Context: an optimization exercise on an open-source flow, tuned for small area, a short achievable clock period and few clock cycles. The choices shown serve that exercise and are no tape-out recipe.
Where RTL was checked, it was by simulation tests only, not by an equivalence proof against the original.
Not every run is shown, and edits may drop behaviour that the tests do not exercise.
No functional check of the RTL was part of runs 1, 2 and 9.

$ cat flow/config.mk
export PLATFORM = sky130hd
export DESIGN_NAME = calc_ops
export DESIGN_NICKNAME = calc_ops
export VERILOG_FILES = /design/flow/design.v
export SDC_FILE = /design/flow/constraint.sdc
export NUM_CORES = 4
export LEC_CHECK = 0
export CAP_MARGIN = 20
export CORE_MARGIN = 2
export CORE_UTILIZATION = 40
export CTS_BUF_LIST = sky130_fd_sc_hd__clkbuf_8
export SLEW_MARGIN = 20
export TNS_END_PERCENT = 0
$ cat flow/constraint.sdc
create_clock -name core_clock -period 11.0 [get_ports {clk}]
set_input_delay 2.2000 -clock core_clock [delete_from_list [all_inputs] [get_ports {clk}]]
set_output_delay 2.2000 -clock core_clock [all_outputs]
set_load 0.01 [all_outputs]
$ cat flow/design.v
module adder (
    input  [55:0] a,
    input  [55:0] b,
    input         ci,
    output [55:0] sum
);
    assign sum = a + b + {55'd0, ci};
endmodule
module shift (
    input  [47:0] a,
    input  [5:0]  b,
    output [47:0] c
);
    assign c = a << b;
endmodule
module mul (
    input  [47:0] x,         
    input  [14:0] bd,        
    input         it0,       
    input         negp,      
    input  [51:0] s,
    input  [51:0] c,
    output [51:0] s_n,       
    output [51:0] c_n,
    output [7:0]  sb,        
    output [7:0]  cb,
    output        negp_n
);
    function [49:0] brow(input [2:0] e, input [47:0] xx);
        brow = {~e[2], ({49{e[0]}} & {1'b0, xx} | {49{e[1]}} & {xx, 1'b0}) ^ {49{e[2]}}};
    endfunction
    wire [2:0] e0 = bd[2:0];
    wire [2:0] e1 = bd[5:3];
    wire [2:0] e2 = bd[8:6];
    wire [2:0] e3 = bd[11:9];
    wire [2:0] e4 = bd[14:12];
    wire [49:0] r0 = brow(e0, x);
    wire [49:0] r1 = brow(e1, x);
    wire [49:0] r2 = brow(e2, x);
    wire [49:0] r3 = brow(e3, x);
    wire [49:0] r4 = brow(e4, x);
    wire [51:0] a_s = it0 ? {2'b00, r0} : s;
    wire [51:0] b_s = c;        
    wire nb0 = it0 ? e0[2] : negp;
    wire n1 = e1[2];
    wire n2 = e2[2];
    wire n3 = e3[2];
    assign negp_n = e4[2];
    wire hs0;
    wire hc0;
    wire hs1;
    wire hc1;
    wire fs2;
    wire fc2;
    wire hs3;
    wire hc3;
    wire fs4;
    wire fc4;
    wire hs5;
    wire hc5;
    wire fs6;
    wire fc6;
    wire fs7;
    wire fc7;
    wire fs8;
    wire fc8;
    wire fs9;
    wire fc9;
    wire fs10;
    wire fc10;
    wire fs11;
    wire fc11;
    wire fs12;
    wire fc12;
    wire fs13;
    wire fc13;
    wire fs14;
    wire fc14;
    wire fs15;
    wire fc15;
    wire fs16;
    wire fc16;
    wire fs17;
    wire fc17;
    wire fs18;
    wire fc18;
    wire fs19;
    wire fc19;
    wire fs20;
    wire fc20;
    wire fs21;
    wire fc21;
    wire fs22;
    wire fc22;
    wire fs23;
    wire fc23;
    wire fs24;
    wire fc24;
    wire fs25;
    wire fc25;
    wire fs26;
    wire fc26;
    wire fs27;
    wire fc27;
    wire fs28;
    wire fc28;
    wire fs29;
    wire fc29;
    wire fs30;
    wire fc30;
    wire fs31;
    wire fc31;
    wire fs32;
    wire fc32;
    wire fs33;
    wire fc33;
    wire fs34;
    wire fc34;
    wire fs35;
    wire fc35;
    wire fs36;
    wire fc36;
    wire fs37;
    wire fc37;
    wire fs38;
    wire fc38;
    wire fs39;
    wire fc39;
    wire fs40;
    wire fc40;
    wire fs41;
    wire fc41;
    wire fs42;
    wire fc42;
    wire fs43;
    wire fc43;
    wire fs44;
    wire fc44;
    wire fs45;
    wire fc45;
    wire fs46;
    wire fc46;
    wire fs47;
    wire fc47;
    wire fs48;
    wire fc48;
    wire fs49;
    wire fc49;
    wire fs50;
    wire fc50;
    wire fs51;
    wire fc51;
    wire fs52;
    wire fc52;
    wire fs53;
    wire fc53;
    wire fs54;
    wire fc54;
    wire fs55;
    wire fc55;
    wire fs56;
    wire fc56;
    wire fs57;
    wire fc57;
    wire fs58;
    wire fc58;
    wire fs59;
    wire fc59;
    wire fs60;
    wire fc60;
    wire fs61;
    wire fc61;
    wire fs62;
    wire fc62;
    wire fs63;
    wire fc63;
    wire fs64;
    wire fc64;
    wire fs65;
    wire fc65;
    wire fs66;
    wire fc66;
    wire fs67;
    wire fc67;
    wire fs68;
    wire fc68;
    wire fs69;
    wire fc69;
    wire fs70;
    wire fc70;
    wire fs71;
    wire fc71;
    wire fs72;
    wire fc72;
    wire fs73;
    wire fc73;
    wire fs74;
    wire fc74;
    wire fs75;
    wire fc75;
    wire fs76;
    wire fc76;
    wire fs77;
    wire fc77;
    wire fs78;
    wire fc78;
    wire fs79;
    wire fc79;
    wire fs80;
    wire fc80;
    wire fs81;
    wire fc81;
    wire fs82;
    wire fc82;
    wire fs83;
    wire fc83;
    wire fs84;
    wire fc84;
    wire fs85;
    wire fc85;
    wire fs86;
    wire fc86;
    wire fs87;
    wire fc87;
    wire fs88;
    wire fc88;
    wire fs89;
    wire fc89;
    wire fs90;
    wire fc90;
    wire fs91;
    wire fc91;
    wire fs92;
    wire fc92;
    wire fs93;
    wire fc93;
    wire fs94;
    wire fc94;
    wire hs95;
    wire hc95;
    wire hs96;
    wire hc96;
    wire fs97;
    wire fc97;
    wire fs98;
    wire fc98;
    wire fs99;
    wire fc99;
    wire fs100;
    wire fc100;
    wire fs101;
    wire fc101;
    wire fs102;
    wire fc102;
    wire fs103;
    wire fc103;
    wire fs104;
    wire fc104;
    wire fs105;
    wire fc105;
    wire fs106;
    wire fc106;
    wire fs107;
    wire fc107;
    wire fs108;
    wire fc108;
    wire fs109;
    wire fc109;
    wire fs110;
    wire fc110;
    wire fs111;
    wire fc111;
    wire fs112;
    wire fc112;
    wire fs113;
    wire fc113;
    wire fs114;
    wire fc114;
    wire fs115;
    wire fc115;
    wire fs116;
    wire fc116;
    wire fs117;
    wire fc117;
    wire fs118;
    wire fc118;
    wire fs119;
    wire fc119;
    wire fs120;
    wire fc120;
    wire fs121;
    wire fc121;
    wire fs122;
    wire fc122;
    wire fs123;
    wire fc123;
    wire fs124;
    wire fc124;
    wire fs125;
    wire fc125;
    wire fs126;
    wire fc126;
    wire fs127;
    wire fc127;
    wire fs128;
    wire fc128;
    wire fs129;
    wire fc129;
    wire fs130;
    wire fc130;
    wire fs131;
    wire fc131;
    wire fs132;
    wire fc132;
    wire fs133;
    wire fc133;
    wire fs134;
    wire fc134;
    wire fs135;
    wire fc135;
    wire fs136;
    wire fc136;
    wire fs137;
    wire fc137;
    wire fs138;
    wire fc138;
    wire fs139;
    wire fc139;
    wire fs140;
    wire fc140;
    wire fs141;
    wire fc141;
    wire fs142;
    wire fc142;
    wire fs143;
    wire fc143;
    wire fs144;
    wire fc144;
    wire fs145;
    wire fc145;
    wire fs146;
    wire fc146;
    wire hs147;
    wire hc147;
    wire hs148;
    wire hc148;
    wire hs149;
    wire hc149;
    wire fs150;
    wire fc150;
    wire fs151;
    wire fc151;
    wire fs152;
    wire fc152;
    wire fs153;
    wire fc153;
    wire fs154;
    wire fc154;
    wire fs155;
    wire fc155;
    wire fs156;
    wire fc156;
    wire fs157;
    wire fc157;
    wire fs158;
    wire fc158;
    wire fs159;
    wire fc159;
    wire fs160;
    wire fc160;
    wire fs161;
    wire fc161;
    wire fs162;
    wire fc162;
    wire fs163;
    wire fc163;
    wire fs164;
    wire fc164;
    wire fs165;
    wire fc165;
    wire fs166;
    wire fc166;
    wire fs167;
    wire fc167;
    wire fs168;
    wire fc168;
    wire fs169;
    wire fc169;
    wire fs170;
    wire fc170;
    wire fs171;
    wire fc171;
    wire fs172;
    wire fc172;
    wire fs173;
    wire fc173;
    wire fs174;
    wire fc174;
    wire fs175;
    wire fc175;
    wire fs176;
    wire fc176;
    wire fs177;
    wire fc177;
    wire fs178;
    wire fc178;
    wire fs179;
    wire fc179;
    wire fs180;
    wire fc180;
    wire fs181;
    wire fc181;
    wire fs182;
    wire fc182;
    wire fs183;
    wire fc183;
    wire fs184;
    wire fc184;
    wire fs185;
    wire fc185;
    wire fs186;
    wire fc186;
    wire fs187;
    wire fc187;
    wire fs188;
    wire fc188;
    wire fs189;
    wire fc189;
    wire fs190;
    wire fc190;
    wire fs191;
    wire fc191;
    wire fs192;
    wire fc192;
    wire fs193;
    wire fc193;
    wire fs194;
    wire fc194;
    wire fs195;
    wire fc195;
    wire fs196;
    wire fc196;
    wire fs197;
    wire fc197;
    wire fs198;
    wire fc198;
    wire fs199;
    wire fc199;
    wire fs200;
    wire fc200;
    wire fs201;
    wire fc201;
    wire fs202;
    wire fc202;
    wire fs203;
    wire fc203;
    wire hs204;
    wire hc204;
    assign hs0 = a_s[4] ^ b_s[4];
    assign hc0 = a_s[4] & b_s[4];
    assign hs1 = a_s[5] ^ b_s[5];
    assign hc1 = a_s[5] & b_s[5];
    assign fs2 = a_s[6] ^ b_s[6] ^ n3;
    assign fc2 = (a_s[6] & b_s[6]) | (a_s[6] & n3) | (b_s[6] & n3);
    assign hs3 = r1[4] ^ r2[2];
    assign hc3 = r1[4] & r2[2];
    assign fs4 = a_s[7] ^ b_s[7] ^ r1[5];
    assign fc4 = (a_s[7] & b_s[7]) | (a_s[7] & r1[5]) | (b_s[7] & r1[5]);
    assign hs5 = r2[3] ^ r3[1];
    assign hc5 = r2[3] & r3[1];
    assign fs6 = a_s[8] ^ b_s[8] ^ r1[6];
    assign fc6 = (a_s[8] & b_s[8]) | (a_s[8] & r1[6]) | (b_s[8] & r1[6]);
    assign fs7 = r2[4] ^ r3[2] ^ r4[0];
    assign fc7 = (r2[4] & r3[2]) | (r2[4] & r4[0]) | (r3[2] & r4[0]);
    assign fs8 = a_s[9] ^ b_s[9] ^ r1[7];
    assign fc8 = (a_s[9] & b_s[9]) | (a_s[9] & r1[7]) | (b_s[9] & r1[7]);
    assign fs9 = r2[5] ^ r3[3] ^ r4[1];
    assign fc9 = (r2[5] & r3[3]) | (r2[5] & r4[1]) | (r3[3] & r4[1]);
    assign fs10 = a_s[10] ^ b_s[10] ^ r1[8];
    assign fc10 = (a_s[10] & b_s[10]) | (a_s[10] & r1[8]) | (b_s[10] & r1[8]);
    assign fs11 = r2[6] ^ r3[4] ^ r4[2];
    assign fc11 = (r2[6] & r3[4]) | (r2[6] & r4[2]) | (r3[4] & r4[2]);
    assign fs12 = a_s[11] ^ b_s[11] ^ r1[9];
    assign fc12 = (a_s[11] & b_s[11]) | (a_s[11] & r1[9]) | (b_s[11] & r1[9]);
    assign fs13 = r2[7] ^ r3[5] ^ r4[3];
    assign fc13 = (r2[7] & r3[5]) | (r2[7] & r4[3]) | (r3[5] & r4[3]);
    assign fs14 = a_s[12] ^ b_s[12] ^ r1[10];
    assign fc14 = (a_s[12] & b_s[12]) | (a_s[12] & r1[10]) | (b_s[12] & r1[10]);
    assign fs15 = r2[8] ^ r3[6] ^ r4[4];
    assign fc15 = (r2[8] & r3[6]) | (r2[8] & r4[4]) | (r3[6] & r4[4]);
    assign fs16 = a_s[13] ^ b_s[13] ^ r1[11];
    assign fc16 = (a_s[13] & b_s[13]) | (a_s[13] & r1[11]) | (b_s[13] & r1[11]);
    assign fs17 = r2[9] ^ r3[7] ^ r4[5];
    assign fc17 = (r2[9] & r3[7]) | (r2[9] & r4[5]) | (r3[7] & r4[5]);
    assign fs18 = a_s[14] ^ b_s[14] ^ r1[12];
    assign fc18 = (a_s[14] & b_s[14]) | (a_s[14] & r1[12]) | (b_s[14] & r1[12]);
    assign fs19 = r2[10] ^ r3[8] ^ r4[6];
    assign fc19 = (r2[10] & r3[8]) | (r2[10] & r4[6]) | (r3[8] & r4[6]);
    assign fs20 = a_s[15] ^ b_s[15] ^ r1[13];
    assign fc20 = (a_s[15] & b_s[15]) | (a_s[15] & r1[13]) | (b_s[15] & r1[13]);
    assign fs21 = r2[11] ^ r3[9] ^ r4[7];
    assign fc21 = (r2[11] & r3[9]) | (r2[11] & r4[7]) | (r3[9] & r4[7]);
    assign fs22 = a_s[16] ^ b_s[16] ^ r1[14];
    assign fc22 = (a_s[16] & b_s[16]) | (a_s[16] & r1[14]) | (b_s[16] & r1[14]);
    assign fs23 = r2[12] ^ r3[10] ^ r4[8];
    assign fc23 = (r2[12] & r3[10]) | (r2[12] & r4[8]) | (r3[10] & r4[8]);
    assign fs24 = a_s[17] ^ b_s[17] ^ r1[15];
    assign fc24 = (a_s[17] & b_s[17]) | (a_s[17] & r1[15]) | (b_s[17] & r1[15]);
    assign fs25 = r2[13] ^ r3[11] ^ r4[9];
    assign fc25 = (r2[13] & r3[11]) | (r2[13] & r4[9]) | (r3[11] & r4[9]);
    assign fs26 = a_s[18] ^ b_s[18] ^ r1[16];
    assign fc26 = (a_s[18] & b_s[18]) | (a_s[18] & r1[16]) | (b_s[18] & r1[16]);
    assign fs27 = r2[14] ^ r3[12] ^ r4[10];
    assign fc27 = (r2[14] & r3[12]) | (r2[14] & r4[10]) | (r3[12] & r4[10]);
    assign fs28 = a_s[19] ^ b_s[19] ^ r1[17];
    assign fc28 = (a_s[19] & b_s[19]) | (a_s[19] & r1[17]) | (b_s[19] & r1[17]);
    assign fs29 = r2[15] ^ r3[13] ^ r4[11];
    assign fc29 = (r2[15] & r3[13]) | (r2[15] & r4[11]) | (r3[13] & r4[11]);
    assign fs30 = a_s[20] ^ b_s[20] ^ r1[18];
    assign fc30 = (a_s[20] & b_s[20]) | (a_s[20] & r1[18]) | (b_s[20] & r1[18]);
    assign fs31 = r2[16] ^ r3[14] ^ r4[12];
    assign fc31 = (r2[16] & r3[14]) | (r2[16] & r4[12]) | (r3[14] & r4[12]);
    assign fs32 = a_s[21] ^ b_s[21] ^ r1[19];
    assign fc32 = (a_s[21] & b_s[21]) | (a_s[21] & r1[19]) | (b_s[21] & r1[19]);
    assign fs33 = r2[17] ^ r3[15] ^ r4[13];
    assign fc33 = (r2[17] & r3[15]) | (r2[17] & r4[13]) | (r3[15] & r4[13]);
    assign fs34 = a_s[22] ^ b_s[22] ^ r1[20];
    assign fc34 = (a_s[22] & b_s[22]) | (a_s[22] & r1[20]) | (b_s[22] & r1[20]);
    assign fs35 = r2[18] ^ r3[16] ^ r4[14];
    assign fc35 = (r2[18] & r3[16]) | (r2[18] & r4[14]) | (r3[16] & r4[14]);
    assign fs36 = a_s[23] ^ b_s[23] ^ r1[21];
    assign fc36 = (a_s[23] & b_s[23]) | (a_s[23] & r1[21]) | (b_s[23] & r1[21]);
    assign fs37 = r2[19] ^ r3[17] ^ r4[15];
    assign fc37 = (r2[19] & r3[17]) | (r2[19] & r4[15]) | (r3[17] & r4[15]);
    assign fs38 = a_s[24] ^ b_s[24] ^ r1[22];
    assign fc38 = (a_s[24] & b_s[24]) | (a_s[24] & r1[22]) | (b_s[24] & r1[22]);
    assign fs39 = r2[20] ^ r3[18] ^ r4[16];
    assign fc39 = (r2[20] & r3[18]) | (r2[20] & r4[16]) | (r3[18] & r4[16]);
    assign fs40 = a_s[25] ^ b_s[25] ^ r1[23];
    assign fc40 = (a_s[25] & b_s[25]) | (a_s[25] & r1[23]) | (b_s[25] & r1[23]);
    assign fs41 = r2[21] ^ r3[19] ^ r4[17];
    assign fc41 = (r2[21] & r3[19]) | (r2[21] & r4[17]) | (r3[19] & r4[17]);
    assign fs42 = a_s[26] ^ b_s[26] ^ r1[24];
    assign fc42 = (a_s[26] & b_s[26]) | (a_s[26] & r1[24]) | (b_s[26] & r1[24]);
    assign fs43 = r2[22] ^ r3[20] ^ r4[18];
    assign fc43 = (r2[22] & r3[20]) | (r2[22] & r4[18]) | (r3[20] & r4[18]);
    assign fs44 = a_s[27] ^ b_s[27] ^ r1[25];
    assign fc44 = (a_s[27] & b_s[27]) | (a_s[27] & r1[25]) | (b_s[27] & r1[25]);
    assign fs45 = r2[23] ^ r3[21] ^ r4[19];
    assign fc45 = (r2[23] & r3[21]) | (r2[23] & r4[19]) | (r3[21] & r4[19]);
    assign fs46 = a_s[28] ^ b_s[28] ^ r1[26];
    assign fc46 = (a_s[28] & b_s[28]) | (a_s[28] & r1[26]) | (b_s[28] & r1[26]);
    assign fs47 = r2[24] ^ r3[22] ^ r4[20];
    assign fc47 = (r2[24] & r3[22]) | (r2[24] & r4[20]) | (r3[22] & r4[20]);
    assign fs48 = a_s[29] ^ b_s[29] ^ r1[27];
    assign fc48 = (a_s[29] & b_s[29]) | (a_s[29] & r1[27]) | (b_s[29] & r1[27]);
    assign fs49 = r2[25] ^ r3[23] ^ r4[21];
    assign fc49 = (r2[25] & r3[23]) | (r2[25] & r4[21]) | (r3[23] & r4[21]);
    assign fs50 = a_s[30] ^ b_s[30] ^ r1[28];
    assign fc50 = (a_s[30] & b_s[30]) | (a_s[30] & r1[28]) | (b_s[30] & r1[28]);
    assign fs51 = r2[26] ^ r3[24] ^ r4[22];
    assign fc51 = (r2[26] & r3[24]) | (r2[26] & r4[22]) | (r3[24] & r4[22]);
    assign fs52 = a_s[31] ^ b_s[31] ^ r1[29];
    assign fc52 = (a_s[31] & b_s[31]) | (a_s[31] & r1[29]) | (b_s[31] & r1[29]);
    assign fs53 = r2[27] ^ r3[25] ^ r4[23];
    assign fc53 = (r2[27] & r3[25]) | (r2[27] & r4[23]) | (r3[25] & r4[23]);
    assign fs54 = a_s[32] ^ b_s[32] ^ r1[30];
    assign fc54 = (a_s[32] & b_s[32]) | (a_s[32] & r1[30]) | (b_s[32] & r1[30]);
    assign fs55 = r2[28] ^ r3[26] ^ r4[24];
    assign fc55 = (r2[28] & r3[26]) | (r2[28] & r4[24]) | (r3[26] & r4[24]);
    assign fs56 = a_s[33] ^ b_s[33] ^ r1[31];
    assign fc56 = (a_s[33] & b_s[33]) | (a_s[33] & r1[31]) | (b_s[33] & r1[31]);
    assign fs57 = r2[29] ^ r3[27] ^ r4[25];
    assign fc57 = (r2[29] & r3[27]) | (r2[29] & r4[25]) | (r3[27] & r4[25]);
    assign fs58 = a_s[34] ^ b_s[34] ^ r1[32];
    assign fc58 = (a_s[34] & b_s[34]) | (a_s[34] & r1[32]) | (b_s[34] & r1[32]);
    assign fs59 = r2[30] ^ r3[28] ^ r4[26];
    assign fc59 = (r2[30] & r3[28]) | (r2[30] & r4[26]) | (r3[28] & r4[26]);
    assign fs60 = a_s[35] ^ b_s[35] ^ r1[33];
    assign fc60 = (a_s[35] & b_s[35]) | (a_s[35] & r1[33]) | (b_s[35] & r1[33]);
    assign fs61 = r2[31] ^ r3[29] ^ r4[27];
    assign fc61 = (r2[31] & r3[29]) | (r2[31] & r4[27]) | (r3[29] & r4[27]);
    assign fs62 = a_s[36] ^ b_s[36] ^ r1[34];
    assign fc62 = (a_s[36] & b_s[36]) | (a_s[36] & r1[34]) | (b_s[36] & r1[34]);
    assign fs63 = r2[32] ^ r3[30] ^ r4[28];
    assign fc63 = (r2[32] & r3[30]) | (r2[32] & r4[28]) | (r3[30] & r4[28]);
    assign fs64 = a_s[37] ^ b_s[37] ^ r1[35];
    assign fc64 = (a_s[37] & b_s[37]) | (a_s[37] & r1[35]) | (b_s[37] & r1[35]);
    assign fs65 = r2[33] ^ r3[31] ^ r4[29];
    assign fc65 = (r2[33] & r3[31]) | (r2[33] & r4[29]) | (r3[31] & r4[29]);
    assign fs66 = a_s[38] ^ b_s[38] ^ r1[36];
    assign fc66 = (a_s[38] & b_s[38]) | (a_s[38] & r1[36]) | (b_s[38] & r1[36]);
    assign fs67 = r2[34] ^ r3[32] ^ r4[30];
    assign fc67 = (r2[34] & r3[32]) | (r2[34] & r4[30]) | (r3[32] & r4[30]);
    assign fs68 = a_s[39] ^ b_s[39] ^ r1[37];
    assign fc68 = (a_s[39] & b_s[39]) | (a_s[39] & r1[37]) | (b_s[39] & r1[37]);
    assign fs69 = r2[35] ^ r3[33] ^ r4[31];
    assign fc69 = (r2[35] & r3[33]) | (r2[35] & r4[31]) | (r3[33] & r4[31]);
    assign fs70 = a_s[40] ^ b_s[40] ^ r1[38];
    assign fc70 = (a_s[40] & b_s[40]) | (a_s[40] & r1[38]) | (b_s[40] & r1[38]);
    assign fs71 = r2[36] ^ r3[34] ^ r4[32];
    assign fc71 = (r2[36] & r3[34]) | (r2[36] & r4[32]) | (r3[34] & r4[32]);
    assign fs72 = a_s[41] ^ b_s[41] ^ r1[39];
    assign fc72 = (a_s[41] & b_s[41]) | (a_s[41] & r1[39]) | (b_s[41] & r1[39]);
    assign fs73 = r2[37] ^ r3[35] ^ r4[33];
    assign fc73 = (r2[37] & r3[35]) | (r2[37] & r4[33]) | (r3[35] & r4[33]);
    assign fs74 = a_s[42] ^ b_s[42] ^ r1[40];
    assign fc74 = (a_s[42] & b_s[42]) | (a_s[42] & r1[40]) | (b_s[42] & r1[40]);
    assign fs75 = r2[38] ^ r3[36] ^ r4[34];
    assign fc75 = (r2[38] & r3[36]) | (r2[38] & r4[34]) | (r3[36] & r4[34]);
    assign fs76 = a_s[43] ^ b_s[43] ^ r1[41];
    assign fc76 = (a_s[43] & b_s[43]) | (a_s[43] & r1[41]) | (b_s[43] & r1[41]);
    assign fs77 = r2[39] ^ r3[37] ^ r4[35];
    assign fc77 = (r2[39] & r3[37]) | (r2[39] & r4[35]) | (r3[37] & r4[35]);
    assign fs78 = a_s[44] ^ b_s[44] ^ r1[42];
    assign fc78 = (a_s[44] & b_s[44]) | (a_s[44] & r1[42]) | (b_s[44] & r1[42]);
    assign fs79 = r2[40] ^ r3[38] ^ r4[36];
    assign fc79 = (r2[40] & r3[38]) | (r2[40] & r4[36]) | (r3[38] & r4[36]);
    assign fs80 = a_s[45] ^ b_s[45] ^ r1[43];
    assign fc80 = (a_s[45] & b_s[45]) | (a_s[45] & r1[43]) | (b_s[45] & r1[43]);
    assign fs81 = r2[41] ^ r3[39] ^ r4[37];
    assign fc81 = (r2[41] & r3[39]) | (r2[41] & r4[37]) | (r3[39] & r4[37]);
    assign fs82 = a_s[46] ^ b_s[46] ^ r1[44];
    assign fc82 = (a_s[46] & b_s[46]) | (a_s[46] & r1[44]) | (b_s[46] & r1[44]);
    assign fs83 = r2[42] ^ r3[40] ^ r4[38];
    assign fc83 = (r2[42] & r3[40]) | (r2[42] & r4[38]) | (r3[40] & r4[38]);
    assign fs84 = a_s[47] ^ b_s[47] ^ r1[45];
    assign fc84 = (a_s[47] & b_s[47]) | (a_s[47] & r1[45]) | (b_s[47] & r1[45]);
    assign fs85 = r2[43] ^ r3[41] ^ r4[39];
    assign fc85 = (r2[43] & r3[41]) | (r2[43] & r4[39]) | (r3[41] & r4[39]);
    assign fs86 = a_s[48] ^ b_s[48] ^ r1[46];
    assign fc86 = (a_s[48] & b_s[48]) | (a_s[48] & r1[46]) | (b_s[48] & r1[46]);
    assign fs87 = r2[44] ^ r3[42] ^ r4[40];
    assign fc87 = (r2[44] & r3[42]) | (r2[44] & r4[40]) | (r3[42] & r4[40]);
    assign fs88 = a_s[49] ^ b_s[49] ^ r1[47];
    assign fc88 = (a_s[49] & b_s[49]) | (a_s[49] & r1[47]) | (b_s[49] & r1[47]);
    assign fs89 = r2[45] ^ r3[43] ^ r4[41];
    assign fc89 = (r2[45] & r3[43]) | (r2[45] & r4[41]) | (r3[43] & r4[41]);
    assign fs90 = a_s[50] ^ b_s[50] ^ r1[48];
    assign fc90 = (a_s[50] & b_s[50]) | (a_s[50] & r1[48]) | (b_s[50] & r1[48]);
    assign fs91 = r2[46] ^ r3[44] ^ r4[42];
    assign fc91 = (r2[46] & r3[44]) | (r2[46] & r4[42]) | (r3[44] & r4[42]);
    assign fs92 = a_s[51] ^ b_s[51] ^ r1[49];
    assign fc92 = (a_s[51] & b_s[51]) | (a_s[51] & r1[49]) | (b_s[51] & r1[49]);
    assign fs93 = r2[47] ^ r3[45] ^ r4[43];
    assign fc93 = (r2[47] & r3[45]) | (r2[47] & r4[43]) | (r3[45] & r4[43]);
    assign fs94 = 1'b1 ^ r2[48] ^ r3[46];
    assign fc94 = (1'b1 & r2[48]) | (1'b1 & r3[46]) | (r2[48] & r3[46]);
    assign hs95 = a_s[2] ^ b_s[2];
    assign hc95 = a_s[2] & b_s[2];
    assign hs96 = a_s[3] ^ b_s[3];
    assign hc96 = a_s[3] & b_s[3];
    assign fs97 = n2 ^ hs0 ^ r1[2];
    assign fc97 = (n2 & hs0) | (n2 & r1[2]) | (hs0 & r1[2]);
    assign fs98 = hc0 ^ hs1 ^ r1[3];
    assign fc98 = (hc0 & hs1) | (hc0 & r1[3]) | (hs1 & r1[3]);
    assign fs99 = hc1 ^ r3[0] ^ fs2;
    assign fc99 = (hc1 & r3[0]) | (hc1 & fs2) | (r3[0] & fs2);
    assign fs100 = fc2 ^ hc3 ^ hs5;
    assign fc100 = (fc2 & hc3) | (fc2 & hs5) | (hc3 & hs5);
    assign fs101 = hc5 ^ fc4 ^ fs6;
    assign fc101 = (hc5 & fc4) | (hc5 & fs6) | (fc4 & fs6);
    assign fs102 = fc6 ^ fc7 ^ fs8;
    assign fc102 = (fc6 & fc7) | (fc6 & fs8) | (fc7 & fs8);
    assign fs103 = fc8 ^ fc9 ^ fs10;
    assign fc103 = (fc8 & fc9) | (fc8 & fs10) | (fc9 & fs10);
    assign fs104 = fc10 ^ fc11 ^ fs12;
    assign fc104 = (fc10 & fc11) | (fc10 & fs12) | (fc11 & fs12);
    assign fs105 = fc12 ^ fc13 ^ fs14;
    assign fc105 = (fc12 & fc13) | (fc12 & fs14) | (fc13 & fs14);
    assign fs106 = fc14 ^ fc15 ^ fs16;
    assign fc106 = (fc14 & fc15) | (fc14 & fs16) | (fc15 & fs16);
    assign fs107 = fc16 ^ fc17 ^ fs18;
    assign fc107 = (fc16 & fc17) | (fc16 & fs18) | (fc17 & fs18);
    assign fs108 = fc18 ^ fc19 ^ fs20;
    assign fc108 = (fc18 & fc19) | (fc18 & fs20) | (fc19 & fs20);
    assign fs109 = fc20 ^ fc21 ^ fs22;
    assign fc109 = (fc20 & fc21) | (fc20 & fs22) | (fc21 & fs22);
    assign fs110 = fc22 ^ fc23 ^ fs24;
    assign fc110 = (fc22 & fc23) | (fc22 & fs24) | (fc23 & fs24);
    assign fs111 = fc24 ^ fc25 ^ fs26;
    assign fc111 = (fc24 & fc25) | (fc24 & fs26) | (fc25 & fs26);
    assign fs112 = fc26 ^ fc27 ^ fs28;
    assign fc112 = (fc26 & fc27) | (fc26 & fs28) | (fc27 & fs28);
    assign fs113 = fc28 ^ fc29 ^ fs30;
    assign fc113 = (fc28 & fc29) | (fc28 & fs30) | (fc29 & fs30);
    assign fs114 = fc30 ^ fc31 ^ fs32;
    assign fc114 = (fc30 & fc31) | (fc30 & fs32) | (fc31 & fs32);
    assign fs115 = fc32 ^ fc33 ^ fs34;
    assign fc115 = (fc32 & fc33) | (fc32 & fs34) | (fc33 & fs34);
    assign fs116 = fc34 ^ fc35 ^ fs36;
    assign fc116 = (fc34 & fc35) | (fc34 & fs36) | (fc35 & fs36);
    assign fs117 = fc36 ^ fc37 ^ fs38;
    assign fc117 = (fc36 & fc37) | (fc36 & fs38) | (fc37 & fs38);
    assign fs118 = fc38 ^ fc39 ^ fs40;
    assign fc118 = (fc38 & fc39) | (fc38 & fs40) | (fc39 & fs40);
    assign fs119 = fc40 ^ fc41 ^ fs42;
    assign fc119 = (fc40 & fc41) | (fc40 & fs42) | (fc41 & fs42);
    assign fs120 = fc42 ^ fc43 ^ fs44;
    assign fc120 = (fc42 & fc43) | (fc42 & fs44) | (fc43 & fs44);
    assign fs121 = fc44 ^ fc45 ^ fs46;
    assign fc121 = (fc44 & fc45) | (fc44 & fs46) | (fc45 & fs46);
    assign fs122 = fc46 ^ fc47 ^ fs48;
    assign fc122 = (fc46 & fc47) | (fc46 & fs48) | (fc47 & fs48);
    assign fs123 = fc48 ^ fc49 ^ fs50;
    assign fc123 = (fc48 & fc49) | (fc48 & fs50) | (fc49 & fs50);
    assign fs124 = fc50 ^ fc51 ^ fs52;
    assign fc124 = (fc50 & fc51) | (fc50 & fs52) | (fc51 & fs52);
    assign fs125 = fc52 ^ fc53 ^ fs54;
    assign fc125 = (fc52 & fc53) | (fc52 & fs54) | (fc53 & fs54);
    assign fs126 = fc54 ^ fc55 ^ fs56;
    assign fc126 = (fc54 & fc55) | (fc54 & fs56) | (fc55 & fs56);
    assign fs127 = fc56 ^ fc57 ^ fs58;
    assign fc127 = (fc56 & fc57) | (fc56 & fs58) | (fc57 & fs58);
    assign fs128 = fc58 ^ fc59 ^ fs60;
    assign fc128 = (fc58 & fc59) | (fc58 & fs60) | (fc59 & fs60);
    assign fs129 = fc60 ^ fc61 ^ fs62;
    assign fc129 = (fc60 & fc61) | (fc60 & fs62) | (fc61 & fs62);
    assign fs130 = fc62 ^ fc63 ^ fs64;
    assign fc130 = (fc62 & fc63) | (fc62 & fs64) | (fc63 & fs64);
    assign fs131 = fc64 ^ fc65 ^ fs66;
    assign fc131 = (fc64 & fc65) | (fc64 & fs66) | (fc65 & fs66);
    assign fs132 = fc66 ^ fc67 ^ fs68;
    assign fc132 = (fc66 & fc67) | (fc66 & fs68) | (fc67 & fs68);
    assign fs133 = fc68 ^ fc69 ^ fs70;
    assign fc133 = (fc68 & fc69) | (fc68 & fs70) | (fc69 & fs70);
    assign fs134 = fc70 ^ fc71 ^ fs72;
    assign fc134 = (fc70 & fc71) | (fc70 & fs72) | (fc71 & fs72);
    assign fs135 = fc72 ^ fc73 ^ fs74;
    assign fc135 = (fc72 & fc73) | (fc72 & fs74) | (fc73 & fs74);
    assign fs136 = fc74 ^ fc75 ^ fs76;
    assign fc136 = (fc74 & fc75) | (fc74 & fs76) | (fc75 & fs76);
    assign fs137 = fc76 ^ fc77 ^ fs78;
    assign fc137 = (fc76 & fc77) | (fc76 & fs78) | (fc77 & fs78);
    assign fs138 = fc78 ^ fc79 ^ fs80;
    assign fc138 = (fc78 & fc79) | (fc78 & fs80) | (fc79 & fs80);
    assign fs139 = fc80 ^ fc81 ^ fs82;
    assign fc139 = (fc80 & fc81) | (fc80 & fs82) | (fc81 & fs82);
    assign fs140 = fc82 ^ fc83 ^ fs84;
    assign fc140 = (fc82 & fc83) | (fc82 & fs84) | (fc83 & fs84);
    assign fs141 = fc84 ^ fc85 ^ fs86;
    assign fc141 = (fc84 & fc85) | (fc84 & fs86) | (fc85 & fs86);
    assign fs142 = fc86 ^ fc87 ^ fs88;
    assign fc142 = (fc86 & fc87) | (fc86 & fs88) | (fc87 & fs88);
    assign fs143 = fc88 ^ fc89 ^ fs90;
    assign fc143 = (fc88 & fc89) | (fc88 & fs90) | (fc89 & fs90);
    assign fs144 = fc90 ^ fc91 ^ fs92;
    assign fc144 = (fc90 & fc91) | (fc90 & fs92) | (fc91 & fs92);
    assign fs145 = r4[44] ^ fc92 ^ fc93;
    assign fc145 = (r4[44] & fc92) | (r4[44] & fc93) | (fc92 & fc93);
    assign fs146 = r2[49] ^ r3[47] ^ r4[45];
    assign fc146 = (r2[49] & r3[47]) | (r2[49] & r4[45]) | (r3[47] & r4[45]);
    assign hs147 = 1'b1 ^ r3[48];
    assign hc147 = 1'b1 & r3[48];
    assign hs148 = a_s[0] ^ b_s[0];
    assign hc148 = a_s[0] & b_s[0];
    assign hs149 = a_s[1] ^ b_s[1];
    assign hc149 = a_s[1] & b_s[1];
    assign fs150 = n1 ^ hs95 ^ r1[0];
    assign fc150 = (n1 & hs95) | (n1 & r1[0]) | (hs95 & r1[0]);
    assign fs151 = hc95 ^ hs96 ^ r1[1];
    assign fc151 = (hc95 & hs96) | (hc95 & r1[1]) | (hs96 & r1[1]);
    assign fs152 = hc96 ^ r2[0] ^ fs97;
    assign fc152 = (hc96 & r2[0]) | (hc96 & fs97) | (r2[0] & fs97);
    assign fs153 = r2[1] ^ fc97 ^ fs98;
    assign fc153 = (r2[1] & fc97) | (r2[1] & fs98) | (fc97 & fs98);
    assign fs154 = hs3 ^ fc98 ^ fs99;
    assign fc154 = (hs3 & fc98) | (hs3 & fs99) | (fc98 & fs99);
    assign fs155 = fs4 ^ fc99 ^ fs100;
    assign fc155 = (fs4 & fc99) | (fs4 & fs100) | (fc99 & fs100);
    assign fs156 = fs7 ^ fc100 ^ fs101;
    assign fc156 = (fs7 & fc100) | (fs7 & fs101) | (fc100 & fs101);
    assign fs157 = fs9 ^ fc101 ^ fs102;
    assign fc157 = (fs9 & fc101) | (fs9 & fs102) | (fc101 & fs102);
    assign fs158 = fs11 ^ fc102 ^ fs103;
    assign fc158 = (fs11 & fc102) | (fs11 & fs103) | (fc102 & fs103);
    assign fs159 = fs13 ^ fc103 ^ fs104;
    assign fc159 = (fs13 & fc103) | (fs13 & fs104) | (fc103 & fs104);
    assign fs160 = fs15 ^ fc104 ^ fs105;
    assign fc160 = (fs15 & fc104) | (fs15 & fs105) | (fc104 & fs105);
    assign fs161 = fs17 ^ fc105 ^ fs106;
    assign fc161 = (fs17 & fc105) | (fs17 & fs106) | (fc105 & fs106);
    assign fs162 = fs19 ^ fc106 ^ fs107;
    assign fc162 = (fs19 & fc106) | (fs19 & fs107) | (fc106 & fs107);
    assign fs163 = fs21 ^ fc107 ^ fs108;
    assign fc163 = (fs21 & fc107) | (fs21 & fs108) | (fc107 & fs108);
    assign fs164 = fs23 ^ fc108 ^ fs109;
    assign fc164 = (fs23 & fc108) | (fs23 & fs109) | (fc108 & fs109);
    assign fs165 = fs25 ^ fc109 ^ fs110;
    assign fc165 = (fs25 & fc109) | (fs25 & fs110) | (fc109 & fs110);
    assign fs166 = fs27 ^ fc110 ^ fs111;
    assign fc166 = (fs27 & fc110) | (fs27 & fs111) | (fc110 & fs111);
    assign fs167 = fs29 ^ fc111 ^ fs112;
    assign fc167 = (fs29 & fc111) | (fs29 & fs112) | (fc111 & fs112);
    assign fs168 = fs31 ^ fc112 ^ fs113;
    assign fc168 = (fs31 & fc112) | (fs31 & fs113) | (fc112 & fs113);
    assign fs169 = fs33 ^ fc113 ^ fs114;
    assign fc169 = (fs33 & fc113) | (fs33 & fs114) | (fc113 & fs114);
    assign fs170 = fs35 ^ fc114 ^ fs115;
    assign fc170 = (fs35 & fc114) | (fs35 & fs115) | (fc114 & fs115);
    assign fs171 = fs37 ^ fc115 ^ fs116;
    assign fc171 = (fs37 & fc115) | (fs37 & fs116) | (fc115 & fs116);
    assign fs172 = fs39 ^ fc116 ^ fs117;
    assign fc172 = (fs39 & fc116) | (fs39 & fs117) | (fc116 & fs117);
    assign fs173 = fs41 ^ fc117 ^ fs118;
    assign fc173 = (fs41 & fc117) | (fs41 & fs118) | (fc117 & fs118);
    assign fs174 = fs43 ^ fc118 ^ fs119;
    assign fc174 = (fs43 & fc118) | (fs43 & fs119) | (fc118 & fs119);
    assign fs175 = fs45 ^ fc119 ^ fs120;
    assign fc175 = (fs45 & fc119) | (fs45 & fs120) | (fc119 & fs120);
    assign fs176 = fs47 ^ fc120 ^ fs121;
    assign fc176 = (fs47 & fc120) | (fs47 & fs121) | (fc120 & fs121);
    assign fs177 = fs49 ^ fc121 ^ fs122;
    assign fc177 = (fs49 & fc121) | (fs49 & fs122) | (fc121 & fs122);
    assign fs178 = fs51 ^ fc122 ^ fs123;
    assign fc178 = (fs51 & fc122) | (fs51 & fs123) | (fc122 & fs123);
    assign fs179 = fs53 ^ fc123 ^ fs124;
    assign fc179 = (fs53 & fc123) | (fs53 & fs124) | (fc123 & fs124);
    assign fs180 = fs55 ^ fc124 ^ fs125;
    assign fc180 = (fs55 & fc124) | (fs55 & fs125) | (fc124 & fs125);
    assign fs181 = fs57 ^ fc125 ^ fs126;
    assign fc181 = (fs57 & fc125) | (fs57 & fs126) | (fc125 & fs126);
    assign fs182 = fs59 ^ fc126 ^ fs127;
    assign fc182 = (fs59 & fc126) | (fs59 & fs127) | (fc126 & fs127);
    assign fs183 = fs61 ^ fc127 ^ fs128;
    assign fc183 = (fs61 & fc127) | (fs61 & fs128) | (fc127 & fs128);
    assign fs184 = fs63 ^ fc128 ^ fs129;
    assign fc184 = (fs63 & fc128) | (fs63 & fs129) | (fc128 & fs129);
    assign fs185 = fs65 ^ fc129 ^ fs130;
    assign fc185 = (fs65 & fc129) | (fs65 & fs130) | (fc129 & fs130);
    assign fs186 = fs67 ^ fc130 ^ fs131;
    assign fc186 = (fs67 & fc130) | (fs67 & fs131) | (fc130 & fs131);
    assign fs187 = fs69 ^ fc131 ^ fs132;
    assign fc187 = (fs69 & fc131) | (fs69 & fs132) | (fc131 & fs132);
    assign fs188 = fs71 ^ fc132 ^ fs133;
    assign fc188 = (fs71 & fc132) | (fs71 & fs133) | (fc132 & fs133);
    assign fs189 = fs73 ^ fc133 ^ fs134;
    assign fc189 = (fs73 & fc133) | (fs73 & fs134) | (fc133 & fs134);
    assign fs190 = fs75 ^ fc134 ^ fs135;
    assign fc190 = (fs75 & fc134) | (fs75 & fs135) | (fc134 & fs135);
    assign fs191 = fs77 ^ fc135 ^ fs136;
    assign fc191 = (fs77 & fc135) | (fs77 & fs136) | (fc135 & fs136);
    assign fs192 = fs79 ^ fc136 ^ fs137;
    assign fc192 = (fs79 & fc136) | (fs79 & fs137) | (fc136 & fs137);
    assign fs193 = fs81 ^ fc137 ^ fs138;
    assign fc193 = (fs81 & fc137) | (fs81 & fs138) | (fc137 & fs138);
    assign fs194 = fs83 ^ fc138 ^ fs139;
    assign fc194 = (fs83 & fc138) | (fs83 & fs139) | (fc138 & fs139);
    assign fs195 = fs85 ^ fc139 ^ fs140;
    assign fc195 = (fs85 & fc139) | (fs85 & fs140) | (fc139 & fs140);
    assign fs196 = fs87 ^ fc140 ^ fs141;
    assign fc196 = (fs87 & fc140) | (fs87 & fs141) | (fc140 & fs141);
    assign fs197 = fs89 ^ fc141 ^ fs142;
    assign fc197 = (fs89 & fc141) | (fs89 & fs142) | (fc141 & fs142);
    assign fs198 = fs91 ^ fc142 ^ fs143;
    assign fc198 = (fs91 & fc142) | (fs91 & fs143) | (fc142 & fs143);
    assign fs199 = fs93 ^ fc143 ^ fs144;
    assign fc199 = (fs93 & fc143) | (fs93 & fs144) | (fc143 & fs144);
    assign fs200 = fs94 ^ fc144 ^ fs145;
    assign fc200 = (fs94 & fc144) | (fs94 & fs145) | (fc144 & fs145);
    assign fs201 = fc94 ^ fs146 ^ fc145;
    assign fc201 = (fc94 & fs146) | (fc94 & fc145) | (fs146 & fc145);
    assign fs202 = r4[46] ^ hs147 ^ fc146;
    assign fc202 = (r4[46] & hs147) | (r4[46] & fc146) | (hs147 & fc146);
    assign fs203 = r3[49] ^ r4[47] ^ hc147;
    assign fc203 = (r3[49] & r4[47]) | (r3[49] & hc147) | (r4[47] & hc147);
    assign hs204 = 1'b1 ^ r4[48];
    assign hc204 = 1'b1 & r4[48];
    wire [59:0] so = {1'b0, 1'b1, r4[49], hs204, fs203, fs202, fc200, fc199, fc198, fc197, fc196, fc195, fc194, fc193, fc192, fc191, fc190, fc189, fc188, fc187, fc186, fc185, fc184, fc183, fc182, fc181, fc180, fc179, fc178, fc177, fc176, fc175, fc174, fc173, fc172, fc171, fc170, fc169, fc168, fc167, fc166, fc165, fc164, fc163, fc162, fc161, fc160, fc159, fc158, fc157, fc156, fc155, fc154, fc153, fc152, fc151, fc150, hc149, hc148, nb0};
    wire [59:0] co = {1'b0, 1'b0, hc204, fc203, fc202, fc201, fs201, fs200, fs199, fs198, fs197, fs196, fs195, fs194, fs193, fs192, fs191, fs190, fs189, fs188, fs187, fs186, fs185, fs184, fs183, fs182, fs181, fs180, fs179, fs178, fs177, fs176, fs175, fs174, fs173, fs172, fs171, fs170, fs169, fs168, fs167, fs166, fs165, fs164, fs163, fs162, fs161, fs160, fs159, fs158, fs157, fs156, fs155, fs154, fs153, fs152, fs151, fs150, hs149, hs148};
    assign s_n = so[59:8];
    assign c_n = co[59:8];
    assign sb = so[7:0];
    assign cb = co[7:0];
endmodule
module calc_ops (
    input           clk,
    input           rst,
    input  [47:0]   add_a,
    input           add_empty,
    output          add_rden,
    output [47:0]   add_c,
    output          add_wren,
    input  [47:0]   shl_a,
    input           shl_empty,
    output          shl_rden,
    output [47:0]   shl_c,
    output          shl_wren,
    input  [47:0]   mul_a,
    input           mul_empty,
    output          mul_rden,
    output [47:0]   mul_c,
    output          mul_wren
);
reg        st_idle, st_capx, st_capy, st_exec, st_iter, st_hi, st_lo;
reg  [2:0] cur;          
reg  [2:0] last;         
reg  [2:0] pend;         
reg  [2:0] rden;
reg  [2:0] wren;
reg  [2:0] it;           
wire [2:0] empty = {mul_empty, shl_empty, add_empty};
wire [2:0] popx = rden & ~empty & ~({3{st_capx}} & cur);
wire [2:0] req  = pend | popx;
wire [2:0] g_after0 = req[1] ? 3'b010 : req[2] ? 3'b100 : req[0] ? 3'b001 : 3'b000;
wire [2:0] g_after1 = req[2] ? 3'b100 : req[0] ? 3'b001 : req[1] ? 3'b010 : 3'b000;
wire [2:0] g_after2 = req[0] ? 3'b001 : req[1] ? 3'b010 : req[2] ? 3'b100 : 3'b000;
wire [2:0] gsel = last[0] ? g_after0 : last[1] ? g_after1 : g_after2;
wire [2:0] grant = st_idle ? gsel : 3'b000;
wire       go = |grant;
wire       it_last = (it == 3'd5);
always @(posedge clk) begin
    if (rst) begin
        st_idle <= 1'b1;
        st_capx <= 1'b0;
        st_capy <= 1'b0;
        st_exec <= 1'b0;
        st_iter <= 1'b0;
        st_hi   <= 1'b0;
        st_lo   <= 1'b0;
        cur     <= 3'b000;
        last    <= 3'b100;
        pend    <= 3'b000;
        rden    <= 3'b111;
        wren    <= 3'b000;
        it      <= 3'd0;
    end else begin
        st_idle <= (st_idle & ~go) | st_exec | st_lo;
        st_capx <= go;
        st_capy <= st_capx;
        st_exec <= st_capy & ~cur[2];
        st_iter <= (st_capy & cur[2]) | (st_iter & ~it_last);
        st_hi   <= st_iter & it_last;
        st_lo   <= st_hi;
        it      <= st_iter ? it + 3'd1 : 3'd0;
        if (go) begin
            cur  <= grant;
            last <= grant;
        end
        pend <= (pend | popx) & ~grant;
        rden <= ~((pend | popx) & ~grant);
        wren <= cur & {3{st_exec | st_hi | st_lo}};
    end
end
assign add_rden = rden[0];
assign shl_rden = rden[1];
assign mul_rden = rden[2];
assign add_wren = wren[0];
assign shl_wren = wren[1];
assign mul_wren = wren[2];
wire [47:0] a_sel = ({48{cur[0]}} & add_a) | ({48{cur[1]}} & shl_a) | ({48{cur[2]}} & mul_a);
reg  [47:0] x;           
reg  [47:0] y;           
reg  [51:0] s, c;        
reg  [7:0]  sb, cb;      
reg         cy;          
reg         negp;
reg  [14:0] bd;          
reg         it0;         
reg         sel_sh;      
reg         sel_lo;      
reg         sel_sum;     
reg  [47:0] acc;         
function [2:0] benc(input y2, input y1, input y0);
    benc = {y2 & ~(y1 & y0),
            (y2 & ~y1 & ~y0) | (~y2 & y1 & y0),
            y1 ^ y0};
endfunction
function [14:0] bdig(input [9:0] v);
    bdig = {benc(v[9], v[8], v[7]), benc(v[7], v[6], v[5]), benc(v[5], v[4], v[3]),
            benc(v[3], v[2], v[1]), benc(v[1], v[0], 1'b0)};
endfunction
wire [51:0] s_n, c_n;
wire [7:0]  sb_n, cb_n;
wire        negp_n;
mul u_mul (
    .x      (x),
    .bd     (bd),
    .it0    (it0),
    .negp   (negp),
    .s      (s),
    .c      (c),
    .s_n    (s_n),
    .c_n    (c_n),
    .sb     (sb_n),
    .cb     (cb_n),
    .negp_n (negp_n)
);
wire [55:0] sum;
adder u_adder (
    .a   ({s[47:0], sb}),
    .b   ({c[47:0], cb}),
    .ci  (cy),
    .sum (sum)
);
wire [8:0] lo_byte = {1'b0, sb} + {1'b0, cb} + {8'd0, cy};
wire [47:0] shl_res;
shift u_shift (
    .a (x),
    .b (y[5:0]),
    .c (shl_res)
);
wire shl_big = (|a_sel[47:6]) | (a_sel[5] & a_sel[4]);    
always @(posedge clk) begin
    if (st_capx)
        x <= a_sel;
    if (st_capy) begin
        y  <= a_sel;
        bd <= bdig(a_sel[9:0]);
        s  <= {4'd0, a_sel};
        c  <= cur[2] ? (52'd3 << 49) : {4'd0, x};
        sb <= 8'd0;
        cb <= 8'd0;
        cy <= 1'b0;
    end else begin
        y  <= {it0 ? 8'd0 : lo_byte[7:0], y[47:8]};
        bd <= bdig(y[17:8]);
        s  <= s_n;
        c  <= c_n;
        sb <= sb_n;
        cb <= cb_n;
        cy <= it0 ? 1'b0 : lo_byte[8];
    end
    negp   <= negp_n;
    it0    <= st_capy;
    sel_sh  <= st_capy & cur[1] & ~shl_big;
    sel_lo  <= st_hi;
    sel_sum <= ~(st_capy & cur[1]) & ~st_hi;
    acc <= ({48{sel_lo}} & y) | ({48{sel_sh}} & shl_res) | ({48{sel_sum}} & sum[55:8]);
end
assign add_c = acc;
assign shl_c = acc;
assign mul_c = acc;
endmodule
$ cat flow/flow/run.sh
#!/bin/bash
# Own layout flow: the standard ORFS flow, with the port buffers made of
# sky130_fd_sc_hd__buf_1 and timing repair aimed below the clock period (the
# SDC and the clock period are unchanged).  make's full output goes to
# flow_make.log; ORFS keeps each step's log under orfs/logs.
set -euo pipefail
MARGIN=${MARGIN:-8.0}
bash standard.sh \
  "BUFFER_PORTS_ARGS=-buffer_cell sky130_fd_sc_hd__buf_1" \
  "SETUP_SLACK_MARGIN=$MARGIN" \
  finish > flow_make.log 2>&1
$ cat flow/standard.sh
#!/bin/bash
# synth_recipe.tcl (not shown) runs the flow's synth.tcl, then flattens the netlist and writes it again
# the make line also repeats each setting of config.mk as NAME=value (left out here)
make -C /OpenROAD-flow-scripts/flow DESIGN_CONFIG=/design/flow/config.mk WORK_HOME=/design/flow/orfs CLKGATE_MAP_FILE= SYNTH_SCRIPT=/design/flow/synth_recipe.tcl "${@:-finish}"
Figure 1. Signal wires on met1 (run 1).
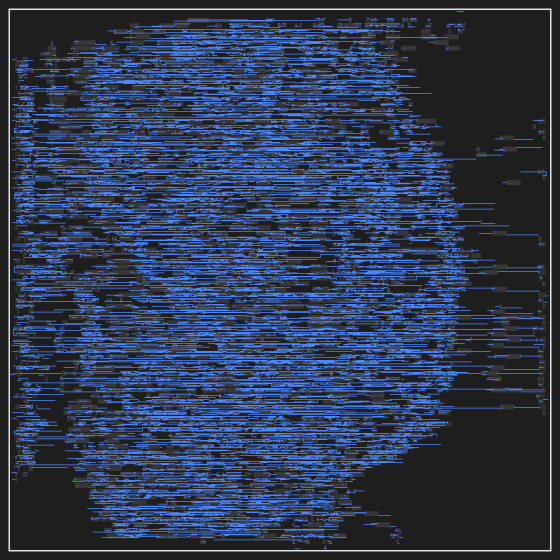
nets with wire on the layer	3067
wire length on this layer	42.7 mm
longest straight run	74.1 um
share of all routed wire	39%

Figure 2. Met2 routing (run 1).
Scale bar: 100 um.
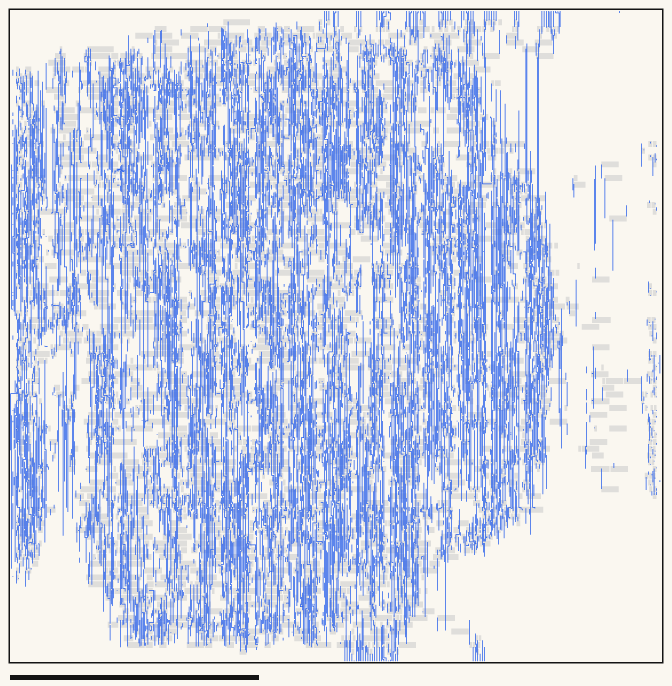
nets with wire on the layer	2933
longest straight run	88.4 um
wire length on this layer	46.3 mm
main direction	vertical

==> results.yml, run 1 <==
finish:
  num-multi-input-gates: 2033
  fin_area_mm2: 0.0294
  fillers: 6531
  n_all_buffers: 380
  drive_above_1_share_pct: 11.8
  largest_cell_class: "multi-input combinational cells"
  diodes: 3
  seq_cell_count: 303
  inverters: 229
  clock_cell_area_share_pct: 4.19
  seq_share_pct: 22.4
  ff_latch_area_mm2: 0.00658
  area_delta_synth_final_pct: 10.4
clock_tree:
  clkTransAtPathRegs_ns: 0.06
  clk_latency_ns: 0.70
  clock_path_buffers: 3
  post-cts-setup-buffer-count: 31
  cts.sinks: 303
  cts_hold_buf: 0
  clockRootBuffer: "clkbuf_8"
logic_synthesis:
  synthArstFlopShare_pct: 0
  synth_cells: 2920
  synth_nets: 3335
  synth_common_cells: "261 x a22oi_1, 255 x dfxtp_1, 255 x nand2_1, 229 x xnor2_1, 227 x inv_1"
  ys_seq_area_share_pct: 24.6
  netlist_area_mm2: 0.0266
  synth_area_leaders: "dfxtp_1 19%, fa_1 14%, xnor2_1 7.5%"
  synth.avg_cell_area_um2: 9.11
  yosysMostFrequentCell: "a22oi_1"
  synth_cell_types: 80
worst_hold_path:
  hold_depth: 0
  whs_endpoint: "sel_lo$_DFF_P_"
sta:
  finalMaxSlewViolations: 0
  period_minus_slack_ns: 3.46
  fmax_mhz: 289
  skew_ns: 0.0422
  setup_viol: 0
  worst_slack_ns: 7.54
placed_design:
  dp_hpwl_um: 78500
  place_area_mm2: 0.0273
  io_buffers: 298
  place_ws_ns: 6.67
detailed_routing:
  wl_um: 108000
  vias_per_cell: 6.17
  via_count: 24200
  dr.first_iter.drc_count: 3158
  drc: 0
critical_path:
  path_class: "register to register"
  worst_setup_path_end_kind: "register"
  crit_start: "c[0]$_DFF_P_"
  reg2reg_depth: 11
  cp-start-kind: "register"
  r2r_end: "acc[47]$_DFF_P_"
status:
  status: "timing/DRC/antenna clean"
global_routing:
  overflow: 0
  grt_max_degree: 78
flow_run:
  max_cap_violations: 0
Figure 3. Met3 routing (run 1).
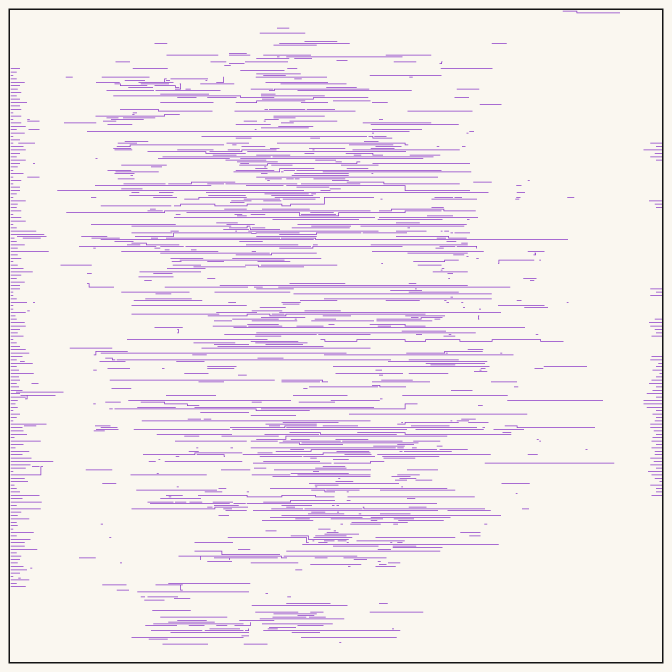
longest straight run	129 um
share of all routed wire	14%
nets with wire on the layer	605
main direction	horizontal
wire length on this layer	14700 um

[run 1: sequential cells by signal, summed over array words and instances (netlist names), 8 cells and up]
name and cells:
s 51, y 46, x 48, acc 48, c 51, bd 15
cb 8, sb 8
[run 1: worst max path at each step]
| stage | to | slack [ns] | depth (start not counted) |
|---|---|---|---|
| after floorplan | bd[12]$_DFF_P_ | 7.40 | 4 |
| after global placement | sel_sh$_DFF_P_ | 6.00 | 5 |
| after detailed placement | sel_sh$_DFF_P_ | 6.67 | 5 |
| after CTS | acc[44]$_DFF_P_ | 7.56 | 13 |
| after global routing | acc[32]$_DFF_P_ | 7.53 | 14 |
| final | acc[47]$_DFF_P_ | 7.54 | 11 |
[run 1: worst max-delay path, stage by stage, from the launching register on]
cell and delay (ns):
dfxtp_1 0.37, ha_1 0.49, a21oi_1 0.18, o21ai_1 0.19
a31oi_1 0.26, o31ai_2 0.15, a221oi_4 0.56, o2111ai_2 0.33
nand3_1 0.17, and3_1 0.32, o21a_1 0.16, o211ai_1 0.10
[run 1: metal layers]
metal	vias up	GRT usage, %	wire length [um]
met4	2	10.8	4440
met1	11900	41.6	42700
met2	1713	46.8	46300
met5	-	0	14
met3	240	10.6	14700
li1	10300	-	-
[run 1: placed cells by master, fill, tap and decap left out, types with 68 or more instances in the layout]
| cell type | count |
|---|---|
| a22oi_1 | 261 |
| buf_1 | 227 |
| dfxtp_1 | 233 |
| a21oi_1 | 99 |
| mux2i_1 | 90 |
| inv_1 | 243 |
| nand2_1 | 253 |
| fa_1 | 190 |
| nor2_1 | 120 |
| o21ai_0 | 68 |
| o21a_1 | 83 |
| ha_1 | 70 |
| xnor2_1 | 229 |
[run 1: cells by family (layout without fill, tap and decap cells)]
logic type	count (synthesis)	in the layout	synth area share, %
fa+ha+maj	266	266	17.9
buf+inv	584	717	9.92
simple gates	537	537	9.16
mux	143	143	7.19
flops	303	303	24.6
other cells	0	3	0
compound gates	792	792	21.5
xor+xnor	295	295	9.71
[run 1: through the flow]
stage	util, %	hold slack, ns	instances
2_1_floorplan	-	0.329	2920
3_3_place_gp	41.5	0.428	3760
3_5_place_dp	41.5	0.425	3763
4_1_cts	44.1	0.436	3902
5_1_grt	44.6	0.453	3918
6_report	44.6	0.420	3920
==> run 2, diff against run 1 <==
==> flow/flow/run.sh (replaced) <==
#!/bin/bash
# Own layout flow: the standard ORFS flow, with the port buffers made of
# sky130_fd_sc_hd__buf_1, a clock tree of fewer, larger leaf clusters and
# timing repair aimed below the clock period (the SDC and the clock period
# are unchanged).  make's full output goes to flow_make.log; ORFS keeps each
# step's log under orfs/logs.
set -euo pipefail
MARGIN=${MARGIN:-7.8}
bash standard.sh \
  "BUFFER_PORTS_ARGS=-buffer_cell sky130_fd_sc_hd__buf_1" \
  "CTS_ARGS=-sink_clustering_enable -repair_clock_nets -sink_clustering_size 30 -sink_clustering_max_diameter 100 -buf_list sky130_fd_sc_hd__clkbuf_16 -dont_use_dummy_load" \
  "SETUP_SLACK_MARGIN=$MARGIN" \
  finish > flow_make.log 2>&1
--- a/flow/config.mk
+++ b/flow/config.mk
@@ -8,6 +8,5 @@
 export CAP_MARGIN = 20
 export CORE_MARGIN = 2
 export CORE_UTILIZATION = 40
-export CTS_BUF_LIST = sky130_fd_sc_hd__clkbuf_8
 export SLEW_MARGIN = 20
-export TNS_END_PERCENT = 0
+export TNS_END_PERCENT = 5
==> results.yml, run 2 <==
logic_synthesis:
  synth_cells: 2920
  synth_compound_area_share_pct: 21.5
  synth_common_cells: "261 x a22oi_1, 255 x dfxtp_1, 255 x nand2_1, 229 x xnor2_1, 227 x inv_1"
  netlist_area_mm2: 0.0266
  synth_nets: 3335
  synthAdderAreaFrac_pct: 17.9
  synth.avg_cell_area_um2: 9.11
  ys_seq_area_share_pct: 24.6
  synth_xor_area_share_pct: 9.71
  synth_cell_types: 80
  synthArstFlopShare_pct: 0
clock_tree:
  cts.sinks: 303
  clkTransAtPathRegs_ns: 0.11
  clk_latency_ns: 0.58
placed_design:
  io_buffers: 298
  place_area_mm2: 0.0273
  dp_hpwl_um: 77900
sta:
  rsz0062_at_grt: "true"
  period_minus_slack_ns: 3.39
  setup_viol: 0
  fmax_mhz: 295
global_routing:
  grt_pass1_vias: 23000
  grt_max_degree: 85
  overflow: 0
critical_path:
  path_class: "register to register"
  worst_setup_path_end_kind: "register"
finish:
  fin_area_mm2: 0.0293
  final_common_cell: "buf_1"
  post-route-util_pct: 44.5
  drive_above_1_share_pct: 9.98
  layout_common_cells: "298 x buf_1, 257 x a22oi_1, 253 x nand2_1"
flow_run:
  max_cap_violations: 0
detailed_routing:
  wl_um: 107000
  vias_per_cell: 6.16
  drc: 0
  dr.first_iter.drc_count: 3261
floorplanning:
  die_w_um: 262
status:
  status: "timing/DRC/antenna clean"
run 2: cell counts after synthesis:
Identical to the previous run, type by type.
run 2: per-layer routing:
metal	routed length [um]	vias up	global-route usage, %
met5	103	-	1.04
met3	14500	203	9.59
li1	-	10300	-
met4	3500	2	8.15
met1	42100	11800	41.8
met2	47200	1617	47.1
run 2: path summary, 6_finish.rpt:
check | start | endpoint | slack [ns] | depth (start not counted)
setup / recovery | x[40]$_DFFE_PP_ | c[33]$_DFF_P_ | 7.61 | 9
hold / removal | st_hi$_SDFF_PP0_ | sel_lo$_DFF_P_ | 0.39 | 0
hold reg to reg | st_hi$_SDFF_PP0_ | sel_lo$_DFF_P_ | 0.39 | 0
setup reg to reg | x[40]$_DFFE_PP_ | c[33]$_DFF_P_ | 7.61 | 9
run 2: through the flow:
stage,hold WS [ns],setup WS [ns],instances
detailed placement,0.379,6.67,3762
global route,0.408,7.49,3880
global placement,0.369,6.37,3760
finish,0.392,7.61,3881
floorplan,0.329,7.40,2920
CTS,0.391,7.58,3835
run 2: kinds of logic after synthesis:
group                    after synthesis
flip-flops                           303
XOR/XNOR                             295
AO/OA/AOI/OAI                        792
adder cells (fa/ha/maj)              266
multiplexers                         143
AND/OR/NAND/NOR                      537
buffers and inverters                584
run 2: repair_timing:
action / in CTS / in global routing
buffers inserted: 52 / 45
cloned: 1 / 0
endpoints found under the setup margin: 304 / 277
pin swaps: 35 / 32
gates resized for setup: 57 / 50
run 2: critical path, cell delays in order, from the launching register on:
cell,delay [ns]
edfxtp_1,0.85
a22oi_1,0.22
xnor2_1,0.26
mux2i_1,0.16
fa_1,0.50
inv_1,0.07
fa_1,0.52
fa_1,0.55
inv_1,0.04
o21ai_0,0.13
run 2: layout make-up:
cell class,instances,area [um2]
diodes,1,2.50
clock buffers,20,500
fillers,6422,36600
inverters,229,871
multi-input cells,2033,17800
flip-flops and latches,303,6580
well taps,864,1080
repair buffers,431,2450
Figure 4. Met3 routing (run 2).
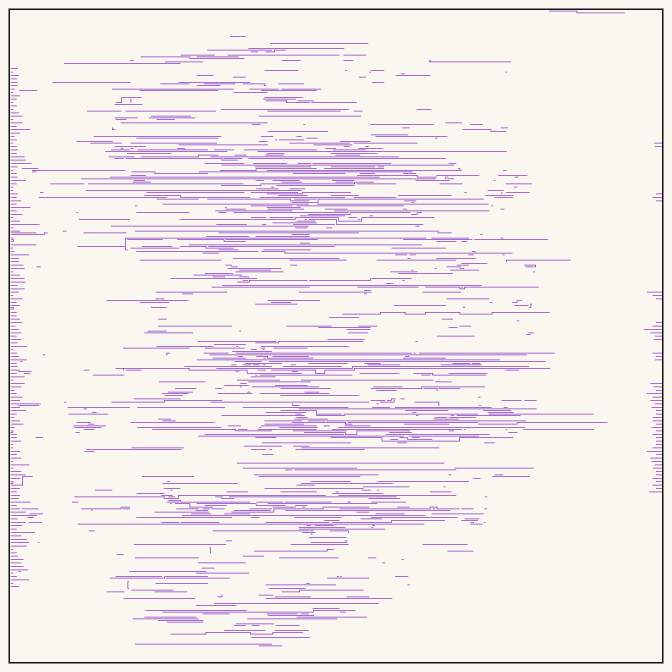
longest straight run	142 um
main direction	horizontal
nets with wire on the layer	594
share of all routed wire	13%
wire length on this layer	14500 um

Figure 5. The metal 4 layer (run 2).
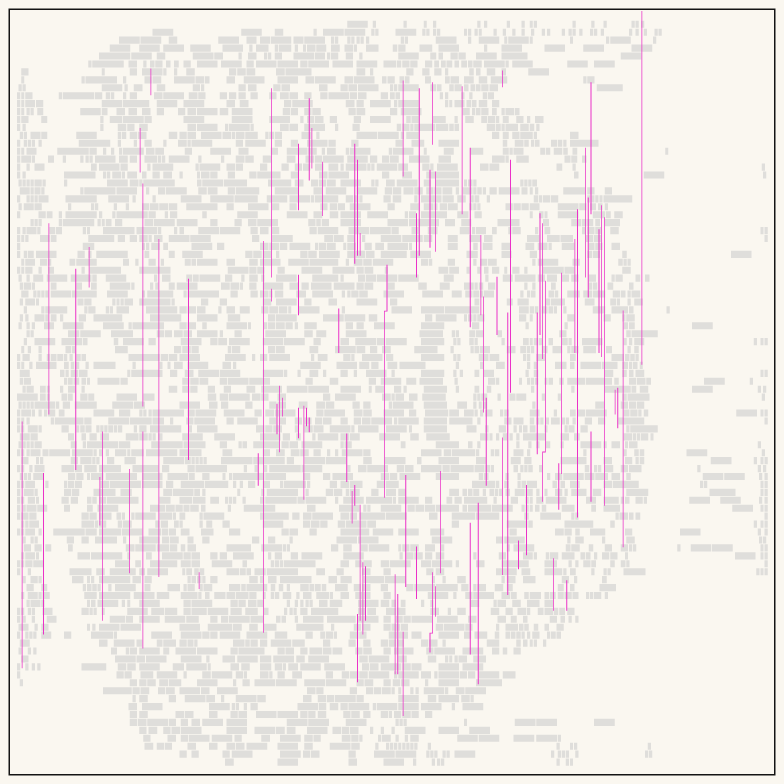
nets with wire on the layer	74
main direction	vertical

Figure 6. Met2 routing (run 2).
Scale bar: 100 um.
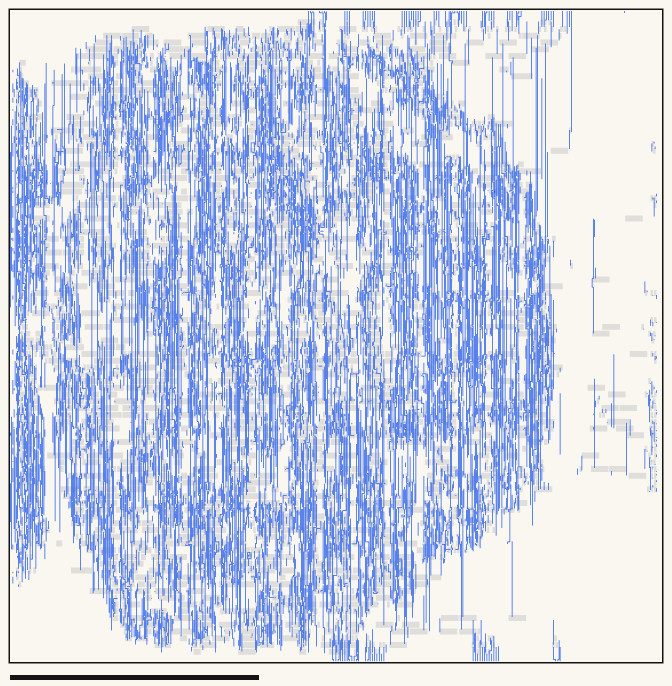
main direction	vertical
nets with wire on the layer	2934
longest straight run	89.8 um
wire length on this layer	47.2 mm

==> run 3, diff against run 2 <==
--- a/flow/design.v
+++ b/flow/design.v
@@ -15,8 +15,7 @@
 endmodule
 module mul (
     input  [47:0] x,         
-    input  [14:0] bd,        
-    input         it0,       
+    input  [11:0] bd,        
     input         negp,      
     input  [51:0] s,
     input  [51:0] c,
@@ -29,19 +28,17 @@
     function [49:0] brow(input [2:0] e, input [47:0] xx);
         brow = {~e[2], ({49{e[0]}} & {1'b0, xx} | {49{e[1]}} & {xx, 1'b0}) ^ {49{e[2]}}};
     endfunction
-    wire [2:0] e0 = bd[2:0];
-    wire [2:0] e1 = bd[5:3];
-    wire [2:0] e2 = bd[8:6];
-    wire [2:0] e3 = bd[11:9];
-    wire [2:0] e4 = bd[14:12];
-    wire [49:0] r0 = brow(e0, x);
+    wire [2:0] e1 = bd[2:0];
+    wire [2:0] e2 = bd[5:3];
+    wire [2:0] e3 = bd[8:6];
+    wire [2:0] e4 = bd[11:9];
     wire [49:0] r1 = brow(e1, x);
     wire [49:0] r2 = brow(e2, x);
     wire [49:0] r3 = brow(e3, x);
     wire [49:0] r4 = brow(e4, x);
-    wire [51:0] a_s = it0 ? {2'b00, r0} : s;
-    wire [51:0] b_s = c;        
-    wire nb0 = it0 ? e0[2] : negp;
+    wire [51:0] a_s = s;
+    wire [51:0] b_s = c;
+    wire nb0 = negp;
     wire n1 = e1[2];
     wire n2 = e2[2];
     wire n3 = e3[2];
@@ -955,7 +952,7 @@
 reg  [7:0]  sb, cb;      
 reg         cy;          
 reg         negp;
-reg  [14:0] bd;          
+reg  [11:0] bd;          
 reg         it0;         
 reg         sel_sh;      
 reg         sel_lo;      
@@ -966,9 +963,9 @@
             (y2 & ~y1 & ~y0) | (~y2 & y1 & y0),
             y1 ^ y0};
 endfunction
-function [14:0] bdig(input [9:0] v);
+function [11:0] bdig(input [9:0] v);
     bdig = {benc(v[9], v[8], v[7]), benc(v[7], v[6], v[5]), benc(v[5], v[4], v[3]),
-            benc(v[3], v[2], v[1]), benc(v[1], v[0], 1'b0)};
+            benc(v[3], v[2], v[1])};
 endfunction
 wire [51:0] s_n, c_n;
 wire [7:0]  sb_n, cb_n;
@@ -976,7 +973,6 @@
 mul u_mul (
     .x      (x),
     .bd     (bd),
-    .it0    (it0),
     .negp   (negp),
     .s      (s),
     .c      (c),
@@ -1007,8 +1003,10 @@
     if (st_capy) begin
         y  <= a_sel;
         bd <= bdig(a_sel[9:0]);
-        s  <= {4'd0, a_sel};
-        c  <= cur[2] ? (52'd3 << 49) : {4'd0, x};
+        s  <= cur[2] ? {4'd0, x & {48{a_sel[0]}}} : {4'd0, a_sel};
+        c  <= cur[2] ? {~a_sel[1], a_sel[1], a_sel[1], ~x & {48{a_sel[1]}}, a_sel[1]}
+                     : {4'd0, x};
+        negp <= a_sel[1];
         sb <= 8'd0;
         cb <= 8'd0;
         cy <= 1'b0;
@@ -1020,8 +1018,8 @@
         sb <= sb_n;
         cb <= cb_n;
         cy <= it0 ? 1'b0 : lo_byte[8];
+        negp <= negp_n;
     end
-    negp   <= negp_n;
     it0    <= st_capy;
     sel_sh  <= st_capy & cur[1] & ~shl_big;
     sel_lo  <= st_hi;
==> flow/flow/run.sh (replaced) <==
#!/bin/bash
# Own layout flow: the standard ORFS flow, with the port buffers made of
# sky130_fd_sc_hd__buf_1, a clock tree of fewer, larger leaf clusters and
# timing repair aimed below the clock period (the SDC and the clock period
# are unchanged).  make's full output goes to flow_make.log; ORFS keeps each
# step's log under orfs/logs.
set -euo pipefail
MARGIN=${MARGIN:-8.0}
bash standard.sh \
  "BUFFER_PORTS_ARGS=-buffer_cell sky130_fd_sc_hd__buf_1" \
  "CTS_ARGS=-sink_clustering_enable -repair_clock_nets -sink_clustering_size 20 -sink_clustering_max_diameter 80 -buf_list sky130_fd_sc_hd__clkbuf_16 -dont_use_dummy_load" \
  "SETUP_SLACK_MARGIN=$MARGIN" \
  finish > flow_make.log 2>&1
--- a/flow/config.mk
+++ b/flow/config.mk
@@ -5,8 +5,9 @@
 export SDC_FILE = /design/flow/constraint.sdc
 export NUM_CORES = 4
 export LEC_CHECK = 0
+export ABC_AREA = 1
 export CAP_MARGIN = 20
 export CORE_MARGIN = 2
 export CORE_UTILIZATION = 40
 export SLEW_MARGIN = 20
-export TNS_END_PERCENT = 5
+export TNS_END_PERCENT = 0
==> results.yml, run 3 <==
status:
  status: "timing/DRC/antenna clean"
detailed_routing:
  dr.first_iter.drc_count: 3960
  drc: 0
  vias_per_cell: 5.83
  wl_um: 122000
logic_synthesis:
  synth_cell_types: 51
  yosysMostFrequentCell: "nand2_1"
  synth_common_cells: "1137 x nand2_1, 528 x nand3_1, 381 x inv_1, 255 x dfxtp_1, 201 x o22ai_1"
  netlist_area_mm2: 0.0274
  synthArstFlopShare_pct: 0
  synth_nets: 4276
  synth.avg_cell_area_um2: 7.09
global_routing:
  grt_pass1_vias: 25900
  overflow: 0
  grt_max_degree: 86
flow_run:
  max_cap_violations: 0
finish:
  layout_common_cells: "1136 x nand2_1, 526 x nand3_1, 373 x inv_1"
  largest-register: "c"
  final_cells: 4847
  drive_above_1_share_pct: 9.26
  area_delta_synth_final_pct: 8.23
  largest_reg_flops: 52
clock_tree:
  cts_resized: 149
  cts.sinks: 303
  post-cts-setup-buffer-count: 17
  cts_hold_buf: 0
  clock_path_buffers: 3
  clk_latency_ns: 0.58
  clkTransAtPathRegs_ns: 0.09
critical_path:
  cp-start-kind: "register"
  crit_slowest_cell: "inv_2"
  crit_path_frequent_cell: "nand3_1"
  crit_chain: "buf_4, inv_2, nand2_1, nand3_1, nand3_1, nand3_1, nand3_1, nor2_1, a21oi_1, o21ai_0"
sta:
  setup_viol: 0
  fmax_mhz: 303
  period_minus_slack_ns: 3.30
  skew_ns: 0.0415
  finalMaxSlewViolations: 0
placed_design:
  dp_hpwl_um: 95100
Testbench counts for the RTL of run 3, summed over its fixed seeds: cycles 13,821.
-- run 3: worst paths after layout --
check	start	end	slack [ns]	depth (start not counted)
setup / recovery	y[0]$_DFF_P_	acc[14]$_DFF_P_	7.70	10
hold / removal	negp$_DFF_P_	sb[0]$_SDFF_PP0_	0.41	2
setup reg to reg	y[0]$_DFF_P_	acc[14]$_DFF_P_	7.70	10
hold reg to reg	negp$_DFF_P_	sb[0]$_SDFF_PP0_	0.41	2
-- run 3: area by class of cell --
type                            instances  area [um2]  share of cell area [%]
Multi-Input combinational cell       2830       17600                    59.4
Sequential cell                       303        6610                    22.3
Timing Repair Buffer                  378        1960                    6.60
Inverter                              437        1790                    6.02
Tap cell                              873        1090                    3.69
Clock buffer                           23         576                    1.94
Timing Repair inverter                  2        10.0                  0.0338
Antenna cell                            1        2.50                 0.00844
-- run 3: logic make-up (layout without fill, tap and decap cells) --
kind of cell             Yosys count  count (layout)  share of synthesized area, %
other                              0               1                             0
AND/OR/NAND/NOR                 1916            1916                          29.7
adder cells (fa/ha/maj)          264             264                          17.4
AO/OA/AOI/OAI                    451             451                          10.6
XOR/XNOR                         199             199                          6.36
flip-flops                       303             303                          23.9
buffers and inverters            730             840                          12.0
-- run 3: layer usage --
| metal | GRT usage [%] | share of wire [%] | wire, um | vias up |
|---|---|---|---|---|
| met5 | 0 | 0.040 | 49 | - |
| met4 | 19.1 | 7.2 | 8790 | 8 |
| met3 | 6.66 | 11 | 12900 | 351 |
| met2 | 50.7 | 43 | 52200 | 1859 |
| met1 | 45.4 | 39 | 48200 | 13300 |
| li1 | - | - | - | 12700 |
-- run 3: per-stage QoR --
stage	utilization, %	setup WS [ns]	area [um2]
after global placement	41.9	7.07	28300
after CTS	43.3	7.70	29200
after detailed placement	41.9	7.15	28300
after floorplan	-	7.96	27400
after global routing	43.9	7.69	29600
final	43.9	7.70	29600
-- run 3: critical path, delay by kind of cell, from the launching register on --
family | cells | cell delay (ns)
and+or+nand+nor | 6 | 0.90
AOI/OAI and AO/OA | 2 | 0.77
DFF | 1 | 0.32
buffers and inverters | 2 | 1.01
Figure 7. The metal 4 layer (run 3).
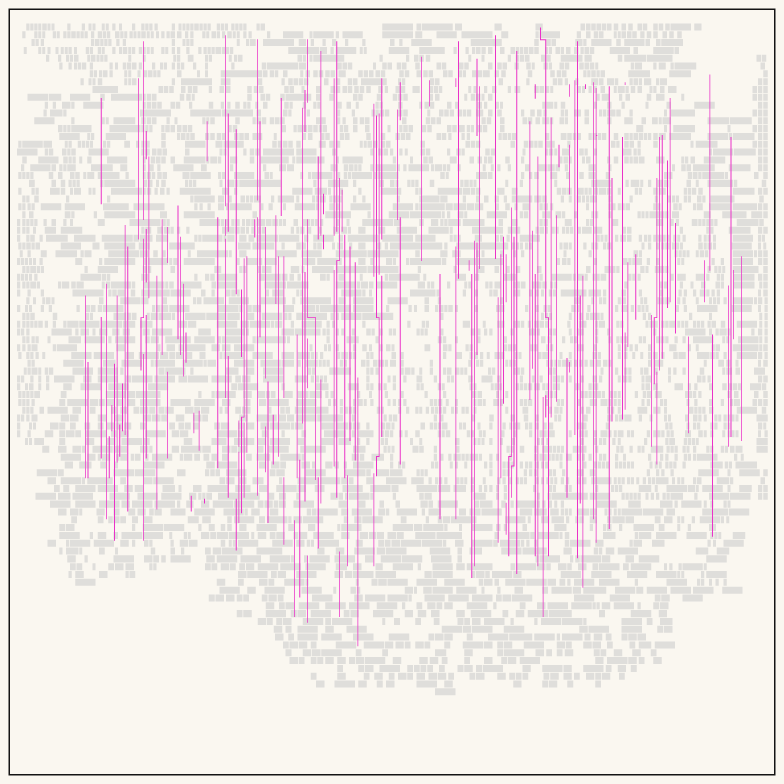
longest straight run	182 um
nets with wire on the layer	137
share of all routed wire	7.2%
main direction	vertical
wire length on this layer	8790 um

Figure 8. Met3 routing (run 3).
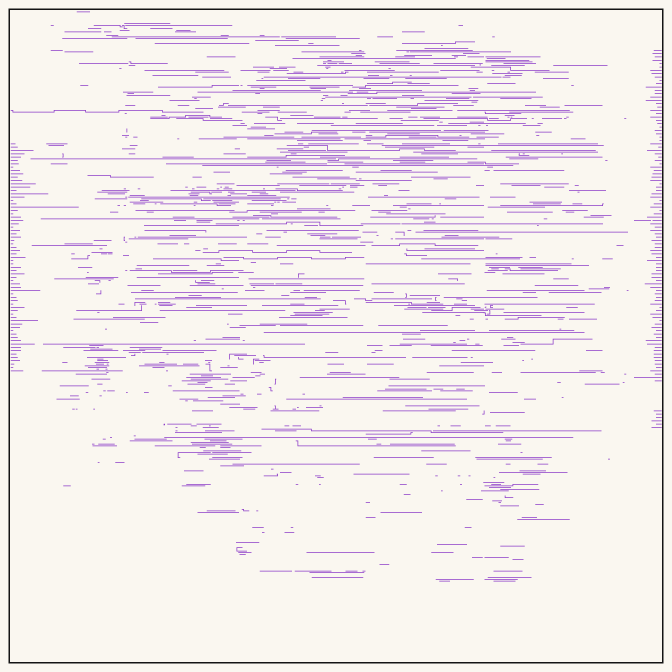
wire length on this layer	12900 um
nets with wire on the layer	678
longest straight run	166 um

Figure 9. Met2 routing (run 3).
Scale bar: 100 um.
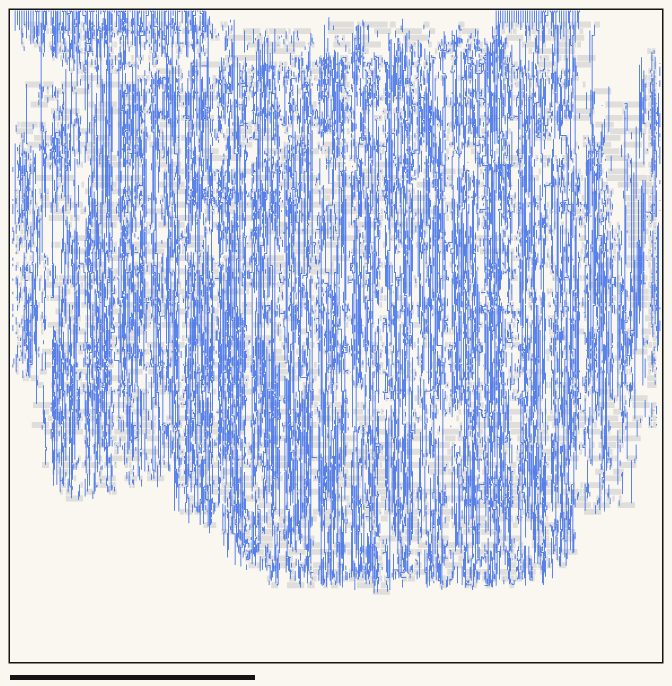
wire length on this layer	52.2 mm
main direction	vertical
nets with wire on the layer	3463
share of all routed wire	43%

==> run 4, diff against run 3 <==
--- a/flow/config.mk
+++ b/flow/config.mk
@@ -5,9 +5,8 @@
 export SDC_FILE = /design/flow/constraint.sdc
 export NUM_CORES = 4
 export LEC_CHECK = 0
-export ABC_AREA = 1
 export CAP_MARGIN = 20
 export CORE_MARGIN = 2
-export CORE_UTILIZATION = 40
+export CORE_UTILIZATION = 60
 export SLEW_MARGIN = 20
 export TNS_END_PERCENT = 0
==> results.yml, run 4 <==
status:
  status: "timing/DRC/antenna clean"
detailed_routing:
  dr.first_iter.drc_count: 4045
  vias_per_cell: 6.94
  via_count: 24100
finish:
  final_common_cell: "nor2_1"
  drive_above_1_share_pct: 7.92
  post-route-util_pct: 64.8
  largest-register: "c"
  largest_reg_flops: 52
global_routing:
  overflow: 0
  grt_use_met3_pct: 9.76
  grt_use_met1_pct: 60.7
  grt-busiest-layer: "met2"
sta:
  setup_viol: 0
  skew_ns: 0.0604
  worst_slack_ns: 7.58
  fmax_mhz: 292
  rsz0062_at_grt: "true"
logic_synthesis:
  ys_seq_area_share_pct: 25.6
  synth_nets: 3306
  synth_cells: 2893
  yosysMostFrequentCell: "nor2_1"
  synthArstFlopShare_pct: 0
critical_path:
  reg2reg_depth: 8
  timing.reg2reg.setup_slack_ns: 7.58
  r2r_end: "acc[47]$_DFF_P_"
  crit_chain: "mux4_2, mux2i_2, nand2_1, nand2_1, o22ai_1, a222oi_1, o311ai_2, buf_4"
  path_class: "register to register"
  crit_path_frequent_cell: "nand2_1"
clock_tree:
  cts_hold_buf: 0
  clockRootBuffer: "clkbuf_16"
floorplanning:
  die_w_um: 210
placed_design:
  io_buffers: 298
[run 4: changes by cell type after synthesis, moves of 152 or more]
cell	before	now
o22ai_1	201	20
xor2_1	195	29
a22oi_1	9	202
inv_1	381	102
xnor2_1	4	214
nand2_1	1137	208
nand3_1	528	32
nor2_1	152	304
[run 4: cells by family after synthesis]
logic type	synth area share, %
muxes	6.76
AOI/OAI and AO/OA	21.3
and+or+nand+nor	10.9
xor gates and xnor gates	8.33
adders and majority gates	18.7
buffers and inverters	8.46
DFF	25.6
[run 4: worst reg2reg max path: stages (launching register included)]
cell and delay (ns):
edfxtp_1 0.70, mux4_2 0.63, mux2i_2 0.45, nand2_1 0.12
nand2_1 0.26, o22ai_1 0.13, a222oi_1 0.47, o311ai_2 0.32
buf_4 0.24
[run 4: metal layers]
| metal | wire [um] | part of all wire (%) |
|---|---|---|
| met1 | 37500 | 38 |
| met5 | 52 | 0.052 |
| met2 | 42400 | 42 |
| met3 | 13300 | 13 |
| met4 | 6440 | 6.5 |
[run 4: what timing repair did]
action                     4_1_cts  5_1_grt
pin swaps                       22        7
setup buffers                   20        4
setup endpoints to repair      314      319
gates cloned                     1        0
hold endpoints to repair         0        0
gates resized for setup         99       10
[run 4: layout make-up]
type	count	area [um2]
tap	539	674
sequential	303	6630
multi-input combinational	2116	17000
fill	3561	14800
timing repair buffer	386	1970
inverter	103	387
clock buffer	22	551
[run 4: worst max path at each step]
| stage | slack [ns] | cells after the start | from | end |
|---|---|---|---|---|
| 2_1_floorplan | 7.35 | 4 | mul_a[7] | bd[9]$_DFF_P_ |
| 3_3_place_gp | 6.75 | 5 | mul_a[18] | sel_sh$_DFF_P_ |
| 3_5_place_dp | 6.66 | 10 | sb[0]$_SDFF_PP0_ | acc[47]$_DFF_P_ |
| 4_1_cts | 7.66 | 1 | acc[46]$_DFF_P_ | add_c[46] |
| 5_1_grt | 7.54 | 12 | sb[0]$_SDFF_PP0_ | acc[38]$_DFF_P_ |
| 6_report | 7.58 | 8 | x[4]$_DFFE_PP_ | acc[47]$_DFF_P_ |
Figure 10. Met3 routing (run 4).
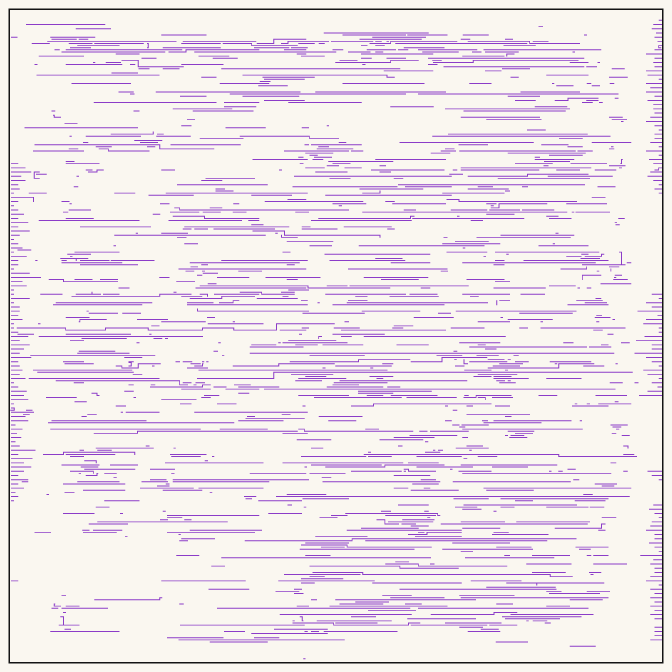
share of all routed wire	13%
main direction	horizontal
longest straight run	117 um
nets with wire on the layer	633

Figure 11. Signal wires on met1 (run 4).
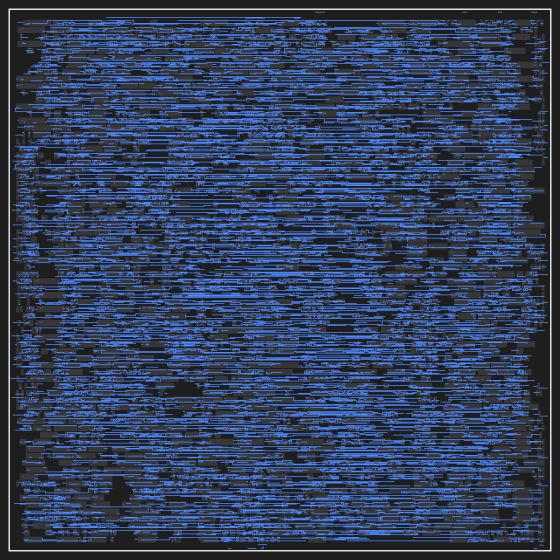
share of all routed wire	38%
longest straight run	61.2 um
nets with wire on the layer	2949
main direction	horizontal
wire length on this layer	37.5 mm

Figure 12. The metal 4 layer (run 4).
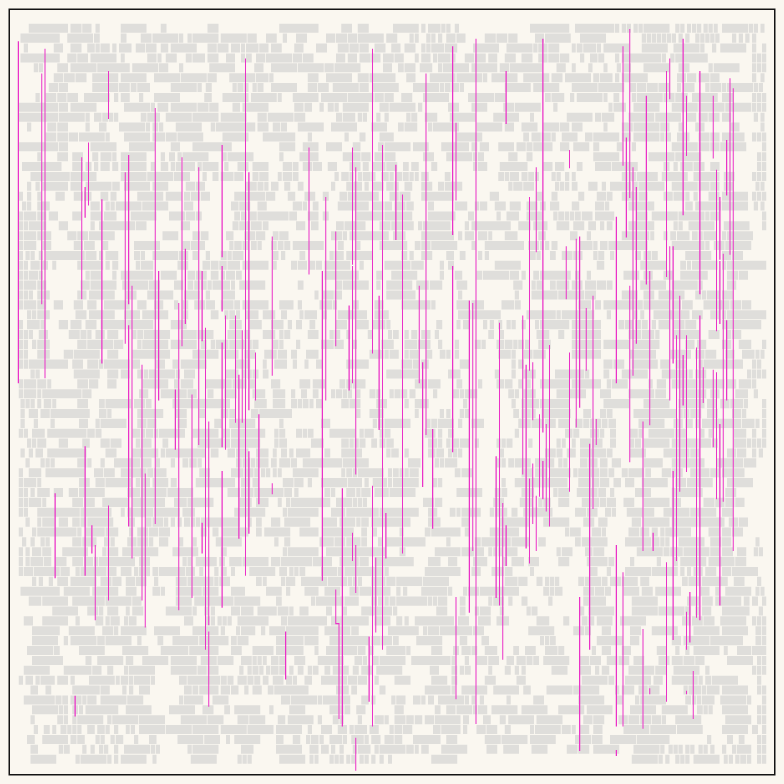
share of all routed wire	6.5%
main direction	vertical
wire length on this layer	6440 um
nets with wire on the layer	123
longest straight run	188 um

==> run 5, diff against run 4 <==
--- a/flow/config.mk
+++ b/flow/config.mk
@@ -5,6 +5,7 @@
 export SDC_FILE = /design/flow/constraint.sdc
 export NUM_CORES = 4
 export LEC_CHECK = 0
+export ABC_CLOCK_PERIOD_IN_PS = 2800
 export CAP_MARGIN = 20
 export CORE_MARGIN = 2
 export CORE_UTILIZATION = 60
==> results.yml, run 5 <==
critical_path:
  worst_setup_path_end_kind: "register"
logic_synthesis:
  synth_cell_types: 71
  yosysMostFrequentCell: "nor2_1"
  synthArstFlopShare_pct: 0
  netlist_area_mm2: 0.0256
  ys_seq_area_share_pct: 25.6
  synth.avg_cell_area_um2: 8.83
  synth_nets: 3306
  synth_cells: 2893
  synth_area_leaders: "dfxtp_1 20%, fa_1 15%, xnor2_1 7.3%"
  synth_common_cells: "304 x nor2_1, 255 x dfxtp_1, 225 x clkbuf_1, 221 x a21oi_1, 214 x xnor2_1"
sta:
  rsz0062_at_grt: "true"
  setup_viol: 0
  skew_ns: 0.0604
  finalMaxSlewViolations: 0
  worst_slack_ns: 7.58
  fin_hold_ws_ns: 0.406
  period_minus_slack_ns: 3.42
global_routing:
  grt_max_degree: 94
  grt_pass1_vias: 22700
finish:
  diodes: 0
  largest_reg_flops: 52
  post-route-util_pct: 64.8
  largest-register: "c"
  fin_area_mm2: 0.0272
  biggestRegsByFlops: "c: 52 flops, s: 51 flops"
  drive_above_1_share_pct: 7.92
  area_delta_synth_final_pct: 6.51
  final_common_cell: "nor2_1"
detailed_routing:
  via_count: 24100
  wl_um: 99700
  dr.first_iter.drc_count: 4045
  drc: 0
placed_design:
  placed_cells: 3422
  place_area_mm2: 0.0261
  place_ws_ns: 6.66
  dp_hpwl_um: 70100
  io_buffers: 298
clock_tree:
  cts_hold_buf: 0
  cts_tree: "built"
  cts.sinks: 303
  clockRootBuffer: "clkbuf_16"
  clk_latency_ns: 0.58
  clock_path_buffers: 3
  clkTransAtPathRegs_ns: 0.08
floorplanning:
  die_w_um: 210
status:
  status: "timing/DRC/antenna clean"
## run 5: cell counts after synthesis
Identical to the previous run, type by type.
## run 5: layout make-up
| class | instances | area (um2) | area share [%] |
|---|---|---|---|
| Multi-Input combinational cell | 2116 | 17000 | 62.5 |
| Sequential cell | 303 | 6630 | 24.4 |
| Clock buffer | 22 | 551 | 2.02 |
| Inverter | 103 | 387 | 1.42 |
| Tap cell | 539 | 674 | 2.48 |
| Timing Repair Buffer | 386 | 1970 | 7.24 |
## run 5: worst paths after layout
check | start | to | slack, ns | cells past startpoint
max | x[4]$_DFFE_PP_ | acc[47]$_DFF_P_ | 7.58 | 8
min | st_hi$_SDFF_PP0_ | sel_lo$_DFF_P_ | 0.41 | 0
max reg2reg | x[4]$_DFFE_PP_ | acc[47]$_DFF_P_ | 7.58 | 8
min reg2reg | st_hi$_SDFF_PP0_ | sel_lo$_DFF_P_ | 0.41 | 0
## run 5: critical path, stage by stage, from the launching register on
cell and delay [ns]:
edfxtp_1 0.70, mux4_2 0.63, mux2i_2 0.45, nand2_1 0.12, nand2_1 0.26, o22ai_1 0.13, a222oi_1 0.47, o311ai_2 0.32
buf_4 0.24
## run 5: repair_timing
| item | CTS | global route |
|---|---|---|
| setup buffers | 20 | 4 |
| gates cloned | 1 | 0 |
| gates resized for setup | 99 | 10 |
| pin swaps | 22 | 7 |
| endpoints found under the setup margin | 314 | 319 |
## run 5: metal layers
layer | part of all wire, % | vias to the layer above | wire length (um) | track usage [%]
li1 | - | 10200 | - | -
met1 | 38 | 11500 | 37500 | 60.7
met2 | 42 | 1990 | 42400 | 66.4
met3 | 13 | 348 | 13300 | 9.76
met4 | 6.5 | 8 | 6440 | 22.9
met5 | 0.052 | - | 52 | 0
## run 5: cell families (layout without fill, tap and decap cells)
| family | Yosys count | in the layout | synth area share (%) |
|---|---|---|---|
| mux | 141 | 141 | 6.76 |
| flops | 303 | 303 | 25.6 |
| simple gates | 657 | 657 | 10.9 |
| buf+inv | 474 | 511 | 8.46 |
| compound gates | 811 | 811 | 21.3 |
| fa+ha+maj | 264 | 264 | 18.7 |
| xor+xnor | 243 | 243 | 8.33 |
Figure 13. Met2 routing (run 5).
Scale bar: 50 um.
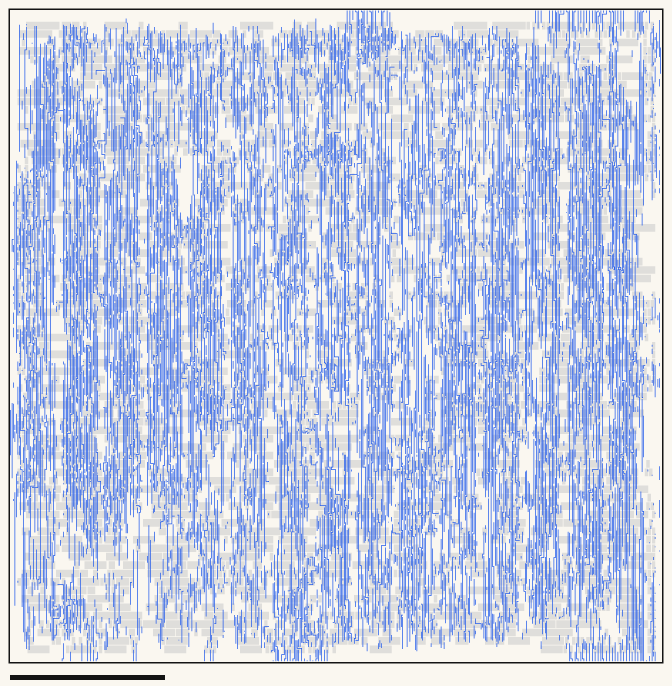
wire length on this layer	42.4 mm
nets with wire on the layer	2834
share of all routed wire	42%

==> run 6, diff against run 5 <==
--- a/flow/config.mk
+++ b/flow/config.mk
@@ -5,9 +5,8 @@
 export SDC_FILE = /design/flow/constraint.sdc
 export NUM_CORES = 4
 export LEC_CHECK = 0
-export ABC_CLOCK_PERIOD_IN_PS = 2800
 export CAP_MARGIN = 20
 export CORE_MARGIN = 2
-export CORE_UTILIZATION = 60
+export CORE_UTILIZATION = 40
 export SLEW_MARGIN = 20
 export TNS_END_PERCENT = 0
==> results.yml, run 6 <==
status:
  status: "timing/DRC/antenna clean"
detailed_routing:
  dr.first_iter.drc_count: 3559
  wl_met2_um: 48800
  wl_um: 112000
  met3_length_um: 13900
  dr.max_layer_used: "met5"
  wl_met1_um: 44200
  vias_per_cell: 6.34
critical_path:
  crit_chain: "buf_6, a22oi_1, xnor2_1, fa_1, fa_1, fa_1, nor2_1, a21oi_1"
  cpPeakStageDelay_ns: 0.55
  crit_slowest_cell: "fa_1"
  crit_path_frequent_cell: "fa_1"
  path_class: "register to register"
  cp-start-kind: "register"
  critPathTopFamily: "adder cells"
global_routing:
  overflow: 0
  grt_pass1_vias: 23000
  grt_max_degree: 96
sta:
  rsz0062_at_grt: "true"
  finalMaxSlewViolations: 0
  fmax_mhz: 292
  worst_slack_ns: 7.57
  period_minus_slack_ns: 3.43
  setup_viol: 0
clock_tree:
  cts_hold_buf: 0
  cts.sinks: 303
  cts_tree: "built"
  clk_latency_ns: 0.60
  clock_path_buffers: 3
  clkTransAtPathRegs_ns: 0.08
logic_synthesis:
  netlist_area_mm2: 0.0256
  synth_common_cells: "304 x nor2_1, 255 x dfxtp_1, 225 x clkbuf_1, 221 x a21oi_1, 214 x xnor2_1"
  synth.avg_cell_area_um2: 8.83
  synth_area_leaders: "dfxtp_1 20%, fa_1 15%, xnor2_1 7.3%"
  ys_seq_area_share_pct: 25.6
  synth_cells: 2893
  synth_cell_types: 71
floorplanning:
  die_w_um: 257
finish:
  final_common_cell: "nor2_1"
  area_delta_synth_final_pct: 8.46
  drive_above_1_share_pct: 8.77
  largest_reg_flops: 52
  layout_common_cells: "303 x nor2_1, 275 x buf_1, 216 x dfxtp_1"
  fillers: 6247
  post-route-util_pct: 43.9
  largest-register: "c"
flow_run:
  max_cap_violations: 0
placed_design:
  dp_hpwl_um: 80400
  io_buffers: 298
  place_ws_ns: 6.66
-- run 6: cell counts after synthesis --
Identical to the previous run, type by type.
-- run 6: layout make-up --
cell class / instances / area (um2) / share of cell area, %
diodes: 2 / 5.00 / 0.0181
flip-flops and latches: 303 / 6630 / 23.9
multi-input cells: 2116 / 17000 / 61.4
repair buffers: 391 / 1940 / 7.00
inverters: 103 / 390 / 1.41
well taps: 846 / 1060 / 3.82
clock buffers: 27 / 676 / 2.44
repair inverters: 1 / 5.00 / 0.0181
-- run 6: per-layer routing --
layer	track usage [%]	up-vias
li1	-	10200
met1	43.9	12000
met2	50.0	1582
met3	9.64	282
met4	12.5	4
met5	0	-
-- run 6: repair_timing --
item / CTS / global route
pin swaps: 16 / 11
endpoints found under the setup margin: 317 / 316
gates cloned: 2 / 1
buffers inserted: 22 / 5
gates resized for setup: 97 / 21
-- run 6: cells by family (layout without fill, tap and decap cells) --
group	count (synthesis)	after routing	share of synthesized area, %
AO/OA/AOI/OAI	811	811	21.3
AND/OR/NAND/NOR	657	657	10.9
buffers and inverters	474	522	8.46
flip-flops	303	303	25.6
adder cells (fa/ha/maj)	264	264	18.7
XOR/XNOR	243	243	8.33
multiplexers	141	141	6.76
other	0	2	0
-- run 6: worst paths after layout --
kind	start	to	slack, ns	cells after the start
min	st_hi$_SDFF_PP0_	sel_lo$_DFF_P_	0.40	0
max reg2reg	bd[0]$_DFF_P_	c[2]$_DFF_P_	7.57	8
min reg2reg	st_hi$_SDFF_PP0_	sel_lo$_DFF_P_	0.40	0
max	bd[0]$_DFF_P_	c[2]$_DFF_P_	7.57	8
-- run 6: metrics by stage --
stage / instances / instance area (um2) / hold WS, ns
after floorplan: 2893 / 25600 / 0.329
after global placement: 3727 / 26400 / 0.382
after detailed placement: 3730 / 26500 / 0.386
after CTS: 3781 / 27600 / 0.400
after global routing: 3787 / 27700 / 0.410
final: 3789 / 27700 / 0.395
Figure 14. Met3 routing (run 6).
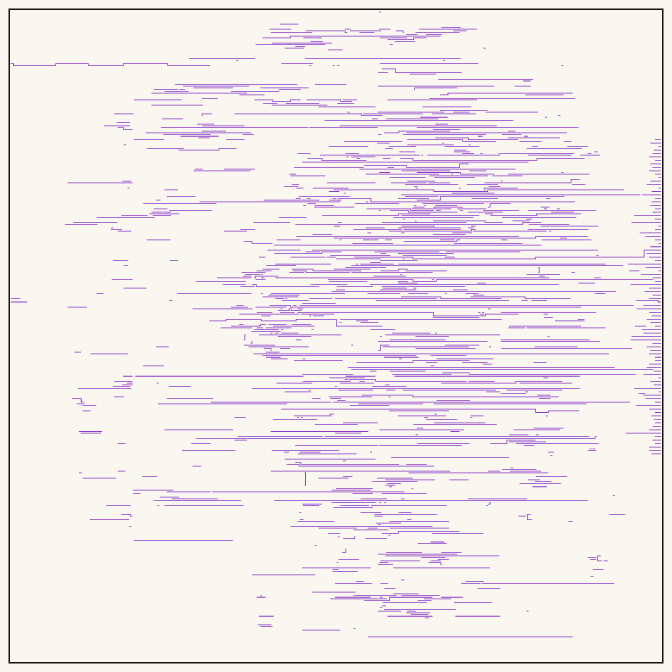
wire length on this layer	13900 um
share of all routed wire	12%
main direction	horizontal

Figure 15. The metal 4 layer (run 6).
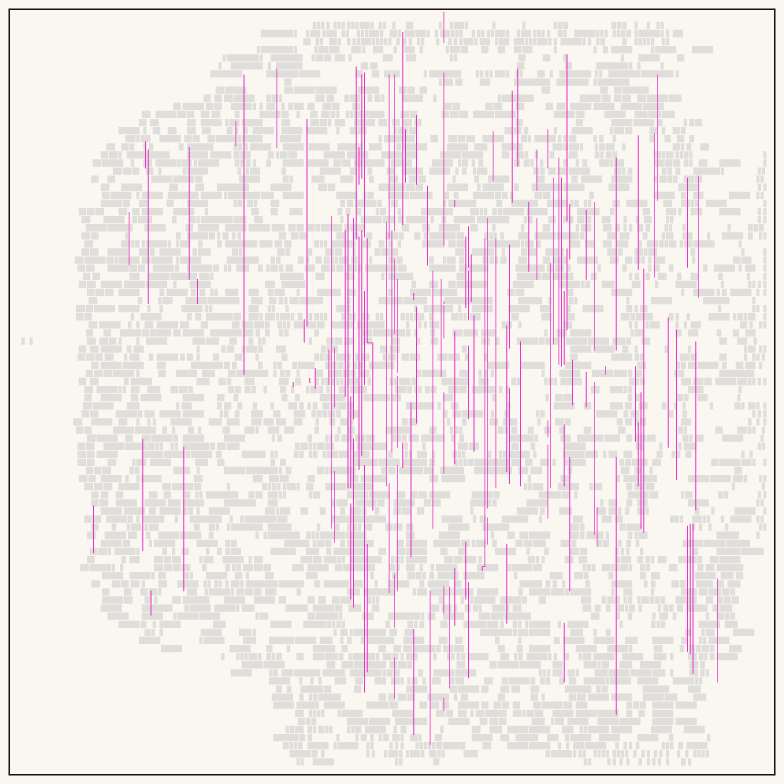
wire length on this layer	5000 um
share of all routed wire	4.5%
main direction	vertical

Figure 16. Signal wires on met1 (run 6).
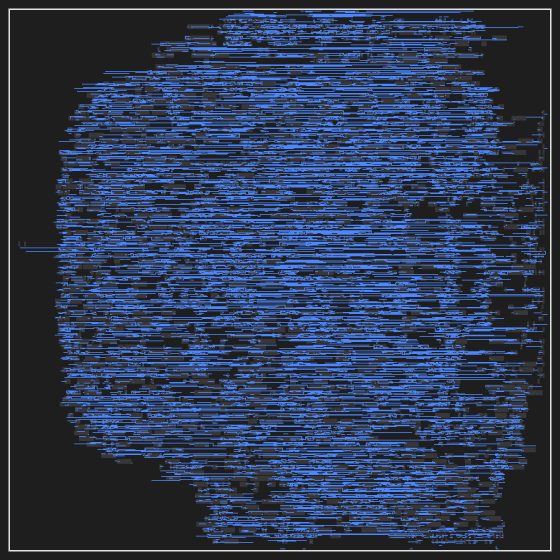
main direction	horizontal
longest straight run	91.5 um
wire length on this layer	44.2 mm
nets with wire on the layer	3043
share of all routed wire	39%

==> run 7, diff against run 6 <==
--- a/flow/flow/run.sh
+++ b/flow/flow/run.sh
@@ -5,7 +5,7 @@
 # are unchanged).  make's full output goes to flow_make.log; ORFS keeps each
 # step's log under orfs/logs.
 set -euo pipefail
-MARGIN=${MARGIN:-8.0}
+MARGIN=${MARGIN:-7.75}
 bash standard.sh \
   "BUFFER_PORTS_ARGS=-buffer_cell sky130_fd_sc_hd__buf_1" \
   "CTS_ARGS=-sink_clustering_enable -repair_clock_nets -sink_clustering_size 20 -sink_clustering_max_diameter 80 -buf_list sky130_fd_sc_hd__clkbuf_16 -dont_use_dummy_load" \
--- a/flow/config.mk
+++ b/flow/config.mk
@@ -9,4 +9,3 @@
 export CORE_MARGIN = 2
 export CORE_UTILIZATION = 40
 export SLEW_MARGIN = 20
-export TNS_END_PERCENT = 0
==> results.yml, run 7 <==
detailed_routing:
  met3_length_um: 10300
  wl_met1_um: 43800
  dr.max_layer_used: "met4"
  drc: 0
critical_path:
  timing.reg2reg.setup_slack_ns: 7.55
  cp-start-kind: "register"
  r2r-start: "sb[0]$_SDFF_PP0_"
finish:
  post-route-util_pct: 46.9
  clock_cell_area_share_pct: 2.28
  area_delta_synth_final_pct: 15.8
  bufAreaShareNonClock_pct: 11.6
  seq_cell_count: 303
floorplanning:
  die_w_um: 257
  well_tap_count: 846
logic_synthesis:
  yosysMostFrequentCell: "nor2_1"
  synth_cells: 2893
  synth_area_leaders: "dfxtp_1 20%, fa_1 15%, xnor2_1 7.3%"
  synth_cell_types: 71
status:
  status: "timing/DRC/antenna clean"
flow_run:
  max_cap_violations: 0
sta:
  skew_ns: 0.0725
  fmax_mhz: 290
clock_tree:
  cts_hold_buf: 0
==> run 7: changes by cell type in the layout (fill, tap and decap cells not counted), moves of 9 or more <==
cell     change
dfxtp_2     +14
dfxtp_1     -39
o21ai_0     -10
buf_1      -126
buf_6      +120
ha_1        -14
dfxtp_4     +25
buf_4       +37
buf_12       +9
==> run 7: kinds of logic (layout without fill, tap and decap cells) <==
family,Yosys count,count (layout),share of synthesized area [%]
other,0,1,0
xor gates and xnor gates,243,243,8.33
muxes,141,141,6.76
and+or+nand+nor,657,657,10.9
AOI/OAI and AO/OA,811,811,21.3
buffers and inverters,474,572,8.46
adders and majority gates,264,264,18.7
DFF,303,303,25.6
==> run 7: worst max-delay path, stage by stage, from the launching register on <==
cell,delay (ns)
dfxtp_2,0.33
fa_2,0.40
fa_2,0.37
a211oi_2,0.26
nor2_2,0.08
a21oi_4,0.22
o221a_4,0.22
nor3_4,0.06
o41a_1,0.43
a21oi_2,0.17
xnor2_1,0.07
a222oi_1,0.56
inv_1,0.12
==> run 7: worst max path at each step <==
stage                           end  cells after the start  slack, ns        startpoint
floorplan             bd[9]$_DFF_P_                      4       7.37          mul_a[7]
global placement     sel_sh$_DFF_P_                      5       6.33         mul_a[39]
detailed placement   sel_sh$_DFF_P_                      5       6.62         mul_a[46]
CTS                       shl_c[41]                      1       7.64   acc[41]$_DFF_P_
global route        acc[30]$_DFF_P_                     12       7.48  sb[0]$_SDFF_PP0_
finish              acc[30]$_DFF_P_                     12       7.55  sb[0]$_SDFF_PP0_
==> run 7: timing repair <==
action	CTS	global route
setup endpoints to repair	252	200
gates resized for setup	406	103
pin swaps	28	34
cloned	0	2
buffers inserted	22	60
==> run 7: through the flow <==
stage / std cells / setup slack (ns)
finish: 3838 / 7.55
global route: 3837 / 7.48
CTS: 3774 / 7.64
detailed placement: 3725 / 6.62
global placement: 3722 / 6.33
floorplan: 2893 / 7.37
==> run 7: metal layers <==
layer / vias up / GRT usage, %
li1: 10300 / -
met1: 11800 / 42.4
met2: 1526 / 48.4
met3: 244 / 4.94
met4: 0 / 11.2
met5: - / 0
Figure 17. The metal 4 layer (run 7).
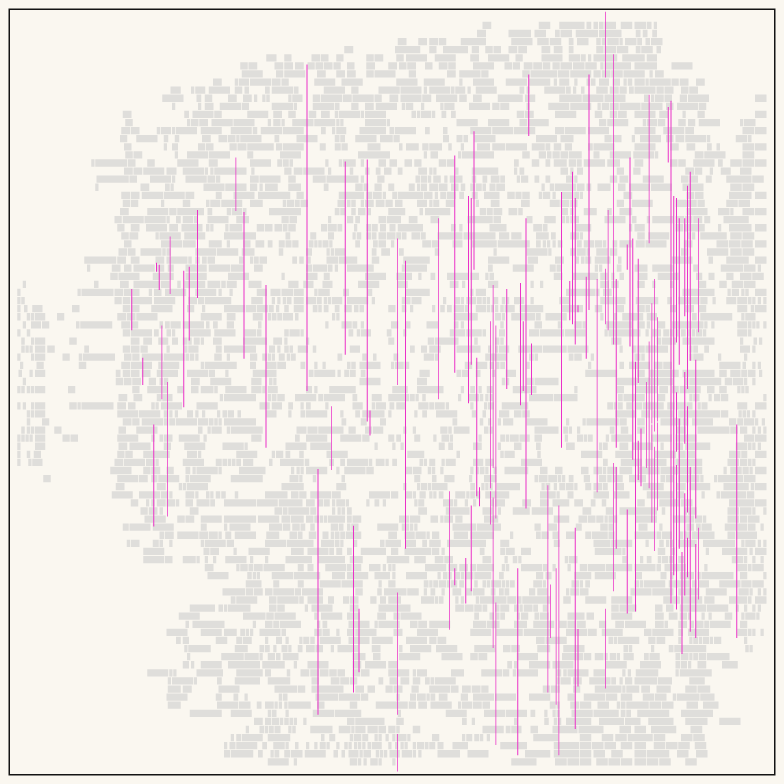
main direction	vertical
longest straight run	169 um

Figure 18. Met3 routing (run 7).
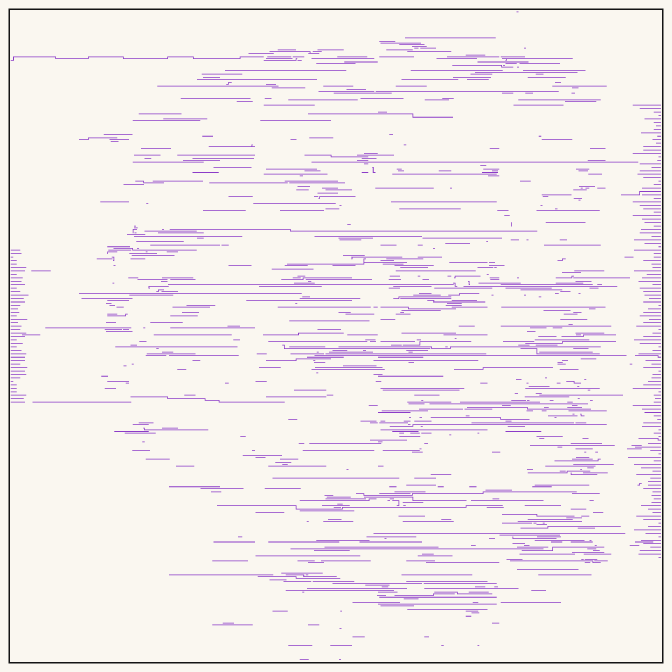
share of all routed wire	9.7%
wire length on this layer	10300 um
longest straight run	128 um

Figure 19. Signal wires on met1 (run 7).
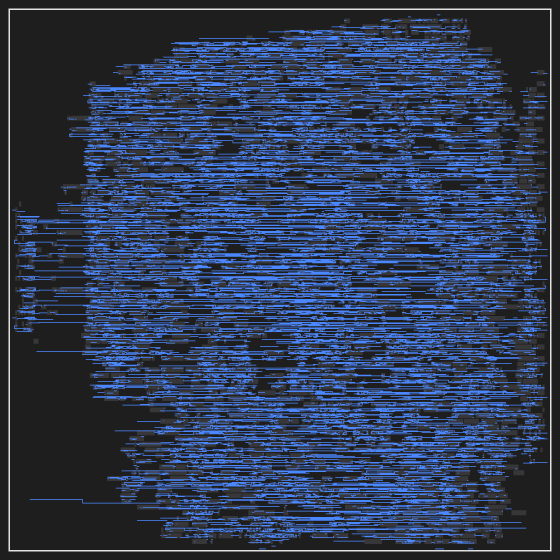
nets with wire on the layer	3035
wire length on this layer	43.8 mm

==> run 8, diff against run 7 <==
==> flow/flow/run.sh (replaced) <==
#!/bin/bash
# Own layout flow: the standard ORFS flow, with the port buffers made of
# sky130_fd_sc_hd__buf_1 and timing repair aimed below the clock period (the
# SDC and the clock period are unchanged).  make's full output goes to
# flow_make.log; ORFS keeps each step's log under orfs/logs.
set -euo pipefail
MARGIN=${MARGIN:-8.0}
bash standard.sh \
  "BUFFER_PORTS_ARGS=-buffer_cell sky130_fd_sc_hd__buf_1" \
  "SETUP_SLACK_MARGIN=$MARGIN" \
  finish > flow_make.log 2>&1
--- a/flow/config.mk
+++ b/flow/config.mk
@@ -8,4 +8,6 @@
 export CAP_MARGIN = 20
 export CORE_MARGIN = 2
 export CORE_UTILIZATION = 40
+export CTS_BUF_LIST = sky130_fd_sc_hd__clkbuf_8
 export SLEW_MARGIN = 20
+export TNS_END_PERCENT = 0
==> results.yml, run 8 <==
logic_synthesis:
  synth.avg_cell_area_um2: 8.83
  synth_nets: 3306
  ys_seq_area_share_pct: 25.6
  netlist_area_mm2: 0.0256
placed_design:
  placed_cells: 3730
  place_ws_ns: 6.66
  dp_hpwl_um: 80400
  place_area_mm2: 0.0265
  io_buffers: 298
sta:
  skew_ns: 0.0308
  fin_hold_ws_ns: 0.389
  setup_viol: 0
  fmax_mhz: 289
  worst_slack_ns: 7.54
clock_tree:
  clkTransAtPathRegs_ns: 0.08
  clock_path_buffers: 3
  cts_hold_buf: 0
  cts.sinks: 303
  cts_tree: "built"
  clk_latency_ns: 0.70
flow_run:
  max_cap_violations: 0
critical_path:
  worst_setup_path_end_kind: "register"
  path_class: "register to register"
  cpPeakStageDelay_ns: 0.61
  crit_path_frequent_cell: "fa_1"
  crit_slowest_cell: "buf_4"
detailed_routing:
  dr.first_iter.drc_count: 3280
  vias_per_cell: 6.24
  via_count: 24000
status:
  status: "timing/DRC/antenna clean"
finish:
  drive_above_1_share_pct: 10.0
  final_common_cell: "nor2_1"
  largest-register: "c"
  largest_reg_flops: 52
  area_delta_synth_final_pct: 9.63
  biggestRegsByFlops: "c: 52 flops, s: 51 flops"
global_routing:
  grt_max_degree: 96
  grt_pass1_vias: 23100
-- run 8: cell counts after synthesis --
No cell type changed its count.
-- run 8: logic make-up (layout without fill, tap and decap cells) --
| family | after synthesis | count (layout) | synth area share [%] |
|---|---|---|---|
| mux | 141 | 141 | 6.76 |
| xor+xnor | 243 | 243 | 8.33 |
| other cells | 0 | 3 | 0 |
| flops | 303 | 303 | 25.6 |
| buf+inv | 474 | 580 | 8.46 |
| fa+ha+maj | 264 | 264 | 18.7 |
| simple gates | 657 | 657 | 10.9 |
| compound gates | 811 | 811 | 21.3 |
-- run 8: path summary, 6_finish.rpt --
check | endpoint | slack (ns) | start | depth (start not counted)
hold reg to reg | sel_lo$_DFF_P_ | 0.39 | st_hi$_SDFF_PP0_ | 0
hold / removal | sel_lo$_DFF_P_ | 0.39 | st_hi$_SDFF_PP0_ | 0
setup / recovery | c[14]$_DFF_P_ | 7.54 | bd[6]$_DFF_P_ | 8
setup reg to reg | c[14]$_DFF_P_ | 7.54 | bd[6]$_DFF_P_ | 8
-- run 8: worst max-delay path, delay by kind of cell, from the launching register on --
kind,cells,cell delay (ns)
buf+inv,1,0.61
fa+ha+maj,3,1.54
compound gates,2,0.59
simple gates,1,0.04
flops,1,0.31
xor+xnor,1,0.20
-- run 8: metal layers --
metal / vias up / GRT usage (%) / wire length [um]
li1: 10300 / - / -
met1: 11900 / 43.7 / 44000
met2: 1606 / 50.1 / 48600
met3: 253 / 9.93 / 13900
met4: 4 / 12.5 / 4660
met5: - / 0 / 28
-- run 8: layout make-up --
cell class | count | area, um2 | share of cell area, %
inverters | 103 | 390 | 1.39
clock buffers | 67 | 922 | 3.29
well taps | 846 | 1060 | 3.78
clock inverters | 38 | 236 | 0.844
repair inverters | 1 | 5.00 | 0.0179
diodes | 3 | 7.51 | 0.0268
multi-input cells | 2116 | 17000 | 60.5
flip-flops and latches | 303 | 6630 | 23.7
repair buffers | 371 | 1810 | 6.46
-- run 8: timing repair --
action,CTS,global route
gates cloned,1,0
gates resized for setup,91,30
setup buffers,3,5
pin swaps,5,8
endpoints found under the setup margin,303,312
Figure 20. The metal 4 layer (run 8).
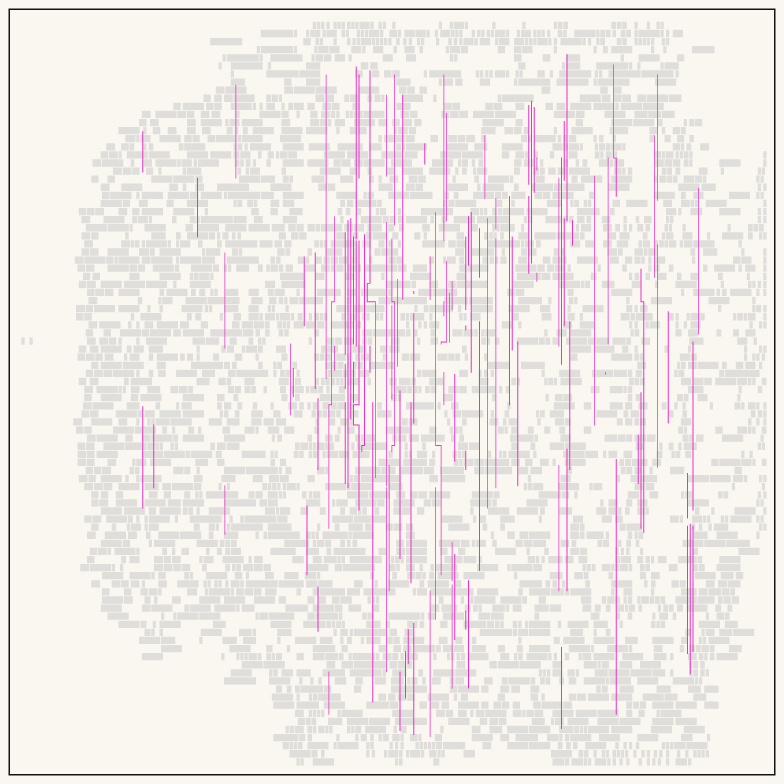
longest straight run	102 um
share of all routed wire	4.2%

Figure 21. Signal wires on met1 (run 8).
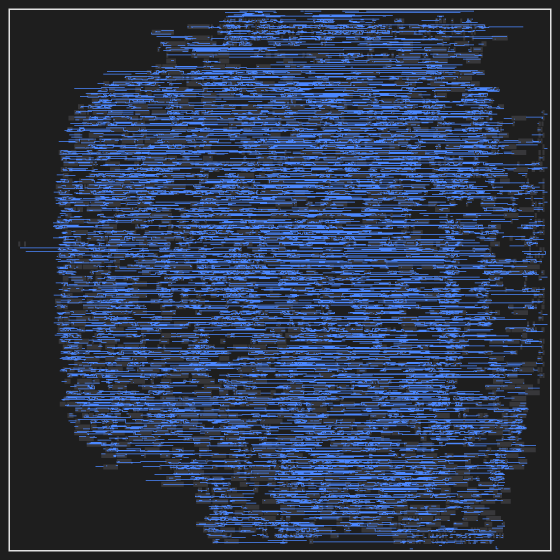
main direction	horizontal
nets with wire on the layer	3045

Figure 22. Met2 routing (run 8).
Scale bar: 100 um.
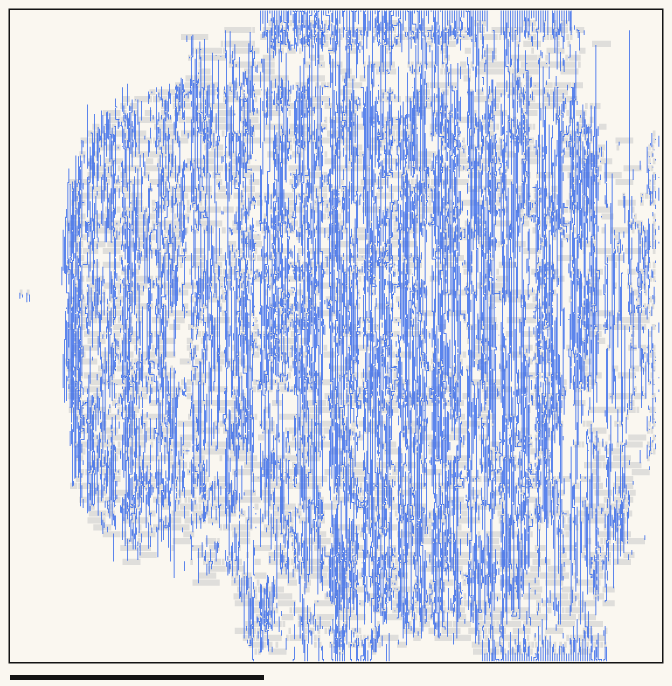
longest straight run	90.4 um
nets with wire on the layer	2836
share of all routed wire	44%
main direction	vertical
wire length on this layer	48.6 mm

==> run 9, diff against run 8 <==
--- a/flow/design.v
+++ b/flow/design.v
@@ -8,10 +8,16 @@
 endmodule
 module shift (
     input  [47:0] a,
-    input  [5:0]  b,
+    input  [3:0]  o1,
+    input  [3:0]  o2,
+    input  [2:0]  o3,
     output [47:0] c
 );
-    assign c = a << b;
+    wire [47:0] t1 = ({48{o1[0]}} & a)        | ({48{o1[1]}} & (a << 1)) |
+                     ({48{o1[2]}} & (a << 2)) | ({48{o1[3]}} & (a << 3));
+    wire [47:0] t2 = ({48{o2[0]}} & t1)        | ({48{o2[1]}} & (t1 << 4)) |
+                     ({48{o2[2]}} & (t1 << 8)) | ({48{o2[3]}} & (t1 << 12));
+    assign c = ({48{o3[0]}} & t2) | ({48{o3[1]}} & (t2 << 16)) | ({48{o3[2]}} & (t2 << 32));
 endmodule
 module mul (
     input  [47:0] x,         
@@ -954,7 +960,9 @@
 reg         negp;
 reg  [11:0] bd;          
 reg         it0;         
-reg         sel_sh;      
+reg  [3:0]  sh_o1;       
+reg  [3:0]  sh_o2;       
+reg  [2:0]  sh_o3;       
 reg         sel_lo;      
 reg         sel_sum;     
 reg  [47:0] acc;         
@@ -992,11 +1000,14 @@
 wire [8:0] lo_byte = {1'b0, sb} + {1'b0, cb} + {8'd0, cy};
 wire [47:0] shl_res;
 shift u_shift (
-    .a (x),
-    .b (y[5:0]),
-    .c (shl_res)
+    .a  (x),
+    .o1 (sh_o1),
+    .o2 (sh_o2),
+    .o3 (sh_o3),
+    .c  (shl_res)
 );
 wire shl_big = (|a_sel[47:6]) | (a_sel[5] & a_sel[4]);    
+wire shl_go  = st_capy & cur[1] & ~shl_big;
 always @(posedge clk) begin
     if (st_capx)
         x <= a_sel;
@@ -1021,10 +1032,12 @@
         negp <= negp_n;
     end
     it0    <= st_capy;
-    sel_sh  <= st_capy & cur[1] & ~shl_big;
+    sh_o1 <= {a_sel[1:0] == 2'd3, a_sel[1:0] == 2'd2, a_sel[1:0] == 2'd1, a_sel[1:0] == 2'd0};
+    sh_o2 <= {a_sel[3:2] == 2'd3, a_sel[3:2] == 2'd2, a_sel[3:2] == 2'd1, a_sel[3:2] == 2'd0};
+    sh_o3 <= {3{shl_go}} & {a_sel[5:4] == 2'd2, a_sel[5:4] == 2'd1, a_sel[5:4] == 2'd0};
     sel_lo  <= st_hi;
     sel_sum <= ~(st_capy & cur[1]) & ~st_hi;
-    acc <= ({48{sel_lo}} & y) | ({48{sel_sh}} & shl_res) | ({48{sel_sum}} & sum[55:8]);
+    acc <= ({48{sel_lo}} & y) | shl_res | ({48{sel_sum}} & sum[55:8]);
 end
 assign add_c = acc;
 assign shl_c = acc;
==> flow/flow/run.sh (replaced) <==
#!/bin/bash
# Own layout flow: the standard ORFS flow, with the port buffers made of
# sky130_fd_sc_hd__buf_1, a clock tree of fewer, larger leaf clusters and
# timing repair aimed below the clock period (the SDC and the clock period
# are unchanged).  make's full output goes to flow_make.log; ORFS keeps each
# step's log under orfs/logs.
set -euo pipefail
MARGIN=${MARGIN:-8.0}
bash standard.sh \
  "BUFFER_PORTS_ARGS=-buffer_cell sky130_fd_sc_hd__buf_1" \
  "CTS_ARGS=-sink_clustering_enable -repair_clock_nets -sink_clustering_size 20 -sink_clustering_max_diameter 80 -buf_list sky130_fd_sc_hd__clkbuf_16 -dont_use_dummy_load" \
  "SETUP_SLACK_MARGIN=$MARGIN" \
  finish > flow_make.log 2>&1
--- a/flow/config.mk
+++ b/flow/config.mk
@@ -7,7 +7,6 @@
 export LEC_CHECK = 0
 export CAP_MARGIN = 20
 export CORE_MARGIN = 2
-export CORE_UTILIZATION = 40
-export CTS_BUF_LIST = sky130_fd_sc_hd__clkbuf_8
+export CORE_UTILIZATION = 60
 export SLEW_MARGIN = 20
 export TNS_END_PERCENT = 0
==> results.yml, run 9 <==
status:
  status: "timing/DRC/antenna clean"
placed_design:
  io_buffers: 298
  place_area_mm2: 0.0260
  dp_hpwl_um: 72600
detailed_routing:
  via_count: 24600
  wl_um: 101000
  dr.first_iter.drc_count: 4088
  vias_per_cell: 7.07
  drc: 0
critical_path:
  reg2reg_depth: 11
  r2r_end: "acc[40]$_DFF_P_"
  worst_setup_path_end_kind: "register"
  r2r-start: "cy$_SDFF_PP0_"
  path_class: "register to register"
  cpPeakStageDelay_ns: 0.46
  crit_chain: "fa_2, fa_2, a211oi_4, o21ai_2, a21oi_1, o21ai_2, a31oi_4, o31ai_4, a31oi_2, xor2_1, o21ai_0"
  crit_slowest_cell: "o21ai_0"
clock_tree:
  cts.sinks: 313
  cts_tree: "built"
  clockRootBuffer: "clkbuf_16"
  clock_path_buffers: 3
  clk_latency_ns: 0.60
sta:
  period_minus_slack_ns: 3.51
  skew_ns: 0.0655
  setup_viol: 0
  finalMaxSlewViolations: 0
  rsz0062_at_grt: "true"
finish:
  biggestRegsByFlops: "c: 52 flops, s: 51 flops"
  fillers: 3560
  drive_above_1_share_pct: 6.47
  final_common_cell: "a22oi_1"
  largest_reg_flops: 52
  fin_area_mm2: 0.0271
floorplanning:
  die_w_um: 211
logic_synthesis:
  yosysMostFrequentCell: "a22oi_1"
  synth_cells: 2899
  synth_cell_types: 85
  synth.avg_cell_area_um2: 8.83
  synth_area_leaders: "dfxtp_1 21%, fa_1 15%, a22oi_1 11%"
  synthArstFlopShare_pct: 0
  synth_nets: 3312
worst_hold_path:
  whs_endpoint: "cy$_SDFF_PP0_"
  hold_depth: 1
global_routing:
  grt_max_degree: 101
  overflow: 0
## run 9: cell families (layout without fill, tap and decap cells)
group                      count (synthesis)  count (layout)  synth area share, %
AOI/OAI and AO/OA                        928             928                 25.7
and+or+nand+nor                          629             629                 10.6
buffers and inverters                    472             508                 8.39
DFF                                      313             313                 26.4
adders and majority gates                264             264                 18.6
xor gates and xnor gates                 243             243                 8.31
muxes                                     50              50                 1.97
other                                      0               3                    0
## run 9: through the flow
stage               instances  util [%]  setup WS, ns  hold slack, ns
finish                   3477      64.5          7.49           0.430
global route             3474      64.5          7.57           0.444
CTS                      3462      64.0          7.64           0.431
detailed placement       3410      61.9          6.70           0.426
global placement         3407      61.8          6.66           0.415
floorplan                2899         -          7.38           0.359
## run 9: repair_timing
action	4_1_cts	5_1_grt
resized for setup	30	19
buffers inserted	29	11
pin swaps	20	17
endpoints found under the setup margin	306	301
## run 9: metal layers
metal	up-vias	global-route usage (%)	wire (um)
met5	-	0	25
met4	4	28.7	8230
met3	377	11.3	13800
met2	2046	63.3	41100
met1	11800	60.9	37500
li1	10400	-	-
## run 9: worst max-delay path by stage
stage	startpoint	to	slack, ns
floorplan	mul_a[7]	bd[9]$_DFF_P_	7.38
global placement	mul_a[37]	sh_o3[0]$_DFF_P_	6.66
detailed placement	mul_a[1]	bd[0]$_DFF_P_	6.70
CTS	sb[0]$_SDFF_PP0_	acc[42]$_DFF_P_	7.64
global route	cy$_SDFF_PP0_	acc[42]$_DFF_P_	7.57
finish	cy$_SDFF_PP0_	acc[40]$_DFF_P_	7.49
## run 9: final cells by class
cell class | count | area [um2] | area share [%]
Antenna cell | 3 | 7.51 | 0.0277
Sequential cell | 313 | 6780 | 25.0
Inverter | 93 | 352 | 1.30
Clock buffer | 23 | 576 | 2.12
Tap cell | 539 | 674 | 2.49
Multi-Input combinational cell | 2114 | 16800 | 62.1
Timing Repair Buffer | 392 | 1890 | 6.98
## run 9: critical path, delay by kind of cell, from the launching register on
kind	cells	cell delay, ns
XOR/XNOR	1	0.11
adder cells (fa/ha/maj)	2	0.76
flip-flops	1	0.33
AO/OA/AOI/OAI	8	2.08
Figure 23. Signal wires on met1 (run 9).
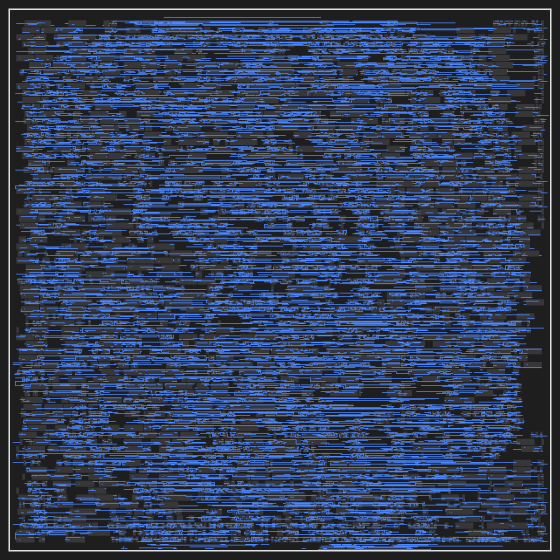
longest straight run	91.1 um
share of all routed wire	37%
main direction	horizontal
nets with wire on the layer	3033
wire length on this layer	37.5 mm

Figure 24. Met2 routing (run 9).
Scale bar: 50 um.
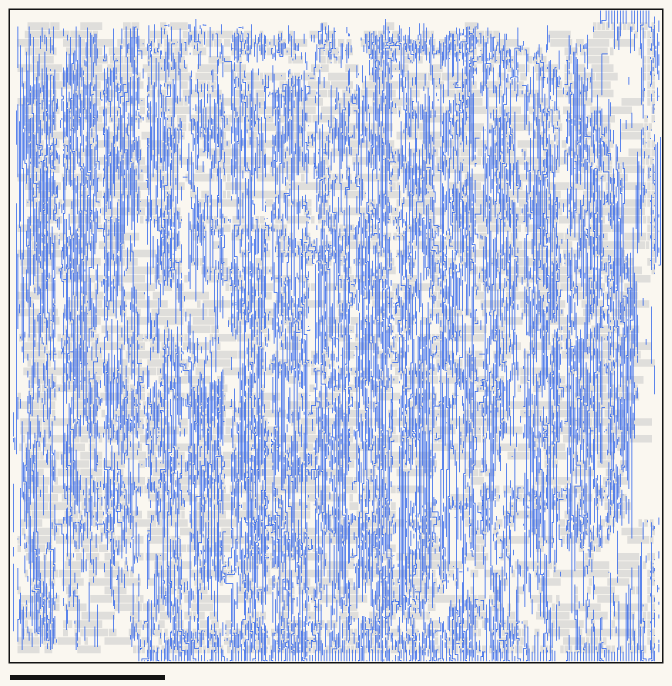
nets with wire on the layer	2855
share of all routed wire	41%

Figure 25. The metal 4 layer (run 9).
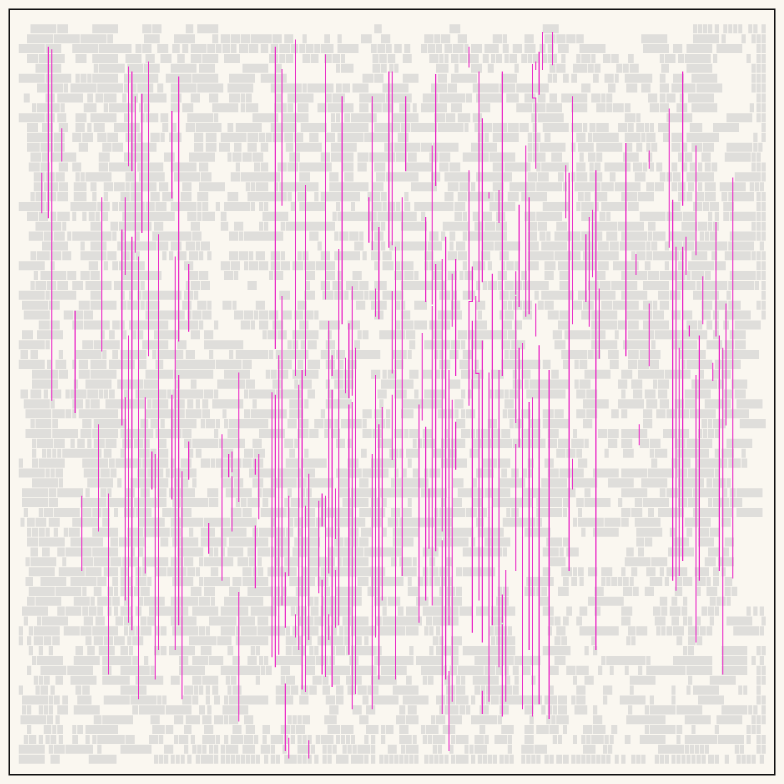
wire length on this layer	8230 um
main direction	vertical
share of all routed wire	8.2%
nets with wire on the layer	149
longest straight run	132 um

==> run 10, diff against run 9 <==
--- a/flow/design.v
+++ b/flow/design.v
@@ -22,6 +22,7 @@
 module mul (
     input  [47:0] x,         
     input  [11:0] bd,        
+    input  [11:0] bdn,       
     input         negp,      
     input  [51:0] s,
     input  [51:0] c,
@@ -31,17 +32,23 @@
     output [7:0]  cb,
     output        negp_n
 );
-    function [49:0] brow(input [2:0] e, input [47:0] xx);
-        brow = {~e[2], ({49{e[0]}} & {1'b0, xx} | {49{e[1]}} & {xx, 1'b0}) ^ {49{e[2]}}};
+    function [49:0] brow(input [2:0] e, input [2:0] eh, input [47:0] xx);
+        reg [49:0] lo, hi;
+        begin
+            lo = {~e[2],  ({49{e[0]}}  & {1'b0, xx} | {49{e[1]}}  & {xx, 1'b0}) ^ {49{e[2]}}};
+            hi = {~eh[2], ({49{eh[0]}} & {1'b0, xx} | {49{eh[1]}} & {xx, 1'b0}) ^ {49{eh[2]}}};
+            brow = {hi[49:25], lo[24:0]};
+        end
     endfunction
     wire [2:0] e1 = bd[2:0];
     wire [2:0] e2 = bd[5:3];
     wire [2:0] e3 = bd[8:6];
     wire [2:0] e4 = bd[11:9];
-    wire [49:0] r1 = brow(e1, x);
-    wire [49:0] r2 = brow(e2, x);
-    wire [49:0] r3 = brow(e3, x);
-    wire [49:0] r4 = brow(e4, x);
+    wire [11:0] bh = ~bdn;
+    wire [49:0] r1 = brow(e1, bh[2:0], x);
+    wire [49:0] r2 = brow(e2, bh[5:3], x);
+    wire [49:0] r3 = brow(e3, bh[8:6], x);
+    wire [49:0] r4 = brow(e4, bh[11:9], x);
     wire [51:0] a_s = s;
     wire [51:0] b_s = c;
     wire nb0 = negp;
@@ -959,6 +966,7 @@
 reg         cy;          
 reg         negp;
 reg  [11:0] bd;          
+reg  [11:0] bdn;         
 reg         it0;         
 reg  [3:0]  sh_o1;       
 reg  [3:0]  sh_o2;       
@@ -981,6 +989,7 @@
 mul u_mul (
     .x      (x),
     .bd     (bd),
+    .bdn    (bdn),
     .negp   (negp),
     .s      (s),
     .c      (c),
@@ -1014,6 +1023,7 @@
     if (st_capy) begin
         y  <= a_sel;
         bd <= bdig(a_sel[9:0]);
+        bdn <= ~bdig(a_sel[9:0]);
         s  <= cur[2] ? {4'd0, x & {48{a_sel[0]}}} : {4'd0, a_sel};
         c  <= cur[2] ? {~a_sel[1], a_sel[1], a_sel[1], ~x & {48{a_sel[1]}}, a_sel[1]}
                      : {4'd0, x};
@@ -1024,6 +1034,7 @@
     end else begin
         y  <= {it0 ? 8'd0 : lo_byte[7:0], y[47:8]};
         bd <= bdig(y[17:8]);
+        bdn <= ~bdig(y[17:8]);
         s  <= s_n;
         c  <= c_n;
         sb <= sb_n;
==> results.yml, run 10 <==
status:
  status: "timing/DRC/antenna clean"
critical_path:
  path_class: "input pin to register"
  worst_setup_path_end_kind: "register"
  cp-start-kind: "input pin"
  timing.reg2reg.setup_slack_ns: 7.76
sta:
  skew_ns: 0.0945
  period_minus_slack_ns: 3.27
  fmax_mhz: 306
  fin_hold_ws_ns: 0.439
  rsz0062_at_grt: "true"
  finalMaxSlewViolations: 0
  setup_viol: 0
placed_design:
  place_area_mm2: 0.0261
  dp_hpwl_um: 73800
  io_buffers: 298
floorplanning:
  die_w_um: 211
logic_synthesis:
  synth_cell_types: 86
  yosysMostFrequentCell: "nor2_1"
  synth_cells: 2905
  synth_area_leaders: "dfxtp_1 22%, fa_1 15%, a22oi_1 8.2%"
  ys_seq_area_share_pct: 27.3
  synthArstFlopShare_pct: 0
  synth_common_cells: "292 x nor2_1, 278 x a22oi_1, 277 x dfxtp_1, 221 x xnor2_1, 213 x clkbuf_1"
  netlist_area_mm2: 0.0256
  synth_nets: 3318
detailed_routing:
  vias_per_cell: 7.06
  dr.first_iter.drc_count: 4623
  wl_um: 102000
  wl_met2_um: 42200
  wl_met1_um: 37300
  met3_length_um: 18200
  drc: 0
  dr.max_layer_used: "met5"
flow_run:
  max_cap_violations: 0
global_routing:
  grt_use_met3_pct: 21.0
  grt_use_met1_pct: 59.2
  grt-busiest-layer: "met2"
  overflow: 0
finish:
  drive_above_1_share_pct: 12.6
  area_delta_synth_final_pct: 9.55
  largest_reg_flops: 52
  largest-register: "c"
  layout_common_cells: "291 x nor2_1, 277 x a22oi_1, 248 x dfxtp_1"
  fin_area_mm2: 0.0280
  final_common_cell: "nor2_1"
clock_tree:
  clk_latency_ns: 0.60
  cts_tree: "built"
  clock_path_buffers: 3
  clockRootBuffer: "clkbuf_16"
  cts.sinks: 325
Testbench counts for the RTL of run 10, summed over its fixed seeds: cycles 13,821.
-- run 10: repair_timing --
item,4_1_cts,5_1_grt
gates resized for setup,127,55
endpoints found under the setup margin,309,303
buffers inserted,60,49
pin swaps,34,12
hold buffers,0,0
gates cloned,1,1
-- run 10: worst paths after layout --
kind / from / to / cells past startpoint
setup reg to reg: s[17]$_DFF_P_ / acc[44]$_DFF_P_ / 12
hold reg to reg: negp$_DFF_P_ / sb[0]$_SDFF_PP0_ / 1
setup / recovery: add_a[0] / s[3]$_DFF_P_ / 7
hold / removal: negp$_DFF_P_ / sb[0]$_SDFF_PP0_ / 1
-- run 10: cell type report --
class | instances | area (um2)
timing repair inverter | 1 | 5.00
tap | 539 | 674
inverter | 136 | 582
sequential | 325 | 7040
timing repair buffer | 452 | 2530
antenna | 6 | 15.0
multi-input combinational | 2100 | 16600
fill | 3462 | 14000
clock buffer | 25 | 626
-- run 10: critical path: stages --
cell and delay (ns):
buf_1 0.14, a22oi_1 0.10, and2_1 0.34, inv_2 0.13, buf_6 0.39, a31oi_1 0.18, a21oi_1 0.20
-- run 10: through the flow --
stage | std cells | setup slack, ns | utilization, %
after floorplan | 2905 | 7.17 | -
after global placement | 3441 | 6.49 | 62.0
after detailed placement | 3442 | 6.48 | 62.0
after CTS | 3528 | 7.75 | 65.2
after global routing | 3580 | 7.70 | 66.7
final | 3584 | 7.73 | 66.7
-- run 10: cells by family after synthesis --
kind of cell / Yosys count / synth area share [%]
AO/OA/AOI/OAI: 933 / 25.5
AND/OR/NAND/NOR: 630 / 10.6
buffers and inverters: 480 / 8.48
flip-flops: 325 / 27.3
adder cells (fa/ha/maj): 264 / 18.6
XOR/XNOR: 245 / 8.38
multiplexers: 28 / 1.11
Figure 26. Met2 routing (run 10).
Scale bar: 50 um.
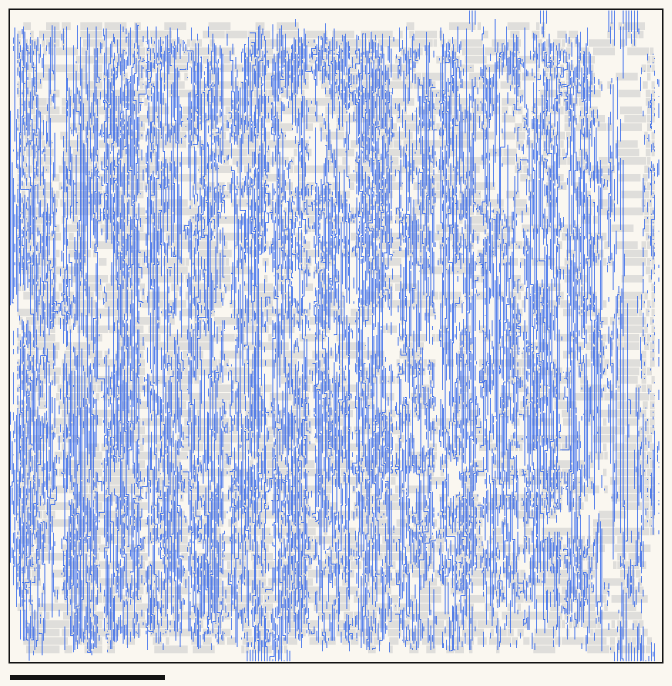
main direction	vertical
longest straight run	77.2 um
nets with wire on the layer	2958

Figure 27. Met3 routing (run 10).
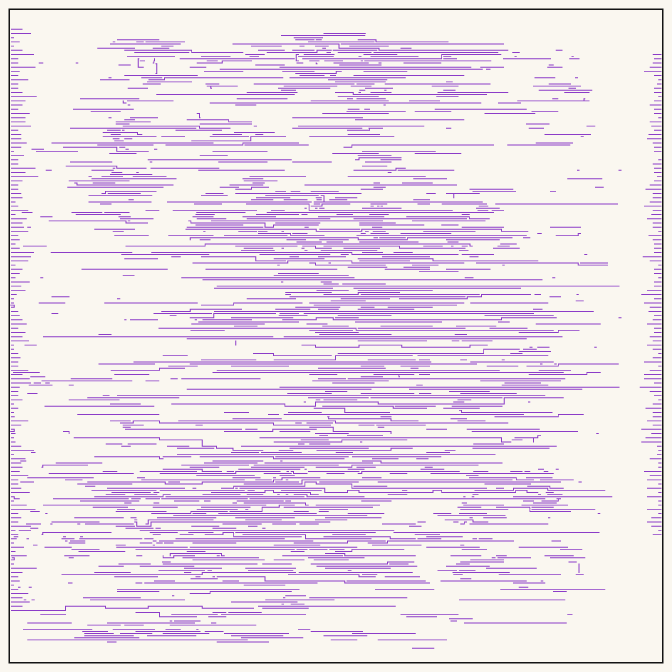
share of all routed wire	18%
nets with wire on the layer	806

Figure 28. Signal wires on met1 (run 10).
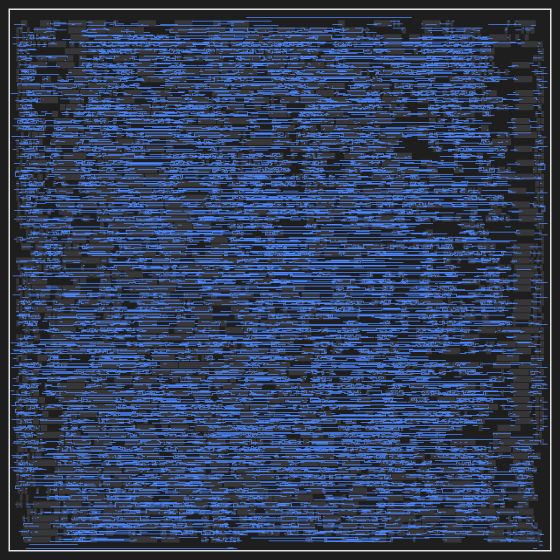
share of all routed wire	37%
main direction	horizontal
nets with wire on the layer	3097

==> run 11, diff against run 10 <==
--- a/flow/design.v
+++ b/flow/design.v
@@ -4,7 +4,8 @@
     input         ci,
     output [55:0] sum
 );
-    assign sum = a + b + {55'd0, ci};
+    wire [56:0] t = {a, 1'b1} + {b, ci};
+    assign sum = t[56:1];
 endmodule
 module shift (
     input  [47:0] a,
@@ -1006,7 +1007,8 @@
     .ci  (cy),
     .sum (sum)
 );
-wire [8:0] lo_byte = {1'b0, sb} + {1'b0, cb} + {8'd0, cy};
+wire [9:0] lo_t = {1'b0, sb, 1'b1} + {1'b0, cb, cy};
+wire [8:0] lo_byte = lo_t[9:1];    
 wire [47:0] shl_res;
 shift u_shift (
     .a  (x),
==> results.yml, run 11 <==
status:
  status: "timing/DRC/antenna clean"
critical_path:
  cpPeakStageDelay_ns: 0.47
  cp-start-kind: "input pin"
  cp_num_buf_inv: 1
  worst_setup_path_end_kind: "register"
clock_tree:
  clock_path_buffers: 3
  cts_tree: "built"
  clkTransAtPathRegs_ns: 0.08
  cts.sinks: 325
  clk_latency_ns: 0.60
logic_synthesis:
  synth_simple_gate_area_share_pct: 11.1
  synth_xor_area_share_pct: 8.09
  synthArstFlopShare_pct: 0
  synth_common_cells: "295 x nor2_1, 280 x a22oi_1, 277 x dfxtp_1, 218 x xnor2_1, 211 x a21oi_1"
  netlist_area_mm2: 0.0259
  synth_area_leaders: "dfxtp_1 21%, fa_1 15%, a22oi_1 8.1%"
  synth.avg_cell_area_um2: 8.70
  synthAdderAreaFrac_pct: 18.3
  muxShareOfSynthArea_pct: 1.14
  ys_seq_area_share_pct: 27.0
placed_design:
  dp_hpwl_um: 75300
  placed_cells: 3506
  io_buffers: 298
global_routing:
  overflow: 0
floorplanning:
  die_w_um: 212
finish:
  layout_common_cells: "295 x nor2_1, 279 x a22oi_1, 218 x xnor2_1"
  area_delta_synth_final_pct: 8.58
  biggestRegsByFlops: "c: 52 flops, s: 51 flops"
detailed_routing:
  dr.max_layer_used: "met5"
Testbench counts for the RTL of run 11, summed over its fixed seeds: cycles 13,821.
-- run 11: cell type report --
| cell class | instances | area [um2] |
|---|---|---|
| Multi-Input combinational cell | 2161 | 16700 |
| Antenna cell | 4 | 10.0 |
| Clock buffer | 25 | 626 |
| Timing Repair Buffer | 430 | 2400 |
| Timing Repair inverter | 1 | 5.00 |
| Tap cell | 546 | 683 |
| Sequential cell | 325 | 7080 |
| Inverter | 131 | 546 |
| Fill cell | 3596 | 14700 |
-- run 11: layer usage --
layer	vias up	global-route usage, %
met5	-	0
met4	2	15.7
met3	367	23.4
met2	2319	65.9
met1	12200	58.0
li1	10800	-
-- run 11: worst reg2reg max path, cell delays in order (launching register included) --
cell      delay (ns)
dfxtp_1         0.58
ha_1            0.41
a21o_1          0.22
a21o_1          0.17
a21oi_1         0.39
o211ai_1        0.25
o21a_1          0.35
nor3b_1         0.28
xor2_1          0.28
o211ai_1        0.17
-- run 11: cells by family (layout without fill, tap and decap cells) --
logic type                 after synthesis  count (layout)
AOI/OAI and AO/OA                      973             973
muxes                                   29              29
DFF                                    325             325
and+or+nand+nor                        656             656
xor gates and xnor gates               239             239
buffers and inverters                  486             587
other                                    0               4
adders and majority gates              264             264
-- run 11: worst paths after layout --
kind | slack (ns) | from | depth (start not counted) | endpoint
worst max-delay path | 7.71 | mul_a[47] | 6 | sh_o3[0]$_DFF_P_
worst min-delay path | 0.42 | st_hi$_SDFF_PP0_ | 0 | sel_lo$_DFF_P_
worst max register to register | 7.72 | s[20]$_DFF_P_ | 9 | acc[35]$_DFF_P_
worst min register to register | 0.42 | st_hi$_SDFF_PP0_ | 0 | sel_lo$_DFF_P_
-- run 11: through the flow --
step | instance area, um2
final | 28100
after global routing | 28100
after CTS | 27500
after detailed placement | 26300
after global placement | 26300
after floorplan | 25900
Figure 29. The metal 4 layer (run 11).
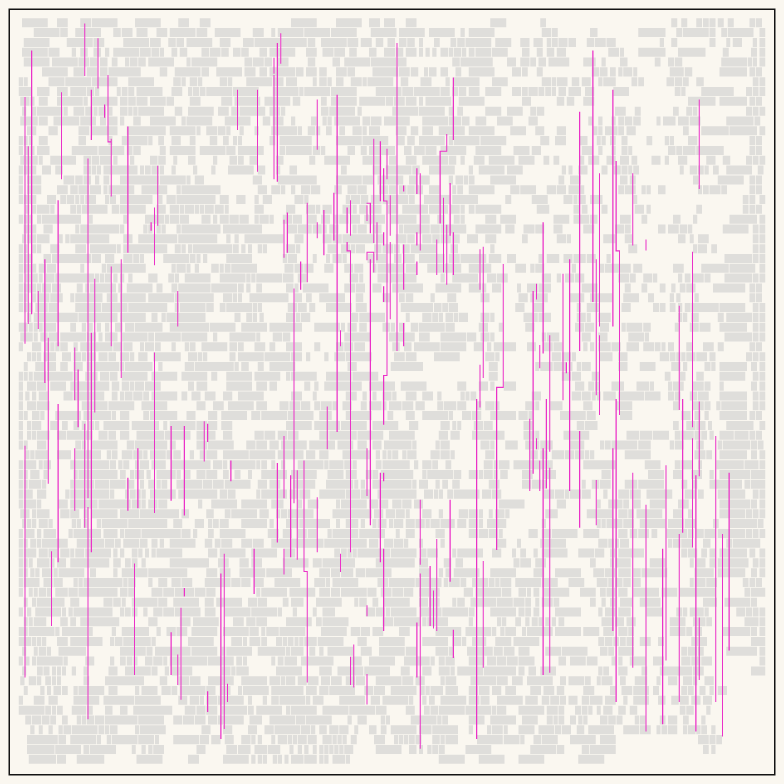
share of all routed wire	4.5%
longest straight run	93.8 um
nets with wire on the layer	152
wire length on this layer	4720 um
main direction	vertical

Figure 30. Met2 routing (run 11).
Scale bar: 50 um.
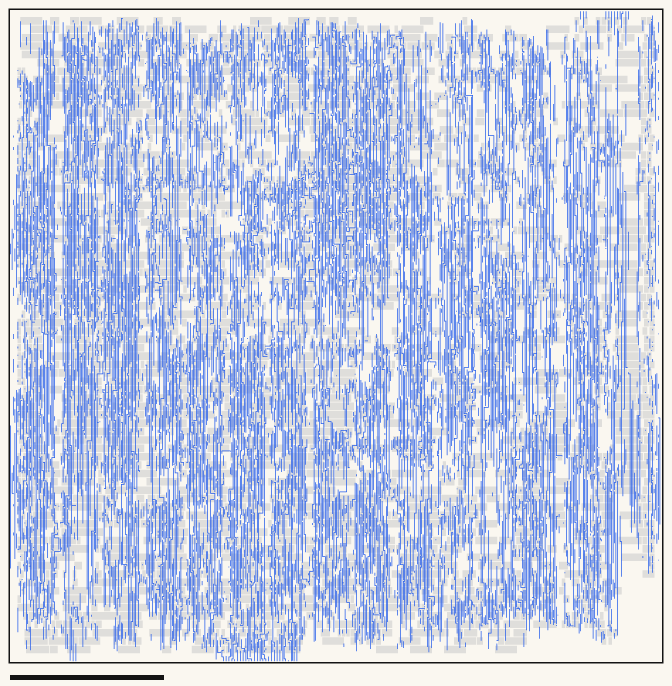
nets with wire on the layer	2968
longest straight run	87.5 um
main direction	vertical

Figure 31. Signal wires on met1 (run 11).
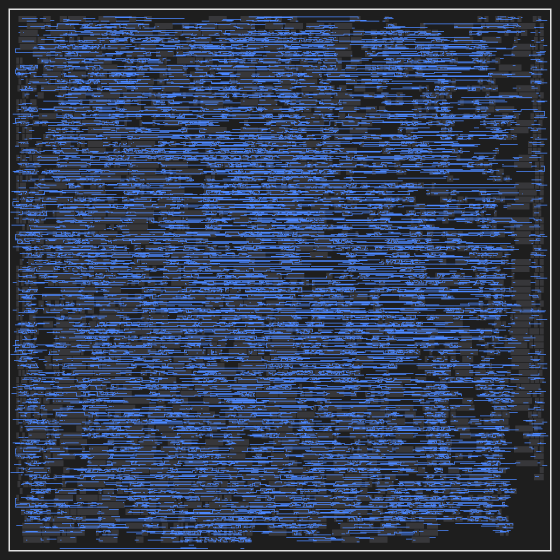
wire length on this layer	36.8 mm
nets with wire on the layer	3106

==> run 12, diff against run 11 <==
--- a/flow/design.v
+++ b/flow/design.v
@@ -1011,7 +1011,7 @@
 wire [8:0] lo_byte = lo_t[9:1];    
 wire [47:0] shl_res;
 shift u_shift (
-    .a  (x),
+    .a  (c[47:0]),
     .o1 (sh_o1),
     .o2 (sh_o2),
     .o3 (sh_o3),
==> results.yml, run 12 <==
status:
  status: "timing/DRC/antenna clean"
critical_path:
  crit_slowest_cell: "a222oi_1"
  crit_chain: "buf_1, a222oi_1, nand2_1, nor4_1, nand4_1, nor3_1"
  worst_setup_path_end_kind: "register"
  cp_num_buf_inv: 1
  critPathTopFamily: "simple AND/OR/NAND/NOR gates"
  path_class: "input pin to register"
  cpPeakStageDelay_ns: 0.72
  cp-start-kind: "input pin"
logic_synthesis:
  synth_common_cells: "297 x nor2_1, 277 x dfxtp_1, 273 x a22oi_1, 227 x xnor2_1, 226 x clkbuf_1"
  netlist_area_mm2: 0.0256
  synth.avg_cell_area_um2: 8.70
  synthArstFlopShare_pct: 0
  synth_cells: 2943
  synth_nets: 3355
  ys_seq_area_share_pct: 27.3
  yosysMostFrequentCell: "nor2_1"
  synth_cell_types: 70
  synth_top_area_cell: "dfxtp_1"
detailed_routing:
  vias_per_cell: 6.96
  wl_met2_um: 42300
  wl_um: 98400
  dr.first_iter.drc_count: 4223
  drc: 0
  met3_length_um: 16400
finish:
  layout_common_cells: "296 x nor2_1, 273 x a22oi_1, 227 x xnor2_1"
  area_delta_synth_final_pct: 8.55
  fin_area_mm2: 0.0278
  post-route-util_pct: 66.1
  biggestRegsByFlops: "c: 52 flops, s: 51 flops"
  largest_reg_flops: 52
  largest-register: "c"
  drive_above_1_share_pct: 12.1
  fillers: 3475
placed_design:
  dp_hpwl_um: 70900
  place_area_mm2: 0.0260
  place_ws_ns: 6.57
sta:
  fin_hold_ws_ns: 0.400
  finalMaxSlewViolations: 0
  setup_viol: 0
  period_minus_slack_ns: 3.30
  rsz0062_at_grt: "true"
  fmax_mhz: 303
  skew_ns: 0.0558
  worst_slack_ns: 7.70
clock_tree:
  cts.sinks: 325
  clockRootBuffer: "clkbuf_16"
  clk_latency_ns: 0.58
  cts_hold_buf: 0
  clock_path_buffers: 3
global_routing:
  grt_max_degree: 201
  grt_pass1_vias: 23200
  use_met2_pct: 64.9
  grt_pass1_wl_um: 144000
  grt_use_met1_pct: 56.2
  grt_use_met3_pct: 18.4
floorplanning:
  die_w_um: 211
Testbench counts for the RTL of run 12, summed over its fixed seeds: cycles 13,821.
## run 12: changes by cell type in the layout (fill, tap and decap cells not counted), moves of 10 or more
cell        change
buf_1          +47
clkinvlp_4     -11
ha_1           -16
buf_2          +32
clkbuf_2       -70
o21ai_1        +11
buf_4          -27
o21ai_0        -10
clkinv_1       +11
## run 12: worst register-to-register path, stage by stage, from the launching register on
cell and delay (ns):
dfxtp_2 0.44, ha_2 0.38, a21o_1 0.21, a21o_1 0.20, a21oi_2 0.18, a21boi_1 0.18
o221ai_1 0.23, o21ai_2 0.27, a21oi_2 0.13, o21ai_4 0.26, a21boi_1 0.11, or3_1 0.31
a31o_1 0.21
## run 12: worst paths after layout
path | startpoint | to | slack (ns) | cells after the start
setup / recovery | mul_a[37] | sh_o3[0]$_DFF_P_ | 7.70 | 6
setup reg to reg | s[12]$_DFF_P_ | acc[39]$_DFF_P_ | 7.77 | 12
hold / removal | st_hi$_SDFF_PP0_ | sel_lo$_DFF_P_ | 0.40 | 0
hold reg to reg | st_hi$_SDFF_PP0_ | sel_lo$_DFF_P_ | 0.40 | 0
## run 12: repair_timing
| action | CTS | global route |
|---|---|---|
| cloned | 2 | 0 |
| pin swaps | 36 | 21 |
| buffers inserted | 47 | 24 |
| gates resized for setup | 188 | 51 |
| endpoints found under the setup margin | 312 | 306 |
## run 12: through the flow
| stage | instances |
|---|---|
| final | 3561 |
| after global routing | 3559 |
| after CTS | 3533 |
| after detailed placement | 3460 |
| after global placement | 3460 |
| after floorplan | 2943 |
## run 12: logic make-up after synthesis
| family | synth area share (%) |
|---|---|
| compound gates | 25.6 |
| xor+xnor | 8.42 |
| fa+ha+maj | 18.5 |
| buf+inv | 8.61 |
| flops | 27.3 |
| mux | 1.08 |
| simple gates | 10.5 |
## run 12: cell type report
| type | count | area, um2 | share of cell area, % |
|---|---|---|---|
| clock buffer | 24 | 601 | 2.16 |
| multi-input combinational | 2130 | 16700 | 60.2 |
| timing repair buffer | 408 | 2180 | 7.84 |
| antenna | 4 | 10.0 | 0.0360 |
| tap | 539 | 674 | 2.43 |
| sequential | 325 | 7090 | 25.5 |
| inverter | 131 | 504 | 1.81 |
Figure 32. Met2 routing (run 12).
Scale bar: 50 um.
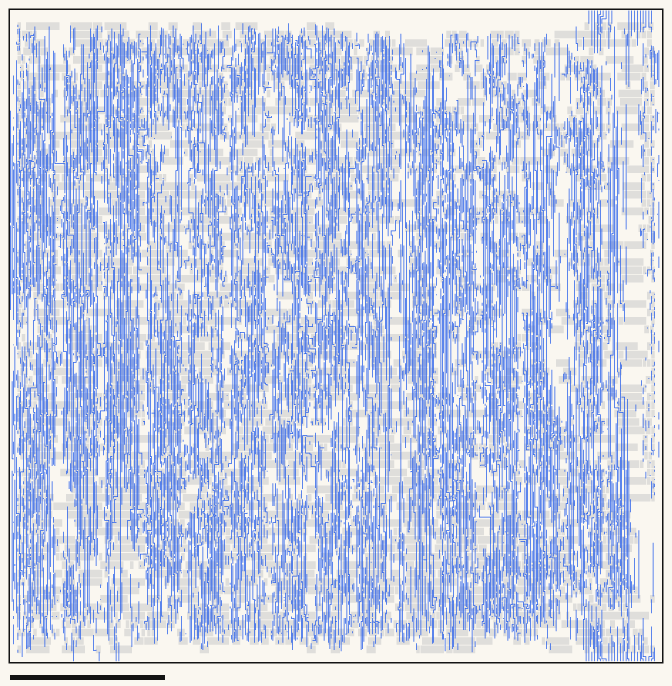
main direction	vertical
share of all routed wire	43%

Figure 33. The metal 4 layer (run 12).
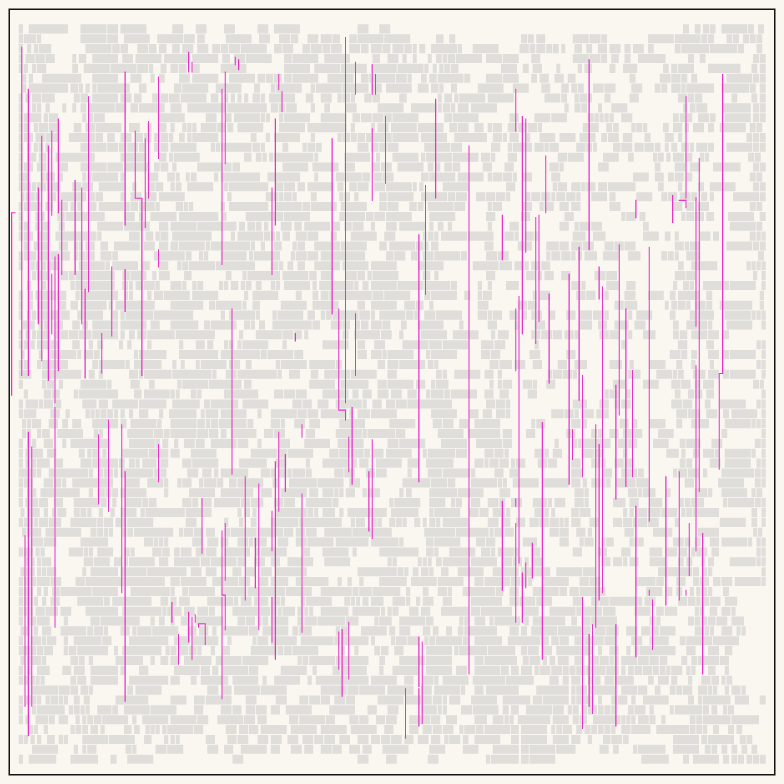
nets with wire on the layer	119
share of all routed wire	4.4%
main direction	vertical

Figure 34. Signal wires on met1 (run 12).
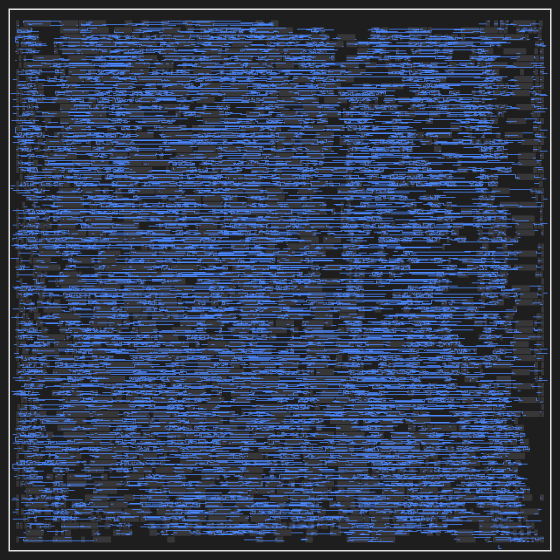
wire length on this layer	35.4 mm
nets with wire on the layer	3044
main direction	horizontal
longest straight run	72.2 um

==> run 13, diff against run 12 <==
--- a/flow/config.mk
+++ b/flow/config.mk
@@ -7,6 +7,6 @@
 export LEC_CHECK = 0
 export CAP_MARGIN = 20
 export CORE_MARGIN = 2
-export CORE_UTILIZATION = 60
+export CORE_UTILIZATION = 50
 export SLEW_MARGIN = 20
 export TNS_END_PERCENT = 0
==> results.yml, run 13 <==
critical_path:
  cpPeakStageDelay_ns: 0.35
  r2r_end: "acc[34]$_DFF_P_"
  crit_chain: "buf_1, a222oi_1, buf_4, nand4_1, nor4_4, nand4_1, nor3_1"
  crit_slowest_cell: "nor4_4"
  critPathTopFamily: "simple AND/OR/NAND/NOR gates"
  crit_start: "mul_a[6]"
  path_class: "input pin to register"
clock_tree:
  cts_tree: "built"
  clockRootBuffer: "clkbuf_16"
  clkTransAtPathRegs_ns: 0.09
global_routing:
  grt_pass1_wl_um: 152000
  grt_max_degree: 201
  grt_pass1_vias: 23000
worst_hold_path:
  hold_depth: 0
  whs_endpoint: "sel_lo$_DFF_P_"
  worstHoldStart: "st_hi$_SDFF_PP0_"
sta:
  fin_hold_ws_ns: 0.386
  setup_viol: 0
  period_minus_slack_ns: 3.32
  skew_ns: 0.0453
logic_synthesis:
  netlist_area_mm2: 0.0256
  synth_nets: 3355
  synthArstFlopShare_pct: 0
  synth_cell_types: 70
  synth_area_leaders: "dfxtp_1 22%, fa_1 15%, a22oi_1 8.0%"
  synth_top_area_cell: "dfxtp_1"
detailed_routing:
  wl_um: 104000
  met3_length_um: 14500
  wl_met2_um: 44900
  dr.first_iter.drc_count: 3393
  drc: 0
  wl_met1_um: 41000
status:
  status: "timing/DRC/antenna clean"
placed_design:
  io_buffers: 298
  place_area_mm2: 0.0262
  dp_hpwl_um: 75100
finish:
  largest-register: "c"
==> run 13: how the worst max path moves through the flow <==
stage | end | slack, ns | cells past startpoint
floorplan | bdn[5]$_DFF_P_ | 7.34 | 6
global placement | sh_o3[2]$_DFF_P_ | 6.60 | 6
detailed placement | sh_o3[0]$_DFF_P_ | 6.72 | 6
CTS | add_rden | 7.70 | 1
global route | acc[44]$_DFF_P_ | 7.62 | 14
finish | sh_o3[2]$_DFF_P_ | 7.68 | 7
==> run 13: cell type report <==
type | count | area [um2]
tap | 672 | 841
multi-input combinational | 2130 | 16800
clock buffer | 25 | 626
fill | 4673 | 22600
antenna | 4 | 10.0
inverter | 131 | 494
sequential | 325 | 7060
timing repair buffer | 406 | 2010
==> run 13: timing repair <==
item                                    4_1_cts  5_1_grt
hold endpoints to repair                      0        0
resized for setup                            76       43
buffers inserted                             47       14
endpoints found under the setup margin      326      317
cloned                                        0        1
pin swaps                                    36       23
==> run 13: worst register-to-register path, delay by kind of cell, from the launching register on <==
kind / cells / cell delay (ns)
AO/OA/AOI/OAI: 7 / 1.85
flip-flops: 1 / 0.38
adder cells (fa/ha/maj): 1 / 0.35
XOR/XNOR: 1 / 0.31
AND/OR/NAND/NOR: 2 / 0.23
==> run 13: stage by stage <==
step	setup WS (ns)	util, %	cells
5_1_grt	7.62	55.2	3690
3_5_place_dp	6.72	52.1	3602
2_1_floorplan	7.34	-	2943
4_1_cts	7.70	54.6	3674
6_report	7.68	55.2	3693
3_3_place_gp	6.60	52.0	3599
==> run 13: kinds of logic (layout without fill, tap and decap cells) <==
| family | after synthesis | in the layout | synth area share [%] |
|---|---|---|---|
| fa+ha+maj | 264 | 264 | 18.5 |
| mux | 27 | 27 | 1.08 |
| buf+inv | 488 | 562 | 8.61 |
| xor+xnor | 246 | 246 | 8.42 |
| flops | 325 | 325 | 27.3 |
| other cells | 0 | 4 | 0 |
| compound gates | 964 | 964 | 25.6 |
| simple gates | 629 | 629 | 10.5 |
==> run 13: routing by layer <==
layer,track usage [%],vias up
li1,-,10600
met1,52.2,12000
met2,57.7,1607
met3,12.9,190
met4,11.5,8
met5,0,-
Figure 35. Met2 routing (run 13).
Scale bar: 50 um.
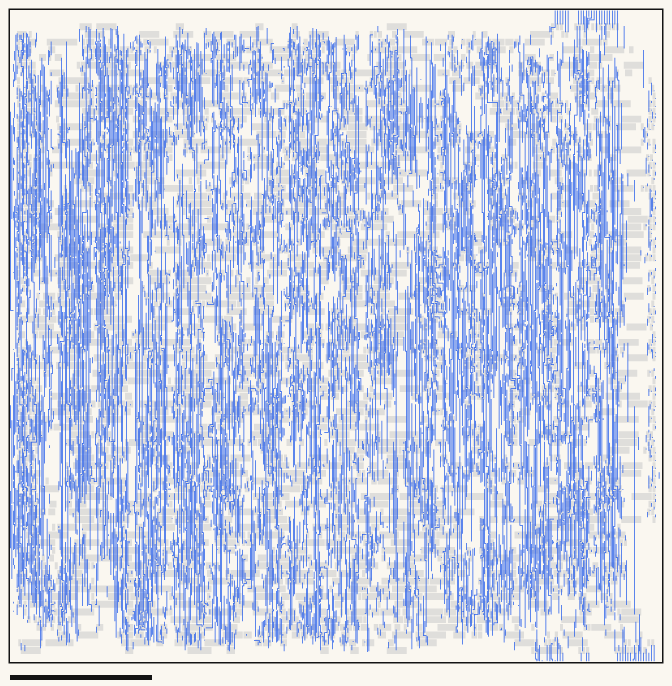
nets with wire on the layer	2879
longest straight run	80.9 um
wire length on this layer	44.9 mm

Figure 36. Signal wires on met1 (run 13).
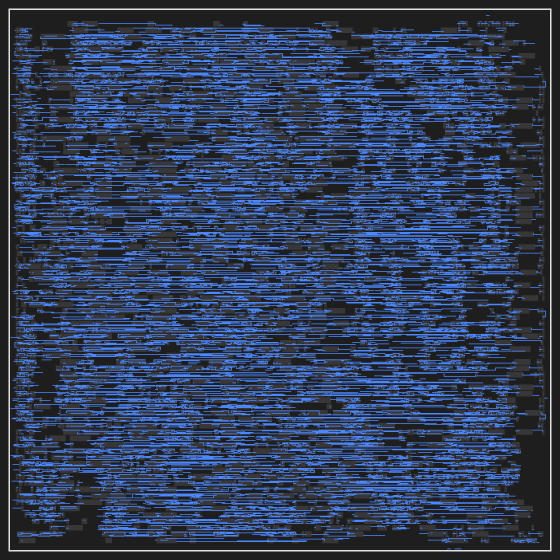
share of all routed wire	39%
main direction	horizontal
longest straight run	75.0 um
wire length on this layer	41.0 mm

Figure 37. The metal 4 layer (run 13).
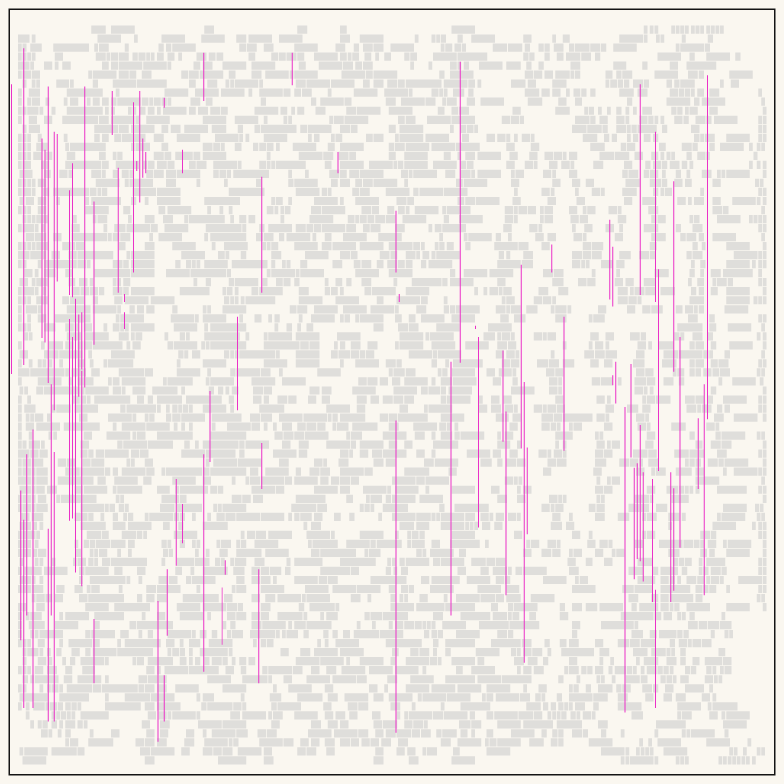
nets with wire on the layer	69
main direction	vertical

==> run 14, diff against run 13 <==
--- a/flow/design.v
+++ b/flow/design.v
@@ -972,6 +972,7 @@
 reg  [3:0]  sh_o1;       
 reg  [3:0]  sh_o2;       
 reg  [2:0]  sh_o3;       
+reg         sh_bh, sh_bl;    
 reg         sel_lo;      
 reg         sel_sum;     
 reg  [47:0] acc;         
@@ -1014,11 +1015,10 @@
     .a  (c[47:0]),
     .o1 (sh_o1),
     .o2 (sh_o2),
-    .o3 (sh_o3),
+    .o3 (sh_o3 & {3{~(sh_bh | sh_bl)}}),    
     .c  (shl_res)
 );
-wire shl_big = (|a_sel[47:6]) | (a_sel[5] & a_sel[4]);    
-wire shl_go  = st_capy & cur[1] & ~shl_big;
+wire shl_go = st_capy & cur[1];
 always @(posedge clk) begin
     if (st_capx)
         x <= a_sel;
@@ -1048,6 +1048,8 @@
     sh_o1 <= {a_sel[1:0] == 2'd3, a_sel[1:0] == 2'd2, a_sel[1:0] == 2'd1, a_sel[1:0] == 2'd0};
     sh_o2 <= {a_sel[3:2] == 2'd3, a_sel[3:2] == 2'd2, a_sel[3:2] == 2'd1, a_sel[3:2] == 2'd0};
     sh_o3 <= {3{shl_go}} & {a_sel[5:4] == 2'd2, a_sel[5:4] == 2'd1, a_sel[5:4] == 2'd0};
+    sh_bh <= |a_sel[47:27];
+    sh_bl <= |a_sel[26:6];
     sel_lo  <= st_hi;
     sel_sum <= ~(st_capy & cur[1]) & ~st_hi;
     acc <= ({48{sel_lo}} & y) | shl_res | ({48{sel_sum}} & sum[55:8]);
--- a/flow/config.mk
+++ b/flow/config.mk
@@ -7,6 +7,6 @@
 export LEC_CHECK = 0
 export CAP_MARGIN = 20
 export CORE_MARGIN = 2
-export CORE_UTILIZATION = 50
+export CORE_UTILIZATION = 60
 export SLEW_MARGIN = 20
 export TNS_END_PERCENT = 0
==> results.yml, run 14 <==
status:
  status: "timing/DRC/antenna clean"
critical_path:
  path_class: "register to register"
  timing.reg2reg.setup_slack_ns: 7.49
  reg2reg_depth: 7
  r2r-start: "bd[1]$_DFF_P_"
logic_synthesis:
  synth_compound_area_share_pct: 25.6
  synth_cell_types: 76
  yosysMostFrequentCell: "nor2_1"
  synth_area_leaders: "dfxtp_1 22%, fa_1 15%, xnor2_1 7.6%"
  synth_top_area_cell: "dfxtp_1"
  muxShareOfSynthArea_pct: 1.19
  synth_cells: 2965
  synth_simple_gate_area_share_pct: 10.6
  synth_xor_area_share_pct: 8.37
  synth.avg_cell_area_um2: 8.72
clock_tree:
  cts.sinks: 327
  clk_latency_ns: 0.60
  clockRootBuffer: "clkbuf_16"
  clock_path_buffers: 3
sta:
  rsz0062_at_grt: "true"
  worst_slack_ns: 7.49
  fmax_mhz: 285
placed_design:
  io_buffers: 298
  place_ws_ns: 6.76
  dp_hpwl_um: 71100
finish:
  largest_reg_flops: 52
  ff_latch_area_mm2: 0.00706
  biggestRegsByFlops: "c: 52 flops, s: 51 flops"
  drive_above_1_share_pct: 4.00
  layout_common_cells: "304 x nor2_1, 298 x buf_1, 260 x dfxtp_1"
global_routing:
  grt_pass1_wl_um: 143000
  grt_max_degree: 109
detailed_routing:
  drc: 0
  via_count: 24400
  wl_um: 97100
  vias_per_cell: 6.93
flow_run:
  max_cap_violations: 0
worst_hold_path:
  worstHoldStart: "st_hi$_SDFF_PP0_"
  hold_depth: 0
Testbench counts for the RTL of run 14, summed over its fixed seeds: cycles 13,821.
==> run 14: changes by cell type after synthesis, moves of 12 or more <==
cell	change
a21o_1	+12
a21oi_1	+21
a222oi_1	-12
a22oi_1	-16
buf_1	+19
clkbuf_1	-25
nand2_1	-27
o21ai_0	-16
==> run 14: how the worst max path moves through the flow <==
stage                        startpoint             end  slack [ns]  cells after the start
after global routing           mul_a[1]  bdn[1]$_DFF_P_        7.39                     10
after CTS                     mul_a[28]   sh_bh$_DFF_P_        7.49                      8
final                     bd[1]$_DFF_P_    c[4]$_DFF_P_        7.49                      7
after detailed placement      mul_a[28]   sh_bh$_DFF_P_        6.76                      7
after floorplan               mul_a[29]   sh_bh$_DFF_P_        7.07                      6
after global placement        mul_a[28]   sh_bh$_DFF_P_        6.79                      7
==> run 14: per-stage QoR <==
step	std cells	utilization (%)	hold slack [ns]	area [um2]
floorplan	2965	-	0.359	25800
global route	3520	63.0	0.418	26900
detailed placement	3486	61.2	0.385	26200
global placement	3486	61.2	0.384	26200
finish	3521	63.0	0.400	26900
CTS	3515	62.8	0.399	26900
==> run 14: what timing repair did <==
item                                    in CTS  in global routing
pin swaps                                    5                  5
buffers inserted                             4                  5
resized for setup                            7                 11
endpoints found under the setup margin     304                324
==> run 14: per-layer routing <==
metal	up-vias	share of wire (%)	GRT usage, %
met2	1883	42	63.0
li1	10500	-	-
met1	11700	38	56.8
met5	-	0.024	0
met4	4	3.9	13.9
met3	264	16	17.4
==> run 14: layout make-up <==
class                           count  share of cell area, %
Timing Repair Buffer              347                   5.52
Clock buffer                       25                   2.32
Inverter                          130                   1.81
Tap cell                          546                   2.54
Sequential cell                   327                   26.2
Multi-Input combinational cell   2145                   61.6
Antenna cell                        1                0.00929
==> run 14: logic make-up after synthesis <==
| kind of cell | Yosys count |
|---|---|
| buffers and inverters | 493 |
| and+or+nand+nor | 629 |
| xor gates and xnor gates | 247 |
| muxes | 30 |
| AOI/OAI and AO/OA | 975 |
| adders and majority gates | 264 |
| DFF | 327 |
==> run 14: critical path, stage by stage, from the launching register on <==
cell and delay, ns:
dfxtp_1 1.09, a22oi_1 0.22, xnor2_1 0.24, fa_1 0.47
fa_1 0.53, fa_1 0.56, nor2_1 0.05, a21oi_1 0.25
Figure 38. The metal 4 layer (run 14).
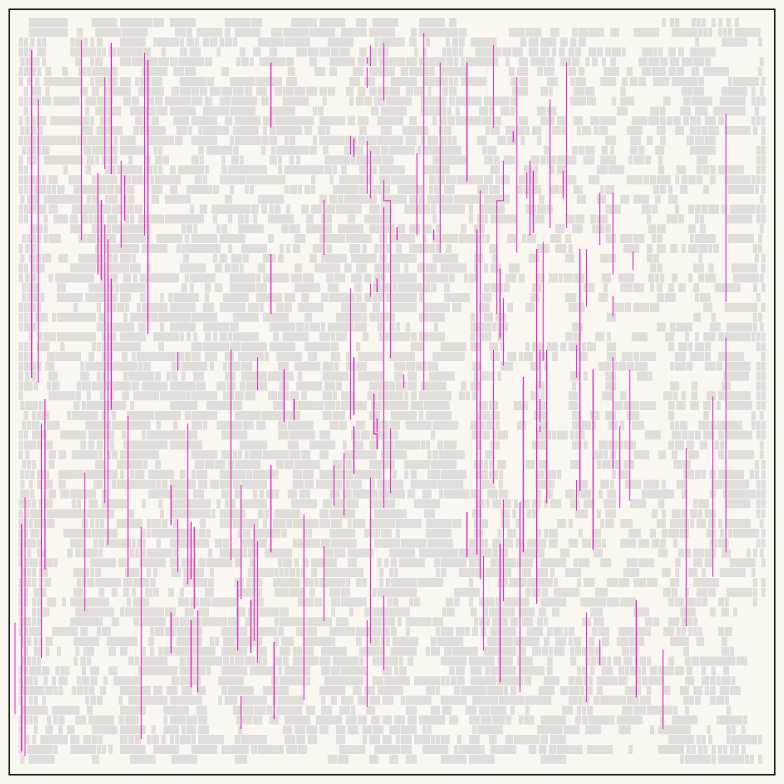
wire length on this layer	3790 um
main direction	vertical
nets with wire on the layer	105

Figure 39. Met2 routing (run 14).
Scale bar: 50 um.
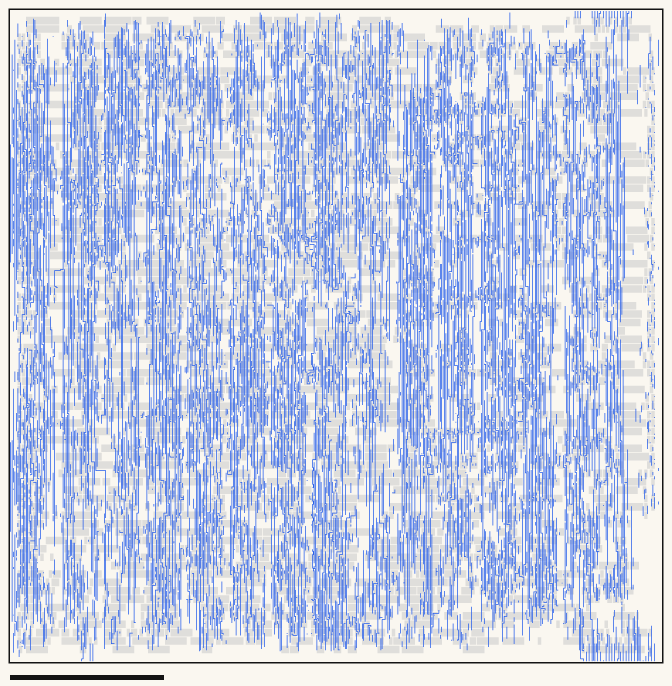
nets with wire on the layer	2845
main direction	vertical

Figure 40. Signal wires on met1 (run 14).
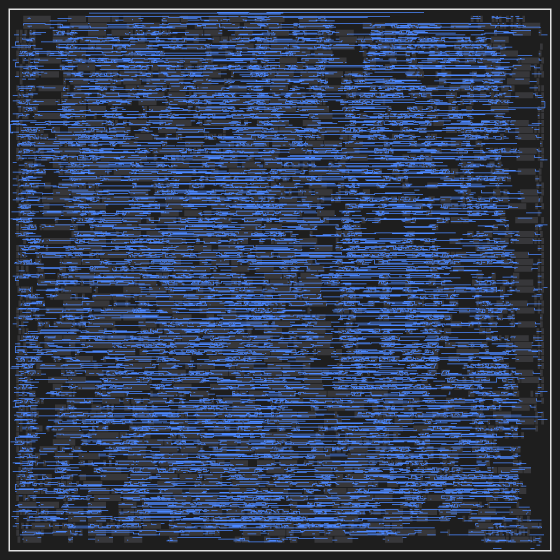
nets with wire on the layer	3007
share of all routed wire	38%
longest straight run	62.1 um
wire length on this layer	36.7 mm
main direction	horizontal

==> run 15, diff against run 14 <==
--- a/flow/design.v
+++ b/flow/design.v
@@ -25,6 +25,8 @@
     input  [11:0] bd,        
     input  [11:0] bdn,       
     input         negp,      
+    input         it0,       
+    input  [1:0]  y01,       
     input  [51:0] s,
     input  [51:0] c,
     output [51:0] s_n,       
@@ -50,9 +52,9 @@
     wire [49:0] r2 = brow(e2, bh[5:3], x);
     wire [49:0] r3 = brow(e3, bh[8:6], x);
     wire [49:0] r4 = brow(e4, bh[11:9], x);
-    wire [51:0] a_s = s;
-    wire [51:0] b_s = c;
-    wire nb0 = negp;
+    wire [51:0] a_s = it0 ? {4'd0, x & {48{y01[0]}}} : s;
+    wire [51:0] b_s = it0 ? {~y01[1], y01[1], y01[1], ~x & {48{y01[1]}}, y01[1]} : c;
+    wire nb0 = it0 ? y01[1] : negp;
     wire n1 = e1[2];
     wire n2 = e2[2];
     wire n3 = e3[2];
@@ -992,6 +994,8 @@
     .x      (x),
     .bd     (bd),
     .bdn    (bdn),
+    .it0    (it0),
+    .y01    (y[1:0]),
     .negp   (negp),
     .s      (s),
     .c      (c),
@@ -1026,10 +1030,8 @@
         y  <= a_sel;
         bd <= bdig(a_sel[9:0]);
         bdn <= ~bdig(a_sel[9:0]);
-        s  <= cur[2] ? {4'd0, x & {48{a_sel[0]}}} : {4'd0, a_sel};
-        c  <= cur[2] ? {~a_sel[1], a_sel[1], a_sel[1], ~x & {48{a_sel[1]}}, a_sel[1]}
-                     : {4'd0, x};
-        negp <= a_sel[1];
+        s  <= {4'd0, a_sel};
+        c  <= {4'd0, x};
         sb <= 8'd0;
         cb <= 8'd0;
         cy <= 1'b0;
@@ -1042,8 +1044,8 @@
         sb <= sb_n;
         cb <= cb_n;
         cy <= it0 ? 1'b0 : lo_byte[8];
-        negp <= negp_n;
     end
+    negp <= negp_n;
     it0    <= st_capy;
     sh_o1 <= {a_sel[1:0] == 2'd3, a_sel[1:0] == 2'd2, a_sel[1:0] == 2'd1, a_sel[1:0] == 2'd0};
     sh_o2 <= {a_sel[3:2] == 2'd3, a_sel[3:2] == 2'd2, a_sel[3:2] == 2'd1, a_sel[3:2] == 2'd0};
==> results.yml, run 15 <==
status:
  status: "timing/DRC/antenna clean"
critical_path:
  cp-start-kind: "input pin"
  timing.reg2reg.setup_slack_ns: 7.75
  path_class: "input pin to register"
  worst_setup_path_end_kind: "register"
  r2r_end: "acc[45]$_DFF_P_"
logic_synthesis:
  synth_simple_gate_area_share_pct: 8.65
  synth_nets: 3291
  synth_compound_area_share_pct: 25.8
  synth_common_cells: "306 x a22oi_1, 277 x dfxtp_1, 204 x nand2_1, 198 x inv_1, 191 x fa_1"
  ys_seq_area_share_pct: 26.9
  synth_cells: 2876
  synth_top_family_by_area: "compound AO/OA/AOI/OAI gates"
  synth_xor_area_share_pct: 8.33
  synth_cell_types: 86
placed_design:
  dp_hpwl_um: 71900
  io_buffers: 298
worst_hold_path:
  hold_depth: 1
global_routing:
  grt_pass1_wl_um: 144000
  grt_pass1_vias: 22900
sta:
  finalMaxSlewViolations: 0
detailed_routing:
  dr.first_iter.drc_count: 3844
  via_count: 24100
finish:
  final_common_cell: "a22oi_1"
  largest_reg_flops: 51
  diodes: 0
  layout_common_cells: "306 x a22oi_1, 204 x dfxtp_1, 203 x nand2_1"
flow_run:
  max_cap_violations: 0
clock_tree:
  cts_tree: "built"
Testbench counts for the RTL of run 15, summed over its fixed seeds: cycles 13,821.
[run 15: cell types whose count changed in the layout (fill, tap and decap cells not counted), moves of 63 or more]
cell / delta
o21a_1: +70
nor2_1: -163
inv_1: +84
buf_2: +63
clkbuf_2: +63
a21oi_1: -77
buf_1: -129
[run 15: repair_timing]
action	in CTS	in global routing
resized for setup	156	147
buffers inserted	16	25
gates cloned	1	1
pin swaps	17	28
endpoints found under the setup margin	324	322
[run 15: final cells by class]
type                    instances  area, um2  area share (%)
multi-input cells            2012      16900            60.3
flip-flops and latches        325       7110            25.3
repair buffers                367       1890            6.74
inverters                     204        773            2.75
well taps                     585        732            2.61
clock buffers                  25        626            2.23
[run 15: worst max-delay path by stage]
stage / startpoint / end
floorplan: mul_a[2] / bd[0]$_DFF_P_
global placement: mul_a[21] / sh_bl$_DFF_P_
detailed placement: it0$_DFF_P_ / c[39]$_DFF_P_
CTS: wren[0]$_SDFF_PP0_ / add_wren
global route: mul_a[35] / sh_bh$_DFF_P_
finish: mul_a[28] / sh_bh$_DFF_P_
[run 15: cells by family after synthesis]
logic type	after synthesis
xor gates and xnor gates	247
AOI/OAI and AO/OA	945
muxes	56
adders and majority gates	266
buffers and inverters	540
and+or+nand+nor	497
DFF	325
[run 15: routing by layer]
layer  up-vias  track usage, %  part of all wire, %
met1     11700            55.8                   36
met4         6            14.7                  4.0
met5         -               0                0.090
met3       291            16.3                   16
li1      10300               -                    -
met2      1898            65.9                   44
[run 15: critical path, cell delays in order]
cell,delay (ns)
buf_1,0.07
a222oi_1,0.98
nand4_1,0.17
nor4_1,0.24
nand2_1,0.09
[run 15: metrics by stage]
step	std cells	utilization, %	hold WS, ns
after floorplan	2876	-	0.329
after global placement	3450	61.4	0.418
after detailed placement	3450	61.4	0.425
after CTS	3492	64.0	0.440
after global routing	3518	65.5	0.447
final	3518	65.5	0.437
Figure 41. Signal wires on met1 (run 15).
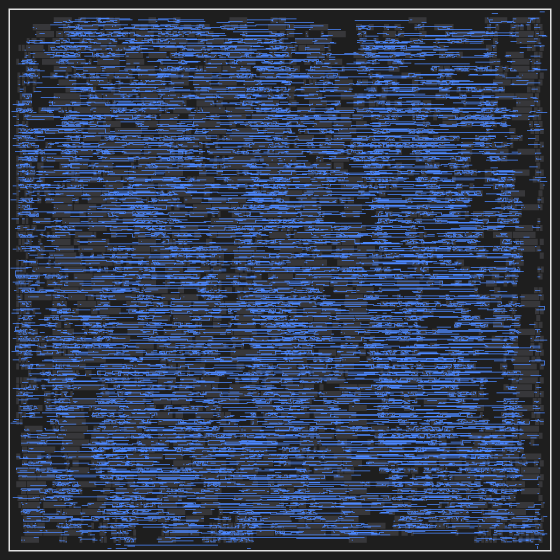
longest straight run	78.2 um
main direction	horizontal
wire length on this layer	35.5 mm
nets with wire on the layer	2989
share of all routed wire	36%

Figure 42. Met2 routing (run 15).
Scale bar: 50 um.
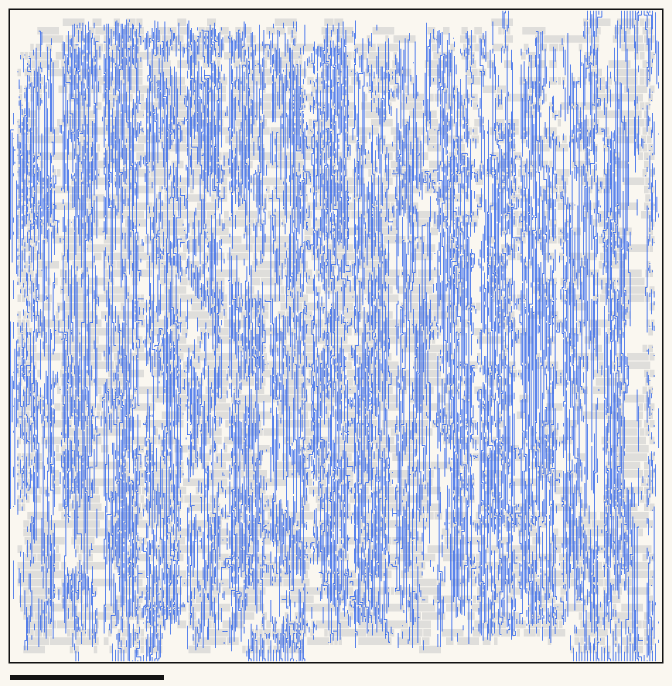
longest straight run	104 um
wire length on this layer	43.2 mm
nets with wire on the layer	2894
share of all routed wire	44%

Figure 43. Met3 routing (run 15).
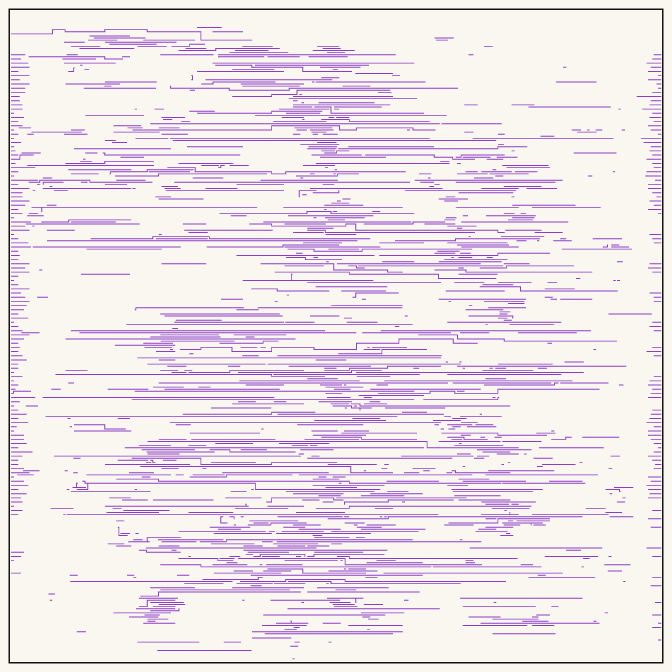
nets with wire on the layer	667
wire length on this layer	15600 um

==> afterwards: timing with drivers on the ports <==
No port has a modelled driver above. Below, the same layouts with a new extraction and two added sets of constraints. Step 1 assumes that a clkbuf_16 drives the clock port and a buf_2 every other input. Step 2 adds t to the input delays and takes it off the output delays; t is the mean of the earliest and latest rising clock arrival at the registers after step 1. Input paths then give back, and output paths get back, about the clock's delay inside the block. Three values: ideal ports, drivers, drivers and shift; two values: the first two.
| run | shift t [ns] | setup WS [ns] | worst setup path after step 2 | worst slew at a driven data input, ns |
|---|---|---|---|---|
| run 1 | 0.742 | 7.543 / 7.535 / 6.939 | input to register | 0.08 |
| run 2 | 0.617 | 7.611 / 7.594 / 7.152 | input to register | 0.08 |
| run 3 | 0.620 | 7.699 / 7.650 / 7.221 | input to register | 0.05 |
| run 4 | 0.613 | 7.575 / 7.575 / 7.003 | input to register | 0.05 |
| run 5 | 0.613 | 7.575 / 7.575 / 7.003 | input to register | 0.05 |
| run 6 | 0.641 | 7.573 / 7.559 / 7.039 | input to register | 0.15 |
| run 7 | 0.645 | 7.547 / 7.547 / 7.132 | input to register | 0.04 |
| run 8 | 0.748 | 7.537 / 7.475 / 6.887 | input to register | 0.16 |
| run 9 | 0.627 | 7.490 / 7.490 / 7.074 | input to register | 0.06 |
| run 10 | 0.617 | 7.733 / 7.693 / 7.151 | input to register | 0.09 |
| run 11 | 0.639 | 7.714 / 7.657 / 7.111 | input to register | 0.06 |
| run 12 | 0.615 | 7.702 / 7.701 / 7.125 | input to register | 0.10 |
| run 13 | 0.628 | 7.683 / 7.641 / 7.094 | input to register | 0.09 |
| run 14 | 0.635 | 7.492 / 7.492 / 6.900 | input to register | 0.07 |
| run 15 | 0.624 | 7.744 / 7.691 / 7.157 | input to register | 0.06 |
After both steps every run listed still meets setup and hold. The setup slack of run 8, which loses most, moves by -0.062 ns with the drivers and by -0.650 ns with both steps.
